Background: an optimization exercise with open tools, aiming at small area. Do not read the settings as production practice. Where RTL was checked, it was by simulation tests only, not by an equivalence proof against the original. Some runs may be left out. An edit can pass the tests and still lose a function that they never use. Function not checked in runs 12 to 14: the RTL went through the layout flow alone. Power is estimated from default activity; no workload was simulated. No driver is modelled on the clock port, so clocking that relies on it looks cheaper here than on a real chip.

<file path="design.v">
module sync_fifo
#(
  parameter DWIDTH = 8,
  parameter AWIDTH = 8
)
(
  input                        clk,
  input                        rst,
  input                        fifo_we,
  input                        fifo_re,
  input         [DWIDTH -1 :0] fifo_wd,
  output reg    [DWIDTH -1 :0] fifo_rd,
  output wire                  fifo_full,
  output wire                  fifo_empty
);
  wire [AWIDTH-1:0] fifo_wa, fifo_ra;
  reg [DWIDTH-1:0] fifo_array [0:(1<<AWIDTH)-1];
  reg [AWIDTH:0] fifo_wptr, fifo_rptr;
  wire                            fifo_full_w;
  wire                            fifo_empty_w;
  assign fifo_full = fifo_full_w;
  assign fifo_empty = fifo_empty_w;
  always @(posedge clk, posedge rst)
    if(rst) fifo_wptr <= {AWIDTH+1{1'b0}};
    else if (fifo_we & !fifo_full_w) fifo_wptr <= fifo_wptr + {{AWIDTH{1'b0}},1'b1};
  always @(posedge clk, posedge rst)
    if(rst) fifo_rptr <= {AWIDTH+1{1'b0}};
    else if (fifo_re & !fifo_empty_w) fifo_rptr <= fifo_rptr + {{AWIDTH{1'b0}},1'b1};
  assign fifo_wa = fifo_wptr[AWIDTH-1:0];
  assign fifo_ra = fifo_re? (fifo_rptr[AWIDTH-1:0] + {{AWIDTH-1{1'b0}},1'b1}) : fifo_rptr[AWIDTH-1:0];
  always @(posedge clk)
    if(fifo_we & !fifo_full_w) fifo_array[fifo_wa] <= fifo_wd;
  always @(posedge clk, posedge rst)
    if(rst) fifo_rd <= {DWIDTH{1'b0}};
    else if (fifo_we & (fifo_wa == fifo_ra) & !fifo_full_w) fifo_rd <= fifo_wd;
    else fifo_rd <= fifo_array[fifo_ra];
  assign fifo_full_w = (fifo_wptr[AWIDTH]^fifo_rptr[AWIDTH]) & (fifo_wptr[AWIDTH-1:0] == fifo_rptr[AWIDTH-1:0]);
  assign fifo_empty_w = (fifo_wptr[AWIDTH:0] == fifo_rptr[AWIDTH:0]);
endmodule
module sram_sp
#(
	parameter WIDTH = 32,
	parameter DEPTH = 10234
)
(
	input 											clka,
	input 											ena,
	input 											wea,
	input  [$clog2(DEPTH)-1:0] 	addra,
	input  [WIDTH-1:0] 					dina,
	output [WIDTH-1:0]          douta
);
	reg [WIDTH-1:0] ram [0:DEPTH-1];
	reg [$clog2(DEPTH)-1:0] addr_r;
	always @(posedge clka) begin
		if(ena) begin
			if(wea) ram[addra] <= dina;
			addr_r <= addra;
		end
	end
	assign douta = ram[addr_r];
endmodule
module sram_sp_be
#(
	parameter WIDTH = 32,
	parameter DEPTH = 10234
)
(
	input 											clka,
	input 											ena,
	input  [WIDTH/8-1:0]				wea,
	input  [$clog2(DEPTH)-1:0] 	addra,
	input  [WIDTH-1:0] 					dina,
	output [WIDTH-1:0]          douta
);
	reg [WIDTH-1:0] ram [0:DEPTH-1];
	reg [$clog2(DEPTH)-1:0] addr_r;
	wire [WIDTH-1:0] mask_data;
	genvar i;
	generate
		for(i = 0; i < WIDTH/8; i = i + 1) begin
			assign mask_data[i*8+:8] = (wea[i]) ? dina[i*8+:8] : ram[addra][i*8+:8];
		end
	endgenerate
	always @(posedge clka) begin
		if(ena) begin
			ram[addra] <= mask_data;
			addr_r <= addra;
		end
	end
	assign douta = ram[addr_r];
endmodule
module sram_dp
#(
	parameter WIDTH = 32,
	parameter DEPTH = 10234
)
(
	input 											clka,
	input 											ena,
	input 											wea,
	input  [$clog2(DEPTH)-1:0] 	addra,
	input  [WIDTH-1:0] 					dina,
	output [WIDTH-1:0]          douta,
	input 											clkb,
	input 											enb,
	input 											web,
	input  [$clog2(DEPTH)-1:0] 	addrb,
	input  [WIDTH-1:0] 					dinb,
	output [WIDTH-1:0]          doutb
);
	reg [WIDTH-1:0] ram [0:DEPTH-1];
	reg [$clog2(DEPTH)-1:0] addra_r;
	reg [$clog2(DEPTH)-1:0] addrb_r;
	always @(posedge clka) begin
		if(ena) begin
			if(wea) ram[addra] <= dina;
			else addra_r <= addra;
		end
	end
	assign douta = ram[addra_r];
	always @(posedge clkb) begin
		if(enb) begin
			if(web) ram[addrb] <= dinb;
			else addrb_r <= addrb;
		end
	end
	assign doutb = ram[addrb_r];
endmodule
module l1_lrum
(
	input 												clk,
	input 												rst_n,
	input 												req,
  input 	[1-1:0] idx,
  output                        ready,
  input   [4-1:0]     ld_val_vect,
  input   [4-1:0]     tag_cmp_vect,
	output 												hit,
  output                        evict_val,
	output 	[4-1:0] 	  way_vect
);
  localparam IDLE   = 1'b0;
  localparam READY  = 1'b1;
  reg                        rst_state_r;
  reg [1-1:0]  rst_addr_r;
  wire                       wen;
  wire [1-1:0] waddr;
  wire [4-1:0]     wdata;
  reg                        req_r;
  reg  [1-1:0] idx_r;
  reg                        bypass_r;
  reg  [4-1:0]     lru_used_bypass_r;
  wire [4-1:0]     lru_used_sram;
  wire [4-1:0]     lru_used;
  wire [4-1:0]     lru_used_inv;
  wire [4-1:0]     lru_used_upd;
 	wire [4-1:0] 		 lru_used_next;
	wire [4-1:0] 		 hit_vect;
	wire [4-1:0] 		 lru_ev_aloc_way_vect;
	wire 											 lru_is_evict;
  function [0:4-1] ms1_vec;
    input [0:4-1] vec;  
    integer i,j;
    reg     res0;
    for (i=0; i<4; i=i+1)
      if (i<(4-1)) begin
        res0=1'b0;
        for (j=i+1; j<4; j=j+1) res0=res0|vec[j];
        ms1_vec[i]=vec[i]& ~res0;
      end
      else
        ms1_vec[i]=vec[i];
  endfunction
  always @(posedge clk or negedge rst_n) begin
    if(~rst_n) begin
      rst_state_r <= IDLE;
    end else begin
      if(rst_state_r == IDLE) begin
        if(rst_addr_r == {1{1'b1}}) rst_state_r <= READY;
      end
    end
  end
  always @(posedge clk or negedge rst_n) begin
    if(~rst_n) begin
      rst_addr_r <= 0;
    end else begin
      if(rst_state_r == IDLE)
        rst_addr_r <= rst_addr_r + 1;
    end
  end
  assign ready  = ~(rst_state_r == IDLE);
  assign wen    = (rst_state_r == IDLE) ? 1'b1 : req_r;
  assign waddr  = (rst_state_r == IDLE) ? rst_addr_r : idx_r;
  assign wdata = (rst_state_r == IDLE) ? {4{1'b0}} : lru_used_next;
  always @(posedge clk, negedge rst_n)
    if(~rst_n) req_r <= 0;
    else req_r       <= req;
  always @(posedge clk) idx_r <= idx;
  always @(posedge clk,negedge rst_n)
    if(~rst_n)   bypass_r <= 0;
    else if(req) bypass_r <= (idx == idx_r);
  always @(posedge clk,negedge rst_n)
    if(~rst_n)     lru_used_bypass_r <= 0;
    else if(req_r) lru_used_bypass_r <= lru_used_next;
  assign lru_used = (bypass_r) ? lru_used_bypass_r : lru_used_sram;
	assign hit_vect = ld_val_vect & tag_cmp_vect;
  assign hit = |hit_vect & req_r;
  assign way_vect = (hit) ? hit_vect : lru_ev_aloc_way_vect;
  assign lru_is_evict  = &ld_val_vect;
  assign evict_val = ~hit & lru_is_evict;
  assign lru_used_inv = ~lru_used;
  assign lru_ev_aloc_way_vect = (lru_used == 0) ? (4'b1) : ms1_vec(lru_used_inv);
  assign lru_used_upd  = lru_used | way_vect;
  assign lru_used_next = (&lru_used_upd) ? way_vect : lru_used_upd;
  sram_dp
  #(
    .WIDTH (4),
    .DEPTH ((1 << 1))
  )
  mem
  (
    .clka   (clk),
    .ena    (wen),
    .wea    (1'b1),
    .addra  (waddr),
    .dina   (wdata),
    .douta  (),
    .clkb   (clk),
    .enb    (req),
    .web    (1'b0),
    .addrb  (idx),
    .dinb   (),
    .doutb  (lru_used_sram)
  );
endmodule
module l1_ld_mem
#(
	parameter WIDTH = 32,
	parameter DEPTH = 1024
)
(
	input 											CLK,
	input 											RST_N,
	input                       EN,
	input 	[$clog2(DEPTH)-1:0] ADDR,
	input                       WE,
	input 	[WIDTH-1:0] 				WDATA,
	output 	[WIDTH-1:0] 				RDATA,
	output                      ready
);
	localparam IDLE 	= 1'b0;
	localparam READY 	= 1'b1;
	reg 										rst_state_r;
	reg [$clog2(DEPTH)-1:0] rst_addr_r;
	wire 										 en;
	wire [$clog2(DEPTH)-1:0] addr;
	wire                     we;
	wire [WIDTH-1:0] 				 wdata;
	always @(posedge CLK or negedge RST_N) begin
		if(~RST_N) begin
			rst_state_r <= IDLE;
		end else begin
			if(rst_state_r == IDLE) begin
				if(rst_addr_r == {1{1'b1}}) rst_state_r <= READY;
			end
		end
	end
	always @(posedge CLK or negedge RST_N) begin
		if(~RST_N) begin
			rst_addr_r <= 0;
		end else begin
			if(rst_state_r == IDLE)
				rst_addr_r <= rst_addr_r + 1;
		end
	end
	assign ready = ~(rst_state_r == IDLE);
	assign en    = (rst_state_r == IDLE) ? 1'b1 : EN;
	assign we    = (rst_state_r == IDLE) ? 1'b1 : WE;
	assign addr  = (rst_state_r == IDLE) ? rst_addr_r : ADDR;
	assign wdata = (rst_state_r == IDLE) ? {WIDTH{1'b0}} : WDATA;
	sram_sp
	#(
		.WIDTH  (WIDTH),
		.DEPTH 	(DEPTH)
	)
	mem
	(
		.clka 	(CLK),
		.ena 		(en),
		.wea 		(we),
		.addra 	(addr),
		.dina 	(wdata),
		.douta 	(RDATA)
	);
endmodule
module l1_ld_dp_mem
#(
	parameter WIDTH = 32,
	parameter DEPTH = 1024
)
(
	input 											CLK,
	input 											RST_N,
	input                       REN,
	input 	[$clog2(DEPTH)-1:0] RADDR,
	output 	[WIDTH-1:0] 				RDATA,
	input                       WEN,
	input 	[$clog2(DEPTH)-1:0] WADDR,
	input 	[WIDTH-1:0] 				WDATA,
	output                      ready
);
	localparam IDLE 	= 1'b0;
	localparam READY 	= 1'b1;
	reg 										rst_state_r;
	reg [$clog2(DEPTH)-1:0] rst_addr_r;
	wire                     wen;
	wire [$clog2(DEPTH)-1:0] waddr;
	wire [WIDTH-1:0] 				 wdata;
	always @(posedge CLK or negedge RST_N) begin
		if(~RST_N) begin
			rst_state_r <= IDLE;
		end else begin
			if(rst_state_r == IDLE) begin
				if(rst_addr_r == {1{1'b1}}) rst_state_r <= READY;
			end
		end
	end
	always @(posedge CLK or negedge RST_N) begin
		if(~RST_N) begin
			rst_addr_r <= 0;
		end else begin
			if(rst_state_r == IDLE)
				rst_addr_r <= rst_addr_r + 1;
		end
	end
	assign ready = ~(rst_state_r == IDLE);
	assign wen   = (rst_state_r == IDLE) ? 1'b1 : WEN;
	assign waddr = (rst_state_r == IDLE) ? rst_addr_r : WADDR;
	assign wdata = (rst_state_r == IDLE) ? {WIDTH{1'b0}} : WDATA;
  sram_dp
  #(
    .WIDTH (WIDTH),
    .DEPTH (DEPTH)
  )
  mem
  (
		.clka 	(CLK),
		.ena 		(wen),
		.wea 		(1'b1),
		.addra 	(waddr),
		.dina 	(wdata),
		.douta 	(),
		.clkb 	(CLK),
		.enb 		(REN),
		.web 		(1'b0),
		.addrb 	(RADDR),
		.dinb 	(),
		.doutb 	(RDATA)
  );
endmodule
module l1_dm_mem
#(
	parameter WIDTH = 32,
	parameter DEPTH = 1024
)
(
	input 											CLK,
	input                       EN,
	input 	[$clog2(DEPTH)-1:0] ADDR,
	input                       WE,
	input   [WIDTH/8-1:0]       WBE,
	input 	[WIDTH-1:0] 				WDATA,
	output 	[WIDTH-1:0] 				RDATA
);
	wire [WIDTH/8-1:0] we;
	assign we = WBE & {WIDTH/8{WE}};
	sram_sp_be
	#(
		.WIDTH  (WIDTH),
		.DEPTH 	(DEPTH)
	)
	mem
	(
		.clka 	(CLK),
		.ena 		(EN),
		.wea 		(we),
		.addra 	(ADDR),
		.dina 	(WDATA),
		.douta 	(RDATA)
	);
endmodule
module l1_mau
(
	input	 												l1i_req_val,
	input  [32-1:0]	l1i_req_addr,
	output 												l1i_req_ack,
	output [256-1:0] 		l1i_ack_data,
	input	 												l1d_req_val,
	input                         l1d_req_nc,
	input                       	l1d_req_we,
	input  [32-1:0]	l1d_req_addr,
	input  [32-1:0] l1d_req_wdata,
	input  [(32 / 8)-1:0]   l1d_req_be,
	output 												l1d_req_ack,
	output [256-1:0] 		l1d_ack_data,
	output                        l1d_ack_nc,
	output                        l1d_ack_we,
	input 											 	wb_clk_i,
	input 											 	wb_rst_i,
	input  [32-1:0] wb_dat_i,
	output [32-1:0] wb_dat_o,
	input 											 	wb_ack_i,
	output [32-1:0] wb_adr_o,
	output                       	wb_cyc_o,
	input                        	wb_stall_i,
	input                        	wb_err_i, 	 
	output                      	wb_lock_o, 	 
	input                        	wb_rty_i, 	 
	output [(32 / 8)-1:0]   wb_sel_o,
	output                       	wb_stb_o,
	output                       	wb_tga_o, 	 
	output                       	wb_tgc_o, 	 
	output                       	wb_we_o
);
	localparam REQ_HDR_BUF_WIDTH = (1 + 1 + 32 + (32 / 8));
	localparam TR_IDLE 		= 1'b0;
	localparam TR_REQ 		= 1'b1;
	localparam TR_CNT_MAX = 256/32;
	parameter  ACK_BUF_WIDTH = $clog2(TR_CNT_MAX) + 1 + 1 + 1;
	localparam ACK_I  = 1'b0;
	localparam ACK_D  = 1'b1;
	localparam ACK_IDLE 	= 1'b0;
	localparam ACK_REC 		= 1'b1;
	wire 													req_wr;
	wire 													req_nc;
	wire [32-1:0] 	req_addr;
	wire [(32 / 8)-1:0]   	req_be;
	wire [32-1:0] 	req_wdata;
	wire [REQ_HDR_BUF_WIDTH-1:0]  req_hdr_data;
	wire                          req_hdr_val;
	wire                          req_hdr_finished;
	wire                          req_dat_val;
	wire                          req_dat_finished;
	wire                          req_ack;
	wire [REQ_HDR_BUF_WIDTH-1:0]  tr_hdr_data;
	wire 													tr_wr;
	wire 													tr_nc;
	wire [32-1:0] 	tr_addr;
	wire [(32 / 8)-1:0]   	tr_be;
	wire [32-1:0] 	tr_wdata;
	wire                        	req_hdr_buf_full;
	wire                        	req_hdr_buf_empty;
	wire                        	req_dat_buf_full;
	wire                        	req_dat_buf_empty;
	wire 													req_d_val;
	wire 													req_i_val;
	reg                           d_req_rd_accepted_r;
	reg                           i_req_rd_accepted_r;
	wire 													w_ack_type;
	wire 													w_ack_wr;
	wire                          w_ack_nc;
	wire [$clog2(TR_CNT_MAX)-1:0] w_ack_cnt;
	wire [ACK_BUF_WIDTH-1:0] 			w_ack_data;
	wire 													ack_type;
	wire 													ack_wr;
	wire                          ack_nc;
	wire [$clog2(TR_CNT_MAX)-1:0] ack_cnt;
	wire [ACK_BUF_WIDTH-1:0] 			ack_data;
	reg 													ack_type_r;
	reg 													ack_wr_r;
	reg                          	ack_nc_r;
	wire                          w_ack;
	wire                          r_ack;
	wire                          ack_buf_full;
	wire                          ack_buf_empty;
	reg [0:0]											tr_state_r;
	reg [0:0]											tr_state_next;
	reg [32-1:0] 		tr_addr_r;
	reg [32-1:0] 		tr_addr_next;
	reg [$clog2(TR_CNT_MAX)-1:0] 	tr_cnt_r;
	reg [$clog2(TR_CNT_MAX)-1:0]  tr_cnt_next;
	reg 													ack_state_r;
	reg 													ack_state_next;
	reg  [256-1:0] 			ack_data_r;
	reg  [$clog2(TR_CNT_MAX)-1:0] ack_cnt_r;
	reg  [$clog2(TR_CNT_MAX)-1:0] ack_cnt_next;
	assign req_d_val = l1d_req_val & ~req_hdr_buf_full & (~req_dat_buf_full | ~l1d_req_we) &
										~d_req_rd_accepted_r & ~ack_buf_full;
	assign req_i_val = l1i_req_val & ~req_hdr_buf_full & (~l1d_req_val | d_req_rd_accepted_r) &
	                   ~i_req_rd_accepted_r & ~ack_buf_full;
	always @(posedge wb_clk_i or posedge wb_rst_i) begin
		if(wb_rst_i) d_req_rd_accepted_r <= 1'b0;
		else begin
			if(d_req_rd_accepted_r) d_req_rd_accepted_r <= ~(req_ack & ~ack_wr_r & (ack_type_r == ACK_D));
			else d_req_rd_accepted_r <= req_d_val & ~l1d_req_we;
		end
	end
	always @(posedge wb_clk_i or posedge wb_rst_i) begin
		if(wb_rst_i) i_req_rd_accepted_r <= 1'b0;
		else begin
			if(i_req_rd_accepted_r) i_req_rd_accepted_r <= ~(req_ack & (ack_type_r == ACK_I));
			else i_req_rd_accepted_r <= req_i_val;
		end
	end
	assign req_hdr_val  = req_d_val | req_i_val;
	assign req_hdr_data = {req_wr, req_nc, req_be, req_addr};
	assign {tr_wr, tr_nc, tr_be, tr_addr} = tr_hdr_data;
	sync_fifo
	#(
		.DWIDTH (REQ_HDR_BUF_WIDTH),
		.AWIDTH (2)
	)
	req_hdr_buf
	(
  	.clk 				(wb_clk_i),
  	.rst 				(wb_rst_i),
  	.fifo_re 		(req_hdr_finished),
  	.fifo_we 		(req_hdr_val),
  	.fifo_wd 		(req_hdr_data),
  	.fifo_empty (req_hdr_buf_empty),
  	.fifo_full 	(req_hdr_buf_full),
  	.fifo_rd 		(tr_hdr_data)
	);
	assign req_dat_val = req_d_val & req_wr;
	sync_fifo
	#(
		.DWIDTH (32),
		.AWIDTH (1)
	)
	req_data_buf
	(
  	.clk 				(wb_clk_i),
  	.rst 				(wb_rst_i),
  	.fifo_re 		(req_dat_finished),
  	.fifo_we 		(req_dat_val),
  	.fifo_wd 		(req_wdata),
  	.fifo_empty (req_dat_buf_empty),
  	.fifo_full 	(req_dat_buf_full),
  	.fifo_rd 		(tr_wdata)
	);
	assign req_wdata = l1d_req_wdata;
	assign req_wr    = req_d_val & l1d_req_we;
	assign req_be    = l1d_req_be;
	assign req_nc    = req_d_val & l1d_req_nc;
	assign req_addr  = (req_d_val) ? l1d_req_addr : l1i_req_addr;
	assign w_ack_data = {w_ack_type, w_ack_wr, w_ack_nc, w_ack_cnt};
	assign {ack_type, ack_wr, ack_nc, ack_cnt} = ack_data;
	assign w_ack 		  = req_d_val | req_i_val;
	assign w_ack_type = (req_d_val) ? ACK_D : ACK_I;
	assign w_ack_cnt  = (req_d_val & (req_nc | req_wr)) ? 0 : TR_CNT_MAX - 1;
	assign w_ack_wr   = req_d_val & req_wr;
	assign w_ack_nc   = req_d_val & req_nc;
	assign r_ack   = (ack_state_next == ACK_REC) & (ack_cnt_next == 1'b0);
	assign req_ack = (ack_state_r == ACK_REC) & (ack_cnt_r == 0);
	always @(posedge wb_clk_i) begin
		if(r_ack) begin
			ack_type_r <= ack_type;
			ack_nc_r   <= ack_nc;
			ack_wr_r   <= ack_wr;
		end
	end
	sync_fifo
	#(
		.DWIDTH (ACK_BUF_WIDTH),
		.AWIDTH (2)
	)
	ack_buff
	(
  	.clk 				(wb_clk_i),
  	.rst 				(wb_rst_i),
  	.fifo_re 		(r_ack),
  	.fifo_we 		(w_ack),
  	.fifo_wd 		(w_ack_data),
  	.fifo_empty	(ack_buf_empty),
  	.fifo_full 	(ack_buf_full),
  	.fifo_rd 		(ack_data)
	);
	assign req_hdr_finished = (tr_state_r == TR_REQ) & (tr_cnt_r == 0) & ~wb_stall_i;
	assign req_dat_finished = (tr_state_r == TR_REQ) & (tr_cnt_r == 0) & ~wb_stall_i & tr_wr;
	always @(posedge wb_clk_i or posedge wb_rst_i) begin
		if(wb_rst_i) begin
			tr_state_r <= TR_IDLE;
			tr_addr_r  <= 0;
			tr_cnt_r 	 <= 0;
		end
		else begin
			tr_state_r <= tr_state_next;
			tr_addr_r  <= tr_addr_next;
			tr_cnt_r   <= tr_cnt_next;
		end
	end
	always @* begin
		case(tr_state_r)
			TR_IDLE: begin
				if(~req_hdr_buf_empty) begin
					tr_state_next = TR_REQ;
					tr_addr_next = tr_addr;
					if(tr_nc | tr_wr) tr_cnt_next = 0;
					else tr_cnt_next = TR_CNT_MAX - 1;
				end
				else begin
					tr_state_next = TR_IDLE;
					tr_addr_next = tr_addr_r;
					tr_cnt_next  = tr_cnt_r;
				end
			end
			TR_REQ: begin
				if(wb_stall_i) begin
					tr_state_next = TR_REQ;
					tr_addr_next = tr_addr_r;
					tr_cnt_next  = tr_cnt_r;
				end
				else begin
					if(tr_cnt_r == 0) begin
						tr_state_next = TR_IDLE;
						tr_addr_next = tr_addr_r;
						tr_cnt_next  = tr_cnt_r;
					end
					else begin
						tr_state_next = TR_REQ;
						tr_addr_next = tr_addr_r + 32/8;
						tr_cnt_next  = tr_cnt_r - 1'b1;
					end
				end
			end
		endcase
	end
	always @(posedge wb_clk_i or posedge wb_rst_i) begin
		if(wb_rst_i) begin
			ack_state_r <= ACK_IDLE;
			ack_cnt_r <= 0;
		end
		else begin
			ack_state_r <= ack_state_next;
			ack_cnt_r <= ack_cnt_next;
		end
	end
	always @* begin
		case(ack_state_r)
			ACK_IDLE: begin
				if(wb_ack_i) begin
					ack_state_next = ACK_REC;
					ack_cnt_next = ack_cnt;
				end
				else begin
					ack_state_next = ACK_IDLE;
					ack_cnt_next = ack_cnt_r;
				end
			end
			ACK_REC: begin
				if(ack_cnt_r == 0) begin
					if(wb_ack_i) begin
						ack_state_next = ACK_REC;
						ack_cnt_next = ack_cnt;
					end
					else begin
						ack_state_next = ACK_IDLE;
						ack_cnt_next = ack_cnt_r;
					end
				end
				else begin
					ack_state_next = ACK_REC;
					if(wb_ack_i) ack_cnt_next = ack_cnt_r - 1;
					else ack_cnt_next = ack_cnt_r;
				end
			end
		endcase
	end
	always @(posedge wb_clk_i or posedge wb_rst_i) begin
		if(wb_rst_i) begin
			ack_data_r   <= 0;
		end
		else begin
			if(wb_ack_i) ack_data_r <= {wb_dat_i, ack_data_r[256-1:32]};
		end
	end
	assign wb_cyc_o = ~ack_buf_empty;
	assign wb_stb_o = (tr_state_r == TR_REQ);
	assign wb_adr_o = tr_addr_r;
	assign wb_we_o  = tr_wr;
	assign wb_sel_o = tr_be;
	assign wb_dat_o = tr_wdata;
	assign l1i_req_ack = req_ack & (ack_type_r == ACK_I);
	assign l1i_ack_data = ack_data_r;
	assign l1d_req_ack = (w_ack & w_ack_wr) | (req_ack & (ack_type_r == ACK_D) & ~ack_wr_r);
	assign l1d_ack_data = ack_data_r;
	assign l1d_ack_nc 	= (w_ack & w_ack_wr & w_ack_nc) | ack_nc_r;
	assign l1d_ack_we   = w_ack_wr;
endmodule
module l1d_top
(
	input 															clk,
	input 															rst_n,
	input 															core_req_val,
	input 		 [32-1:0] 	core_req_addr,
	input 		 [3-1:0]   	core_req_cop,
	input 		 [32-1:0] 	core_req_wdata,
	input 	 	 [3-1:0]  	core_req_size,
	output                        			core_req_ack,
	output reg [32-1:0] 	core_ack_data,
	output	 														mau_req_val,
	output                         			mau_req_nc,
	output                       				mau_req_we,
	output 	   [32-1:0]		mau_req_addr,
	output     [32-1:0] 	mau_req_wdata,
	output reg [(32 / 8)-1:0]     mau_req_be,
	input 															mau_req_ack,
	input                               mau_ack_nc,
	input                               mau_ack_we,
	input 		 [256-1:0] 			mau_ack_data
);
  function [$clog2(4)-1:0] one_hot_num;
    input [4-1:0] one_hot_vector;
    integer i,j;
    reg [4-1:0] tmp;
    for(i = 0; i < $clog2(4); i=i+1) begin
      for(j = 0; j < 4; j=j+1) begin
        tmp[j] = one_hot_vector[j] & j[i];
      end
      one_hot_num[i] = |tmp;
    end
  endfunction
  wire 														cache_ready;
	wire                          	s0_req_val;
	wire [26-1:0] 			s0_req_tag;
	wire [1-1:0] 			s0_req_idx;
	wire [5-1:0] 	s0_req_offset;
  reg  [256/8-1:0]      s0_req_be;
	wire 														s0_req_nc;
	wire 														s0_req_wr;
	wire 														s0_req_rd;
  reg  [32/8-1:0]   s0_word_be;
  reg 											 			del_buf_val_r;
  reg  [32-1:0] 		del_buf_addr_r;
  reg  [32-1:0] 		del_buf_data_r;
  reg                             del_buf_hit_r;
  reg  [256/8-1:0]      del_buf_be_r;
  reg  [4-1:0]          del_buf_way_vect_r;
	wire [26-1:0] 			del_buf_tag;
	wire [1-1:0] 			del_buf_idx;
	wire [5-1:0] 	del_buf_offset;
	wire                            del_buf_clean;
	reg                             del_buf_dm_wr_r;
  wire 														del_buf_need_dm_wr;
  wire                            del_buf_addr_hit;
  wire                            del_buf_be_hit;
  reg                             del_buf_addr_hit_r;
  reg                             del_buf_be_hit_r;
  reg  [32/8-1:0]   del_buf_word_be_r;
	wire [32-1:0] 	  del_buf_dm_combined_data;
	reg                           	s1_req_val_r;
  reg  [32-1:0]     s1_req_addr_r;
	wire [26-1:0] 			s1_req_tag_r;
	wire [1-1:0] 			s1_req_idx_r;
	wire [5-1:0] 	s1_req_offset_r;
	reg  [32-1:0] 		s1_req_wdata_r;
	reg  [3-1:0]  		s1_req_size_r;
	reg                             s1_req_we_r;
	reg                             s1_req_nc_r;
	wire  [5-1:0] 	s1_alligned_offset;
	wire                           	stall;
	wire [4-1:0] 					tag_cmp_vect;
	wire                            req_ack;
	wire                            req_we_ack;
	wire                            req_rd_ack;
	wire [256-1:0]        core_line_data;
	wire [32-1:0] 	  core_line_dm_word;
	reg 														mau_req_ack_r;
	reg  [256-1:0]        mau_ack_data_r;
	reg      												mau_ack_nc_r;
	wire [4-1:0]					ld_ready_vect;
	wire [4-1:0]          ld_ren_vect;
	wire [1-1:0]      ld_raddr;
	wire [1-1:0]      ld_waddr;
	wire [(26 + 1)-1:0] 		ld_rdata 		[0:4-1];
	wire [4-1:0] 					ld_rd_val_vect;
	wire [26-1:0] 			ld_rd_tag   [0:4-1];
	wire [4-1:0]          ld_wen_vect;
	wire [(26 + 1)-1:0] 		ld_wdata;
	wire  													ld_wr_val;
	wire [26-1:0] 			ld_wr_tag;
	wire                            lru_req;
	reg                             lru_req_r;
	wire                            lru_ready;
	wire [4-1:0] 					lru_way_vect;
	reg  [4-1:0] 					lru_way_vect_r;
	wire 														lru_hit;
	wire                            lru_evict_val;
	wire [$clog2(4)-1:0]  lru_way_pos;
	reg  [4-1:0]          dm_en_vect;
	reg  [4-1:0]          dm_we_vect;
	reg  [1-1:0]      dm_addr;
	wire [256-1:0]        dm_rdata [0:4-1];
	wire [256-1:0] 				dm_wdata;
	wire [256/8-1:0]      dm_wr_be;
	wire                            dm_blocked;
	assign cache_ready = &ld_ready_vect & lru_ready;
	assign s0_req_val = core_req_val & ~stall;
	assign s0_req_nc = (core_req_cop == 3'b010) | (core_req_cop == 3'b011);
	assign s0_req_wr = (core_req_cop == 3'b001);
	assign s0_req_rd = (core_req_cop == 3'b000);
	assign {s0_req_tag, s0_req_idx, s0_req_offset} = core_req_addr;
	always @* begin
		if     (core_req_size == 1) s0_req_be = 4'b0001 << s0_req_offset;
		else if(core_req_size == 2) s0_req_be = 4'b0011 << s0_req_offset;
		else                        s0_req_be = 4'b1111 << s0_req_offset;
	end
	always @* begin
		if     (core_req_size == 1) s0_word_be = 4'b0001 << core_req_addr[1:0];
		else if(core_req_size == 2) s0_word_be = 4'b0011 << core_req_addr[1:0];
		else                        s0_word_be = 4'b1111;
	end
  assign del_buf_need_dm_wr = s1_req_val_r & s1_req_we_r & lru_hit;
  assign dm_blocked = (s0_req_val & s0_req_rd) | (mau_req_ack & ~mau_ack_nc & ~mau_ack_we);
  assign del_buf_clean = (del_buf_dm_wr_r & ~dm_blocked) | (~del_buf_dm_wr_r & ~del_buf_need_dm_wr);
	assign {del_buf_tag, del_buf_idx, del_buf_offset} = del_buf_addr_r;
	assign del_buf_addr_hit = (del_buf_addr_r[31:2] == core_req_addr[31:2]);
	assign del_buf_be_hit = (s0_word_be == (del_buf_word_be_r & s0_word_be));
	always @(posedge clk or negedge rst_n) begin
		if(~rst_n) begin
			del_buf_val_r <= 1'b0;
			del_buf_hit_r <= 1'b0;
		end else begin
			del_buf_val_r      <= (s0_req_val & s0_req_wr) | (del_buf_val_r & ~del_buf_clean);
			del_buf_addr_hit_r <= del_buf_val_r & s0_req_val & s0_req_rd & del_buf_addr_hit;
			del_buf_be_hit_r   <= del_buf_val_r & s0_req_val & s0_req_rd & del_buf_be_hit;
			del_buf_hit_r      <= del_buf_val_r & s0_req_val & s0_req_rd & del_buf_addr_hit & del_buf_be_hit;
		end
	end
	always @(posedge clk) begin
		if(s0_req_val & s0_req_wr) begin
			del_buf_addr_r 		<= core_req_addr;
			del_buf_data_r 		<= core_req_wdata;
			del_buf_be_r     	<= s0_req_be;
			del_buf_word_be_r <= s0_word_be;
		end
	end
	always @(posedge clk or negedge rst_n) begin
		if(~rst_n) begin
			del_buf_way_vect_r <= 0;
		end else begin
			if(del_buf_need_dm_wr) del_buf_way_vect_r <= lru_way_vect;
		end
	end
	always @(posedge clk or negedge rst_n) begin
		if(~rst_n) begin
			del_buf_dm_wr_r <= 1'b0;
		end else begin
			del_buf_dm_wr_r <= (del_buf_need_dm_wr & dm_blocked) | (del_buf_dm_wr_r & ~del_buf_clean);
		end
	end
	assign ld_ren_vect = {4{(s0_req_val & ~s0_req_nc)}};
	assign ld_raddr    = s0_req_idx;
	assign ld_wen_vect = {4{mau_req_ack & ~mau_ack_nc & ~mau_ack_we}} & (lru_way_vect_r);
	assign ld_waddr    = s1_req_idx_r;
	assign ld_wdata    = {ld_wr_val, ld_wr_tag};
	assign ld_wr_val   = 1'b1;
	assign ld_wr_tag   = s1_req_tag_r;
	assign lru_req = s0_req_val & (~s0_req_nc);
	always @(posedge clk or negedge rst_n) begin
		if(~rst_n) begin
			lru_req_r <= 1'b0;
		end else begin
			lru_req_r <= lru_req;
		end
	end
	always @(posedge clk) if(lru_req_r) lru_way_vect_r <= lru_way_vect;
	assign lru_way_pos = one_hot_num(lru_way_vect);
	always @* begin
		if(s0_req_val & s0_req_rd) begin
			dm_en_vect = {4{1'b1}};
			dm_we_vect = {4{1'b0}};
			dm_addr    = s0_req_idx;
		end
		else begin
			if(mau_req_ack & ~mau_ack_nc & ~mau_ack_we) begin
				dm_en_vect = lru_way_vect_r;
				dm_we_vect = lru_way_vect_r;
				dm_addr    = s1_req_idx_r;
			end
			else begin
				if(del_buf_val_r & del_buf_need_dm_wr) begin
					dm_en_vect = lru_way_vect;
					dm_we_vect = lru_way_vect;
					dm_addr    = del_buf_idx;
				end
				else begin
					dm_en_vect = del_buf_way_vect_r & {4{del_buf_dm_wr_r}};
					dm_we_vect = del_buf_way_vect_r;
					dm_addr    = del_buf_idx;
				end
			end
		end
	end
	assign dm_wdata = (mau_req_ack & ~mau_ack_nc & ~mau_ack_we) ? mau_ack_data : {256/32{del_buf_data_r}};
	assign dm_wr_be = (mau_req_ack & ~mau_ack_nc & ~mau_ack_we) ? {256/8{1'b1}} : del_buf_be_r;
	always @(posedge clk, negedge rst_n) begin
		if(~rst_n) s1_req_val_r <= 1'b0;
		else if(~stall) s1_req_val_r <= s0_req_val;
		else s1_req_val_r <= ~mau_req_ack ;
	end
	always @(posedge clk) if(~stall) s1_req_we_r    <= (core_req_cop == 3'b011) | (core_req_cop == 3'b001);
	always @(posedge clk) if(~stall) s1_req_nc_r    <= s0_req_nc;
	always @(posedge clk) if(~stall) s1_req_addr_r  <= core_req_addr;
	always @(posedge clk) if(~stall) s1_req_wdata_r <= core_req_wdata;
	always @(posedge clk) if(~stall) s1_req_size_r  <= core_req_size;
	assign {s1_req_tag_r, s1_req_idx_r, s1_req_offset_r} = s1_req_addr_r;
	assign stall = (s1_req_we_r) ? (s1_req_val_r & ~mau_req_ack) :
																 (s1_req_val_r & ~(lru_hit | del_buf_hit_r));
	assign mau_req_val 	 = s1_req_val_r & (s1_req_nc_r | s1_req_we_r | ~(lru_hit | del_buf_hit_r));
	assign mau_req_nc    = s1_req_nc_r;
  assign mau_req_we    = s1_req_we_r;
	assign mau_req_addr  = (s1_req_we_r | s1_req_nc_r) ? s1_req_addr_r : {s1_req_tag_r, s1_req_idx_r, {5{1'b0}}};
	assign mau_req_wdata = s1_req_wdata_r;
	always @* begin
		if     (s1_req_size_r == 1) mau_req_be = 4'b0001;
		else if(s1_req_size_r == 2) mau_req_be = 4'b0011;
		else                     		mau_req_be = 4'b1111;
	end
	always @(posedge clk) mau_req_ack_r  <= mau_req_ack & ~mau_ack_we;
	always @(posedge clk) mau_ack_data_r <= mau_ack_data;
	always @(posedge clk) mau_ack_nc_r   <= mau_ack_nc;
	assign req_ack    = req_rd_ack  | req_we_ack | mau_req_ack_r;
	assign req_rd_ack = ~s1_req_we_r & (lru_hit | del_buf_hit_r);
	assign req_we_ack = s1_req_val_r & s1_req_we_r & ~stall;
	assign core_req_ack   = req_ack;
	assign core_line_data = (lru_hit) ? dm_rdata[lru_way_pos] : mau_ack_data_r;
	assign s1_alligned_offset = {s1_req_offset_r[5-1:2], 2'b00};
	assign core_line_dm_word = core_line_data[s1_alligned_offset*8+:32];
	genvar b;
	generate
		for(b = 0; b < 4; b = b + 1) begin
			assign del_buf_dm_combined_data[b*8+:8] =
			(del_buf_word_be_r[b]) ? del_buf_data_r[b*8+:8] : core_line_dm_word[b*8+:8];
		end
	endgenerate
	always @* begin
		if(del_buf_hit_r) core_ack_data = del_buf_data_r;
		else if(del_buf_addr_hit_r) core_ack_data = del_buf_dm_combined_data;
		else if(mau_req_ack_r & mau_ack_nc_r) core_ack_data = core_line_data[256-1:256-32];
		else core_ack_data = core_line_data[s1_alligned_offset*8+:32];
	end
	genvar way;
	generate
		for(way = 0; way < 4; way = way + 1) begin
			assign {ld_rd_val_vect[way], ld_rd_tag[way]} = ld_rdata[way];
			assign tag_cmp_vect[way] = (ld_rd_tag[way] == s1_req_tag_r);
			l1_ld_dp_mem
			#(
				.WIDTH ((26 + 1)),
				.DEPTH ((1 << 1))
			)
			ld_mem
			(
				.CLK 		(clk),
				.RST_N 	(rst_n),
				.REN    (ld_ren_vect[way]),
				.RADDR  (ld_raddr),
				.RDATA 	(ld_rdata[way]),
				.WEN    (ld_wen_vect[way]),
				.WADDR 	(ld_waddr),
				.WDATA 	(ld_wdata),
				.ready  (ld_ready_vect[way])
			);
			l1_dm_mem
			#(
				.WIDTH (256),
				.DEPTH ((1 << 1))
			)
			dm_mem
			(
				.CLK 		(clk),
				.EN 		(dm_en_vect[way]),
				.ADDR 	(dm_addr),
				.WE 		(dm_we_vect[way]),
				.WBE    (dm_wr_be),
				.WDATA 	(dm_wdata),
				.RDATA 	(dm_rdata[way])
			);
		end
	endgenerate
	l1_lrum lrum
	(
		.clk 					(clk),
		.rst_n 				(rst_n),
		.req 					(lru_req),
 		.idx 					(s0_req_idx),
 		.ready        (lru_ready),
  	.tag_cmp_vect (tag_cmp_vect),
  	.ld_val_vect  (ld_rd_val_vect),
		.hit 					(lru_hit),
		.evict_val   	(lru_evict_val),
		.way_vect 		(lru_way_vect)
	);
endmodule
module l1i_top
(
	input 															clk,
	input 															rst_n,
	input 															core_req_val,
	input 			[32-1:0] 	core_req_addr,
	output                        			core_req_ack,
	output			[32-1:0] 	core_ack_data,
	output	 														mau_req_val,
	output 		 	[32-1:0]	mau_req_addr,
	input 															mau_req_ack,
	input 			[256-1:0] 		mau_ack_data
);
	reg  [32-1:0]   	core_req_addr_r;
	reg                           	core_req_val_r;
	wire                            cache_ready;
	reg                             cache_ready_r;
	wire [32-1:0]   	req_addr;
	wire [26-1:0] 			req_tag;
	wire [1-1:0] 			req_idx;
	wire [5-1:0] 	req_offset;
	wire                          	req_val;
	reg  [26-1:0] 			req_tag_r;
	reg  [1-1:0] 			req_idx_r;
	reg  [5-1:0] 	req_offset_r;
	reg                           	req_val_r;
	wire [4-1:0] 					tag_cmp_vect;
	wire                            req_ack;
	wire [256-1:0]        core_line_data;
	reg 														mau_req_was_send_r;
	reg 														mau_req_ack_r;
	reg  [256-1:0]        mau_ack_data_r;
	wire [4-1:0]					ld_ready_vect;
	wire [4-1:0]          ld_en_vect;
	wire [1-1:0]      ld_addr;
	wire [(26 + 1)-1:0] 		ld_rdata 		[0:4];
	wire [4-1:0] 					ld_rd_val_vect;
	wire [26-1:0] 			ld_rd_tag   [0:4];
	wire [4-1:0]          ld_we_vect;
	wire [(26 + 1)-1:0] 		ld_wdata;
	wire  													ld_wr_val;
	wire [26-1:0] 			ld_wr_tag;
	wire                            lru_ready;
	wire [4-1:0] 					lru_way_vect;
	reg  [4-1:0] 					lru_way_vect_r;
	wire 														lru_hit;
	wire                            lru_evict_val;
	wire [$clog2(4)-1:0]  lru_way_pos;
	wire [4-1:0]          dm_en_vect;
	wire [4-1:0]          dm_we_vect;
	wire [1-1:0]      dm_addr;
	wire [256-1:0]        dm_rdata [0:4];
	wire [256-1:0] 				dm_wdata;
  function [$clog2(4)-1:0] one_hot_num;
    input [4-1:0] one_hot_vector;
    integer i,j;
    reg [4-1:0] tmp;
    for(i = 0; i < $clog2(4); i=i+1) begin
      for(j = 0; j < 4; j=j+1) begin
        tmp[j] = one_hot_vector[j] & j[i];
      end
      one_hot_num[i] = |tmp;
    end
  endfunction
	always @(posedge clk) cache_ready_r <= cache_ready;
	assign req_val = cache_ready & core_req_val & (req_ack | ~cache_ready_r);
	assign req_addr = (cache_ready & ~cache_ready_r) ? core_req_addr_r : core_req_addr;
	assign {req_tag, req_idx, req_offset} = req_addr;
	always @(posedge clk) if(req_val) req_tag_r    <= req_tag;
	always @(posedge clk) if(req_val) req_idx_r    <= req_idx;
	always @(posedge clk) if(req_val) req_offset_r <= req_offset;
	always @(posedge clk, negedge rst_n) begin
		if(~rst_n) core_req_val_r <= 1'b0;
		else core_req_val_r <= core_req_val;
	end
	always @(posedge clk)
		if(~core_req_val_r) core_req_addr_r <= core_req_addr;
	always @(posedge clk, negedge rst_n)
		if(~rst_n) req_val_r <= 1'b0;
		else req_val_r <= req_val;
	assign req_ack = mau_req_ack_r | lru_hit;
	assign cache_ready = &ld_ready_vect & lru_ready;
	always @(posedge clk) if(req_val_r) lru_way_vect_r <= lru_way_vect;
	assign lru_way_pos = one_hot_num(lru_way_vect);
	assign ld_en_vect = {4{(req_val)}} | (lru_way_vect_r & ({4{(mau_req_ack)}}));
	assign ld_we_vect = lru_way_vect_r & ({4{(mau_req_ack)}});
	assign ld_addr   = (req_val) ? req_idx : req_idx_r;
	assign ld_wdata  = {ld_wr_val, ld_wr_tag};
	assign ld_wr_val = 1'b1;
	assign ld_wr_tag = req_tag_r;
	always @(posedge clk, negedge rst_n) begin
		if(~rst_n) mau_req_was_send_r <= 1'b0;
		else if(mau_req_was_send_r) mau_req_was_send_r <= ~mau_req_ack;
	 	else mau_req_was_send_r <= mau_req_val;
	end
	assign mau_req_val = (req_val_r & ~lru_hit) | mau_req_was_send_r;
	assign mau_req_addr = {req_tag_r, req_idx_r, {5{1'b0}}};
	always @(posedge clk) mau_req_ack_r  <= mau_req_ack;
	always @(posedge clk) mau_ack_data_r <= mau_ack_data;
	assign core_req_ack = req_ack;
	assign core_line_data = (lru_hit) ? dm_rdata[lru_way_pos] : mau_ack_data_r;
	assign core_ack_data = core_line_data[req_offset_r*8+:32];
	assign dm_en_vect = {4{(req_val)}} | (lru_way_vect_r & ({4{(mau_req_ack)}}));
	assign dm_we_vect = lru_way_vect_r & ({4{(mau_req_ack)}});
	assign dm_addr  = (req_val) ? req_idx : req_idx_r;
	assign dm_wdata = mau_ack_data;
	genvar way;
	generate
		for(way = 0; way < 4; way = way + 1) begin
			assign {ld_rd_val_vect[way], ld_rd_tag[way]} = ld_rdata[way];
			assign tag_cmp_vect[way] = (ld_rd_tag[way] == req_tag_r);
			l1_ld_mem
			#(
				.WIDTH ((26 + 1)),
				.DEPTH ((1 << 1))
			)
			ld_mem
			(
				.CLK 		(clk),
				.RST_N 	(rst_n),
				.EN     (ld_en_vect[way]),
				.WE     (ld_we_vect[way]),
				.ADDR 	(ld_addr),
				.RDATA 	(ld_rdata[way]),
				.WDATA 	(ld_wdata),
				.ready  (ld_ready_vect[way])
			);
			l1_dm_mem
			#(
				.WIDTH (256),
				.DEPTH ((1 << 1))
			)
			dm_mem
			(
				.CLK 		(clk),
				.EN 		(dm_en_vect[way]),
				.ADDR 	(dm_addr),
				.WE 		(dm_we_vect[way]),
				.WBE    ({256/8{1'b1}}),
				.WDATA 	(dm_wdata),
				.RDATA  (dm_rdata[way])
			);
		end
	endgenerate
	l1_lrum lrum
	(
		.clk 					(clk),
		.rst_n 				(rst_n),
		.req 					(req_val),
 		.idx 					(req_idx),
 		.ready        (lru_ready),
  	.tag_cmp_vect (tag_cmp_vect),
  	.ld_val_vect  (ld_rd_val_vect),
		.hit 					(lru_hit),
		.evict_val   	(lru_evict_val),
		.way_vect 		(lru_way_vect)
	);
endmodule
module l1_top
(
	input 													clk,
	input 													rst_n,
	input 													l1i_req_val,
	input 	[32-1:0] 	l1i_req_addr,
	output                        	l1i_req_ack,
	output	[32-1:0] 	l1i_ack_data,
	input 													l1d_req_val,
	input 	[32-1:0] 	l1d_req_addr,
	input 	[3-1:0]   l1d_req_cop,
	input 	[32-1:0] 	l1d_req_wdata,
	input 	[3-1:0]  l1d_req_size,
	output                        	l1d_req_ack,
	output	[32-1:0] 	l1d_ack_data,
	input 											 		wb_clk_i,
	input 											 		wb_rst_i,
	input  [32-1:0] 	wb_dat_i,
	output [32-1:0] 	wb_dat_o,
	input 											 		wb_ack_i,
	output [32-1:0] 	wb_adr_o,
	output                       		wb_cyc_o,
	input                        		wb_stall_i,
	input                        		wb_err_i, 	 
	output                      		wb_lock_o, 	 
	input                        		wb_rty_i, 	 
	output [(32 / 8)-1:0]   	wb_sel_o,
	output                       		wb_stb_o,
	output                       		wb_tga_o, 	 
	output                       		wb_tgc_o, 	 
	output                       		wb_we_o
);
	wire	 												l1i_mau_req_val;
	wire 	[32-1:0]	l1i_mau_req_addr;
	wire 													l1i_mau_req_ack;
	wire 	[256-1:0] 		l1i_mau_ack_data;
	wire	 												l1d_mau_req_val;
	wire                         	l1d_mau_req_nc;
	wire                       		l1d_mau_req_we;
	wire 	[32-1:0]	l1d_mau_req_addr;
	wire  [32-1:0] 	l1d_mau_req_wdata;
	wire  [(32 / 8)-1:0]    l1d_mau_req_be;
	wire 													l1d_mau_req_ack;
	wire 	[256-1:0] 		l1d_mau_ack_data;
	wire                          l1d_mau_ack_nc;
	wire                          l1d_mau_ack_we;
	l1i_top l1i
	(
		.clk 						 (clk),
		.rst_n 					 (rst_n),
		.core_req_val 	 (l1i_req_val),
		.core_req_addr 	 (l1i_req_addr),
		.core_req_ack 	 (l1i_req_ack),
		.core_ack_data 	 (l1i_ack_data),
		.mau_req_val 		 (l1i_mau_req_val),
		.mau_req_addr 	 (l1i_mau_req_addr),
		.mau_req_ack 		 (l1i_mau_req_ack),
		.mau_ack_data 	 (l1i_mau_ack_data)
	);
	l1d_top l1d
	(
		.clk 						(clk),
		.rst_n 					(rst_n),
		.core_req_val 	(l1d_req_val),
		.core_req_addr 	(l1d_req_addr),
		.core_req_cop 	(l1d_req_cop),
		.core_req_wdata (l1d_req_wdata),
		.core_req_size 	(l1d_req_size),
		.core_req_ack 	(l1d_req_ack),
		.core_ack_data 	(l1d_ack_data),
		.mau_req_val 		(l1d_mau_req_val),
		.mau_req_nc 		(l1d_mau_req_nc),
		.mau_req_we 		(l1d_mau_req_we),
		.mau_req_addr 	(l1d_mau_req_addr),
		.mau_req_wdata 	(l1d_mau_req_wdata),
		.mau_req_be 		(l1d_mau_req_be),
		.mau_req_ack 		(l1d_mau_req_ack),
		.mau_ack_data 	(l1d_mau_ack_data),
		.mau_ack_nc    	(l1d_mau_ack_nc),
		.mau_ack_we     (l1d_mau_ack_we)
	);
	l1_mau mau
	(
		.l1i_req_val 		 (l1i_mau_req_val),
		.l1i_req_addr 	 (l1i_mau_req_addr),
		.l1i_req_ack 		 (l1i_mau_req_ack),
		.l1i_ack_data 	 (l1i_mau_ack_data),
		.l1d_req_val 		 (l1d_mau_req_val),
		.l1d_req_we 		 (l1d_mau_req_we),
		.l1d_req_nc   	 (l1d_mau_req_nc),
		.l1d_req_addr 	 (l1d_mau_req_addr),
		.l1d_req_wdata 	 (l1d_mau_req_wdata),
		.l1d_req_be 		 (l1d_mau_req_be),
		.l1d_req_ack 	 	 (l1d_mau_req_ack),
		.l1d_ack_data 	 (l1d_mau_ack_data),
		.l1d_ack_nc      (l1d_mau_ack_nc),
		.l1d_ack_we   	 (l1d_mau_ack_we),
		.wb_clk_i 			 (wb_clk_i),
		.wb_rst_i 			 (wb_rst_i),
		.wb_dat_i 			 (wb_dat_i),
		.wb_dat_o 			 (wb_dat_o),
		.wb_ack_i 			 (wb_ack_i),
		.wb_adr_o 			 (wb_adr_o),
		.wb_cyc_o 			 (wb_cyc_o),
		.wb_stall_i 		 (wb_stall_i),
		.wb_err_i 			 (wb_err_i), 	 
		.wb_lock_o 			 (wb_lock_o), 	 
		.wb_rty_i 			 (wb_rty_i), 	 
		.wb_sel_o 			 (wb_sel_o),
		.wb_stb_o 			 (wb_stb_o),
		.wb_tga_o 			 (wb_tga_o), 	 
		.wb_tgc_o 			 (wb_tgc_o), 	 
		.wb_we_o 				 (wb_we_o)
	);
endmodule
module selen_l1_cache
(
	input                           clk,
	input                           rst_n,
	input                           l1i_req_val,
	input   [32-1:0]  l1i_req_addr,
	output                          l1i_req_ack,
	output  [32-1:0]  l1i_ack_data,
	input                           l1d_req_val,
	input   [32-1:0]  l1d_req_addr,
	input   [3-1:0]   l1d_req_cop,
	input   [32-1:0]  l1d_req_wdata,
	input   [3-1:0]  l1d_req_size,
	output                          l1d_req_ack,
	output  [32-1:0]  l1d_ack_data,
	input   [32-1:0]  wb_dat_i,
	output  [32-1:0]  wb_dat_o,
	input                           wb_ack_i,
	output  [32-1:0]  wb_adr_o,
	output                          wb_cyc_o,
	input                           wb_stall_i,
	output  [(32 / 8)-1:0]    wb_sel_o,
	output                          wb_stb_o,
	output                          wb_we_o
);
	l1_top l1
	(
		.clk           (clk),
		.rst_n         (rst_n),
		.l1i_req_val   (l1i_req_val),
		.l1i_req_addr  (l1i_req_addr),
		.l1i_req_ack   (l1i_req_ack),
		.l1i_ack_data  (l1i_ack_data),
		.l1d_req_val   (l1d_req_val),
		.l1d_req_addr  (l1d_req_addr),
		.l1d_req_cop   (l1d_req_cop),
		.l1d_req_wdata (l1d_req_wdata),
		.l1d_req_size  (l1d_req_size),
		.l1d_req_ack   (l1d_req_ack),
		.l1d_ack_data  (l1d_ack_data),
		.wb_clk_i      (clk),
		.wb_rst_i      (~rst_n),
		.wb_dat_i      (wb_dat_i),
		.wb_dat_o      (wb_dat_o),
		.wb_ack_i      (wb_ack_i),
		.wb_adr_o      (wb_adr_o),
		.wb_cyc_o      (wb_cyc_o),
		.wb_stall_i    (wb_stall_i),
		.wb_err_i      (1'b0),
		.wb_lock_o     (),
		.wb_rty_i      (1'b0),
		.wb_sel_o      (wb_sel_o),
		.wb_stb_o      (wb_stb_o),
		.wb_tga_o      (),
		.wb_tgc_o      (),
		.wb_we_o       (wb_we_o)
	);
endmodule
</file>
<file path="run.sh">
#!/bin/bash
# synth_recipe.tcl (not shown) runs the flow's synth.tcl, then flattens the netlist and writes it again
# the make line also repeats each setting of config.mk as NAME=value (left out here)
make -C /OpenROAD-flow-scripts/flow DESIGN_CONFIG=/design/flow/config.mk WORK_HOME=/design/flow/orfs CLKGATE_MAP_FILE= SYNTH_SCRIPT=/design/flow/synth_recipe.tcl finish
</file>
<file path="config.mk">
export PLATFORM = sky130hd
export DESIGN_NAME = selen_l1_cache
export DESIGN_NICKNAME = selen_l1_cache
export VERILOG_FILES = /design/flow/design.v
export SDC_FILE = /design/flow/constraint.sdc
export NUM_CORES = 8
export LEC_CHECK = 0
export CAP_MARGIN = 20
export CORE_MARGIN = 2
export CORE_UTILIZATION = 25
export PLACE_DENSITY = 0.45
export SLEW_MARGIN = 20
</file>
<file path="constraint.sdc">
create_clock -name core_clock -period 12.0 [get_ports {clk}]
set_input_delay 2.4000 -clock core_clock [delete_from_list [all_inputs] [get_ports {clk}]]
set_output_delay 2.4000 -clock core_clock [all_outputs]
set_load 0.01 [all_outputs]
</file>
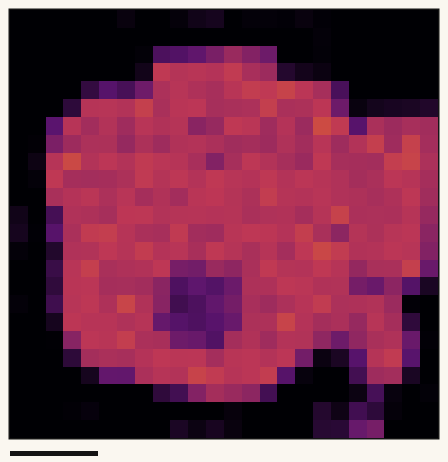
run_1/density.png
Bar = 200 um. The die is cut into 24 by 24 equal tiles; black is low, pale yellow is high, 0 to 100% covered.
fullest tile: 56%
nearly empty tiles: 30%
mean over tiles: 28%
emptiest ninth of the die: upper left

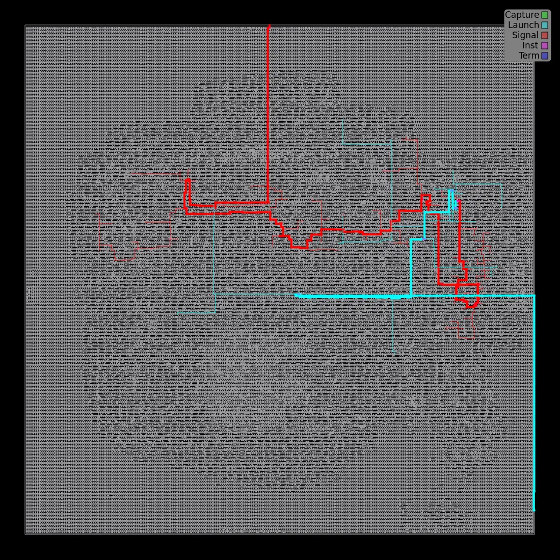
run_1/final_worst_path.png
fin worst setup slack: 0.146 ns
min Tclk post-route: 11.85 ns

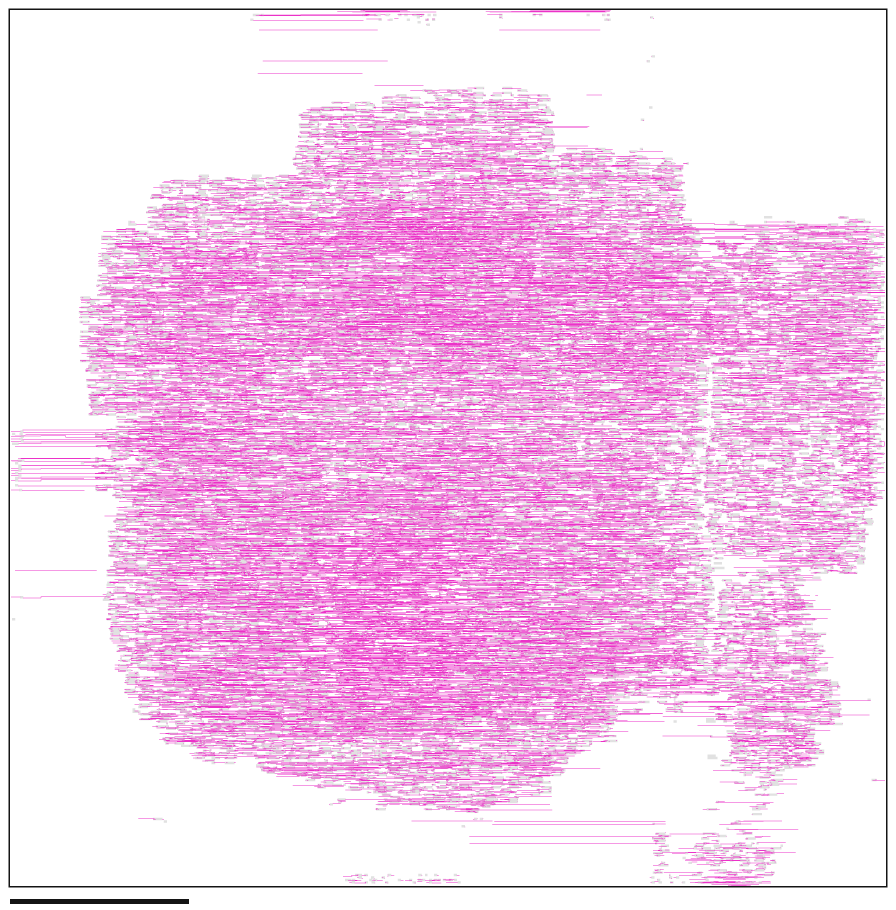
run_1/met1.png
Bar = 200 um. Cells faint in the background.
nets with wire on the layer: 15979
wire length on this layer: 424 mm
met1 usage: 0.274
vias post-DR: 153000
WL final: 1070000 um

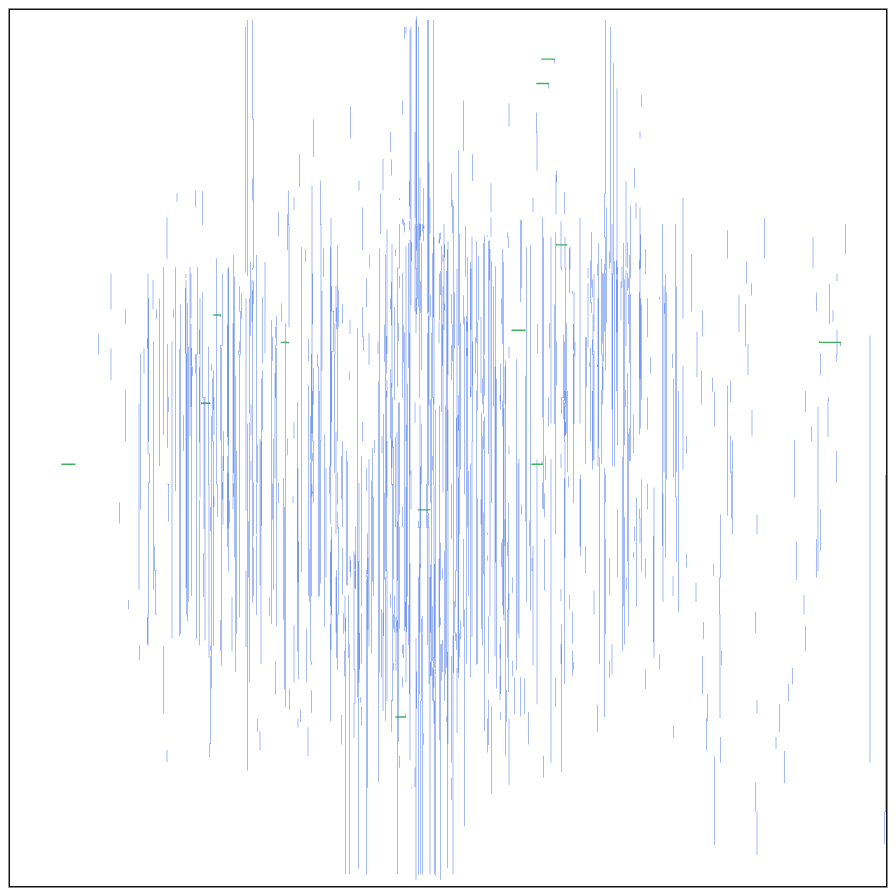
run_1/metal_stack.png
Two of the layers only.
legend:
  blue:
    layer: met4
    wire_length: 83.5 mm
  green:
    layer: met5
    wire_length: 145 um

==> impl_metrics.toml, run 1 <==
[timing]
worstMarginPinSlew_ns = 1.42
fmax_ghz = 0.0844
maxSlewHeadroom = 0.0548
fin_skew_ns = 0.0838
rsz0062_at_grt = "no"
whs_ns = 0.422
finalCritPeriodShare = 0.988

[logic_synthesis]
yosysTopAreaCell = "edfxtp_1"
synth-compound-area-share = 0.0838
async_reset_ff_frac = 0.0749
syn_area_um2 = 237000
synth_cells = 16100
yosys.area_share.simple = 0.0586
synth_top_area_frac = 0.636
synth_commonest_cells = "edfxtp_1 (5024), mux2i_1 (1982), nand2_1 (1362)"

[global_routing]
grt_use_met2 = 0.334
grt-busiest-layer = "met2"

[power]
seqPwrFrac = 0.405
power.density_nw_per_um2 = 243
total_power_mw = 67.9
p_clk_mw = 20.0
p_leak_nw = 95.5
ir_drop_mv = 0.251
p_comb_mw = 20.4

[finish]
layout.cells.non_filler = 29700
inv_count = 66
fillers = 94800
largestRegisters = "l1.l1d.genblk2.dm_mem.mem.ram (2048), l1.l1i.genblk1.dm_mem.mem.ram (2048)"
bufAreaShareNonClock = 0.0315
seq_cells = 5730

[critical_path]
cp.required_ns = 9.60
reg2regPathDepth = 20
crit_path_end = "l1d_ack_data[2]"
reg2reg_slack_ns = 2.78
cp.depth = 17
arrival_ns = 9.45
cp_slowest_cell = "dfxtp_4"
regToRegEndpoint = "l1.l1d.genblk2[3].dm_mem.mem.ram[1][253]"

[routing]
wl_per_cell_um = 36.1
wl_met3_um = 89600

[outcome]
outcome = "no timing/DRC/antenna violations"

[clock_network]
clock_latency_ns = 1.18
ctsResizeCount = 0
cts_setup_buffers = 0
clk_pin_slew_ns = 0.06
clock-sinks = 5730
cts-htree-levels = 6

[placed_design]
hpwl_um = 746000

[floorplanning]
rows = 357
die_y_um = 978
run_1/registers.png
Other sequential cells in the stronger gray, the rest of the logic in the fainter gray.
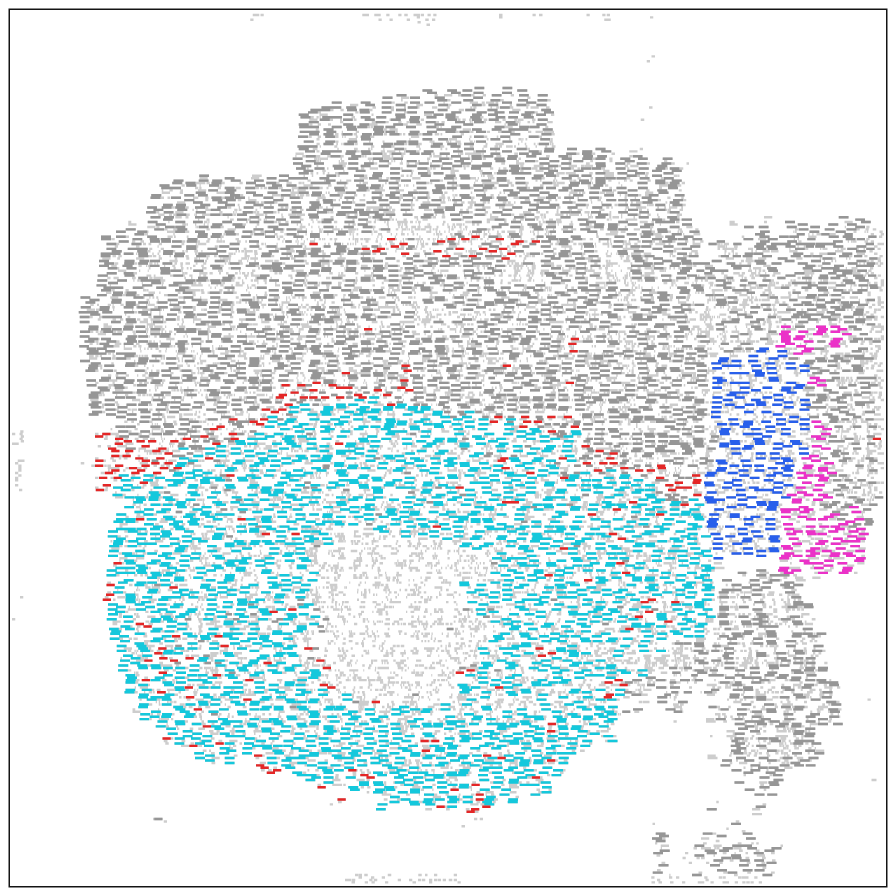

## Run 2: files that changed since run 1, shown whole
==> design.v <==
module l1_lrum
(
	input               clk,
	input               rst_n,
	input               req,
	input               idx,
	input   [3:0]       ld_val_vect,
	input   [3:0]       tag_cmp_vect,
	output              hit,
	output  [3:0]       hit_vect,
	output  [3:0]       way_vect
);
	reg        req_r;
	reg        idx_r;
	reg        bypass_r;
	reg  [3:0] bypass_used_r;
	reg  [3:0] used0_r;
	reg  [3:0] used1_r;
	wire [3:0] used;
	wire [3:0] alloc;
	wire [3:0] upd;
	wire [3:0] used_next;
	always @(posedge clk or negedge rst_n)
		if(~rst_n) req_r <= 1'b0;
		else req_r <= req;
	always @(posedge clk) idx_r <= idx;
	always @(posedge clk or negedge rst_n)
		if(~rst_n) bypass_r <= 1'b0;
		else if(req) bypass_r <= (idx == idx_r);
	always @(posedge clk or negedge rst_n)
		if(~rst_n) bypass_used_r <= 4'b0;
		else if(req_r) bypass_used_r <= used_next;
	always @(posedge clk or negedge rst_n)
		if(~rst_n) used0_r <= 4'b0;
		else if(req_r & ~idx_r) used0_r <= used_next;
	always @(posedge clk or negedge rst_n)
		if(~rst_n) used1_r <= 4'b0;
		else if(req_r & idx_r) used1_r <= used_next;
	assign used = bypass_r ? bypass_used_r : (idx_r ? used1_r : used0_r);
	assign hit_vect = ld_val_vect & tag_cmp_vect;
	assign hit      = (|hit_vect) & req_r;
	assign alloc[0] = ~used[0];
	assign alloc[1] = ~used[1] & used[0];
	assign alloc[2] = ~used[2] & (&used[1:0]);
	assign alloc[3] = ~used[3] & (&used[2:0]);
	assign way_vect  = hit ? hit_vect : alloc;
	assign upd       = used | way_vect;
	assign used_next = (&upd) ? way_vect : upd;
endmodule
module l1_mau
(
	input               clk,
	input               rst_n,
	input               l1i_req_val,
	input       [26:0]  l1i_req_line,
	output              l1i_req_ack,
	output              l1i_beat_we,
	input               l1d_req_val,
	input               l1d_req_nc,
	input               l1d_req_we,
	input       [31:0]  l1d_req_addr,
	input       [31:0]  l1d_req_wdata,
	input       [1:0]   l1d_req_sz,
	output              l1d_req_ack,
	output              l1d_ack_nc,
	output              l1d_ack_we,
	output              l1d_beat_we,
	output              l1d_beat_nc_we,
	output      [2:0]   beat_idx,
	input               wb_ack_i,
	output      [31:0]  wb_dat_o,
	output      [31:0]  wb_adr_o,
	output              wb_cyc_o,
	input               wb_stall_i,
	output      [3:0]   wb_sel_o,
	output              wb_stb_o,
	output              wb_we_o
);
	reg  [2:0]  tok_r [0:3];
	reg  [2:0]  wp_r, ip_r, ap_r;
	reg  [31:0] ws_addr_r [0:1];
	reg  [31:0] ws_data_r [0:1];
	reg  [1:0]  ws_sz_r   [0:1];
	reg  [1:0]  wsw_r, wsr_r;
	wire        ack_full, ack_empty, hdr_empty, dat_full;
	wire        req_d_val, req_i_val, w_ack, w_ack_wr, w_ack_nc;
	reg         d_req_rd_accepted_r;
	reg         i_req_rd_accepted_r;
	reg         tr_state_r;
	reg  [2:0]  tr_cnt_r;
	wire [2:0]  h_tok = tok_r[ip_r[1:0]];
	wire        h_d  = h_tok[2];
	wire        h_wr = h_tok[1];
	wire        h_nc = h_tok[0];
	wire        tr_fin;
	reg         ack_state_r;
	reg  [2:0]  ack_cnt_r;
	reg         ack_state_next;
	reg  [2:0]  ack_cnt_next;
	wire [2:0]  a_tok = tok_r[ap_r[1:0]];
	wire        a_d  = a_tok[2];
	wire        a_wr = a_tok[1];
	wire        a_nc = a_tok[0];
	wire [2:0]  ack_cnt = (a_wr | a_nc) ? 3'd0 : 3'd7;
	wire        r_ack;
	wire        req_ack;
	reg         ack_type_r, ack_wr_r, ack_nc_r;
	assign ack_full  = (wp_r[2] ^ ap_r[2]) & (wp_r[1:0] == ap_r[1:0]);
	assign ack_empty = (wp_r == ap_r);
	assign hdr_empty = (wp_r == ip_r);
	assign dat_full  = (wsw_r[1] ^ wsr_r[1]) & (wsw_r[0] == wsr_r[0]);
	assign req_d_val = l1d_req_val & (~dat_full | ~l1d_req_we) & ~d_req_rd_accepted_r & ~ack_full;
	assign req_i_val = l1i_req_val & (~l1d_req_val | d_req_rd_accepted_r) & ~i_req_rd_accepted_r & ~ack_full;
	assign w_ack    = req_d_val | req_i_val;
	assign w_ack_wr = req_d_val & l1d_req_we;
	assign w_ack_nc = req_d_val & l1d_req_nc;
	always @(posedge clk or negedge rst_n) begin
		if(~rst_n) d_req_rd_accepted_r <= 1'b0;
		else if(d_req_rd_accepted_r) d_req_rd_accepted_r <= ~(req_ack & ~ack_wr_r & ack_type_r);
		else d_req_rd_accepted_r <= req_d_val & ~l1d_req_we;
	end
	always @(posedge clk or negedge rst_n) begin
		if(~rst_n) i_req_rd_accepted_r <= 1'b0;
		else if(i_req_rd_accepted_r) i_req_rd_accepted_r <= ~(req_ack & ~ack_type_r);
		else i_req_rd_accepted_r <= req_i_val;
	end
	always @(posedge clk) if(w_ack) tok_r[wp_r[1:0]] <= {req_d_val, w_ack_wr, w_ack_nc};
	always @(posedge clk)
		if(w_ack_wr) begin
			ws_addr_r[wsw_r[0]] <= l1d_req_addr;
			ws_data_r[wsw_r[0]] <= l1d_req_wdata;
			ws_sz_r[wsw_r[0]]   <= l1d_req_sz;
		end
	always @(posedge clk or negedge rst_n) begin
		if(~rst_n) begin
			wp_r  <= 3'd0;
			ip_r  <= 3'd0;
			ap_r  <= 3'd0;
			wsw_r <= 2'd0;
			wsr_r <= 2'd0;
		end else begin
			if(w_ack)           wp_r  <= wp_r + 3'd1;
			if(tr_fin)          ip_r  <= ip_r + 3'd1;
			if(r_ack)           ap_r  <= ap_r + 3'd1;
			if(w_ack_wr)        wsw_r <= wsw_r + 2'd1;
			if(tr_fin & h_wr)   wsr_r <= wsr_r + 2'd1;
		end
	end
	assign tr_fin = tr_state_r & (tr_cnt_r == 3'd0) & ~wb_stall_i;
	always @(posedge clk or negedge rst_n) begin
		if(~rst_n) begin
			tr_state_r <= 1'b0;
			tr_cnt_r   <= 3'd0;
		end else if(~tr_state_r) begin
			if(~hdr_empty) begin
				tr_state_r <= 1'b1;
				tr_cnt_r   <= (h_nc | h_wr) ? 3'd0 : 3'd7;
			end
		end else if(~wb_stall_i) begin
			if(tr_cnt_r == 3'd0) tr_state_r <= 1'b0;
			else tr_cnt_r <= tr_cnt_r - 3'd1;
		end
	end
	wire [31:0] ws_addr = ws_addr_r[wsr_r[0]];
	wire [31:0] h_addr  = h_wr ? ws_addr : h_d ? l1d_req_addr : {l1i_req_line, 5'b0};
	wire [1:0]  ws_sz   = ws_sz_r[wsr_r[0]];
	assign wb_stb_o = tr_state_r;
	assign wb_we_o  = h_wr;
	assign wb_adr_o = (h_wr | h_nc) ? h_addr : {h_addr[31:5], ~tr_cnt_r, 2'b00};
	assign wb_sel_o = ws_sz[0] ? 4'b0001 : ws_sz[1] ? 4'b0011 : 4'b1111;
	assign wb_dat_o = ws_data_r[wsr_r[0]];
	assign wb_cyc_o = ~ack_empty;
	always @* begin
		ack_state_next = ack_state_r;
		ack_cnt_next   = ack_cnt_r;
		if(~ack_state_r | (ack_cnt_r == 3'd0)) begin
			if(wb_ack_i) begin
				ack_state_next = 1'b1;
				ack_cnt_next   = ack_cnt;
			end else begin
				ack_state_next = 1'b0;
			end
		end else if(wb_ack_i) begin
			ack_cnt_next = ack_cnt_r - 3'd1;
		end
	end
	assign r_ack   = ack_state_next & (ack_cnt_next == 3'd0);
	assign req_ack = ack_state_r & (ack_cnt_r == 3'd0);
	always @(posedge clk or negedge rst_n) begin
		if(~rst_n) begin
			ack_state_r <= 1'b0;
			ack_cnt_r   <= 3'd0;
		end else begin
			ack_state_r <= ack_state_next;
			ack_cnt_r   <= ack_cnt_next;
		end
	end
	always @(posedge clk) begin
		if(r_ack) begin
			ack_type_r <= a_d;
			ack_nc_r   <= a_nc;
			ack_wr_r   <= a_wr;
		end
	end
	assign beat_idx       = (~ack_state_r | (ack_cnt_r == 3'd0)) ? 3'd0 : (3'd0 - ack_cnt_r);
	assign l1i_beat_we    = wb_ack_i & ~a_d;
	assign l1d_beat_we    = wb_ack_i & a_d & ~a_wr & ~a_nc;
	assign l1d_beat_nc_we = wb_ack_i & a_d & ~a_wr & a_nc;
	assign l1i_req_ack = req_ack & ~ack_type_r;
	assign l1d_req_ack = w_ack_wr | (req_ack & ack_type_r & ~ack_wr_r);
	assign l1d_ack_nc  = (w_ack_wr & w_ack_nc) | ack_nc_r;
	assign l1d_ack_we  = w_ack_wr;
endmodule
module l1d_top
(
	input               clk,
	input               rst_n,
	input               core_req_val,
	input       [31:0]  core_req_addr,
	input       [2:0]   core_req_cop,
	input       [31:0]  core_req_wdata,
	input       [2:0]   core_req_size,
	output              core_req_ack,
	output reg  [31:0]  core_ack_data,
	output              mau_req_val,
	output              mau_req_nc,
	output              mau_req_we,
	output      [31:0]  mau_req_addr,
	output      [31:0]  mau_req_wdata,
	output      [1:0]   mau_req_sz,
	input               mau_req_ack,
	input               mau_ack_nc,
	input               mau_ack_we,
	input               beat_we,
	input               beat_nc_we,
	input       [2:0]   beat_idx,
	input       [31:0]  beat_data
);
	wire        s0_req_val;
	wire        s0_req_nc;
	wire        s0_req_wr;
	wire        s0_req_rd;
	reg  [3:0]  s0_word_be;
	reg         del_buf_val_r;
	reg  [29:0] del_buf_addr_r;
	reg  [31:0] del_buf_data_r;
	reg  [3:0]  del_buf_word_be_r;
	reg         del_buf_hit_r;
	reg  [3:0]  del_buf_way_vect_r;
	reg         del_buf_dm_wr_r;
	wire        del_buf_need_dm_wr;
	wire        del_buf_clean;
	wire        del_buf_addr_hit;
	wire        del_buf_be_hit;
	reg         del_buf_addr_hit_r;
	wire        del_buf_idx = del_buf_addr_r[3];
	wire [2:0]  del_buf_word = del_buf_addr_r[2:0];
	wire [31:0] del_buf_dm_combined_data;
	reg         s1_req_val_r;
	reg  [31:0] s1_req_addr_r;
	reg         s1_req_we_r;
	reg         s1_req_nc_r;
	reg  [31:0] s1_req_wdata_r;
	reg  [1:0]  s1_req_sz_r;
	wire [25:0] s1_req_tag_r  = s1_req_addr_r[31:6];
	wire        s1_req_idx_r  = s1_req_addr_r[5];
	wire [2:0]  s1_req_word_r = s1_req_addr_r[4:2];
	wire        stall;
	wire        fill_ack;
	wire        dm_blocked;
	wire        req_ack;
	wire        req_we_ack;
	wire        req_rd_ack;
	reg         mau_req_ack_r;
	reg         mau_ack_nc_r;
	reg  [31:0] nc_data_r;
	reg  [25:0] tag_r [0:7];
	reg  [7:0]  vld_r;
	wire [3:0]  tag_cmp_vect;
	wire [3:0]  ld_val_vect;
	wire        lru_req;
	reg         lru_req_r;
	wire        lru_hit;
	wire [3:0]  hit_vect;
	wire [3:0]  lru_way_vect;
	reg  [3:0]  lru_way_vect_r;
	reg  [31:0] dm_r [0:63];
	wire        dbw_we;
	wire [3:0]  dbw_way;
	wire [31:0] dm_wdata;
	wire [3:0]  rd_way;
	reg  [31:0] dm_word;
	assign s0_req_val = core_req_val & ~stall;
	assign s0_req_nc  = (core_req_cop == 3'b010) | (core_req_cop == 3'b011);
	assign s0_req_wr  = (core_req_cop == 3'b001);
	assign s0_req_rd  = (core_req_cop == 3'b000);
	always @* begin
		if     (core_req_size == 1) s0_word_be = 4'b0001 << core_req_addr[1:0];
		else if(core_req_size == 2) s0_word_be = 4'b0011 << core_req_addr[1:0];
		else                        s0_word_be = 4'b1111;
	end
	assign del_buf_need_dm_wr = s1_req_val_r & s1_req_we_r & lru_hit;
	assign fill_ack   = mau_req_ack & ~mau_ack_nc & ~mau_ack_we;
	assign dm_blocked = (s0_req_val & s0_req_rd) | fill_ack;
	assign del_buf_clean = (del_buf_dm_wr_r & ~dm_blocked) | (~del_buf_dm_wr_r & ~del_buf_need_dm_wr);
	assign del_buf_addr_hit = (del_buf_addr_r == core_req_addr[31:2]);
	assign del_buf_be_hit   = (s0_word_be == (del_buf_word_be_r & s0_word_be));
	always @(posedge clk or negedge rst_n) begin
		if(~rst_n) begin
			del_buf_val_r      <= 1'b0;
			del_buf_hit_r      <= 1'b0;
			del_buf_addr_hit_r <= 1'b0;
		end else begin
			del_buf_val_r      <= (s0_req_val & s0_req_wr) | (del_buf_val_r & ~del_buf_clean);
			del_buf_addr_hit_r <= del_buf_val_r & s0_req_val & s0_req_rd & del_buf_addr_hit;
			del_buf_hit_r      <= del_buf_val_r & s0_req_val & s0_req_rd & del_buf_addr_hit & del_buf_be_hit;
		end
	end
	always @(posedge clk) begin
		if(s0_req_val & s0_req_wr) begin
			del_buf_addr_r    <= core_req_addr[31:2];
			del_buf_word_be_r <= s0_word_be;
		end
	end
	always @(posedge clk) if(s0_req_val & s0_req_wr) del_buf_data_r <= core_req_wdata;
	always @(posedge clk or negedge rst_n) begin
		if(~rst_n) del_buf_way_vect_r <= 4'b0;
		else if(del_buf_need_dm_wr) del_buf_way_vect_r <= lru_way_vect;
	end
	always @(posedge clk or negedge rst_n) begin
		if(~rst_n) del_buf_dm_wr_r <= 1'b0;
		else del_buf_dm_wr_r <= (del_buf_need_dm_wr & dm_blocked) | (del_buf_dm_wr_r & ~del_buf_clean);
	end
	assign lru_req = s0_req_val & ~s0_req_nc;
	always @(posedge clk or negedge rst_n) begin
		if(~rst_n) lru_req_r <= 1'b0;
		else lru_req_r <= lru_req;
	end
	always @(posedge clk) if(lru_req_r) lru_way_vect_r <= lru_way_vect;
	l1_lrum lrum
	(
		.clk          (clk),
		.rst_n        (rst_n),
		.req          (lru_req),
		.idx          (core_req_addr[5]),
		.ld_val_vect  (ld_val_vect),
		.tag_cmp_vect (tag_cmp_vect),
		.hit          (lru_hit),
		.hit_vect     (hit_vect),
		.way_vect     (lru_way_vect)
	);
	always @(posedge clk, negedge rst_n) begin
		if(~rst_n) s1_req_val_r <= 1'b0;
		else if(~stall) s1_req_val_r <= s0_req_val;
		else s1_req_val_r <= ~mau_req_ack;
	end
	always @(posedge clk) if(~stall) s1_req_we_r   <= (core_req_cop == 3'b011) | (core_req_cop == 3'b001);
	always @(posedge clk) if(~stall) s1_req_nc_r   <= s0_req_nc;
	always @(posedge clk) if(~stall) s1_req_addr_r <= core_req_addr;
	always @(posedge clk) if(~stall) s1_req_wdata_r <= core_req_wdata;
	always @(posedge clk) if(~stall) s1_req_sz_r    <= {core_req_size == 2, core_req_size == 1};
	assign stall = (s1_req_we_r) ? (s1_req_val_r & ~mau_req_ack) :
	                               (s1_req_val_r & ~(lru_hit | del_buf_hit_r));
	assign mau_req_val   = s1_req_val_r & (s1_req_nc_r | s1_req_we_r | ~(lru_hit | del_buf_hit_r));
	assign mau_req_nc    = s1_req_nc_r;
	assign mau_req_we    = s1_req_we_r;
	assign mau_req_addr  = (s1_req_we_r | s1_req_nc_r) ? s1_req_addr_r : {s1_req_tag_r, s1_req_idx_r, 5'b0};
	assign mau_req_wdata = s1_req_wdata_r;
	assign mau_req_sz    = s1_req_sz_r;
	always @(posedge clk or negedge rst_n)
		if(~rst_n) mau_req_ack_r <= 1'b0;
		else mau_req_ack_r <= mau_req_ack & ~mau_ack_we;
	always @(posedge clk) mau_ack_nc_r <= mau_ack_nc;
	always @(posedge clk) if(beat_nc_we) nc_data_r <= beat_data;
	assign req_ack    = req_rd_ack | req_we_ack | mau_req_ack_r;
	assign req_rd_ack = ~s1_req_we_r & (lru_hit | del_buf_hit_r);
	assign req_we_ack = s1_req_val_r & s1_req_we_r & ~stall;
	assign dbw_we  = ~(s0_req_val & s0_req_rd) & ~fill_ack &
	                 ((del_buf_val_r & del_buf_need_dm_wr) | del_buf_dm_wr_r);
	assign dbw_way = (del_buf_val_r & del_buf_need_dm_wr) ? lru_way_vect : del_buf_way_vect_r;
	assign dm_wdata = beat_we ? beat_data : del_buf_data_r;
	genvar w, k, b;
	generate
		for(w = 0; w < 4; w = w + 1) begin : g_way
			assign tag_cmp_vect[w] = (tag_r[{s1_req_idx_r, w[1:0]}] == s1_req_tag_r);
			assign ld_val_vect[w]  = vld_r[{s1_req_idx_r, w[1:0]}];
		end
		for(k = 0; k < 8; k = k + 1) begin : g_tag
			always @(posedge clk)
				if(fill_ack & lru_way_vect_r[k%4] & (s1_req_idx_r == k/4))
					tag_r[k] <= s1_req_tag_r;
			always @(posedge clk or negedge rst_n)
				if(~rst_n) vld_r[k] <= 1'b0;
				else if(fill_ack & lru_way_vect_r[k%4] & (s1_req_idx_r == k/4))
					vld_r[k] <= 1'b1;
		end
		for(k = 0; k < 64; k = k + 1) begin : g_dm
			wire fill_we = beat_we & lru_way_vect_r[(k/8)%4] & (s1_req_idx_r == k/32) & (beat_idx == k%8);
			wire dbw_hit = dbw_we & dbw_way[(k/8)%4] & (del_buf_idx == k/32) & (del_buf_word == k%8);
			for(b = 0; b < 4; b = b + 1) begin : g_byte
				always @(posedge clk)
					if(fill_we | dbw_hit & del_buf_word_be_r[b])
						dm_r[k][b*8+:8] <= dm_wdata[b*8+:8];
			end
		end
	endgenerate
	assign rd_way = lru_hit ? hit_vect : lru_way_vect_r;
	integer i;
	always @* begin
		dm_word = 32'b0;
		for(i = 0; i < 4; i = i + 1)
			if(rd_way[i]) dm_word = dm_word | dm_r[{s1_req_idx_r, i[1:0], s1_req_word_r}];
	end
	genvar bb;
	generate
		for(bb = 0; bb < 4; bb = bb + 1) begin : g_comb
			assign del_buf_dm_combined_data[bb*8+:8] =
				del_buf_word_be_r[bb] ? del_buf_data_r[bb*8+:8] : dm_word[bb*8+:8];
		end
	endgenerate
	assign core_req_ack = req_ack;
	always @* begin
		if(del_buf_hit_r) core_ack_data = del_buf_data_r;
		else if(del_buf_addr_hit_r) core_ack_data = del_buf_dm_combined_data;
		else if(mau_req_ack_r & mau_ack_nc_r) core_ack_data = nc_data_r;
		else core_ack_data = dm_word;
	end
endmodule
module l1i_top
(
	input               clk,
	input               rst_n,
	input               core_req_val,
	input       [31:0]  core_req_addr,
	output              core_req_ack,
	output      [31:0]  core_ack_data,
	output              mau_req_val,
	output      [26:0]  mau_req_line,
	input               mau_req_ack,
	input               beat_we,
	input       [2:0]   beat_idx,
	input       [31:0]  beat_data
);
	reg         rdy1_r, rdy2_r, rdy3_r;
	wire        req_val;
	reg  [29:0] req_addr_r;
	reg         req_val_r;
	wire [25:0] req_tag_r  = req_addr_r[29:4];
	wire        req_idx_r  = req_addr_r[3];
	wire [2:0]  req_word_r = req_addr_r[2:0];
	wire        req_ack;
	reg         mau_req_was_send_r;
	reg         mau_req_ack_r;
	reg  [25:0] tag_r [0:7];
	reg  [7:0]  vld_r;
	wire [3:0]  tag_cmp_vect;
	wire [3:0]  ld_val_vect;
	wire        lru_hit;
	wire [3:0]  hit_vect;
	wire [3:0]  lru_way_vect;
	reg  [3:0]  lru_way_vect_r;
	reg  [31:0] dm_r [0:63];
	wire [3:0]  rd_way;
	always @(posedge clk or negedge rst_n)
		if(~rst_n) begin
			rdy1_r <= 1'b0;
			rdy2_r <= 1'b0;
			rdy3_r <= 1'b0;
		end else begin
			rdy1_r <= 1'b1;
			rdy2_r <= rdy1_r;
			rdy3_r <= rdy2_r;
		end
	assign req_val = rdy2_r & core_req_val & (req_ack | ~rdy3_r);
	always @(posedge clk) if(req_val) req_addr_r <= core_req_addr[31:2];
	always @(posedge clk or negedge rst_n)
		if(~rst_n) req_val_r <= 1'b0;
		else req_val_r <= req_val;
	assign req_ack = mau_req_ack_r | lru_hit;
	always @(posedge clk) if(req_val_r) lru_way_vect_r <= lru_way_vect;
	l1_lrum lrum
	(
		.clk          (clk),
		.rst_n        (rst_n),
		.req          (req_val),
		.idx          (core_req_addr[5]),
		.ld_val_vect  (ld_val_vect),
		.tag_cmp_vect (tag_cmp_vect),
		.hit          (lru_hit),
		.hit_vect     (hit_vect),
		.way_vect     (lru_way_vect)
	);
	always @(posedge clk or negedge rst_n) begin
		if(~rst_n) mau_req_was_send_r <= 1'b0;
		else if(mau_req_was_send_r) mau_req_was_send_r <= ~mau_req_ack;
		else mau_req_was_send_r <= mau_req_val;
	end
	assign mau_req_val  = (req_val_r & ~lru_hit) | mau_req_was_send_r;
	assign mau_req_line = {req_tag_r, req_idx_r};
	always @(posedge clk or negedge rst_n)
		if(~rst_n) mau_req_ack_r <= 1'b0;
		else mau_req_ack_r <= mau_req_ack;
	genvar w, k;
	generate
		for(w = 0; w < 4; w = w + 1) begin : g_way
			assign tag_cmp_vect[w] = (tag_r[{req_idx_r, w[1:0]}] == req_tag_r);
			assign ld_val_vect[w]  = vld_r[{req_idx_r, w[1:0]}];
		end
		for(k = 0; k < 8; k = k + 1) begin : g_tag
			always @(posedge clk)
				if(mau_req_ack & lru_way_vect_r[k%4] & (req_idx_r == k/4))
					tag_r[k] <= req_tag_r;
			always @(posedge clk or negedge rst_n)
				if(~rst_n) vld_r[k] <= 1'b0;
				else if(mau_req_ack & lru_way_vect_r[k%4] & (req_idx_r == k/4))
					vld_r[k] <= 1'b1;
		end
		for(k = 0; k < 64; k = k + 1) begin : g_dm
			always @(posedge clk)
				if(beat_we & lru_way_vect_r[(k/8)%4] & (req_idx_r == k/32) & (beat_idx == k%8))
					dm_r[k] <= beat_data;
		end
	endgenerate
	assign rd_way = req_val_r ? hit_vect : lru_way_vect_r;
	reg [31:0] rd_data;
	integer i;
	always @* begin
		rd_data = 32'b0;
		for(i = 0; i < 4; i = i + 1)
			if(rd_way[i]) rd_data = rd_data | dm_r[{req_idx_r, i[1:0], req_word_r}];
	end
	assign core_req_ack  = req_ack;
	assign core_ack_data = rd_data;
endmodule
module selen_l1_cache
(
	input                           clk,
	input                           rst_n,
	input                           l1i_req_val,
	input   [32-1:0]  l1i_req_addr,
	output                          l1i_req_ack,
	output  [32-1:0]  l1i_ack_data,
	input                           l1d_req_val,
	input   [32-1:0]  l1d_req_addr,
	input   [3-1:0]   l1d_req_cop,
	input   [32-1:0]  l1d_req_wdata,
	input   [3-1:0]  l1d_req_size,
	output                          l1d_req_ack,
	output  [32-1:0]  l1d_ack_data,
	input   [32-1:0]  wb_dat_i,
	output  [32-1:0]  wb_dat_o,
	input                           wb_ack_i,
	output  [32-1:0]  wb_adr_o,
	output                          wb_cyc_o,
	input                           wb_stall_i,
	output  [(32 / 8)-1:0]    wb_sel_o,
	output                          wb_stb_o,
	output                          wb_we_o
);
	wire        i_mau_req_val;
	wire [26:0] i_mau_req_line;
	wire        i_mau_req_ack;
	wire        i_beat_we;
	wire        d_mau_req_val;
	wire        d_mau_req_nc;
	wire        d_mau_req_we;
	wire [31:0] d_mau_req_addr;
	wire [31:0] d_mau_req_wdata;
	wire [1:0]  d_mau_req_sz;
	wire        d_mau_req_ack;
	wire        d_mau_ack_nc;
	wire        d_mau_ack_we;
	wire        d_beat_we;
	wire        d_beat_nc_we;
	wire [2:0]  beat_idx;
	l1i_top l1i
	(
		.clk           (clk),
		.rst_n         (rst_n),
		.core_req_val  (l1i_req_val),
		.core_req_addr (l1i_req_addr),
		.core_req_ack  (l1i_req_ack),
		.core_ack_data (l1i_ack_data),
		.mau_req_val   (i_mau_req_val),
		.mau_req_line  (i_mau_req_line),
		.mau_req_ack   (i_mau_req_ack),
		.beat_we       (i_beat_we),
		.beat_idx      (beat_idx),
		.beat_data     (wb_dat_i)
	);
	l1d_top l1d
	(
		.clk            (clk),
		.rst_n          (rst_n),
		.core_req_val   (l1d_req_val),
		.core_req_addr  (l1d_req_addr),
		.core_req_cop   (l1d_req_cop),
		.core_req_wdata (l1d_req_wdata),
		.core_req_size  (l1d_req_size),
		.core_req_ack   (l1d_req_ack),
		.core_ack_data  (l1d_ack_data),
		.mau_req_val    (d_mau_req_val),
		.mau_req_nc     (d_mau_req_nc),
		.mau_req_we     (d_mau_req_we),
		.mau_req_addr   (d_mau_req_addr),
		.mau_req_wdata  (d_mau_req_wdata),
		.mau_req_sz     (d_mau_req_sz),
		.mau_req_ack    (d_mau_req_ack),
		.mau_ack_nc     (d_mau_ack_nc),
		.mau_ack_we     (d_mau_ack_we),
		.beat_we        (d_beat_we),
		.beat_nc_we     (d_beat_nc_we),
		.beat_idx       (beat_idx),
		.beat_data      (wb_dat_i)
	);
	l1_mau mau
	(
		.clk            (clk),
		.rst_n          (rst_n),
		.l1i_req_val    (i_mau_req_val),
		.l1i_req_line   (i_mau_req_line),
		.l1i_req_ack    (i_mau_req_ack),
		.l1i_beat_we    (i_beat_we),
		.l1d_req_val    (d_mau_req_val),
		.l1d_req_nc     (d_mau_req_nc),
		.l1d_req_we     (d_mau_req_we),
		.l1d_req_addr   (d_mau_req_addr),
		.l1d_req_wdata  (d_mau_req_wdata),
		.l1d_req_sz     (d_mau_req_sz),
		.l1d_req_ack    (d_mau_req_ack),
		.l1d_ack_nc     (d_mau_ack_nc),
		.l1d_ack_we     (d_mau_ack_we),
		.l1d_beat_we    (d_beat_we),
		.l1d_beat_nc_we (d_beat_nc_we),
		.beat_idx       (beat_idx),
		.wb_ack_i       (wb_ack_i),
		.wb_dat_o       (wb_dat_o),
		.wb_adr_o       (wb_adr_o),
		.wb_cyc_o       (wb_cyc_o),
		.wb_stall_i     (wb_stall_i),
		.wb_sel_o       (wb_sel_o),
		.wb_stb_o       (wb_stb_o),
		.wb_we_o        (wb_we_o)
	);
endmodule
==> config.mk <==
export PLATFORM = sky130hd
export DESIGN_NAME = selen_l1_cache
export DESIGN_NICKNAME = selen_l1_cache
export VERILOG_FILES = /design/flow/design.v
export SDC_FILE = /design/flow/constraint.sdc
export NUM_CORES = 8
export LEC_CHECK = 0
export CAP_MARGIN = 0
export CORE_MARGIN = 2
export CORE_UTILIZATION = 70
export CTS_CLUSTER_DIAMETER = 100
export CTS_CLUSTER_SIZE = 30
export PLACE_DENSITY = 0.75
export SLEW_MARGIN = 0
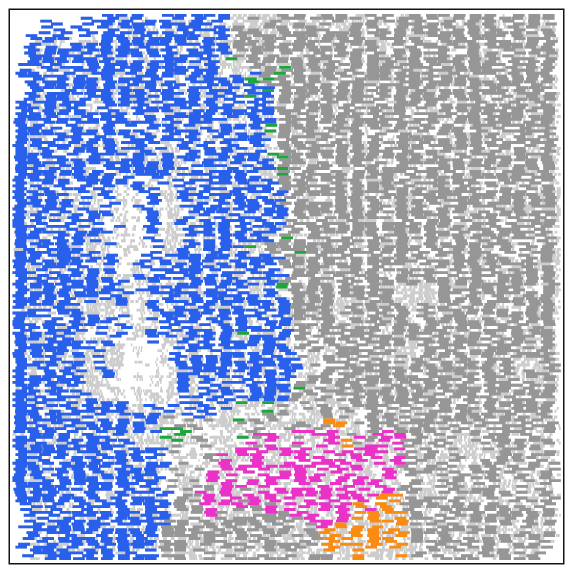
run_2/registers.png
Other sequential cells in the stronger gray, the rest of the logic in the fainter gray.
legend:
  magenta:
    netlist_name: l1d.tag_r
    sequential_cells: 208
    where: bottom center
  green:
    netlist_name: l1d.nc_data_r
    sequential_cells: 32
    where: a vertical strip down the middle
  orange:
    netlist_name: mau.ws_addr_r
    sequential_cells: 64
  blue:
    netlist_name: l1d.dm_r
    sequential_cells: 2048
not colored: 2596

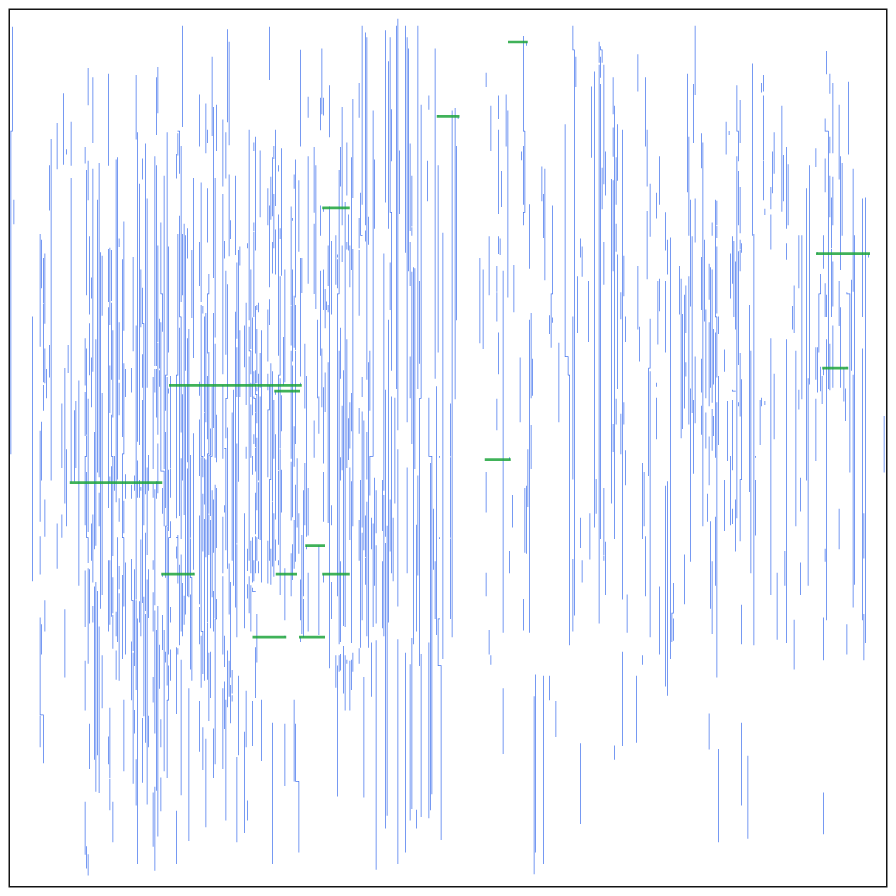
run_2/metal_stack.png
Two of the layers only.
legend:
  blue:
    layer: met4
    wire_length: 49.7 mm
  green:
    layer: met5
    wire_length: 326 um

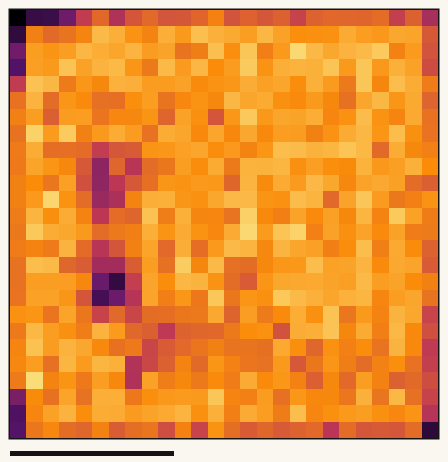
run_2/density.png
Bar = 200 um. The die is cut into 26 by 26 equal tiles; black is low, pale yellow is high, 0 to 100% covered.
nearly empty tiles: 0.10%
tiles over 75% full: 53%
fullest tile: 93%
mean over tiles: 73%
core area: 265000 um2
initial core utilization: 0.704

==> impl_metrics.toml, run 2 <==
[critical_path]
crit_path_end = "l1d_ack_data[15]"
cp_slowest_cell = "edfxtp_1"
cp.depth = 12
arrival_ns = 8.24
reg2regPathDepth = 12

[logic_synthesis]
synth_commonest_cells = "edfxtp_1 (4863), a22oi_1 (1064), clkbuf_1 (471)"
syn_area_um2 = 187000
yosys.area_share.simple = 0.0398
synth-compound-area-share = 0.115
yosysTopAreaCell = "edfxtp_1"

[timing]
worstMarginPinSlew_ns = 1.40
whs_ns = 0.378
maxSlewHeadroom = 0.0639
rsz0062_at_grt = "no"
fin_crit_ns = 10.64
postLayoutSetupSlackWorst_ns = 1.36
finalCritPeriodShare = 0.886

[global_routing]
grt-busiest-layer = "met2"
grt_use_met2 = 0.651

[outcome]
outcome = "no timing/DRC/antenna violations"

[clock_network]
clock-sinks = 4948
clock_latency_ns = 0.94
clk_pin_slew_ns = 0.11

[finish]
inv_count = 42
layout.cells.non_filler = 14700

[power]
ir_drop_mv = 0.202
p_leak_nw = 62.6
total_power_mw = 38.9
p_comb_mw = 10.3

[routing]
wl_met3_um = 88200

[floorplanning]
die_y_um = 521

[placed_design]
hpwl_um = 349000
run_2/met1.png
Bar = 200 um. Cells faint in the background.
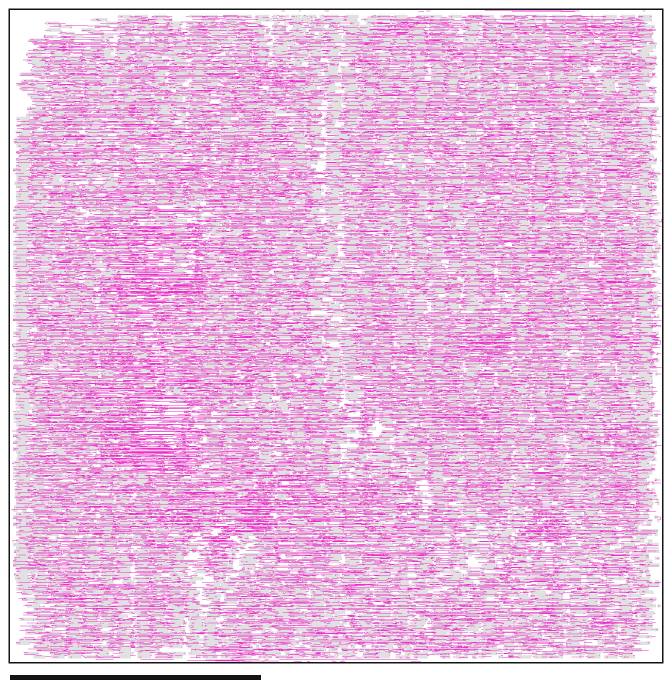

==> inputs of run 3 (changes only) <==
==> config.mk (replaced) <==
export PLATFORM = sky130hd
export DESIGN_NAME = selen_l1_cache
export DESIGN_NICKNAME = selen_l1_cache
export VERILOG_FILES = /design/flow/design.v
export SDC_FILE = /design/flow/constraint.sdc
export NUM_CORES = 8
export LEC_CHECK = 0
export CAP_MARGIN = 20
export CORE_MARGIN = 2
export CORE_UTILIZATION = 70
export CTS_CLUSTER_DIAMETER = 120
export CTS_CLUSTER_SIZE = 24
export PLACE_DENSITY = 0.75
export SLEW_MARGIN = 20
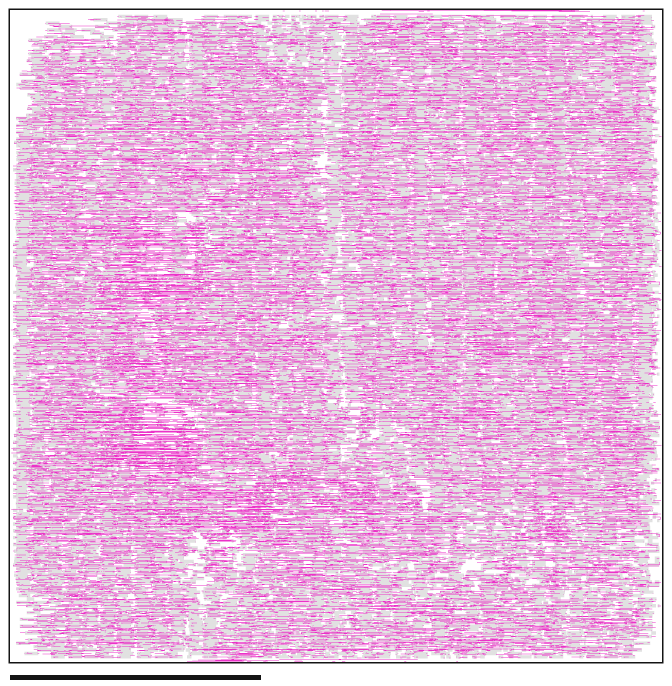
run_3/met1.png
Bar = 200 um. Cells faint in the background.
longest straight run: 145 um
wire length on this layer: 189 mm
met1 usage: 0.569
WL final: 594000 um
vias post-DR: 114000

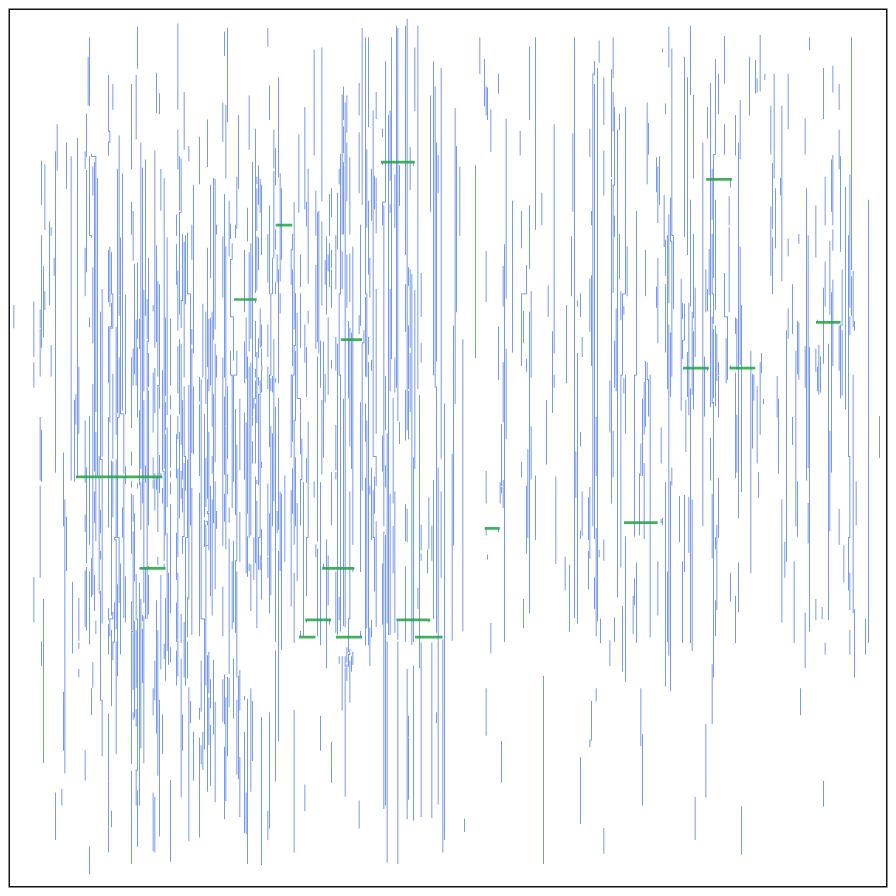
run_3/metal_stack.png
Two of the layers only.
legend:
  green:
    layer: met5
    wire_length: 280 um
  blue:
    layer: met4
    wire_length: 49.8 mm

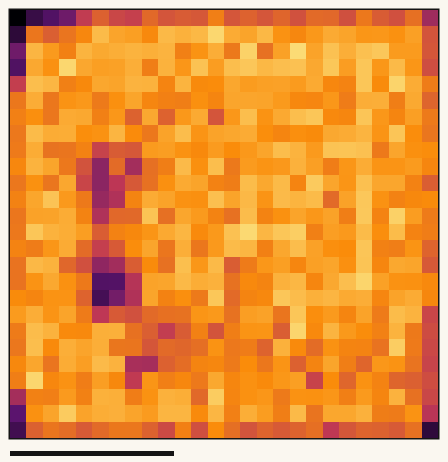
run_3/density.png
Bar = 200 um. The die is cut into 26 by 26 equal tiles; black is low, pale yellow is high, 0 to 100% covered.
fullest tile: 92%
tiles over 75% full: 54%
nearly empty tiles: 0.10%
mean over tiles: 73%

==> impl_metrics.toml, run 3 <==
[power]
p_comb_mw = 10.4
power.density_nw_per_um2 = 195
seqPwrFrac = 0.521
total_power_mw = 39.6

[critical_path]
crit_path_end = "l1d_ack_data[15]"
reg2regPathDepth = 12
reg2reg_slack_ns = 5.89
cp_slowest_cell = "o41ai_1"
cp.required_ns = 9.60
cp.depth = 12
regToRegEndpoint = "l1d.dm_r[9][5]"
arrival_ns = 7.80

[clock_network]
clk_pin_slew_ns = 0.09
cts-htree-levels = 4
clock_latency_ns = 0.97
cts_setup_buffers = 0
root_buffer = "clkbuf_16"

[finish]
seq_cells = 4948
largest_cell_class = "flip-flops and latches"
fillers = 15000
inv_count = 42
largestRegisters = "l1d.dm_r (2048), l1i.dm_r (2048)"
bufAreaShareNonClock = 0.0361
layout.cells.non_filler = 14800

[timing]
fmax_ghz = 0.0980
worstMarginPinSlew_ns = 1.27
whs_ns = 0.370
postLayoutSetupSlackWorst_ns = 1.80
finalCritPeriodShare = 0.850
fin_crit_ns = 10.20
fin_skew_ns = 0.0621
rsz0062_at_grt = "no"
maxSlewHeadroom = 0.148

[logic_synthesis]
synth_commonest_cells = "edfxtp_1 (4863), a22oi_1 (1064), clkbuf_1 (471)"
yosys.area_share.simple = 0.0398
synth_cells = 10800
async_reset_ff_frac = 0.0166
synth_top_area_frac = 0.782
synth-compound-area-share = 0.115
yosysTopAreaCell = "edfxtp_1"

[floorplanning]
die_y_um = 521
core-area_um2 = 265000
initial_core_util = 0.704
rows = 189
pin_count = 277

[routing]
wl_met3_um = 90100

[global_routing]
grt-busiest-layer = "met2"

[placed_design]
hpwl_um = 349000

[outcome]
outcome = "no timing/DRC/antenna violations"
run_3/registers.png
Other sequential cells in the stronger gray, the rest of the logic in the fainter gray.
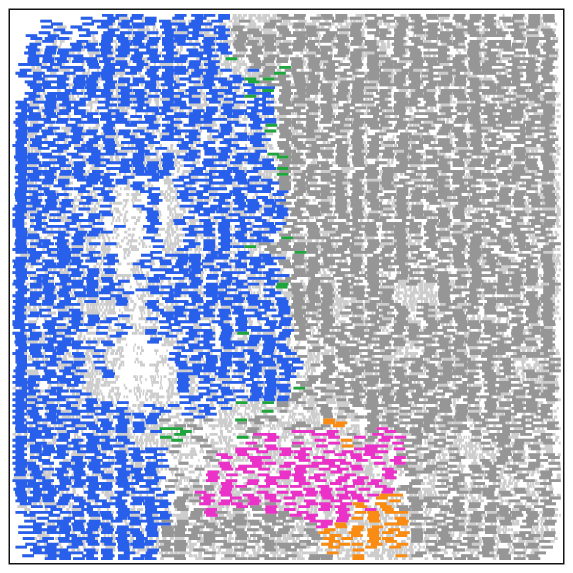

==> inputs of run 4 (changes only) <==
--- a/config.mk
+++ b/config.mk
@@ -7,8 +7,6 @@
 export LEC_CHECK = 0
 export CAP_MARGIN = 20
 export CORE_MARGIN = 2
-export CORE_UTILIZATION = 70
-export CTS_CLUSTER_DIAMETER = 120
-export CTS_CLUSTER_SIZE = 24
-export PLACE_DENSITY = 0.75
+export CORE_UTILIZATION = 55
+export PLACE_DENSITY = 0.65
 export SLEW_MARGIN = 20
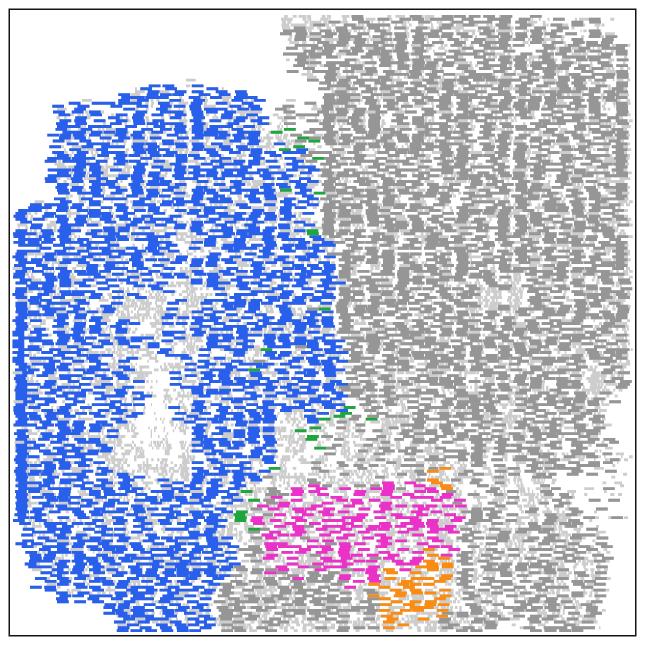
run_4/registers.png
Other sequential cells in the stronger gray, the rest of the logic in the fainter gray.
legend:
  green:
    netlist_name: l1d.nc_data_r
    sequential_cells: 32
  magenta:
    netlist_name: l1d.tag_r
    sequential_cells: 208
    where: bottom center
  orange:
    netlist_name: mau.ws_addr_r
    sequential_cells: 64
  blue:
    netlist_name: l1d.dm_r
    sequential_cells: 2048
not colored: 2596

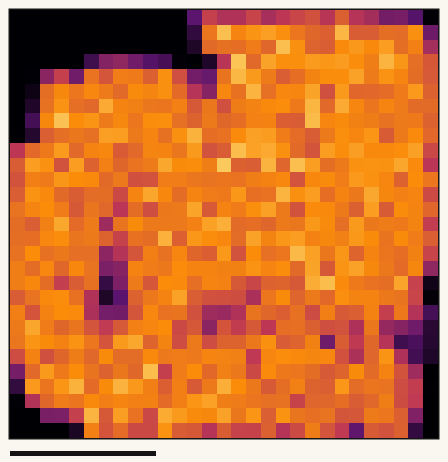
run_4/density.png
Bar = 200 um. The die is cut into 29 by 29 equal tiles; black is low, pale yellow is high, 0 to 100% covered.
nearly empty tiles: 7.5%
tiles over 75% full: 18%
mean over tiles: 60%
fullest tile: 88%

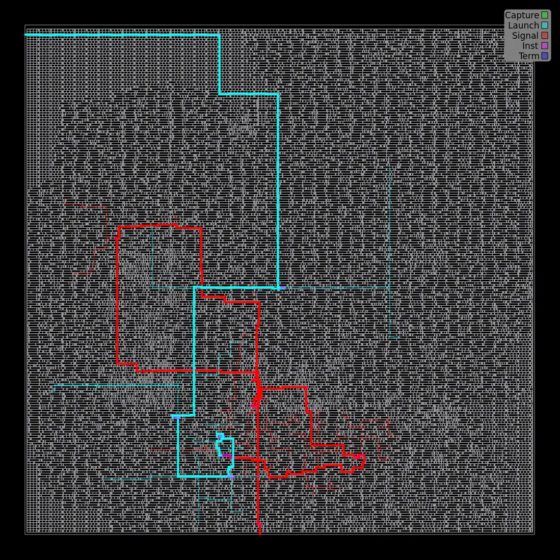
run_4/final_worst_path.png
Final Util: 0.632
min Tclk post-route: 9.93 ns
setup TNS: 0 ns
non-filler instance count after layout: 16300
fin worst setup slack: 2.07 ns

==> impl_metrics.toml, run 4 <==
[finish]
seq_cells = 4948
largest_cell_class = "flip-flops and latches"
largestRegisters = "l1d.dm_r (2048), l1i.dm_r (2048)"
inv_count = 42
bufAreaShareNonClock = 0.0341

[routing]
drt_wl_total_um = 615000
vias = 114000
wl_per_cell_um = 37.6
wl_met3_um = 76100

[logic_synthesis]
synth_cells = 10800
yosysTopAreaCell = "edfxtp_1"
synth_commonest_cells = "edfxtp_1 (4863), a22oi_1 (1064), clkbuf_1 (471)"
async_reset_ff_frac = 0.0166
yosys.area_share.simple = 0.0398
synth_top_area_frac = 0.782

[clock_network]
root_buffer = "clkbuf_16"
cts-htree-levels = 5
cts_setup_buffers = 0

[placed_design]
hpwl_um = 359000

[timing]
fmax_ghz = 0.101
finalCritPeriodShare = 0.827
worstMarginPinSlew_ns = 1.26
whs_ns = 0.346
maxSlewHeadroom = 0.153
fin_skew_ns = 0.0533

[critical_path]
cp.required_ns = 9.60
reg2regPathDepth = 10
arrival_ns = 7.53
regToRegEndpoint = "l1d.dm_r[45][3]"
reg2reg_slack_ns = 5.92
crit_path_end = "l1d_ack_data[14]"
cp.depth = 12

[power]
power.density_nw_per_um2 = 215
p_leak_nw = 67.6
p_clk_mw = 14.7
ir_drop_mv = 0.323
total_power_mw = 45.9

[floorplanning]
initial_core_util = 0.554
pin_count = 277
die_y_um = 587
core-area_um2 = 337000

[outcome]
outcome = "no timing/DRC/antenna violations"

[global_routing]
grt-busiest-layer = "met2"
run_4/metal_stack.png
Two of the layers only.
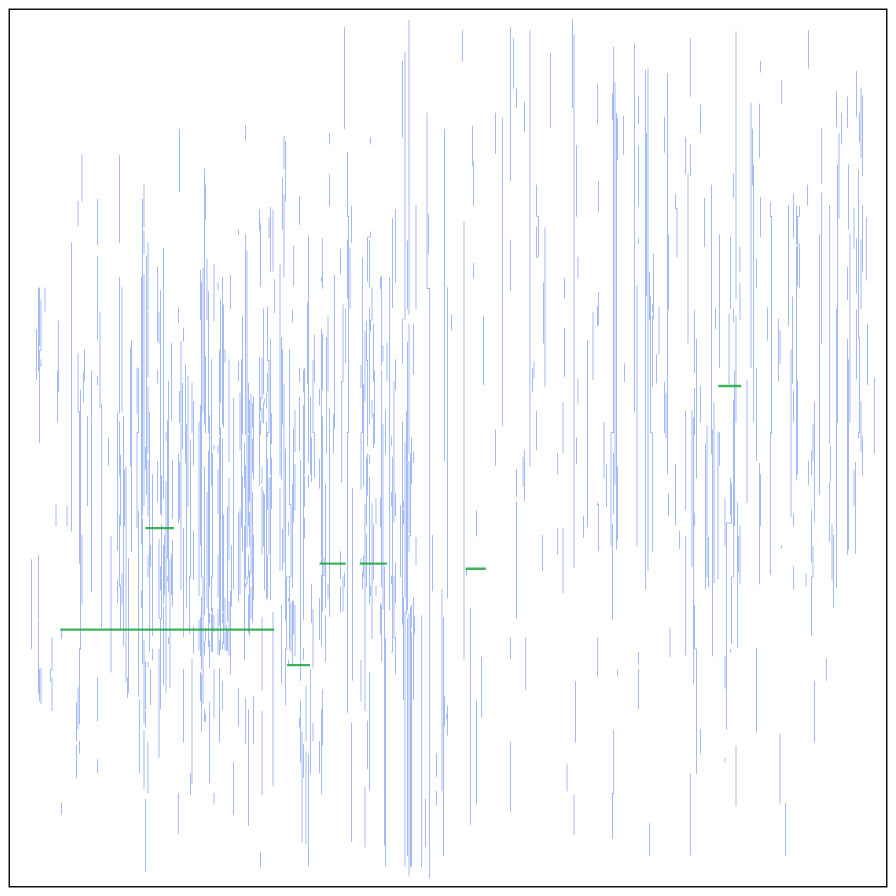

==> inputs of run 5 (changes only) <==
--- a/design.v
+++ b/design.v
@@ -65,9 +65,10 @@
 	output              l1d_ack_nc,
 	output              l1d_ack_we,
 	output              l1d_beat_we,
-	output              l1d_beat_nc_we,
 	output      [2:0]   beat_idx,
+	output      [31:0]  nc_data,
 	input               wb_ack_i,
+	input       [31:0]  wb_dat_i,
 	output      [31:0]  wb_dat_o,
 	output      [31:0]  wb_adr_o,
 	output              wb_cyc_o,
@@ -103,6 +104,7 @@
 	wire        a_nc = a_tok[0];
 	wire [2:0]  ack_cnt = (a_wr | a_nc) ? 3'd0 : 3'd7;
 	wire        r_ack;
+	wire        l1d_beat_nc_we;
 	wire        req_ack;
 	reg         ack_type_r, ack_wr_r, ack_nc_r;
 	assign ack_full  = (wp_r[2] ^ ap_r[2]) & (wp_r[1:0] == ap_r[1:0]);
@@ -128,9 +130,11 @@
 	always @(posedge clk)
 		if(w_ack_wr) begin
 			ws_addr_r[wsw_r[0]] <= l1d_req_addr;
-			ws_data_r[wsw_r[0]] <= l1d_req_wdata;
 			ws_sz_r[wsw_r[0]]   <= l1d_req_sz;
 		end
+	always @(posedge clk)
+		if(w_ack_wr | l1d_beat_nc_we)
+			ws_data_r[wsw_r[0]] <= w_ack_wr ? l1d_req_wdata : wb_dat_i;
 	always @(posedge clk or negedge rst_n) begin
 		if(~rst_n) begin
 			wp_r  <= 3'd0;
@@ -169,6 +173,7 @@
 	assign wb_adr_o = (h_wr | h_nc) ? h_addr : {h_addr[31:5], ~tr_cnt_r, 2'b00};
 	assign wb_sel_o = ws_sz[0] ? 4'b0001 : ws_sz[1] ? 4'b0011 : 4'b1111;
 	assign wb_dat_o = ws_data_r[wsr_r[0]];
+	assign nc_data  = wb_dat_o;
 	assign wb_cyc_o = ~ack_empty;
 	always @* begin
 		ack_state_next = ack_state_r;
@@ -232,7 +237,7 @@
 	input               mau_ack_nc,
 	input               mau_ack_we,
 	input               beat_we,
-	input               beat_nc_we,
+	input       [31:0]  nc_data,
 	input       [2:0]   beat_idx,
 	input       [31:0]  beat_data
 );
@@ -273,7 +278,6 @@
 	wire        req_rd_ack;
 	reg         mau_req_ack_r;
 	reg         mau_ack_nc_r;
-	reg  [31:0] nc_data_r;
 	reg  [25:0] tag_r [0:7];
 	reg  [7:0]  vld_r;
 	wire [3:0]  tag_cmp_vect;
@@ -371,7 +375,6 @@
 		if(~rst_n) mau_req_ack_r <= 1'b0;
 		else mau_req_ack_r <= mau_req_ack & ~mau_ack_we;
 	always @(posedge clk) mau_ack_nc_r <= mau_ack_nc;
-	always @(posedge clk) if(beat_nc_we) nc_data_r <= beat_data;
 	assign req_ack    = req_rd_ack | req_we_ack | mau_req_ack_r;
 	assign req_rd_ack = ~s1_req_we_r & (lru_hit | del_buf_hit_r);
 	assign req_we_ack = s1_req_val_r & s1_req_we_r & ~stall;
@@ -422,7 +425,7 @@
 	always @* begin
 		if(del_buf_hit_r) core_ack_data = del_buf_data_r;
 		else if(del_buf_addr_hit_r) core_ack_data = del_buf_dm_combined_data;
-		else if(mau_req_ack_r & mau_ack_nc_r) core_ack_data = nc_data_r;
+		else if(mau_req_ack_r & mau_ack_nc_r) core_ack_data = nc_data;
 		else core_ack_data = dm_word;
 	end
 endmodule
@@ -438,7 +441,6 @@
 	output      [26:0]  mau_req_line,
 	input               mau_req_ack,
 	input               beat_we,
-	input       [2:0]   beat_idx,
 	input       [31:0]  beat_data
 );
 	reg         rdy1_r, rdy2_r, rdy3_r;
@@ -516,18 +518,31 @@
 					vld_r[k] <= 1'b1;
 		end
 		for(k = 0; k < 64; k = k + 1) begin : g_dm
+			wire [31:0] shift_in;
+			if(k%8 == 7) begin : g_top
+				assign shift_in = beat_data;
+			end else begin : g_mid
+				assign shift_in = dm_r[k+1];
+			end
 			always @(posedge clk)
-				if(beat_we & lru_way_vect_r[(k/8)%4] & (req_idx_r == k/32) & (beat_idx == k%8))
-					dm_r[k] <= beat_data;
+				if(beat_we & lru_way_vect_r[(k/8)%4] & (req_idx_r == k/32))
+					dm_r[k] <= shift_in;
 		end
 	endgenerate
 	assign rd_way = req_val_r ? hit_vect : lru_way_vect_r;
-	reg [31:0] rd_data;
+	wire [63:0] rd_sel;
+	reg  [31:0] rd_data;
+	genvar q;
+	generate
+		for(q = 0; q < 64; q = q + 1) begin : g_sel
+			assign rd_sel[q] = rd_way[(q/8)%4] & (req_idx_r == q/32) & (req_word_r == q%8);
+		end
+	endgenerate
 	integer i;
 	always @* begin
 		rd_data = 32'b0;
-		for(i = 0; i < 4; i = i + 1)
-			if(rd_way[i]) rd_data = rd_data | dm_r[{req_idx_r, i[1:0], req_word_r}];
+		for(i = 0; i < 64; i = i + 1)
+			rd_data = rd_data | ({32{rd_sel[i]}} & dm_r[i]);
 	end
 	assign core_req_ack  = req_ack;
 	assign core_ack_data = rd_data;
@@ -571,7 +586,7 @@
 	wire        d_mau_ack_nc;
 	wire        d_mau_ack_we;
 	wire        d_beat_we;
-	wire        d_beat_nc_we;
+	wire [31:0] nc_data;
 	wire [2:0]  beat_idx;
 	l1i_top l1i
 	(
@@ -585,7 +600,6 @@
 		.mau_req_line  (i_mau_req_line),
 		.mau_req_ack   (i_mau_req_ack),
 		.beat_we       (i_beat_we),
-		.beat_idx      (beat_idx),
 		.beat_data     (wb_dat_i)
 	);
 	l1d_top l1d
@@ -609,7 +623,7 @@
 		.mau_ack_nc     (d_mau_ack_nc),
 		.mau_ack_we     (d_mau_ack_we),
 		.beat_we        (d_beat_we),
-		.beat_nc_we     (d_beat_nc_we),
+		.nc_data        (nc_data),
 		.beat_idx       (beat_idx),
 		.beat_data      (wb_dat_i)
 	);
@@ -631,9 +645,10 @@
 		.l1d_ack_nc     (d_mau_ack_nc),
 		.l1d_ack_we     (d_mau_ack_we),
 		.l1d_beat_we    (d_beat_we),
-		.l1d_beat_nc_we (d_beat_nc_we),
 		.beat_idx       (beat_idx),
+		.nc_data        (nc_data),
 		.wb_ack_i       (wb_ack_i),
+		.wb_dat_i       (wb_dat_i),
 		.wb_dat_o       (wb_dat_o),
 		.wb_adr_o       (wb_adr_o),
 		.wb_cyc_o       (wb_cyc_o),
--- a/config.mk
+++ b/config.mk
@@ -7,6 +7,8 @@
 export LEC_CHECK = 0
 export CAP_MARGIN = 20
 export CORE_MARGIN = 2
-export CORE_UTILIZATION = 55
-export PLACE_DENSITY = 0.65
+export CORE_UTILIZATION = 80
+export CTS_CLUSTER_DIAMETER = 120
+export CTS_CLUSTER_SIZE = 24
+export PLACE_DENSITY = 0.85
 export SLEW_MARGIN = 20
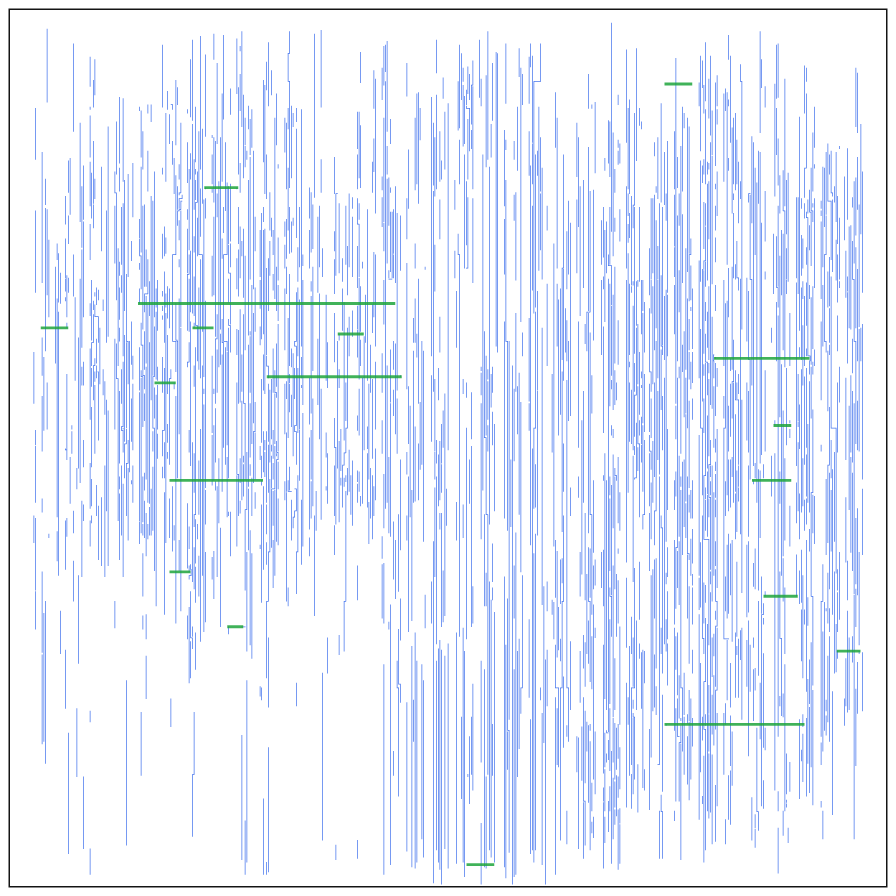
run_5/metal_stack.png
Two of the layers only.
legend:
  blue:
    layer: met4
    wire_length: 68.0 mm
  green:
    layer: met5
    wire_length: 561 um

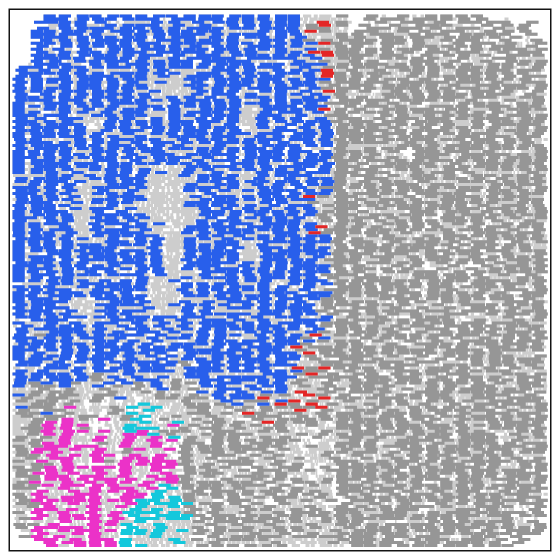
run_5/registers.png
Other sequential cells in the stronger gray, the rest of the logic in the fainter gray.
legend:
  red:
    netlist_name: l1d.del_buf_data_r
    sequential_cells: 32
    where: a vertical strip down the middle
  magenta:
    netlist_name: l1d.tag_r
    sequential_cells: 208
    where: lower left
  blue:
    netlist_name: l1d.dm_r
    sequential_cells: 2048
  cyan:
    netlist_name: mau.ws_addr_r
    sequential_cells: 64
    where: lower left

==> impl_metrics.toml, run 5 <==
[outcome]
outcome = "no timing/DRC/antenna violations"

[critical_path]
reg2reg_slack_ns = 5.41
cp_slowest_cell = "and2_1"
regToRegEndpoint = "l1d.dm_r[34][17]"
cp.depth = 13
cp.required_ns = 9.60
reg2regPathDepth = 11
arrival_ns = 7.62

[power]
seqPwrFrac = 0.551
p_comb_mw = 8.76
p_clk_mw = 8.46
sw_frac_of_total = 0.307
power.density_nw_per_um2 = 188
total_power_mw = 38.4
clockPowerShare = 0.221
p_leak_nw = 66.0

[finish]
finish.utilization = 0.878
largest_cell_class = "flip-flops and latches"
largestRegisters = "l1d.dm_r (2048), l1i.dm_r (2048)"
bufAreaShareNonClock = 0.0332
layout.cells.non_filler = 14300
fillers = 8798
areaGrowthSynthToFinish_pct = 8.95
final_cell_mix = "edfxtp_1 (4831), a22oi_1 (1005), buf_4 (489)"
inv_count = 45
seq_cells = 4916

[timing]
finalCritPeriodShare = 0.835
postLayoutSetupSlackWorst_ns = 1.98
fin_skew_ns = 0.0496
fin_crit_ns = 10.02
worstMarginPinSlew_ns = 1.41
maxSlewHeadroom = 0.0617
fmax_ghz = 0.0998
whs_ns = 0.357
finalSetupTns_ns = 0
rsz0062_at_grt = "no"

[logic_synthesis]
syn_area_um2 = 188000
yosysTopAreaCell = "edfxtp_1"
synth-adder-area-share = 0.000933
synthMostInstantiatedCell = "edfxtp_1"
synth-compound-area-share = 0.119
synth_top_area_frac = 0.773
async_reset_ff_frac = 0.0167
synth_cells = 10900
synth_commonest_cells = "edfxtp_1 (4831), a22oi_1 (1005), clkbuf_1 (553)"

[clock_network]
clock-sinks = 4916
cts_setup_buffers = 0
ctsResizeCount = 0
clk_pin_slew_ns = 0.09
root_buffer = "clkbuf_16"
clock_latency_ns = 0.94

[global_routing]
grt-busiest-layer = "met2"
grt_use_met2 = 0.717

[floorplanning]
rows = 177
initial_core_util = 0.805
pin_count = 277
core-area_um2 = 233000

[placed_design]
hpwl_um = 357000

[routing]
wl_met3_um = 114000
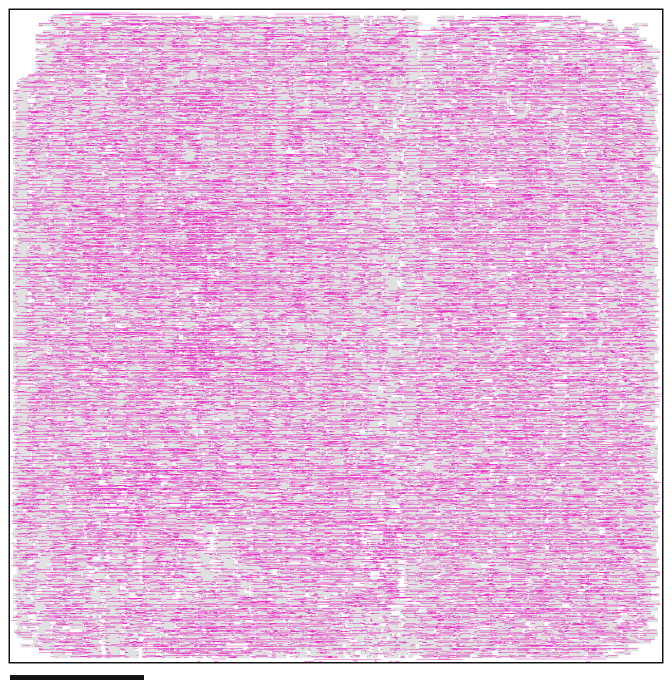
run_5/met1.png
Bar = 100 um. Cells faint in the background.
wire length on this layer: 170 mm
nets with wire on the layer: 10829
longest straight run: 118 um
WL final: 608000 um
met1 usage: 0.626
vias post-DR: 121000

run_5/density.png
Bar = 100 um. The die is cut into 24 by 24 equal tiles; black is low, pale yellow is high, 0 to 100% covered.
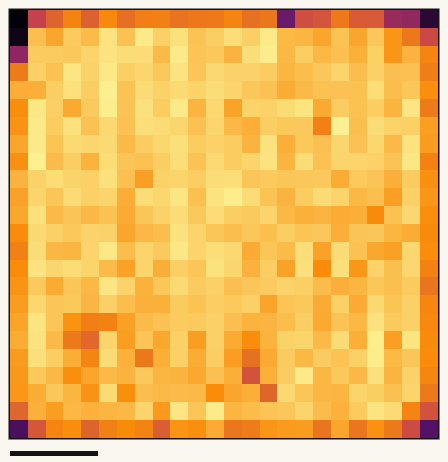

==> inputs of run 6 (changes only) <==
--- a/config.mk
+++ b/config.mk
@@ -7,8 +7,8 @@
 export LEC_CHECK = 0
 export CAP_MARGIN = 20
 export CORE_MARGIN = 2
-export CORE_UTILIZATION = 80
+export CORE_UTILIZATION = 70
 export CTS_CLUSTER_DIAMETER = 120
 export CTS_CLUSTER_SIZE = 24
-export PLACE_DENSITY = 0.85
+export PLACE_DENSITY = 0.75
 export SLEW_MARGIN = 20
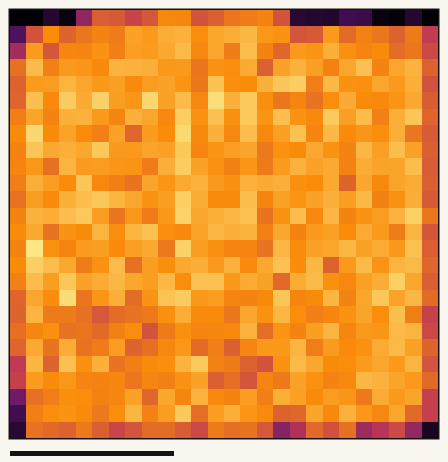
run_6/density.png
Bar = 200 um. The die is cut into 26 by 26 equal tiles; black is low, pale yellow is high, 0 to 100% covered.
tiles over 75% full: 57%
fullest tile: 95%
nearly empty tiles: 0.60%
mean over tiles: 74%
initial core utilization: 0.702
core area: 267000 um2
Final Util: 0.768

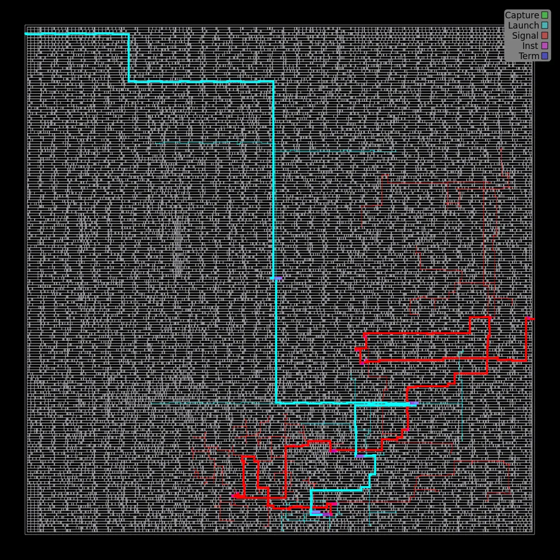
run_6/final_worst_path.png
min Tclk post-route: 9.84 ns
non-filler instance count after layout: 14800
fin worst setup slack: 2.16 ns

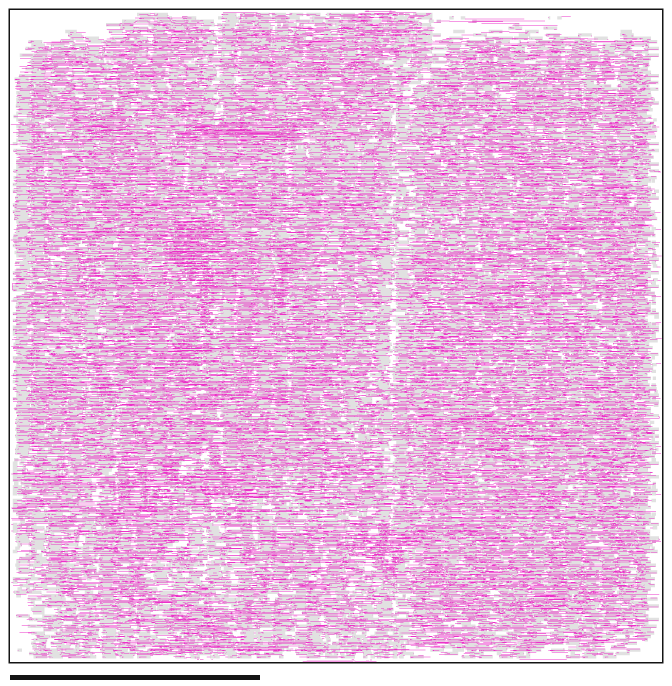
run_6/met1.png
Bar = 200 um. Cells faint in the background.
longest straight run: 166 um
main direction: horizontal
share of all routed wire: 32%

==> impl_metrics.toml, run 6 <==
[logic_synthesis]
synthMostInstantiatedCell = "edfxtp_1"
synth_commonest_cells = "edfxtp_1 (4831), a22oi_1 (1005), clkbuf_1 (553)"
yosys.area_share.simple = 0.0431
synth-adder-area-share = 0.000933
synth_cells = 10900
async_reset_ff_frac = 0.0167
syn_area_um2 = 188000
yosysTopAreaCell = "edfxtp_1"
synth_top_area_frac = 0.773
synth-compound-area-share = 0.119

[placed_design]
hpwl_um = 358000
place_inst = 14400

[critical_path]
crit_path_end = "l1i_ack_data[22]"
reg2regPathDepth = 12
cp_slowest_cell = "nor4_1"
cp.depth = 13
arrival_ns = 7.44
worstSetupPathType = "flip-flop to output pin"
regToRegEndpoint = "l1d.dm_r[34][16]"
reg2reg_slack_ns = 5.31
cp.required_ns = 9.60

[power]
p_comb_frac = 0.226
p_leak_nw = 66.0
clockPowerShare = 0.225
p_clk_mw = 8.64
total_power_mw = 38.3
ir_drop_mv = 0.181

[finish]
largest_cell_class = "flip-flops and latches"
inv_count = 45
seq_cells = 4916
final_cell_mix = "edfxtp_1 (4831), a22oi_1 (1005), buf_4 (507)"
fillers = 14800
bufAreaShareNonClock = 0.0343
areaGrowthSynthToFinish_pct = 9.37

[timing]
worstMarginPinSlew_ns = 1.38
maxSlewHeadroom = 0.0818
fin_skew_ns = 0.0744
finalSetupTns_ns = 0
fmax_ghz = 0.102
whs_ns = 0.365

[clock_network]
ctsResizeCount = 0
clock_latency_ns = 0.98
root_buffer = "clkbuf_16"
clock-sinks = 4916
cts_setup_buffers = 0

[global_routing]
met1_usage = 0.572

[floorplanning]
pin_count = 277
die_y_um = 522
rows = 190

[job]
max_cap_viol_count = 0

[routing]
wl_met3_um = 93400
wl_per_cell_um = 40.6
vias = 117000
drt_wl_total_um = 599000

[outcome]
outcome = "no timing/DRC/antenna violations"
run_6/metal_stack.png
Two of the layers only.
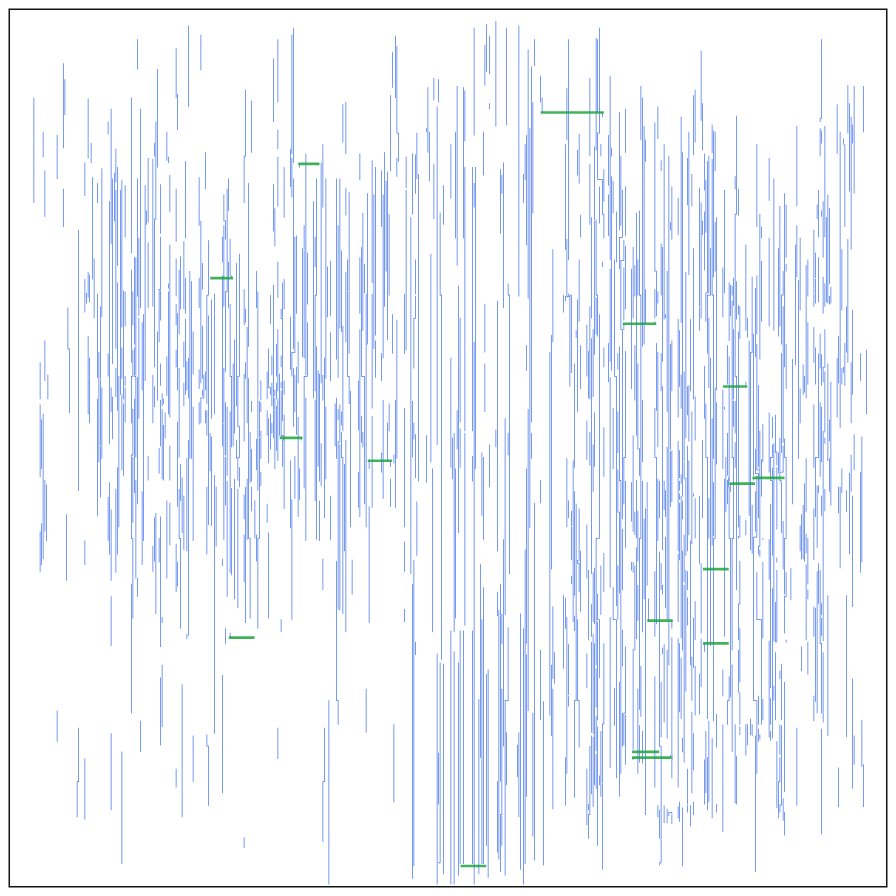

==> inputs of run 7 (changes only) <==
==> flow/run.sh (new file) <==
#!/bin/bash
# Own layout flow: the standard flow (standard.sh) with these changes:
#  - synthesis maps the logic with an area-oriented ABC script (flow/abc_area.script)
#    in place of ORFS's delay-oriented one; everything else in the synthesis, and so
#    every register, its name and its cell, is the standard synthesis's
#  - the port buffers are sky130_fd_sc_hd__buf_1
#  - clock tree: sink clusters of up to 24 flip-flops within 120 um, no dummy loads
# Each tool's output is in orfs/logs/ (one log per step) and in flow.log here.
set -euo pipefail
W=$(pwd)
F=$W/flow

# The standard flow's synthesis script, with yosys' abc command given our script
{
	echo "proc abc {args} { set i [lsearch -exact \$args -script]; if {\$i >= 0} { lset args [expr {\$i + 1}] $F/abc_area.script }; yosys abc {*}\$args }"
	cat "$W/synth_recipe.tcl"
} > "$W/own_synth.tcl"
sed -e "s#SYNTH_SCRIPT=[^ ]*synth_recipe.tcl#SYNTH_SCRIPT=$W/own_synth.tcl#" "$W/standard.sh" > "$W/own_standard.sh"
grep -q "SYNTH_SCRIPT=$W/own_synth.tcl" "$W/own_standard.sh"

bash "$W/own_standard.sh" \
	"BUFFER_PORTS_ARGS=-buffer_cell sky130_fd_sc_hd__buf_1" \
	"CTS_ARGS=-sink_clustering_enable -repair_clock_nets -sink_clustering_size 24 -sink_clustering_max_diameter 120 -dont_use_dummy_load" \
	finish > "$W/flow.log" 2>&1
==> flow/abc_area.script (new file) <==
strash
&get -n
&fraig -x
&put
scorr
dc2
dretime
strash
&get -n
&dch -f
&nf
&put
buffer -c
topo
stime -c
upsize -c
dnsize -c
==> standard.sh (new file) <==
#!/bin/bash
# synth_recipe.tcl (not shown) runs the flow's synth.tcl, then flattens the netlist and writes it again
# the make line also repeats each setting of config.mk as NAME=value (left out here)
make -C /OpenROAD-flow-scripts/flow DESIGN_CONFIG=/design/flow/config.mk WORK_HOME=/design/flow/orfs CLKGATE_MAP_FILE= SYNTH_SCRIPT=/design/flow/synth_recipe.tcl "${@:-finish}"
--- a/config.mk
+++ b/config.mk
@@ -8,7 +8,5 @@
 export CAP_MARGIN = 20
 export CORE_MARGIN = 2
 export CORE_UTILIZATION = 70
-export CTS_CLUSTER_DIAMETER = 120
-export CTS_CLUSTER_SIZE = 24
 export PLACE_DENSITY = 0.75
 export SLEW_MARGIN = 20
removed: run.sh
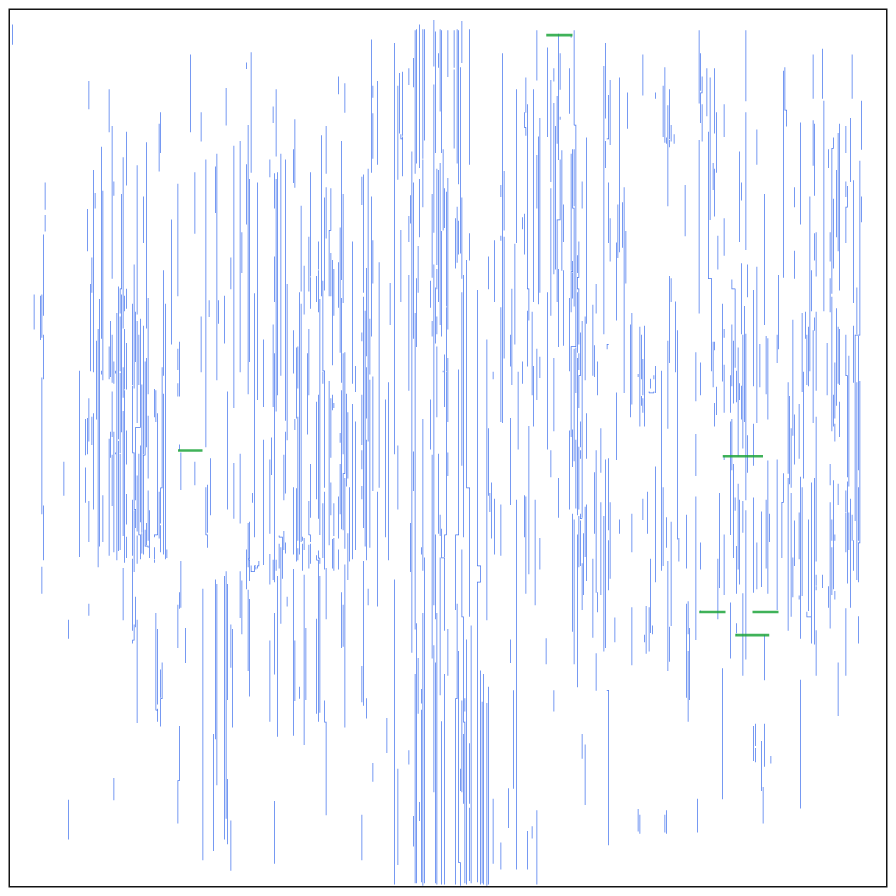
run_7/metal_stack.png
Two of the layers only.
legend:
  blue:
    layer: met4
    wire_length: 40.8 mm
  green:
    layer: met5
    wire_length: 94.8 um

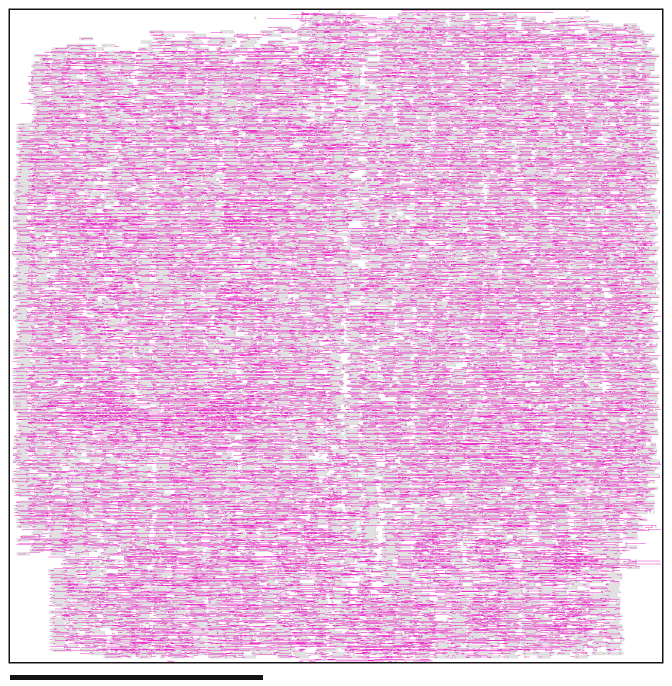
run_7/met1.png
Bar = 200 um. Cells faint in the background.
longest straight run: 120 um
wire length on this layer: 173 mm
main direction: horizontal

==> impl_metrics.toml, run 7 <==
[timing]
fmax_ghz = 0.100
rsz0062_at_grt = "no"

[critical_path]
cp_slowest_cell = "nor3_4"
arrival_ns = 7.60
reg2regPathDepth = 13
cp.depth = 13

[logic_synthesis]
synthMostInstantiatedCell = "edfxtp_1"
yosysTopAreaCell = "edfxtp_1"
async_reset_ff_frac = 0.0167
yosys.area_share.simple = 0.0403
synth_top_area_frac = 0.790

[power]
p_clk_mw = 8.37
total_power_mw = 35.4
ir_drop_mv = 0.177

[clock_network]
cts-htree-levels = 4
root_buffer = "clkbuf_16"
clock-sinks = 4916
cts_setup_buffers = 0

[finish]
largest_cell_class = "flip-flops and latches"
finish.utilization = 0.746
seq_cells = 4916
fillers = 14800

[job]
max_cap_viol_count = 0

[floorplanning]
initial_core_util = 0.702

[placed_design]
place_inst = 13400

[routing]
drt_wl_total_um = 536000

[outcome]
outcome = "no timing/DRC/antenna violations"
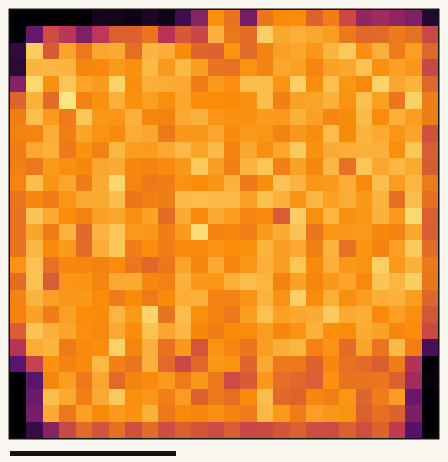
run_7/density.png
Bar = 200 um. The die is cut into 26 by 26 equal tiles; black is low, pale yellow is high, 0 to 100% covered.
mean over tiles: 72%
nearly empty tiles: 2.2%
fullest tile: 94%
tiles over 75% full: 54%

run_7/registers.png
Other sequential cells in the stronger gray, the rest of the logic in the fainter gray.
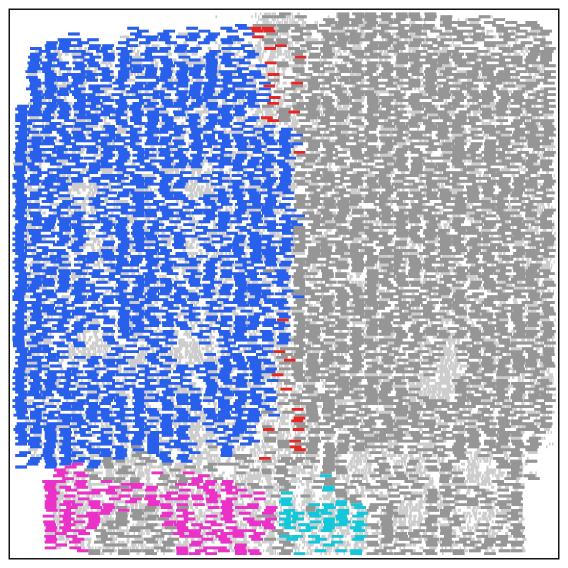

==> inputs of run 8 (changes only) <==
--- a/design.v
+++ b/design.v
@@ -260,7 +260,6 @@
 	reg         del_buf_addr_hit_r;
 	wire        del_buf_idx = del_buf_addr_r[3];
 	wire [2:0]  del_buf_word = del_buf_addr_r[2:0];
-	wire [31:0] del_buf_dm_combined_data;
 	reg         s1_req_val_r;
 	reg  [31:0] s1_req_addr_r;
 	reg         s1_req_we_r;
@@ -292,6 +291,11 @@
 	wire        dbw_we;
 	wire [3:0]  dbw_way;
 	wire [31:0] dm_wdata;
+	wire [3:0]  wr_way;
+	wire        wr_idx;
+	wire [2:0]  wr_word_idx;
+	wire [3:0]  wr_be;
+	wire        nc_sel;
 	wire [3:0]  rd_way;
 	reg  [31:0] dm_word;
 	assign s0_req_val = core_req_val & ~stall;
@@ -381,7 +385,11 @@
 	assign dbw_we  = ~(s0_req_val & s0_req_rd) & ~fill_ack &
 	                 ((del_buf_val_r & del_buf_need_dm_wr) | del_buf_dm_wr_r);
 	assign dbw_way = (del_buf_val_r & del_buf_need_dm_wr) ? lru_way_vect : del_buf_way_vect_r;
-	assign dm_wdata = beat_we ? beat_data : del_buf_data_r;
+	assign dm_wdata    = beat_we ? beat_data : del_buf_data_r;
+	assign wr_way      = beat_we ? lru_way_vect_r : dbw_way;
+	assign wr_idx      = beat_we ? s1_req_idx_r : del_buf_idx;
+	assign wr_word_idx = beat_we ? beat_idx : del_buf_word;
+	assign wr_be       = {4{beat_we}} | ({4{dbw_we}} & del_buf_word_be_r);
 	genvar w, k, b;
 	generate
 		for(w = 0; w < 4; w = w + 1) begin : g_way
@@ -398,36 +406,30 @@
 					vld_r[k] <= 1'b1;
 		end
 		for(k = 0; k < 64; k = k + 1) begin : g_dm
-			wire fill_we = beat_we & lru_way_vect_r[(k/8)%4] & (s1_req_idx_r == k/32) & (beat_idx == k%8);
-			wire dbw_hit = dbw_we & dbw_way[(k/8)%4] & (del_buf_idx == k/32) & (del_buf_word == k%8);
+			wire wr_word = wr_way[(k/8)%4] & (wr_idx == k/32) & (wr_word_idx == k%8);
 			for(b = 0; b < 4; b = b + 1) begin : g_byte
 				always @(posedge clk)
-					if(fill_we | dbw_hit & del_buf_word_be_r[b])
+					if(wr_word & wr_be[b])
 						dm_r[k][b*8+:8] <= dm_wdata[b*8+:8];
 			end
 		end
 	endgenerate
-	assign rd_way = lru_hit ? hit_vect : lru_way_vect_r;
+	assign nc_sel = mau_req_ack_r & mau_ack_nc_r;
+	assign rd_way = lru_hit ? hit_vect : (lru_way_vect_r & {4{~nc_sel}});
 	integer i;
 	always @* begin
-		dm_word = 32'b0;
+		dm_word = {32{nc_sel}} & nc_data;
 		for(i = 0; i < 4; i = i + 1)
 			if(rd_way[i]) dm_word = dm_word | dm_r[{s1_req_idx_r, i[1:0], s1_req_word_r}];
 	end
 	genvar bb;
 	generate
-		for(bb = 0; bb < 4; bb = bb + 1) begin : g_comb
-			assign del_buf_dm_combined_data[bb*8+:8] =
-				del_buf_word_be_r[bb] ? del_buf_data_r[bb*8+:8] : dm_word[bb*8+:8];
+		for(bb = 0; bb < 4; bb = bb + 1) begin : g_out
+			wire db_byte = del_buf_hit_r | (del_buf_addr_hit_r & del_buf_word_be_r[bb]);
+			always @* core_ack_data[bb*8+:8] = db_byte ? del_buf_data_r[bb*8+:8] : dm_word[bb*8+:8];
 		end
 	endgenerate
 	assign core_req_ack = req_ack;
-	always @* begin
-		if(del_buf_hit_r) core_ack_data = del_buf_data_r;
-		else if(del_buf_addr_hit_r) core_ack_data = del_buf_dm_combined_data;
-		else if(mau_req_ack_r & mau_ack_nc_r) core_ack_data = nc_data;
-		else core_ack_data = dm_word;
-	end
 endmodule
 module l1i_top
 (
==> flow/abc_area.script (replaced) <==
strash
&get -n
&fraig -x
&put
scorr
dc2
dretime
strash
&get -n
&dch -f
&nf -R 1000
&put
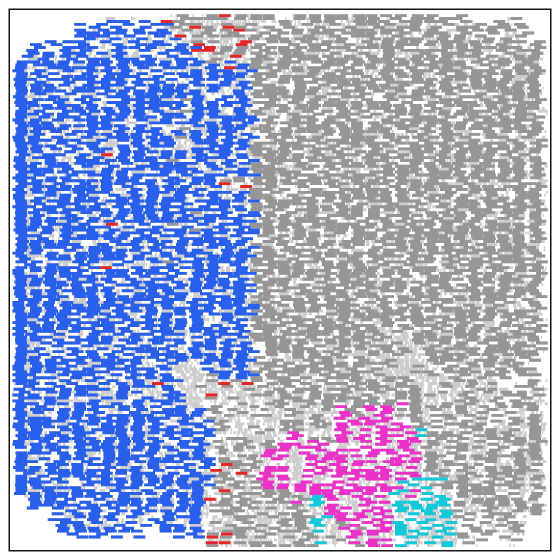
run_8/registers.png
Other sequential cells in the stronger gray, the rest of the logic in the fainter gray.
legend:
  red:
    netlist_name: l1d.del_buf_data_r
    sequential_cells: 32
    where: a vertical strip down the middle
  magenta:
    netlist_name: l1d.tag_r
    sequential_cells: 208
  cyan:
    netlist_name: mau.ws_addr_r
    sequential_cells: 64
    where: lower right
  blue:
    netlist_name: l1d.dm_r
    sequential_cells: 2048
not colored: 2564
Seq/total area: 0.769
seq pwr: 20.7 mW
Final Util: 0.761

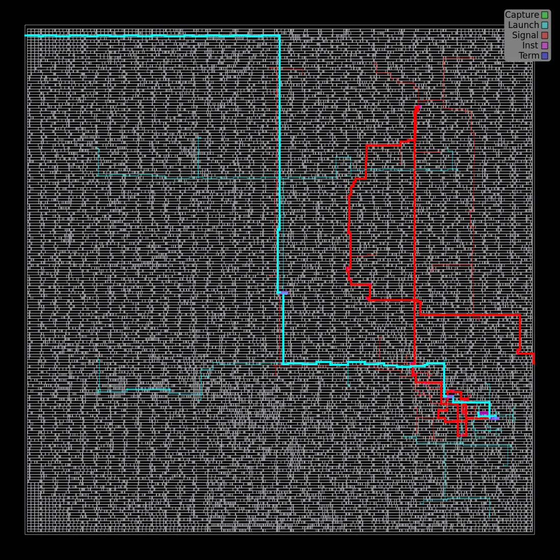
run_8/final_worst_path.png
min Tclk post-route: 9.64 ns
fin worst setup slack: 2.36 ns

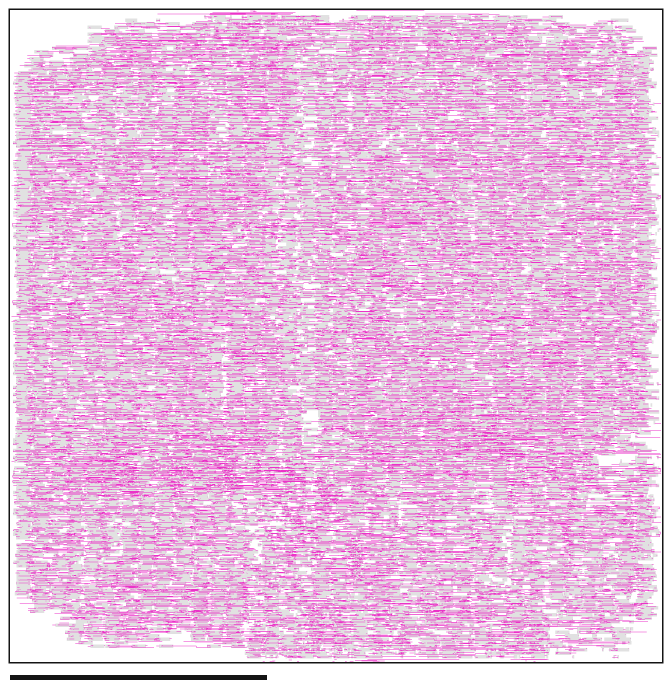
run_8/met1.png
Bar = 200 um. Cells faint in the background.
main direction: horizontal
share of all routed wire: 32%
longest straight run: 141 um
nets with wire on the layer: 9751

==> impl_metrics.toml, run 8 <==
[outcome]
outcome = "no timing/DRC/antenna violations"

[job]
max_cap_viol_count = 0

[critical_path]
worstSetupPathType = "flip-flop to output pin"
cp_slowest_cell = "nor2_4"
arrival_ns = 7.24
reg2reg_slack_ns = 3.10
cp.depth = 17

[global_routing]
grt-busiest-layer = "met2"
grt_use_met2 = 0.617
met1_usage = 0.537

[routing]
wl_met3_um = 79800
vias = 104000
wl_per_cell_um = 39.6
drt_wl_total_um = 525000

[logic_synthesis]
yosys.area_share.simple = 0.0420
syn_area_um2 = 177000
synth_commonest_cells = "edfxtp_1 (4831), a222oi_1 (796), nor2_1 (508)"
synth_top_area_frac = 0.819
synth_cells = 9132

[finish]
inv_count = 61
areaGrowthSynthToFinish_pct = 8.01
seq_cells = 4916

[floorplanning]
pin_count = 277
rows = 184

[power]
ir_drop_mv = 0.167
p_comb_frac = 0.167
p_clk_mw = 8.19
sw_frac_of_total = 0.278
clockPowerShare = 0.236

[timing]
fmax_ghz = 0.104
fin_skew_ns = 0.0639
rsz0062_at_grt = "no"
maxSlewHeadroom = 0.177
finalSetupTns_ns = 0

[clock_network]
clk_pin_slew_ns = 0.09
cts-htree-levels = 4
clock-sinks = 4916
run_8/metal_stack.png
Two of the layers only.
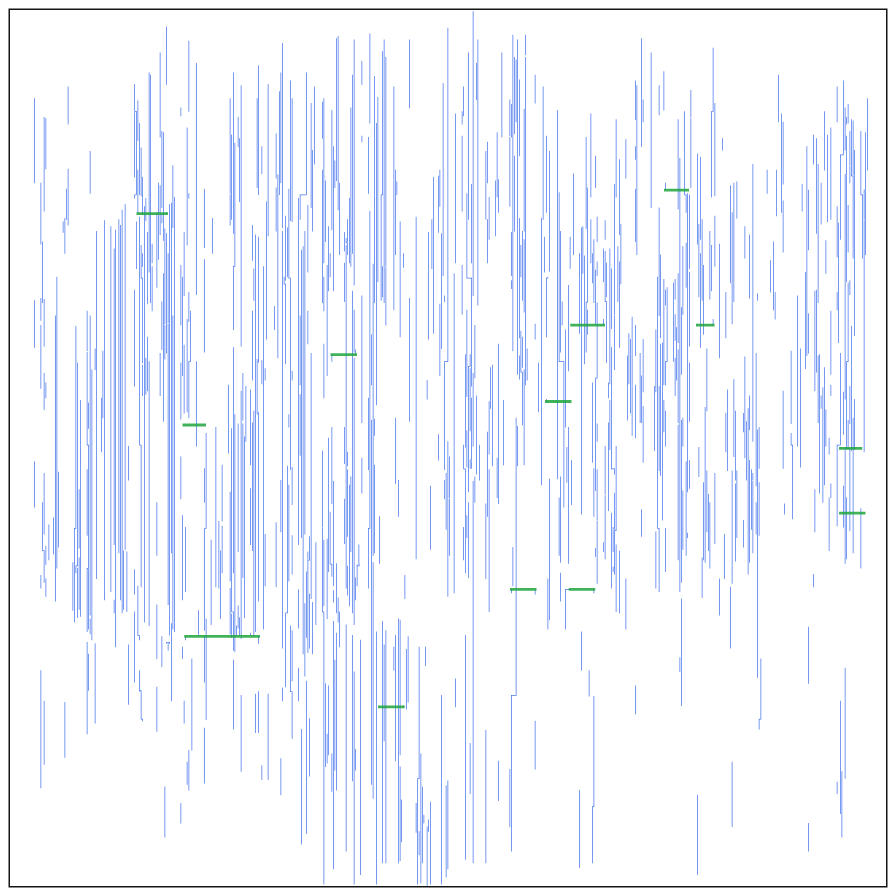

==> inputs of run 9 (changes only) <==
--- a/design.v
+++ b/design.v
@@ -79,10 +79,11 @@
 );
 	reg  [2:0]  tok_r [0:3];
 	reg  [2:0]  wp_r, ip_r, ap_r;
-	reg  [31:0] ws_addr_r [0:1];
-	reg  [31:0] ws_data_r [0:1];
-	reg  [1:0]  ws_sz_r   [0:1];
-	reg  [1:0]  wsw_r, wsr_r;
+	reg  [31:0] ws0_addr_r, ws1_addr_r;
+	reg  [31:0] ws0_data_r, ws1_data_r;
+	reg  [1:0]  ws0_sz_r,   ws1_sz_r;
+	reg         ws0_val_r,  ws1_val_r;
+	wire        ws_pop, ws_move;
 	wire        ack_full, ack_empty, hdr_empty, dat_full;
 	wire        req_d_val, req_i_val, w_ack, w_ack_wr, w_ack_nc;
 	reg         d_req_rd_accepted_r;
@@ -110,7 +111,7 @@
 	assign ack_full  = (wp_r[2] ^ ap_r[2]) & (wp_r[1:0] == ap_r[1:0]);
 	assign ack_empty = (wp_r == ap_r);
 	assign hdr_empty = (wp_r == ip_r);
-	assign dat_full  = (wsw_r[1] ^ wsr_r[1]) & (wsw_r[0] == wsr_r[0]);
+	assign dat_full  = ws0_val_r & ws1_val_r;
 	assign req_d_val = l1d_req_val & (~dat_full | ~l1d_req_we) & ~d_req_rd_accepted_r & ~ack_full;
 	assign req_i_val = l1i_req_val & (~l1d_req_val | d_req_rd_accepted_r) & ~i_req_rd_accepted_r & ~ack_full;
 	assign w_ack    = req_d_val | req_i_val;
@@ -127,27 +128,40 @@
 		else i_req_rd_accepted_r <= req_i_val;
 	end
 	always @(posedge clk) if(w_ack) tok_r[wp_r[1:0]] <= {req_d_val, w_ack_wr, w_ack_nc};
+	assign ws_pop  = tr_fin & h_wr;
+	assign ws_move = ws1_val_r & (~ws0_val_r | ws_pop);
 	always @(posedge clk)
 		if(w_ack_wr) begin
-			ws_addr_r[wsw_r[0]] <= l1d_req_addr;
-			ws_sz_r[wsw_r[0]]   <= l1d_req_sz;
+			ws1_addr_r <= l1d_req_addr;
+			ws1_sz_r   <= l1d_req_sz;
 		end
 	always @(posedge clk)
 		if(w_ack_wr | l1d_beat_nc_we)
-			ws_data_r[wsw_r[0]] <= w_ack_wr ? l1d_req_wdata : wb_dat_i;
+			ws1_data_r <= w_ack_wr ? l1d_req_wdata : wb_dat_i;
+	always @(posedge clk)
+		if(ws_move) begin
+			ws0_addr_r <= ws1_addr_r;
+			ws0_data_r <= ws1_data_r;
+			ws0_sz_r   <= ws1_sz_r;
+		end
+	always @(posedge clk or negedge rst_n) begin
+		if(~rst_n) begin
+			ws0_val_r <= 1'b0;
+			ws1_val_r <= 1'b0;
+		end else begin
+			ws0_val_r <= ws_move | (ws0_val_r & ~ws_pop);
+			ws1_val_r <= w_ack_wr | (ws1_val_r & ~ws_move);
+		end
+	end
 	always @(posedge clk or negedge rst_n) begin
 		if(~rst_n) begin
 			wp_r  <= 3'd0;
 			ip_r  <= 3'd0;
 			ap_r  <= 3'd0;
-			wsw_r <= 2'd0;
-			wsr_r <= 2'd0;
 		end else begin
 			if(w_ack)           wp_r  <= wp_r + 3'd1;
 			if(tr_fin)          ip_r  <= ip_r + 3'd1;
 			if(r_ack)           ap_r  <= ap_r + 3'd1;
-			if(w_ack_wr)        wsw_r <= wsw_r + 2'd1;
-			if(tr_fin & h_wr)   wsr_r <= wsr_r + 2'd1;
 		end
 	end
 	assign tr_fin = tr_state_r & (tr_cnt_r == 3'd0) & ~wb_stall_i;
@@ -165,15 +179,14 @@
 			else tr_cnt_r <= tr_cnt_r - 3'd1;
 		end
 	end
-	wire [31:0] ws_addr = ws_addr_r[wsr_r[0]];
-	wire [31:0] h_addr  = h_wr ? ws_addr : h_d ? l1d_req_addr : {l1i_req_line, 5'b0};
-	wire [1:0]  ws_sz   = ws_sz_r[wsr_r[0]];
+	wire [31:0] h_addr  = h_wr ? ws0_addr_r : h_d ? l1d_req_addr : {l1i_req_line, 5'b0};
+	wire [1:0]  ws_sz   = ws0_sz_r;
 	assign wb_stb_o = tr_state_r;
 	assign wb_we_o  = h_wr;
 	assign wb_adr_o = (h_wr | h_nc) ? h_addr : {h_addr[31:5], ~tr_cnt_r, 2'b00};
 	assign wb_sel_o = ws_sz[0] ? 4'b0001 : ws_sz[1] ? 4'b0011 : 4'b1111;
-	assign wb_dat_o = ws_data_r[wsr_r[0]];
-	assign nc_data  = wb_dat_o;
+	assign wb_dat_o = ws0_data_r;
+	assign nc_data  = ws1_data_r;
 	assign wb_cyc_o = ~ack_empty;
 	always @* begin
 		ack_state_next = ack_state_r;
--- a/flow/run.sh
+++ b/flow/run.sh
@@ -4,7 +4,7 @@
 #    in place of ORFS's delay-oriented one; everything else in the synthesis, and so
 #    every register, its name and its cell, is the standard synthesis's
 #  - the port buffers are sky130_fd_sc_hd__buf_1
-#  - clock tree: sink clusters of up to 24 flip-flops within 120 um, no dummy loads
+#  - clock tree: sink clusters of up to 28 flip-flops within 100 um, clkbuf_8 above the leaves, no dummy loads
 # Each tool's output is in orfs/logs/ (one log per step) and in flow.log here.
 set -euo pipefail
 W=$(pwd)
@@ -20,5 +20,5 @@
 
 bash "$W/own_standard.sh" \
 	"BUFFER_PORTS_ARGS=-buffer_cell sky130_fd_sc_hd__buf_1" \
-	"CTS_ARGS=-sink_clustering_enable -repair_clock_nets -sink_clustering_size 24 -sink_clustering_max_diameter 120 -dont_use_dummy_load" \
+	"CTS_ARGS=-sink_clustering_enable -repair_clock_nets -sink_clustering_size 28 -sink_clustering_max_diameter 100 -tree_buf sky130_fd_sc_hd__clkbuf_8 -dont_use_dummy_load" \
 	finish > "$W/flow.log" 2>&1
--- a/config.mk
+++ b/config.mk
@@ -7,6 +7,6 @@
 export LEC_CHECK = 0
 export CAP_MARGIN = 20
 export CORE_MARGIN = 2
-export CORE_UTILIZATION = 70
-export PLACE_DENSITY = 0.75
+export CORE_UTILIZATION = 76
+export PLACE_DENSITY = 0.8
 export SLEW_MARGIN = 20
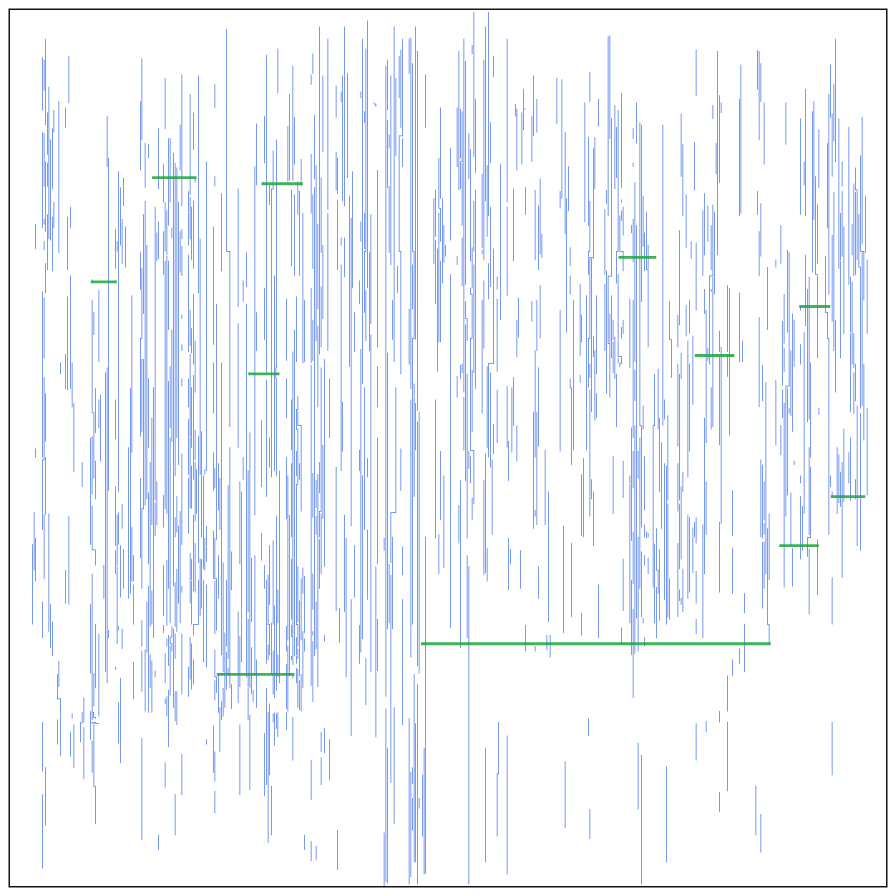
run_9/metal_stack.png
Two of the layers only.
legend:
  green:
    layer: met5
    wire_length: 399 um
  blue:
    layer: met4
    wire_length: 43.2 mm

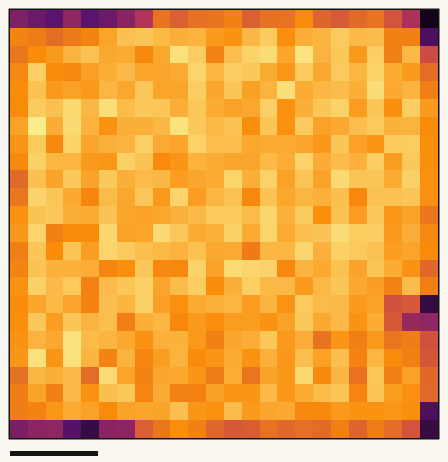
run_9/density.png
Bar = 100 um. The die is cut into 24 by 24 equal tiles; black is low, pale yellow is high, 0 to 100% covered.
tiles over 75% full: 76%
mean over tiles: 79%
fullest tile: 96%

==> impl_metrics.toml, run 9 <==
[critical_path]
cp_slowest_cell = "nor2_4"
cp.depth = 18
crit_path_end = "l1i_ack_data[12]"
regToRegEndpoint = "l1d.dm_r[46][4]"

[logic_synthesis]
syn_area_um2 = 176000
synth_top_area_frac = 0.823
yosys.area_share.simple = 0.0413
async_reset_ff_frac = 0.0163

[power]
clockPowerShare = 0.224
total_power_mw = 33.5
seqPwrFrac = 0.619
sw_frac_of_total = 0.273
pg_seq_mw = 20.8
p_comb_frac = 0.156

[timing]
whs_ns = 0.360
rsz0062_at_grt = "no"
finalSetupTns_ns = 0
maxSlewHeadroom = 0.0990
fin_crit_ns = 10.48

[clock_network]
cts-htree-levels = 4
ctsResizeCount = 0
root_buffer = "clkbuf_16"
cts_setup_buffers = 0

[job]
max_cap_viol_count = 0

[placed_design]
hpwl_um = 305000

[global_routing]
grt-busiest-layer = "met2"

[finish]
largestRegisters = "l1d.dm_r (2048), l1i.dm_r (2048)"
seq_cells = 4914

[routing]
vias = 105000

[floorplanning]
core-area_um2 = 230000

[outcome]
outcome = "no timing/DRC/antenna violations"
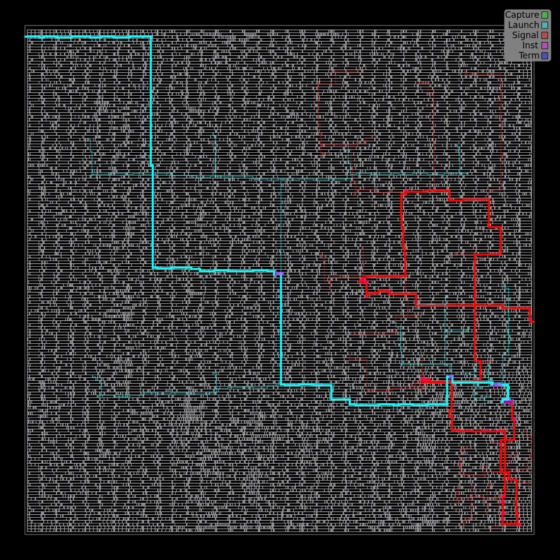
run_9/final_worst_path.png
non-filler instance count after layout: 12800
Final Util: 0.821

run_9/met1.png
Bar = 100 um. Cells faint in the background.
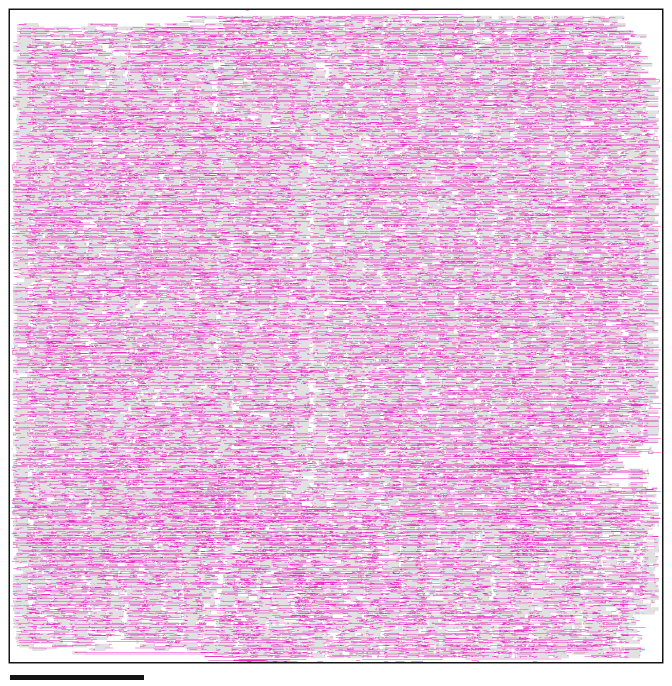

==> inputs of run 10 (changes only) <==
--- a/config.mk
+++ b/config.mk
@@ -7,6 +7,6 @@
 export LEC_CHECK = 0
 export CAP_MARGIN = 20
 export CORE_MARGIN = 2
-export CORE_UTILIZATION = 76
-export PLACE_DENSITY = 0.8
+export CORE_UTILIZATION = 64
+export PLACE_DENSITY = 0.7
 export SLEW_MARGIN = 20
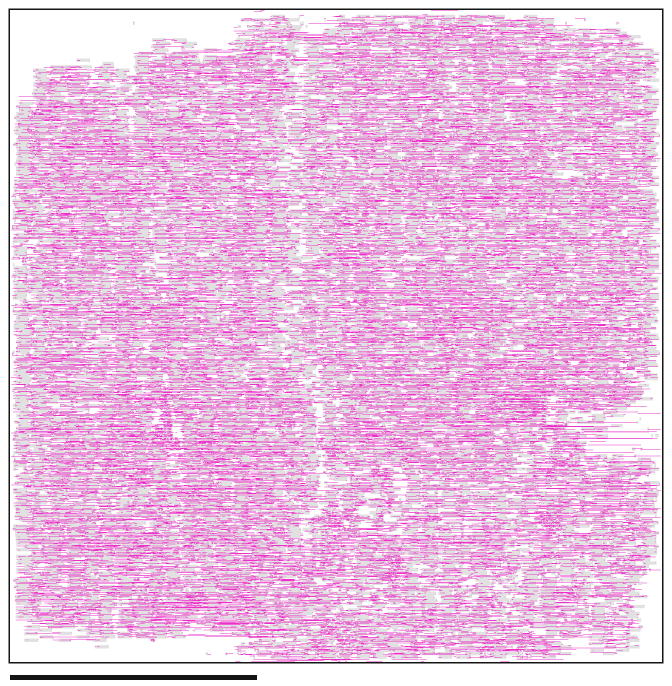
run_10/met1.png
Bar = 200 um. Cells faint in the background.
longest straight run: 98.9 um
nets with wire on the layer: 9612
share of all routed wire: 34%

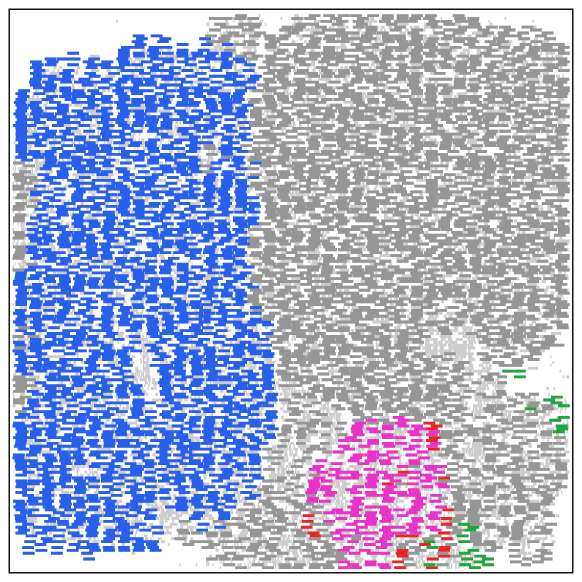
run_10/registers.png
Other sequential cells in the stronger gray, the rest of the logic in the fainter gray.
legend:
  blue:
    netlist_name: l1d.dm_r
    sequential_cells: 2048
  green:
    netlist_name: l1i.req_addr_r
    sequential_cells: 30
  red:
    netlist_name: mau.ws1_addr_r
    sequential_cells: 32
    where: lower right
  magenta:
    netlist_name: l1d.tag_r
    sequential_cells: 208
not colored: 2596

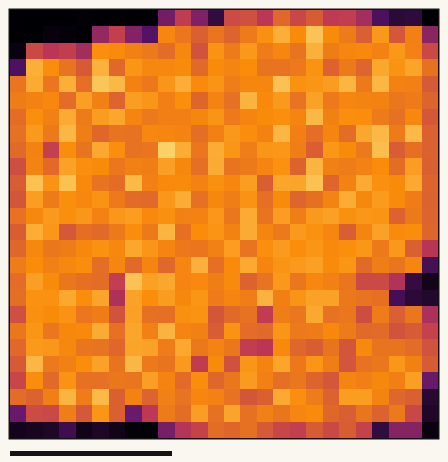
run_10/density.png
Bar = 200 um. The die is cut into 26 by 26 equal tiles; black is low, pale yellow is high, 0 to 100% covered.
nearly empty tiles: 2.4%
mean over tiles: 66%
fullest tile: 90%
tiles over 75% full: 29%
initial core utilization: 0.644
Final Util: 0.694
core area: 274000 um2

==> impl_metrics.toml, run 10 <==
[finish]
areaGrowthSynthToFinish_pct = 7.83
seq_share = 0.774
bufAreaShareNonClock = 0.0176
layout.cells.non_filler = 13400

[floorplanning]
die_y_um = 529
rows = 192

[critical_path]
cp.depth = 20
reg2reg_slack_ns = 2.71

[power]
total_power_mw = 33.9
power.density_nw_per_um2 = 178
clockPowerShare = 0.231
p_comb_frac = 0.155
pg_seq_mw = 20.8

[routing]
wl_per_cell_um = 39.2
vias = 102000

[timing]
worstMarginPinSlew_ns = 1.25
whs_ns = 0.358
fin_skew_ns = 0.0999

[clock_network]
clock-sinks = 4914
cts_setup_buffers = 0
clock_latency_ns = 1.02

[global_routing]
met1_usage = 0.504

[logic_synthesis]
synthMostInstantiatedCell = "edfxtp_1"
syn_area_um2 = 176000

[outcome]
outcome = "no timing/DRC/antenna violations"

[placed_design]
hpwl_um = 306000
run_10/final_worst_path.png
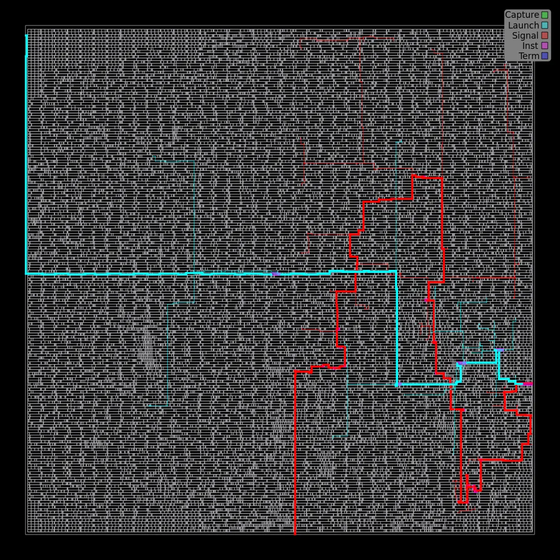

==> inputs of run 11 (changes only) <==
--- a/config.mk
+++ b/config.mk
@@ -7,6 +7,6 @@
 export LEC_CHECK = 0
 export CAP_MARGIN = 20
 export CORE_MARGIN = 2
-export CORE_UTILIZATION = 64
-export PLACE_DENSITY = 0.7
+export CORE_UTILIZATION = 70
+export PLACE_DENSITY = 0.75
 export SLEW_MARGIN = 20
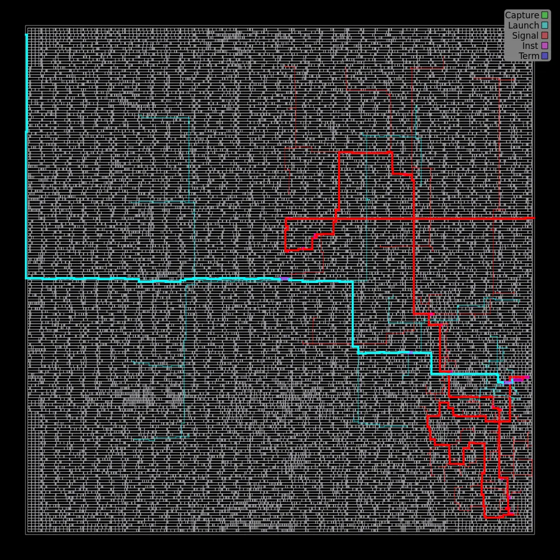
run_11/final_worst_path.png
min Tclk post-route: 10.67 ns
non-filler instance count after layout: 13100
Final Util: 0.754
fin worst setup slack: 1.33 ns

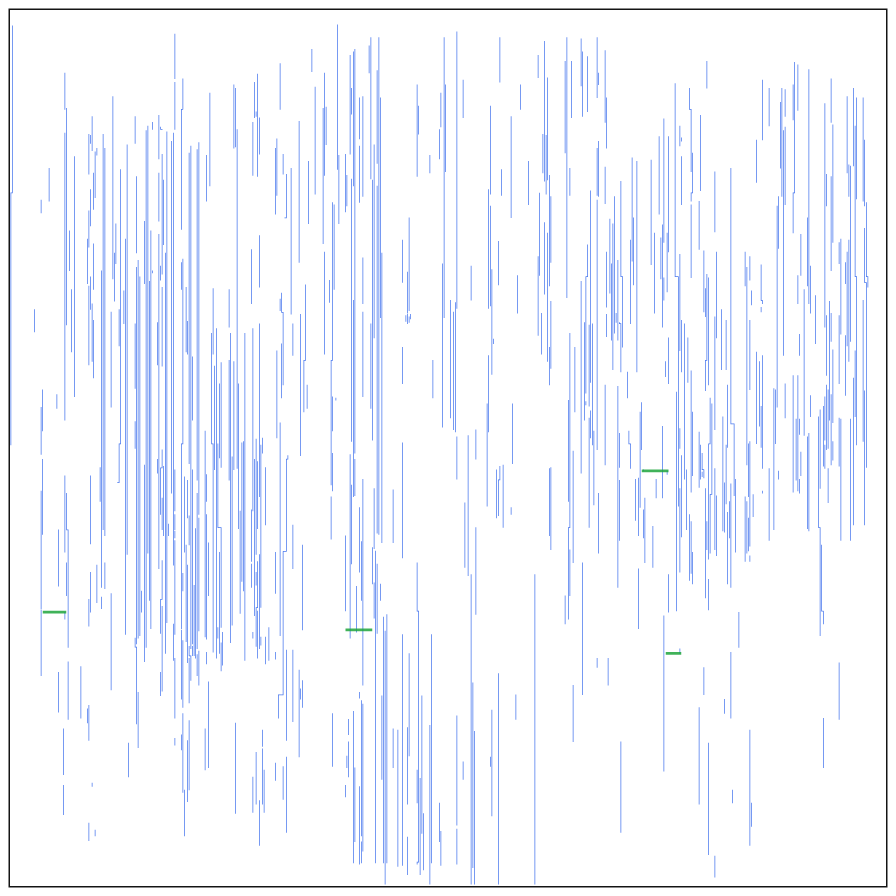
run_11/metal_stack.png
Two of the layers only.
legend:
  green:
    layer: met5
    wire_length: 46.9 um
  blue:
    layer: met4
    wire_length: 34.3 mm

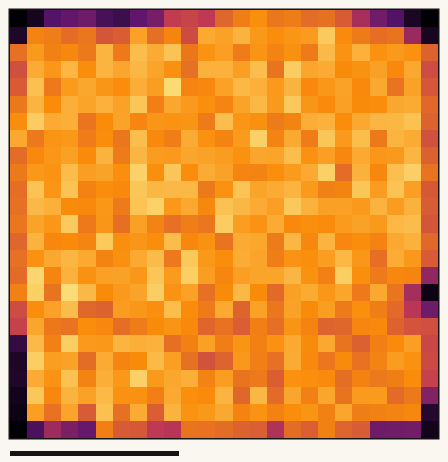
run_11/density.png
Bar = 200 um. The die is cut into 25 by 25 equal tiles; black is low, pale yellow is high, 0 to 100% covered.
nearly empty tiles: 0.50%
mean over tiles: 72%
fullest tile: 93%
tiles over 75% full: 55%
initial core utilization: 0.703
core area: 251000 um2

==> impl_metrics.toml, run 11 <==
[outcome]
outcome = "no timing/DRC/antenna violations"

[critical_path]
worstSetupPathType = "flip-flop to output pin"
arrival_ns = 8.27
reg2regPathDepth = 25
cp.depth = 17
cp_slowest_cell = "nor2_4"

[power]
p_leak_nw = 57.8
power.density_nw_per_um2 = 177
ir_drop_mv = 0.202
total_power_mw = 33.4

[global_routing]
met1_usage = 0.539
grt_use_met2 = 0.593

[finish]
seq_cells = 4914
largestRegisters = "l1d.dm_r (2048), l1i.dm_r (2048)"

[timing]
worstMarginPinSlew_ns = 1.23
maxSlewHeadroom = 0.176
fin_skew_ns = 0.0869

[routing]
drt_wl_total_um = 507000
wl_met3_um = 77800

[clock_network]
cts_setup_buffers = 0
root_buffer = "clkbuf_16"

[floorplanning]
die_y_um = 506
pin_count = 277

[logic_synthesis]
synth_cells = 9033
async_reset_ff_frac = 0.0163
syn_area_um2 = 176000

[placed_design]
place_inst = 12900
run_11/registers.png
Other sequential cells in the stronger gray, the rest of the logic in the fainter gray.
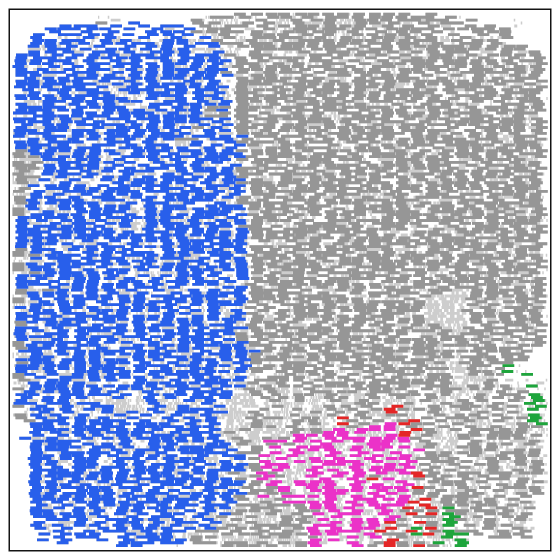

==> inputs of run 12 (changes only) <==
--- a/design.v
+++ b/design.v
@@ -1,4 +1,7 @@
 module l1_lrum
+#(
+	parameter BYPASS = 1
+)
 (
 	input               clk,
 	input               rst_n,
@@ -24,12 +27,21 @@
 		if(~rst_n) req_r <= 1'b0;
 		else req_r <= req;
 	always @(posedge clk) idx_r <= idx;
-	always @(posedge clk or negedge rst_n)
-		if(~rst_n) bypass_r <= 1'b0;
-		else if(req) bypass_r <= (idx == idx_r);
-	always @(posedge clk or negedge rst_n)
-		if(~rst_n) bypass_used_r <= 4'b0;
-		else if(req_r) bypass_used_r <= used_next;
+	generate
+		if(BYPASS) begin : g_bypass
+			always @(posedge clk or negedge rst_n)
+				if(~rst_n) bypass_r <= 1'b0;
+				else if(req) bypass_r <= (idx == idx_r);
+			always @(posedge clk or negedge rst_n)
+				if(~rst_n) bypass_used_r <= 4'b0;
+				else if(req_r) bypass_used_r <= used_next;
+		end else begin : g_no_bypass
+			always @* begin
+				bypass_r      = 1'b0;
+				bypass_used_r = 4'b0;
+			end
+		end
+	endgenerate
 	always @(posedge clk or negedge rst_n)
 		if(~rst_n) used0_r <= 4'b0;
 		else if(req_r & ~idx_r) used0_r <= used_next;
@@ -495,7 +507,7 @@
 		else req_val_r <= req_val;
 	assign req_ack = mau_req_ack_r | lru_hit;
 	always @(posedge clk) if(req_val_r) lru_way_vect_r <= lru_way_vect;
-	l1_lrum lrum
+	l1_lrum #(.BYPASS(0)) lrum
 	(
 		.clk          (clk),
 		.rst_n        (rst_n),
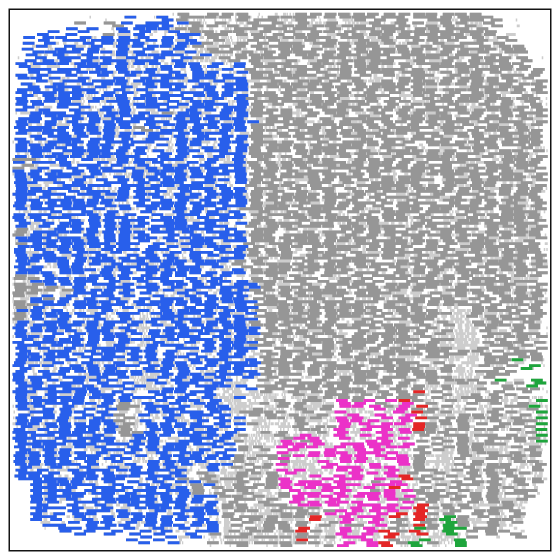
run_12/registers.png
Other sequential cells in the stronger gray, the rest of the logic in the fainter gray.
legend:
  red:
    netlist_name: mau.ws1_addr_r
    sequential_cells: 32
    where: lower right
  green:
    netlist_name: l1i.req_addr_r
    sequential_cells: 30
    where: lower right
  blue:
    netlist_name: l1d.dm_r
    sequential_cells: 2048
  magenta:
    netlist_name: l1d.tag_r
    sequential_cells: 208
not colored: 2591

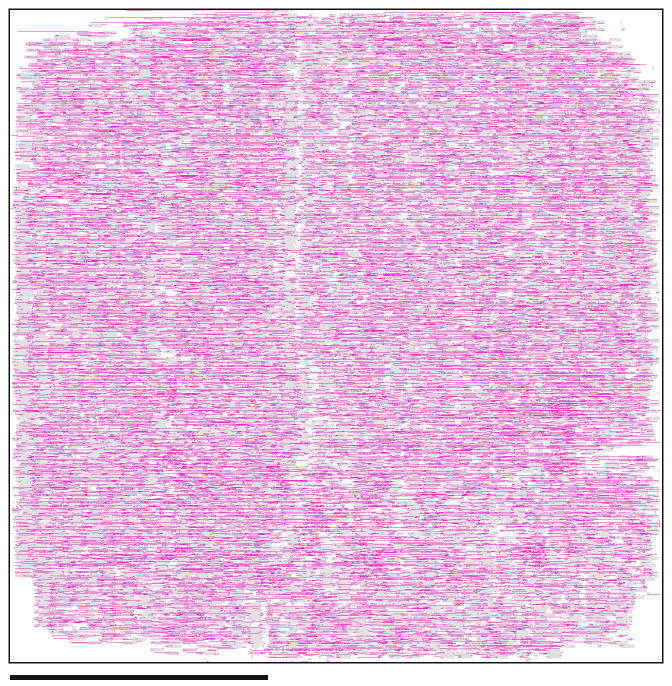
run_12/met1.png
Bar = 200 um. Cells faint in the background.
share of all routed wire: 32%
wire length on this layer: 166 mm
nets with wire on the layer: 9545
main direction: horizontal
longest straight run: 101 um

==> impl_metrics.toml, run 12 <==
[logic_synthesis]
async_reset_ff_frac = 0.0153
yosys.area_share.simple = 0.0419
synthMostInstantiatedCell = "edfxtp_1"
synth_top_area_frac = 0.823
synth_commonest_cells = "edfxtp_1 (4831), a222oi_1 (834), nor2_1 (519)"
synth-adder-area-share = 0.000994
syn_area_um2 = 176000
synth_cells = 9020
synth-compound-area-share = 0.0973

[clock_network]
clock_latency_ns = 0.95
clock-sinks = 4909
ctsResizeCount = 0
root_buffer = "clkbuf_16"
clk_pin_slew_ns = 0.11
cts_setup_buffers = 0

[power]
sw_frac_of_total = 0.274
clockPowerShare = 0.224
total_power_mw = 33.5
seqPwrFrac = 0.614
pg_seq_mw = 20.6
ir_drop_mv = 0.165
p_leak_nw = 57.9
p_comb_mw = 5.42
p_comb_frac = 0.162

[floorplanning]
rows = 184
pin_count = 277
core-area_um2 = 251000

[critical_path]
arrival_ns = 7.78
cp.required_ns = 9.60
reg2reg_slack_ns = 3.21
crit_path_end = "l1d_ack_data[2]"
reg2regPathDepth = 23
cp_slowest_cell = "nor4_1"
regToRegEndpoint = "l1d.dm_r[5][2]"

[timing]
postLayoutSetupSlackWorst_ns = 1.82
finalCritPeriodShare = 0.848
whs_ns = 0.363
fmax_ghz = 0.0982
fin_crit_ns = 10.18
worstMarginPinSlew_ns = 1.26
rsz0062_at_grt = "no"

[global_routing]
grt-busiest-layer = "met2"
grt_use_met2 = 0.595

[finish]
inv_count = 51
layout.cells.non_filler = 13100
finish.utilization = 0.755
final_cell_mix = "edfxtp_1 (4831), a222oi_1 (834), nand2_1 (493)"
largestRegisters = "l1d.dm_r (2048), l1i.dm_r (2048)"
seq_share = 0.776
fillers = 14100

[routing]
wl_per_cell_um = 39.2
wl_met3_um = 81200

[placed_design]
place_inst = 12900
hpwl_um = 306000

[job]
max_cap_viol_count = 0

[outcome]
outcome = "no timing/DRC/antenna violations"
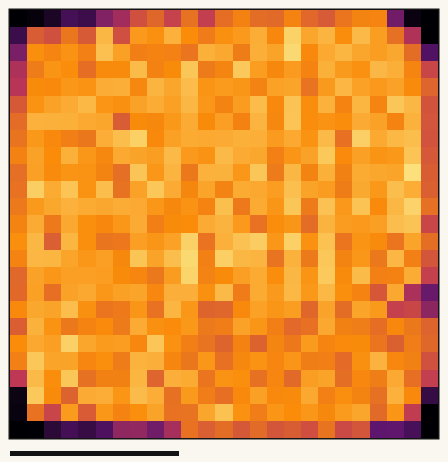
run_12/density.png
Bar = 200 um. The die is cut into 25 by 25 equal tiles; black is low, pale yellow is high, 0 to 100% covered.
fullest tile: 93%
mean over tiles: 72%
nearly empty tiles: 1.3%
tiles over 75% full: 54%

run_12/metal_stack.png
Two of the layers only.
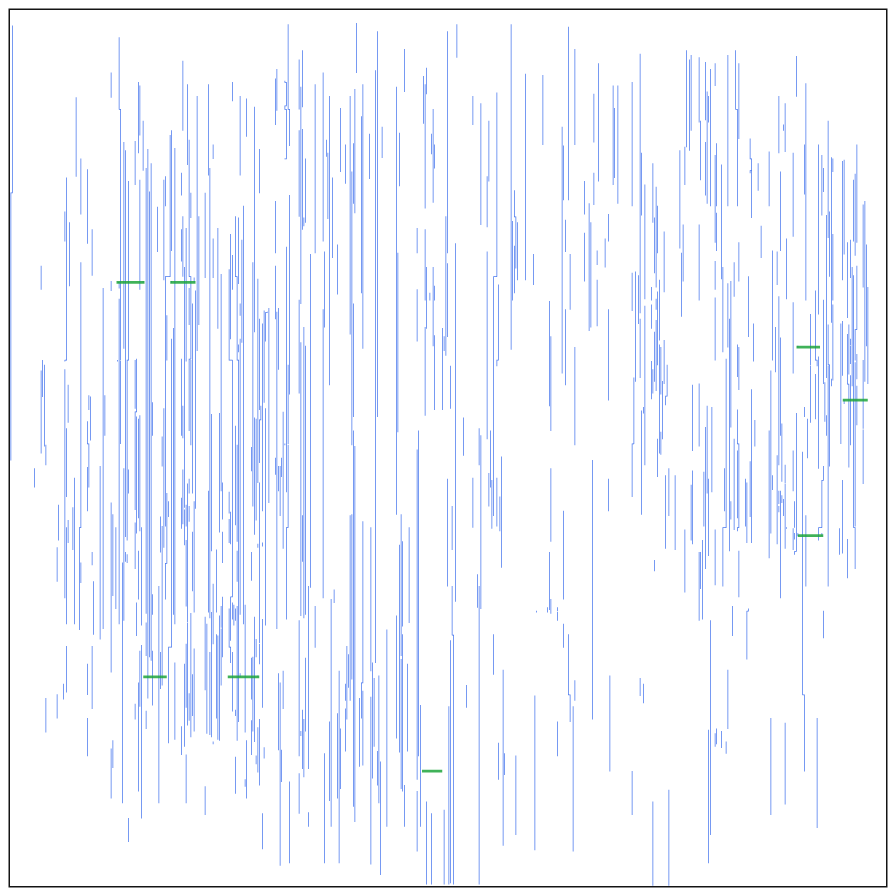

==> inputs of run 13 (changes only) <==
--- a/design.v
+++ b/design.v
@@ -276,7 +276,6 @@
 	reg  [31:0] del_buf_data_r;
 	reg  [3:0]  del_buf_word_be_r;
 	reg         del_buf_hit_r;
-	reg  [3:0]  del_buf_way_vect_r;
 	reg         del_buf_dm_wr_r;
 	wire        del_buf_need_dm_wr;
 	wire        del_buf_clean;
@@ -314,12 +313,10 @@
 	reg  [3:0]  lru_way_vect_r;
 	reg  [31:0] dm_r [0:63];
 	wire        dbw_we;
-	wire [3:0]  dbw_way;
 	wire [31:0] dm_wdata;
 	wire [3:0]  wr_way;
-	wire        wr_idx;
+	wire        wr_en;
 	wire [2:0]  wr_word_idx;
-	wire [3:0]  wr_be;
 	wire        nc_sel;
 	wire [3:0]  rd_way;
 	reg  [31:0] dm_word;
@@ -357,10 +354,6 @@
 	end
 	always @(posedge clk) if(s0_req_val & s0_req_wr) del_buf_data_r <= core_req_wdata;
 	always @(posedge clk or negedge rst_n) begin
-		if(~rst_n) del_buf_way_vect_r <= 4'b0;
-		else if(del_buf_need_dm_wr) del_buf_way_vect_r <= lru_way_vect;
-	end
-	always @(posedge clk or negedge rst_n) begin
 		if(~rst_n) del_buf_dm_wr_r <= 1'b0;
 		else del_buf_dm_wr_r <= (del_buf_need_dm_wr & dm_blocked) | (del_buf_dm_wr_r & ~del_buf_clean);
 	end
@@ -407,15 +400,18 @@
 	assign req_ack    = req_rd_ack | req_we_ack | mau_req_ack_r;
 	assign req_rd_ack = ~s1_req_we_r & (lru_hit | del_buf_hit_r);
 	assign req_we_ack = s1_req_val_r & s1_req_we_r & ~stall;
-	assign dbw_we  = ~(s0_req_val & s0_req_rd) & ~fill_ack &
-	                 ((del_buf_val_r & del_buf_need_dm_wr) | del_buf_dm_wr_r);
-	assign dbw_way = (del_buf_val_r & del_buf_need_dm_wr) ? lru_way_vect : del_buf_way_vect_r;
-	assign dm_wdata    = beat_we ? beat_data : del_buf_data_r;
-	assign wr_way      = beat_we ? lru_way_vect_r : dbw_way;
-	assign wr_idx      = beat_we ? s1_req_idx_r : del_buf_idx;
-	assign wr_word_idx = beat_we ? beat_idx : del_buf_word;
-	assign wr_be       = {4{beat_we}} | ({4{dbw_we}} & del_buf_word_be_r);
-	genvar w, k, b;
+	assign dbw_we      = del_buf_need_dm_wr;
+	assign wr_way      = beat_we ? lru_way_vect_r : lru_way_vect;
+	assign wr_word_idx = beat_we ? beat_idx : s1_req_word_r;
+	assign wr_en       = beat_we | dbw_we;
+	genvar mb;
+	generate
+		for(mb = 0; mb < 4; mb = mb + 1) begin : g_merge
+			assign dm_wdata[mb*8+:8] = beat_we ? beat_data[mb*8+:8] :
+			                           del_buf_word_be_r[mb] ? del_buf_data_r[mb*8+:8] : dm_word[mb*8+:8];
+		end
+	endgenerate
+	genvar w, k;
 	generate
 		for(w = 0; w < 4; w = w + 1) begin : g_way
 			assign tag_cmp_vect[w] = (tag_r[{s1_req_idx_r, w[1:0]}] == s1_req_tag_r);
@@ -431,12 +427,9 @@
 					vld_r[k] <= 1'b1;
 		end
 		for(k = 0; k < 64; k = k + 1) begin : g_dm
-			wire wr_word = wr_way[(k/8)%4] & (wr_idx == k/32) & (wr_word_idx == k%8);
-			for(b = 0; b < 4; b = b + 1) begin : g_byte
-				always @(posedge clk)
-					if(wr_word & wr_be[b])
-						dm_r[k][b*8+:8] <= dm_wdata[b*8+:8];
-			end
+			always @(posedge clk)
+				if(wr_en & wr_way[(k/8)%4] & (s1_req_idx_r == k/32) & (wr_word_idx == k%8))
+					dm_r[k] <= dm_wdata;
 		end
 	endgenerate
 	assign nc_sel = mau_req_ack_r & mau_ack_nc_r;
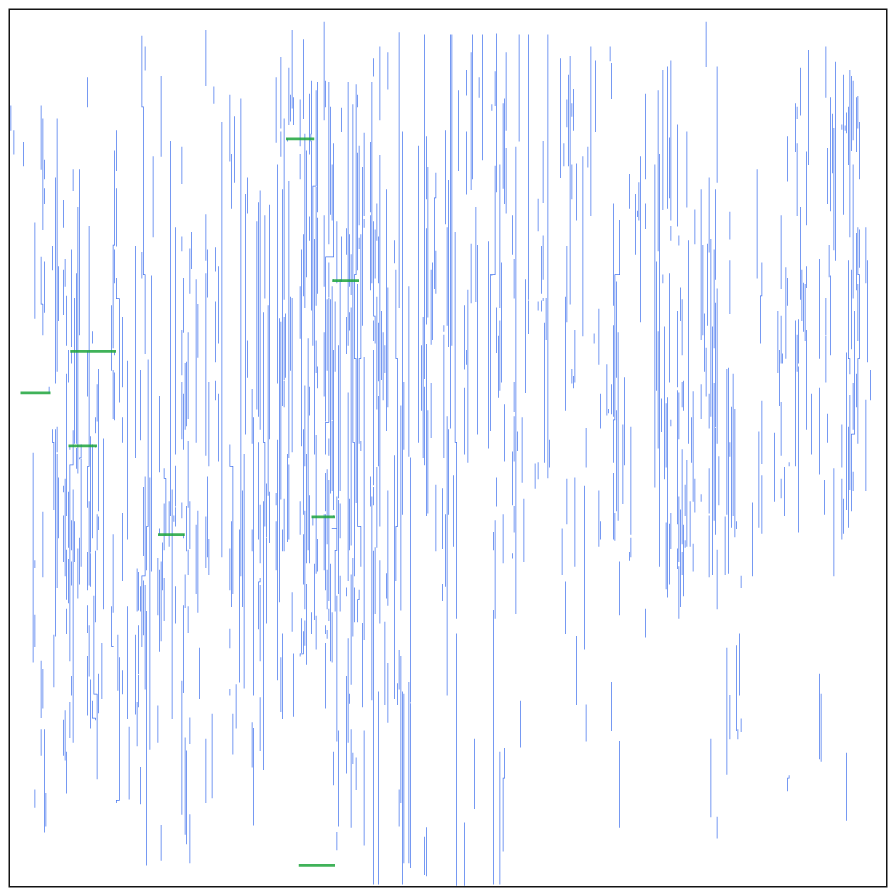
run_13/metal_stack.png
Two of the layers only.
legend:
  green:
    layer: met5
    wire_length: 129 um
  blue:
    layer: met4
    wire_length: 38.7 mm

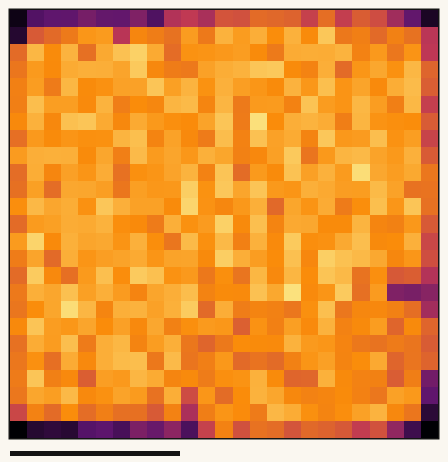
run_13/density.png
Bar = 200 um. The die is cut into 25 by 25 equal tiles; black is low, pale yellow is high, 0 to 100% covered.
tiles over 75% full: 55%
fullest tile: 94%
mean over tiles: 73%
nearly empty tiles: 0.30%
initial core utilization: 0.705
core area: 249000 um2
Final Util: 0.763

==> impl_metrics.toml, run 13 <==
[outcome]
outcome = "no timing/DRC/antenna violations"

[critical_path]
arrival_ns = 7.93
cp_slowest_cell = "nor2_4"
worstSetupPathType = "flip-flop to output pin"
cp.required_ns = 9.60
crit_path_end = "l1i_ack_data[8]"

[power]
power.density_nw_per_um2 = 189
clockPowerShare = 0.209
p_comb_frac = 0.189
total_power_mw = 35.8
ir_drop_mv = 0.209
p_leak_nw = 58.4
seqPwrFrac = 0.603
pg_seq_mw = 21.6
p_comb_mw = 6.76
sw_frac_of_total = 0.291

[timing]
maxSlewHeadroom = 0.179
finalCritPeriodShare = 0.861
fin_skew_ns = 0.108
worstMarginPinSlew_ns = 1.23
rsz0062_at_grt = "no"
postLayoutSetupSlackWorst_ns = 1.67
finalSetupTns_ns = 0
fmax_ghz = 0.0968

[floorplanning]
rows = 183
die_y_um = 504

[finish]
inv_count = 91
layout.cells.non_filler = 13000
largest_cell_class = "flip-flops and latches"
largestRegisters = "l1d.dm_r (2048), l1i.dm_r (2048)"
fillers = 13600
bufAreaShareNonClock = 0.0206
seq_cells = 4905

[clock_network]
root_buffer = "clkbuf_16"
clock-sinks = 4905
cts-htree-levels = 4
clk_pin_slew_ns = 0.10
ctsResizeCount = 0
cts_setup_buffers = 0

[logic_synthesis]
synth-adder-area-share = 0.00100
async_reset_ff_frac = 0.0145
synth_cells = 8822
yosys.area_share.simple = 0.0380
synth_commonest_cells = "edfxtp_1 (4831), a222oi_1 (926), nand2_1 (508)"
synthMostInstantiatedCell = "edfxtp_1"

[routing]
wl_met3_um = 84100
wl_per_cell_um = 40.3
drt_wl_total_um = 523000

[job]
max_cap_viol_count = 0

[placed_design]
hpwl_um = 289000
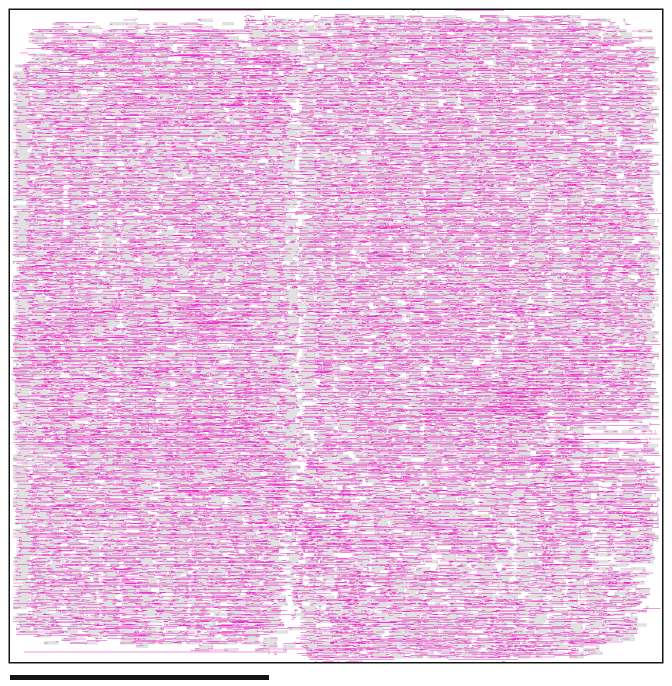
run_13/met1.png
Bar = 200 um. Cells faint in the background.
main direction: horizontal
longest straight run: 203 um
met1 usage: 0.535
vias post-DR: 102000

run_13/final_worst_path.png
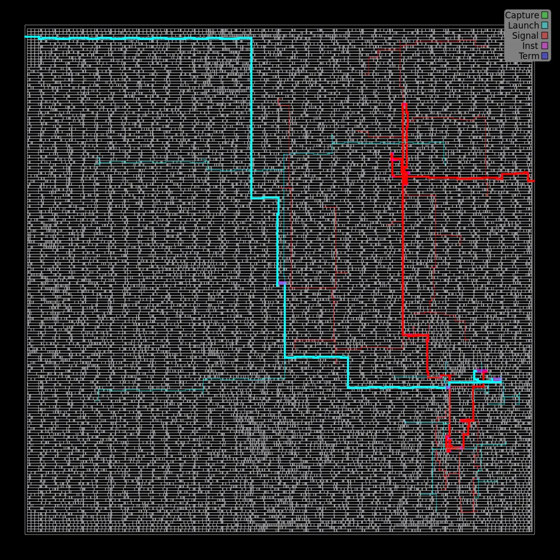

==> inputs of run 14 (changes only) <==
--- a/design.v
+++ b/design.v
@@ -1,7 +1,4 @@
 module l1_lrum
-#(
-	parameter BYPASS = 1
-)
 (
 	input               clk,
 	input               rst_n,
@@ -27,21 +24,12 @@
 		if(~rst_n) req_r <= 1'b0;
 		else req_r <= req;
 	always @(posedge clk) idx_r <= idx;
-	generate
-		if(BYPASS) begin : g_bypass
-			always @(posedge clk or negedge rst_n)
-				if(~rst_n) bypass_r <= 1'b0;
-				else if(req) bypass_r <= (idx == idx_r);
-			always @(posedge clk or negedge rst_n)
-				if(~rst_n) bypass_used_r <= 4'b0;
-				else if(req_r) bypass_used_r <= used_next;
-		end else begin : g_no_bypass
-			always @* begin
-				bypass_r      = 1'b0;
-				bypass_used_r = 4'b0;
-			end
-		end
-	endgenerate
+	always @(posedge clk or negedge rst_n)
+		if(~rst_n) bypass_r <= 1'b0;
+		else if(req) bypass_r <= (idx == idx_r);
+	always @(posedge clk or negedge rst_n)
+		if(~rst_n) bypass_used_r <= 4'b0;
+		else if(req_r) bypass_used_r <= used_next;
 	always @(posedge clk or negedge rst_n)
 		if(~rst_n) used0_r <= 4'b0;
 		else if(req_r & ~idx_r) used0_r <= used_next;
@@ -500,7 +488,7 @@
 		else req_val_r <= req_val;
 	assign req_ack = mau_req_ack_r | lru_hit;
 	always @(posedge clk) if(req_val_r) lru_way_vect_r <= lru_way_vect;
-	l1_lrum #(.BYPASS(0)) lrum
+	l1_lrum lrum
 	(
 		.clk          (clk),
 		.rst_n        (rst_n),
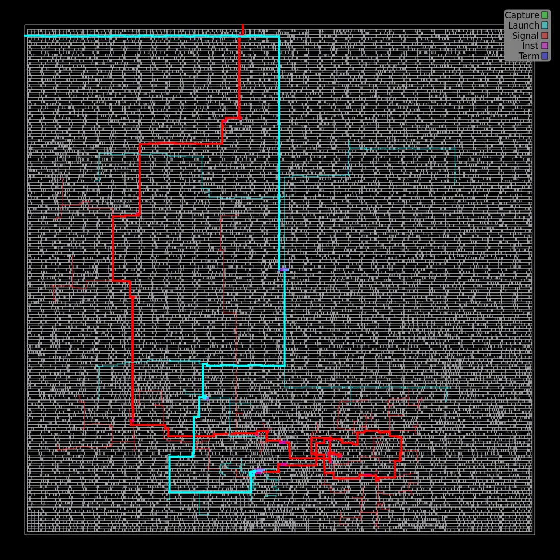
run_14/final_worst_path.png
Final Util: 0.763
non-filler instance count after layout: 13000
fin worst setup slack: 1.89 ns
min Tclk post-route: 10.11 ns

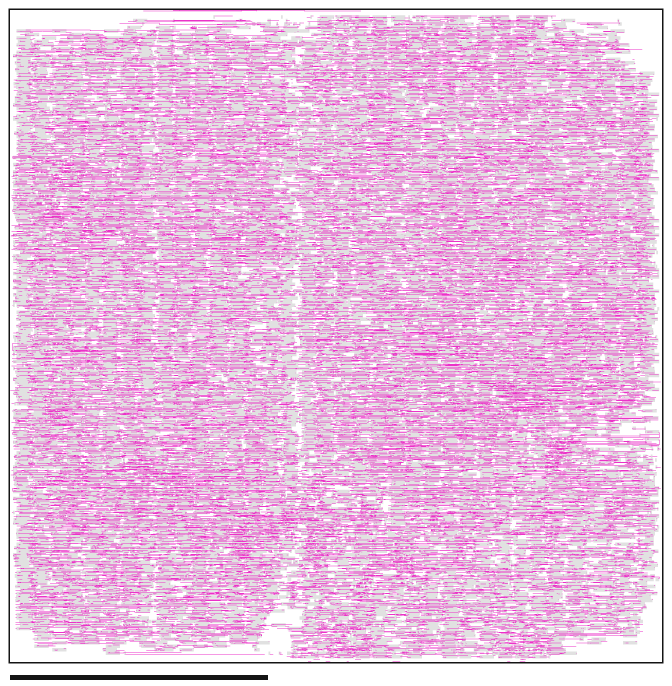
run_14/met1.png
Bar = 200 um. Cells faint in the background.
share of all routed wire: 32%
wire length on this layer: 165 mm
nets with wire on the layer: 9410
vias post-DR: 103000
met1 usage: 0.542

==> impl_metrics.toml, run 14 <==
[finish]
fillers = 13600
seq_share = 0.775
final_cell_mix = "edfxtp_1 (4831), a222oi_1 (873), nand2_1 (473)"
areaGrowthSynthToFinish_pct = 8.23
inv_count = 83
largest_cell_class = "flip-flops and latches"
seq_cells = 4910

[power]
seqPwrFrac = 0.607
pg_seq_mw = 21.7
clockPowerShare = 0.209
ir_drop_mv = 0.235
p_leak_nw = 58.3

[global_routing]
grt-busiest-layer = "met2"

[floorplanning]
rows = 183
core-area_um2 = 249000

[critical_path]
regToRegEndpoint = "l1d.dm_r[37][15]"
reg2regPathDepth = 19
cp.required_ns = 9.60
arrival_ns = 7.71

[logic_synthesis]
synth_top_area_frac = 0.827
syn_area_um2 = 175000
yosys.area_share.simple = 0.0377
synth-compound-area-share = 0.0984

[placed_design]
hpwl_um = 294000
place_inst = 12800

[routing]
drt_wl_total_um = 522000
wl_met3_um = 87000
wl_per_cell_um = 40.2

[timing]
finalCritPeriodShare = 0.843
whs_ns = 0.353
rsz0062_at_grt = "no"

[clock_network]
clock_latency_ns = 1.00
cts_setup_buffers = 0
root_buffer = "clkbuf_16"
cts-htree-levels = 4
ctsResizeCount = 0

[outcome]
outcome = "no timing/DRC/antenna violations"
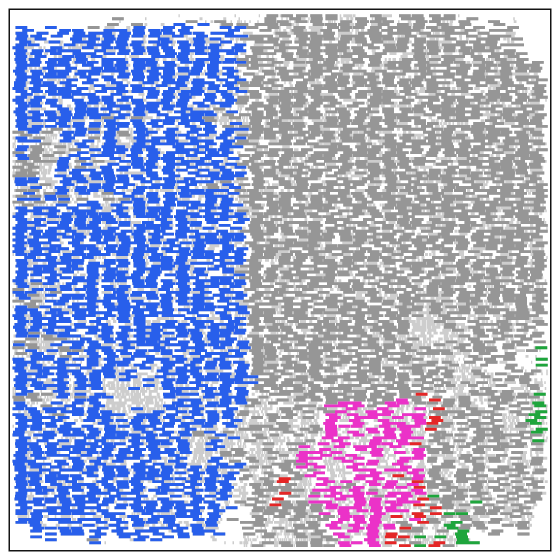
run_14/registers.png
Other sequential cells in the stronger gray, the rest of the logic in the fainter gray.
legend:
  green:
    netlist_name: l1i.req_addr_r
    sequential_cells: 30
    where: lower right
  blue:
    netlist_name: l1d.dm_r
    sequential_cells: 2048
  magenta:
    netlist_name: l1d.tag_r
    sequential_cells: 208
  red:
    netlist_name: mau.ws1_addr_r
    sequential_cells: 32
    where: lower right
not colored: 2592

-- re-timing with driven ports --
The flow's constraints put no driver on any port. The routed layouts listed below were extracted and timed again, unchanged, in two steps.
Step 1 assumes that a clkbuf_16 drives the clock port and a buf_2 every other input.
Step 2 times the ports against the registers' clock, not the clock port: input delays grow and output delays shrink by t, the midpoint of the rising clock arrivals with the driver on.
Slacks: no drivers / after step 1 / after step 2; pairs: no drivers / after step 1.
| run | shift t [ns] | setup slack, ns | hold slack, ns |
|---|---|---|---|
| run 1 | 1.268 | 0.146 / 0.011 / 1.278 | 0.422 / 0.422 / 0.422 |
| run 2 | 1.013 | 1.364 / 1.259 / 2.272 | 0.378 / 0.378 / 0.378 |
| run 3 | 1.050 | 1.795 / 1.688 / 2.738 | 0.370 / 0.370 / 0.370 |
| run 4 | 1.103 | 2.072 / 1.961 / 3.064 | 0.346 / 0.346 / 0.346 |
| run 5 | 1.028 | 1.983 / 1.871 / 2.899 | 0.357 / 0.357 / 0.357 |
| run 6 | 1.051 | 2.163 / 2.055 / 3.106 | 0.365 / 0.365 / 0.365 |
| run 7 | 1.043 | 1.999 / 1.893 / 2.936 | 0.363 / 0.363 / 0.363 |
| run 8 | 1.012 | 2.356 / 2.244 / 3.097 | 0.359 / 0.359 / 0.359 |
| run 9 | 1.016 | 1.519 / 1.416 / 2.433 | 0.360 / 0.360 / 0.360 |
| run 10 | 1.072 | 1.490 / 1.389 / 2.461 | 0.358 / 0.358 / 0.358 |
| run 11 | 1.026 | 1.331 / 1.231 / 2.256 | 0.360 / 0.360 / 0.360 |
| run 12 | 1.008 | 1.818 / 1.716 / 2.724 | 0.363 / 0.363 / 0.363 |
| run 13 | 1.012 | 1.672 / 1.565 / 2.578 | 0.363 / 0.363 / 0.363 |
| run 14 | 1.029 | 1.888 / 1.786 / 2.815 | 0.353 / 0.353 / 0.353 |
After both steps every run listed still meets setup and hold.
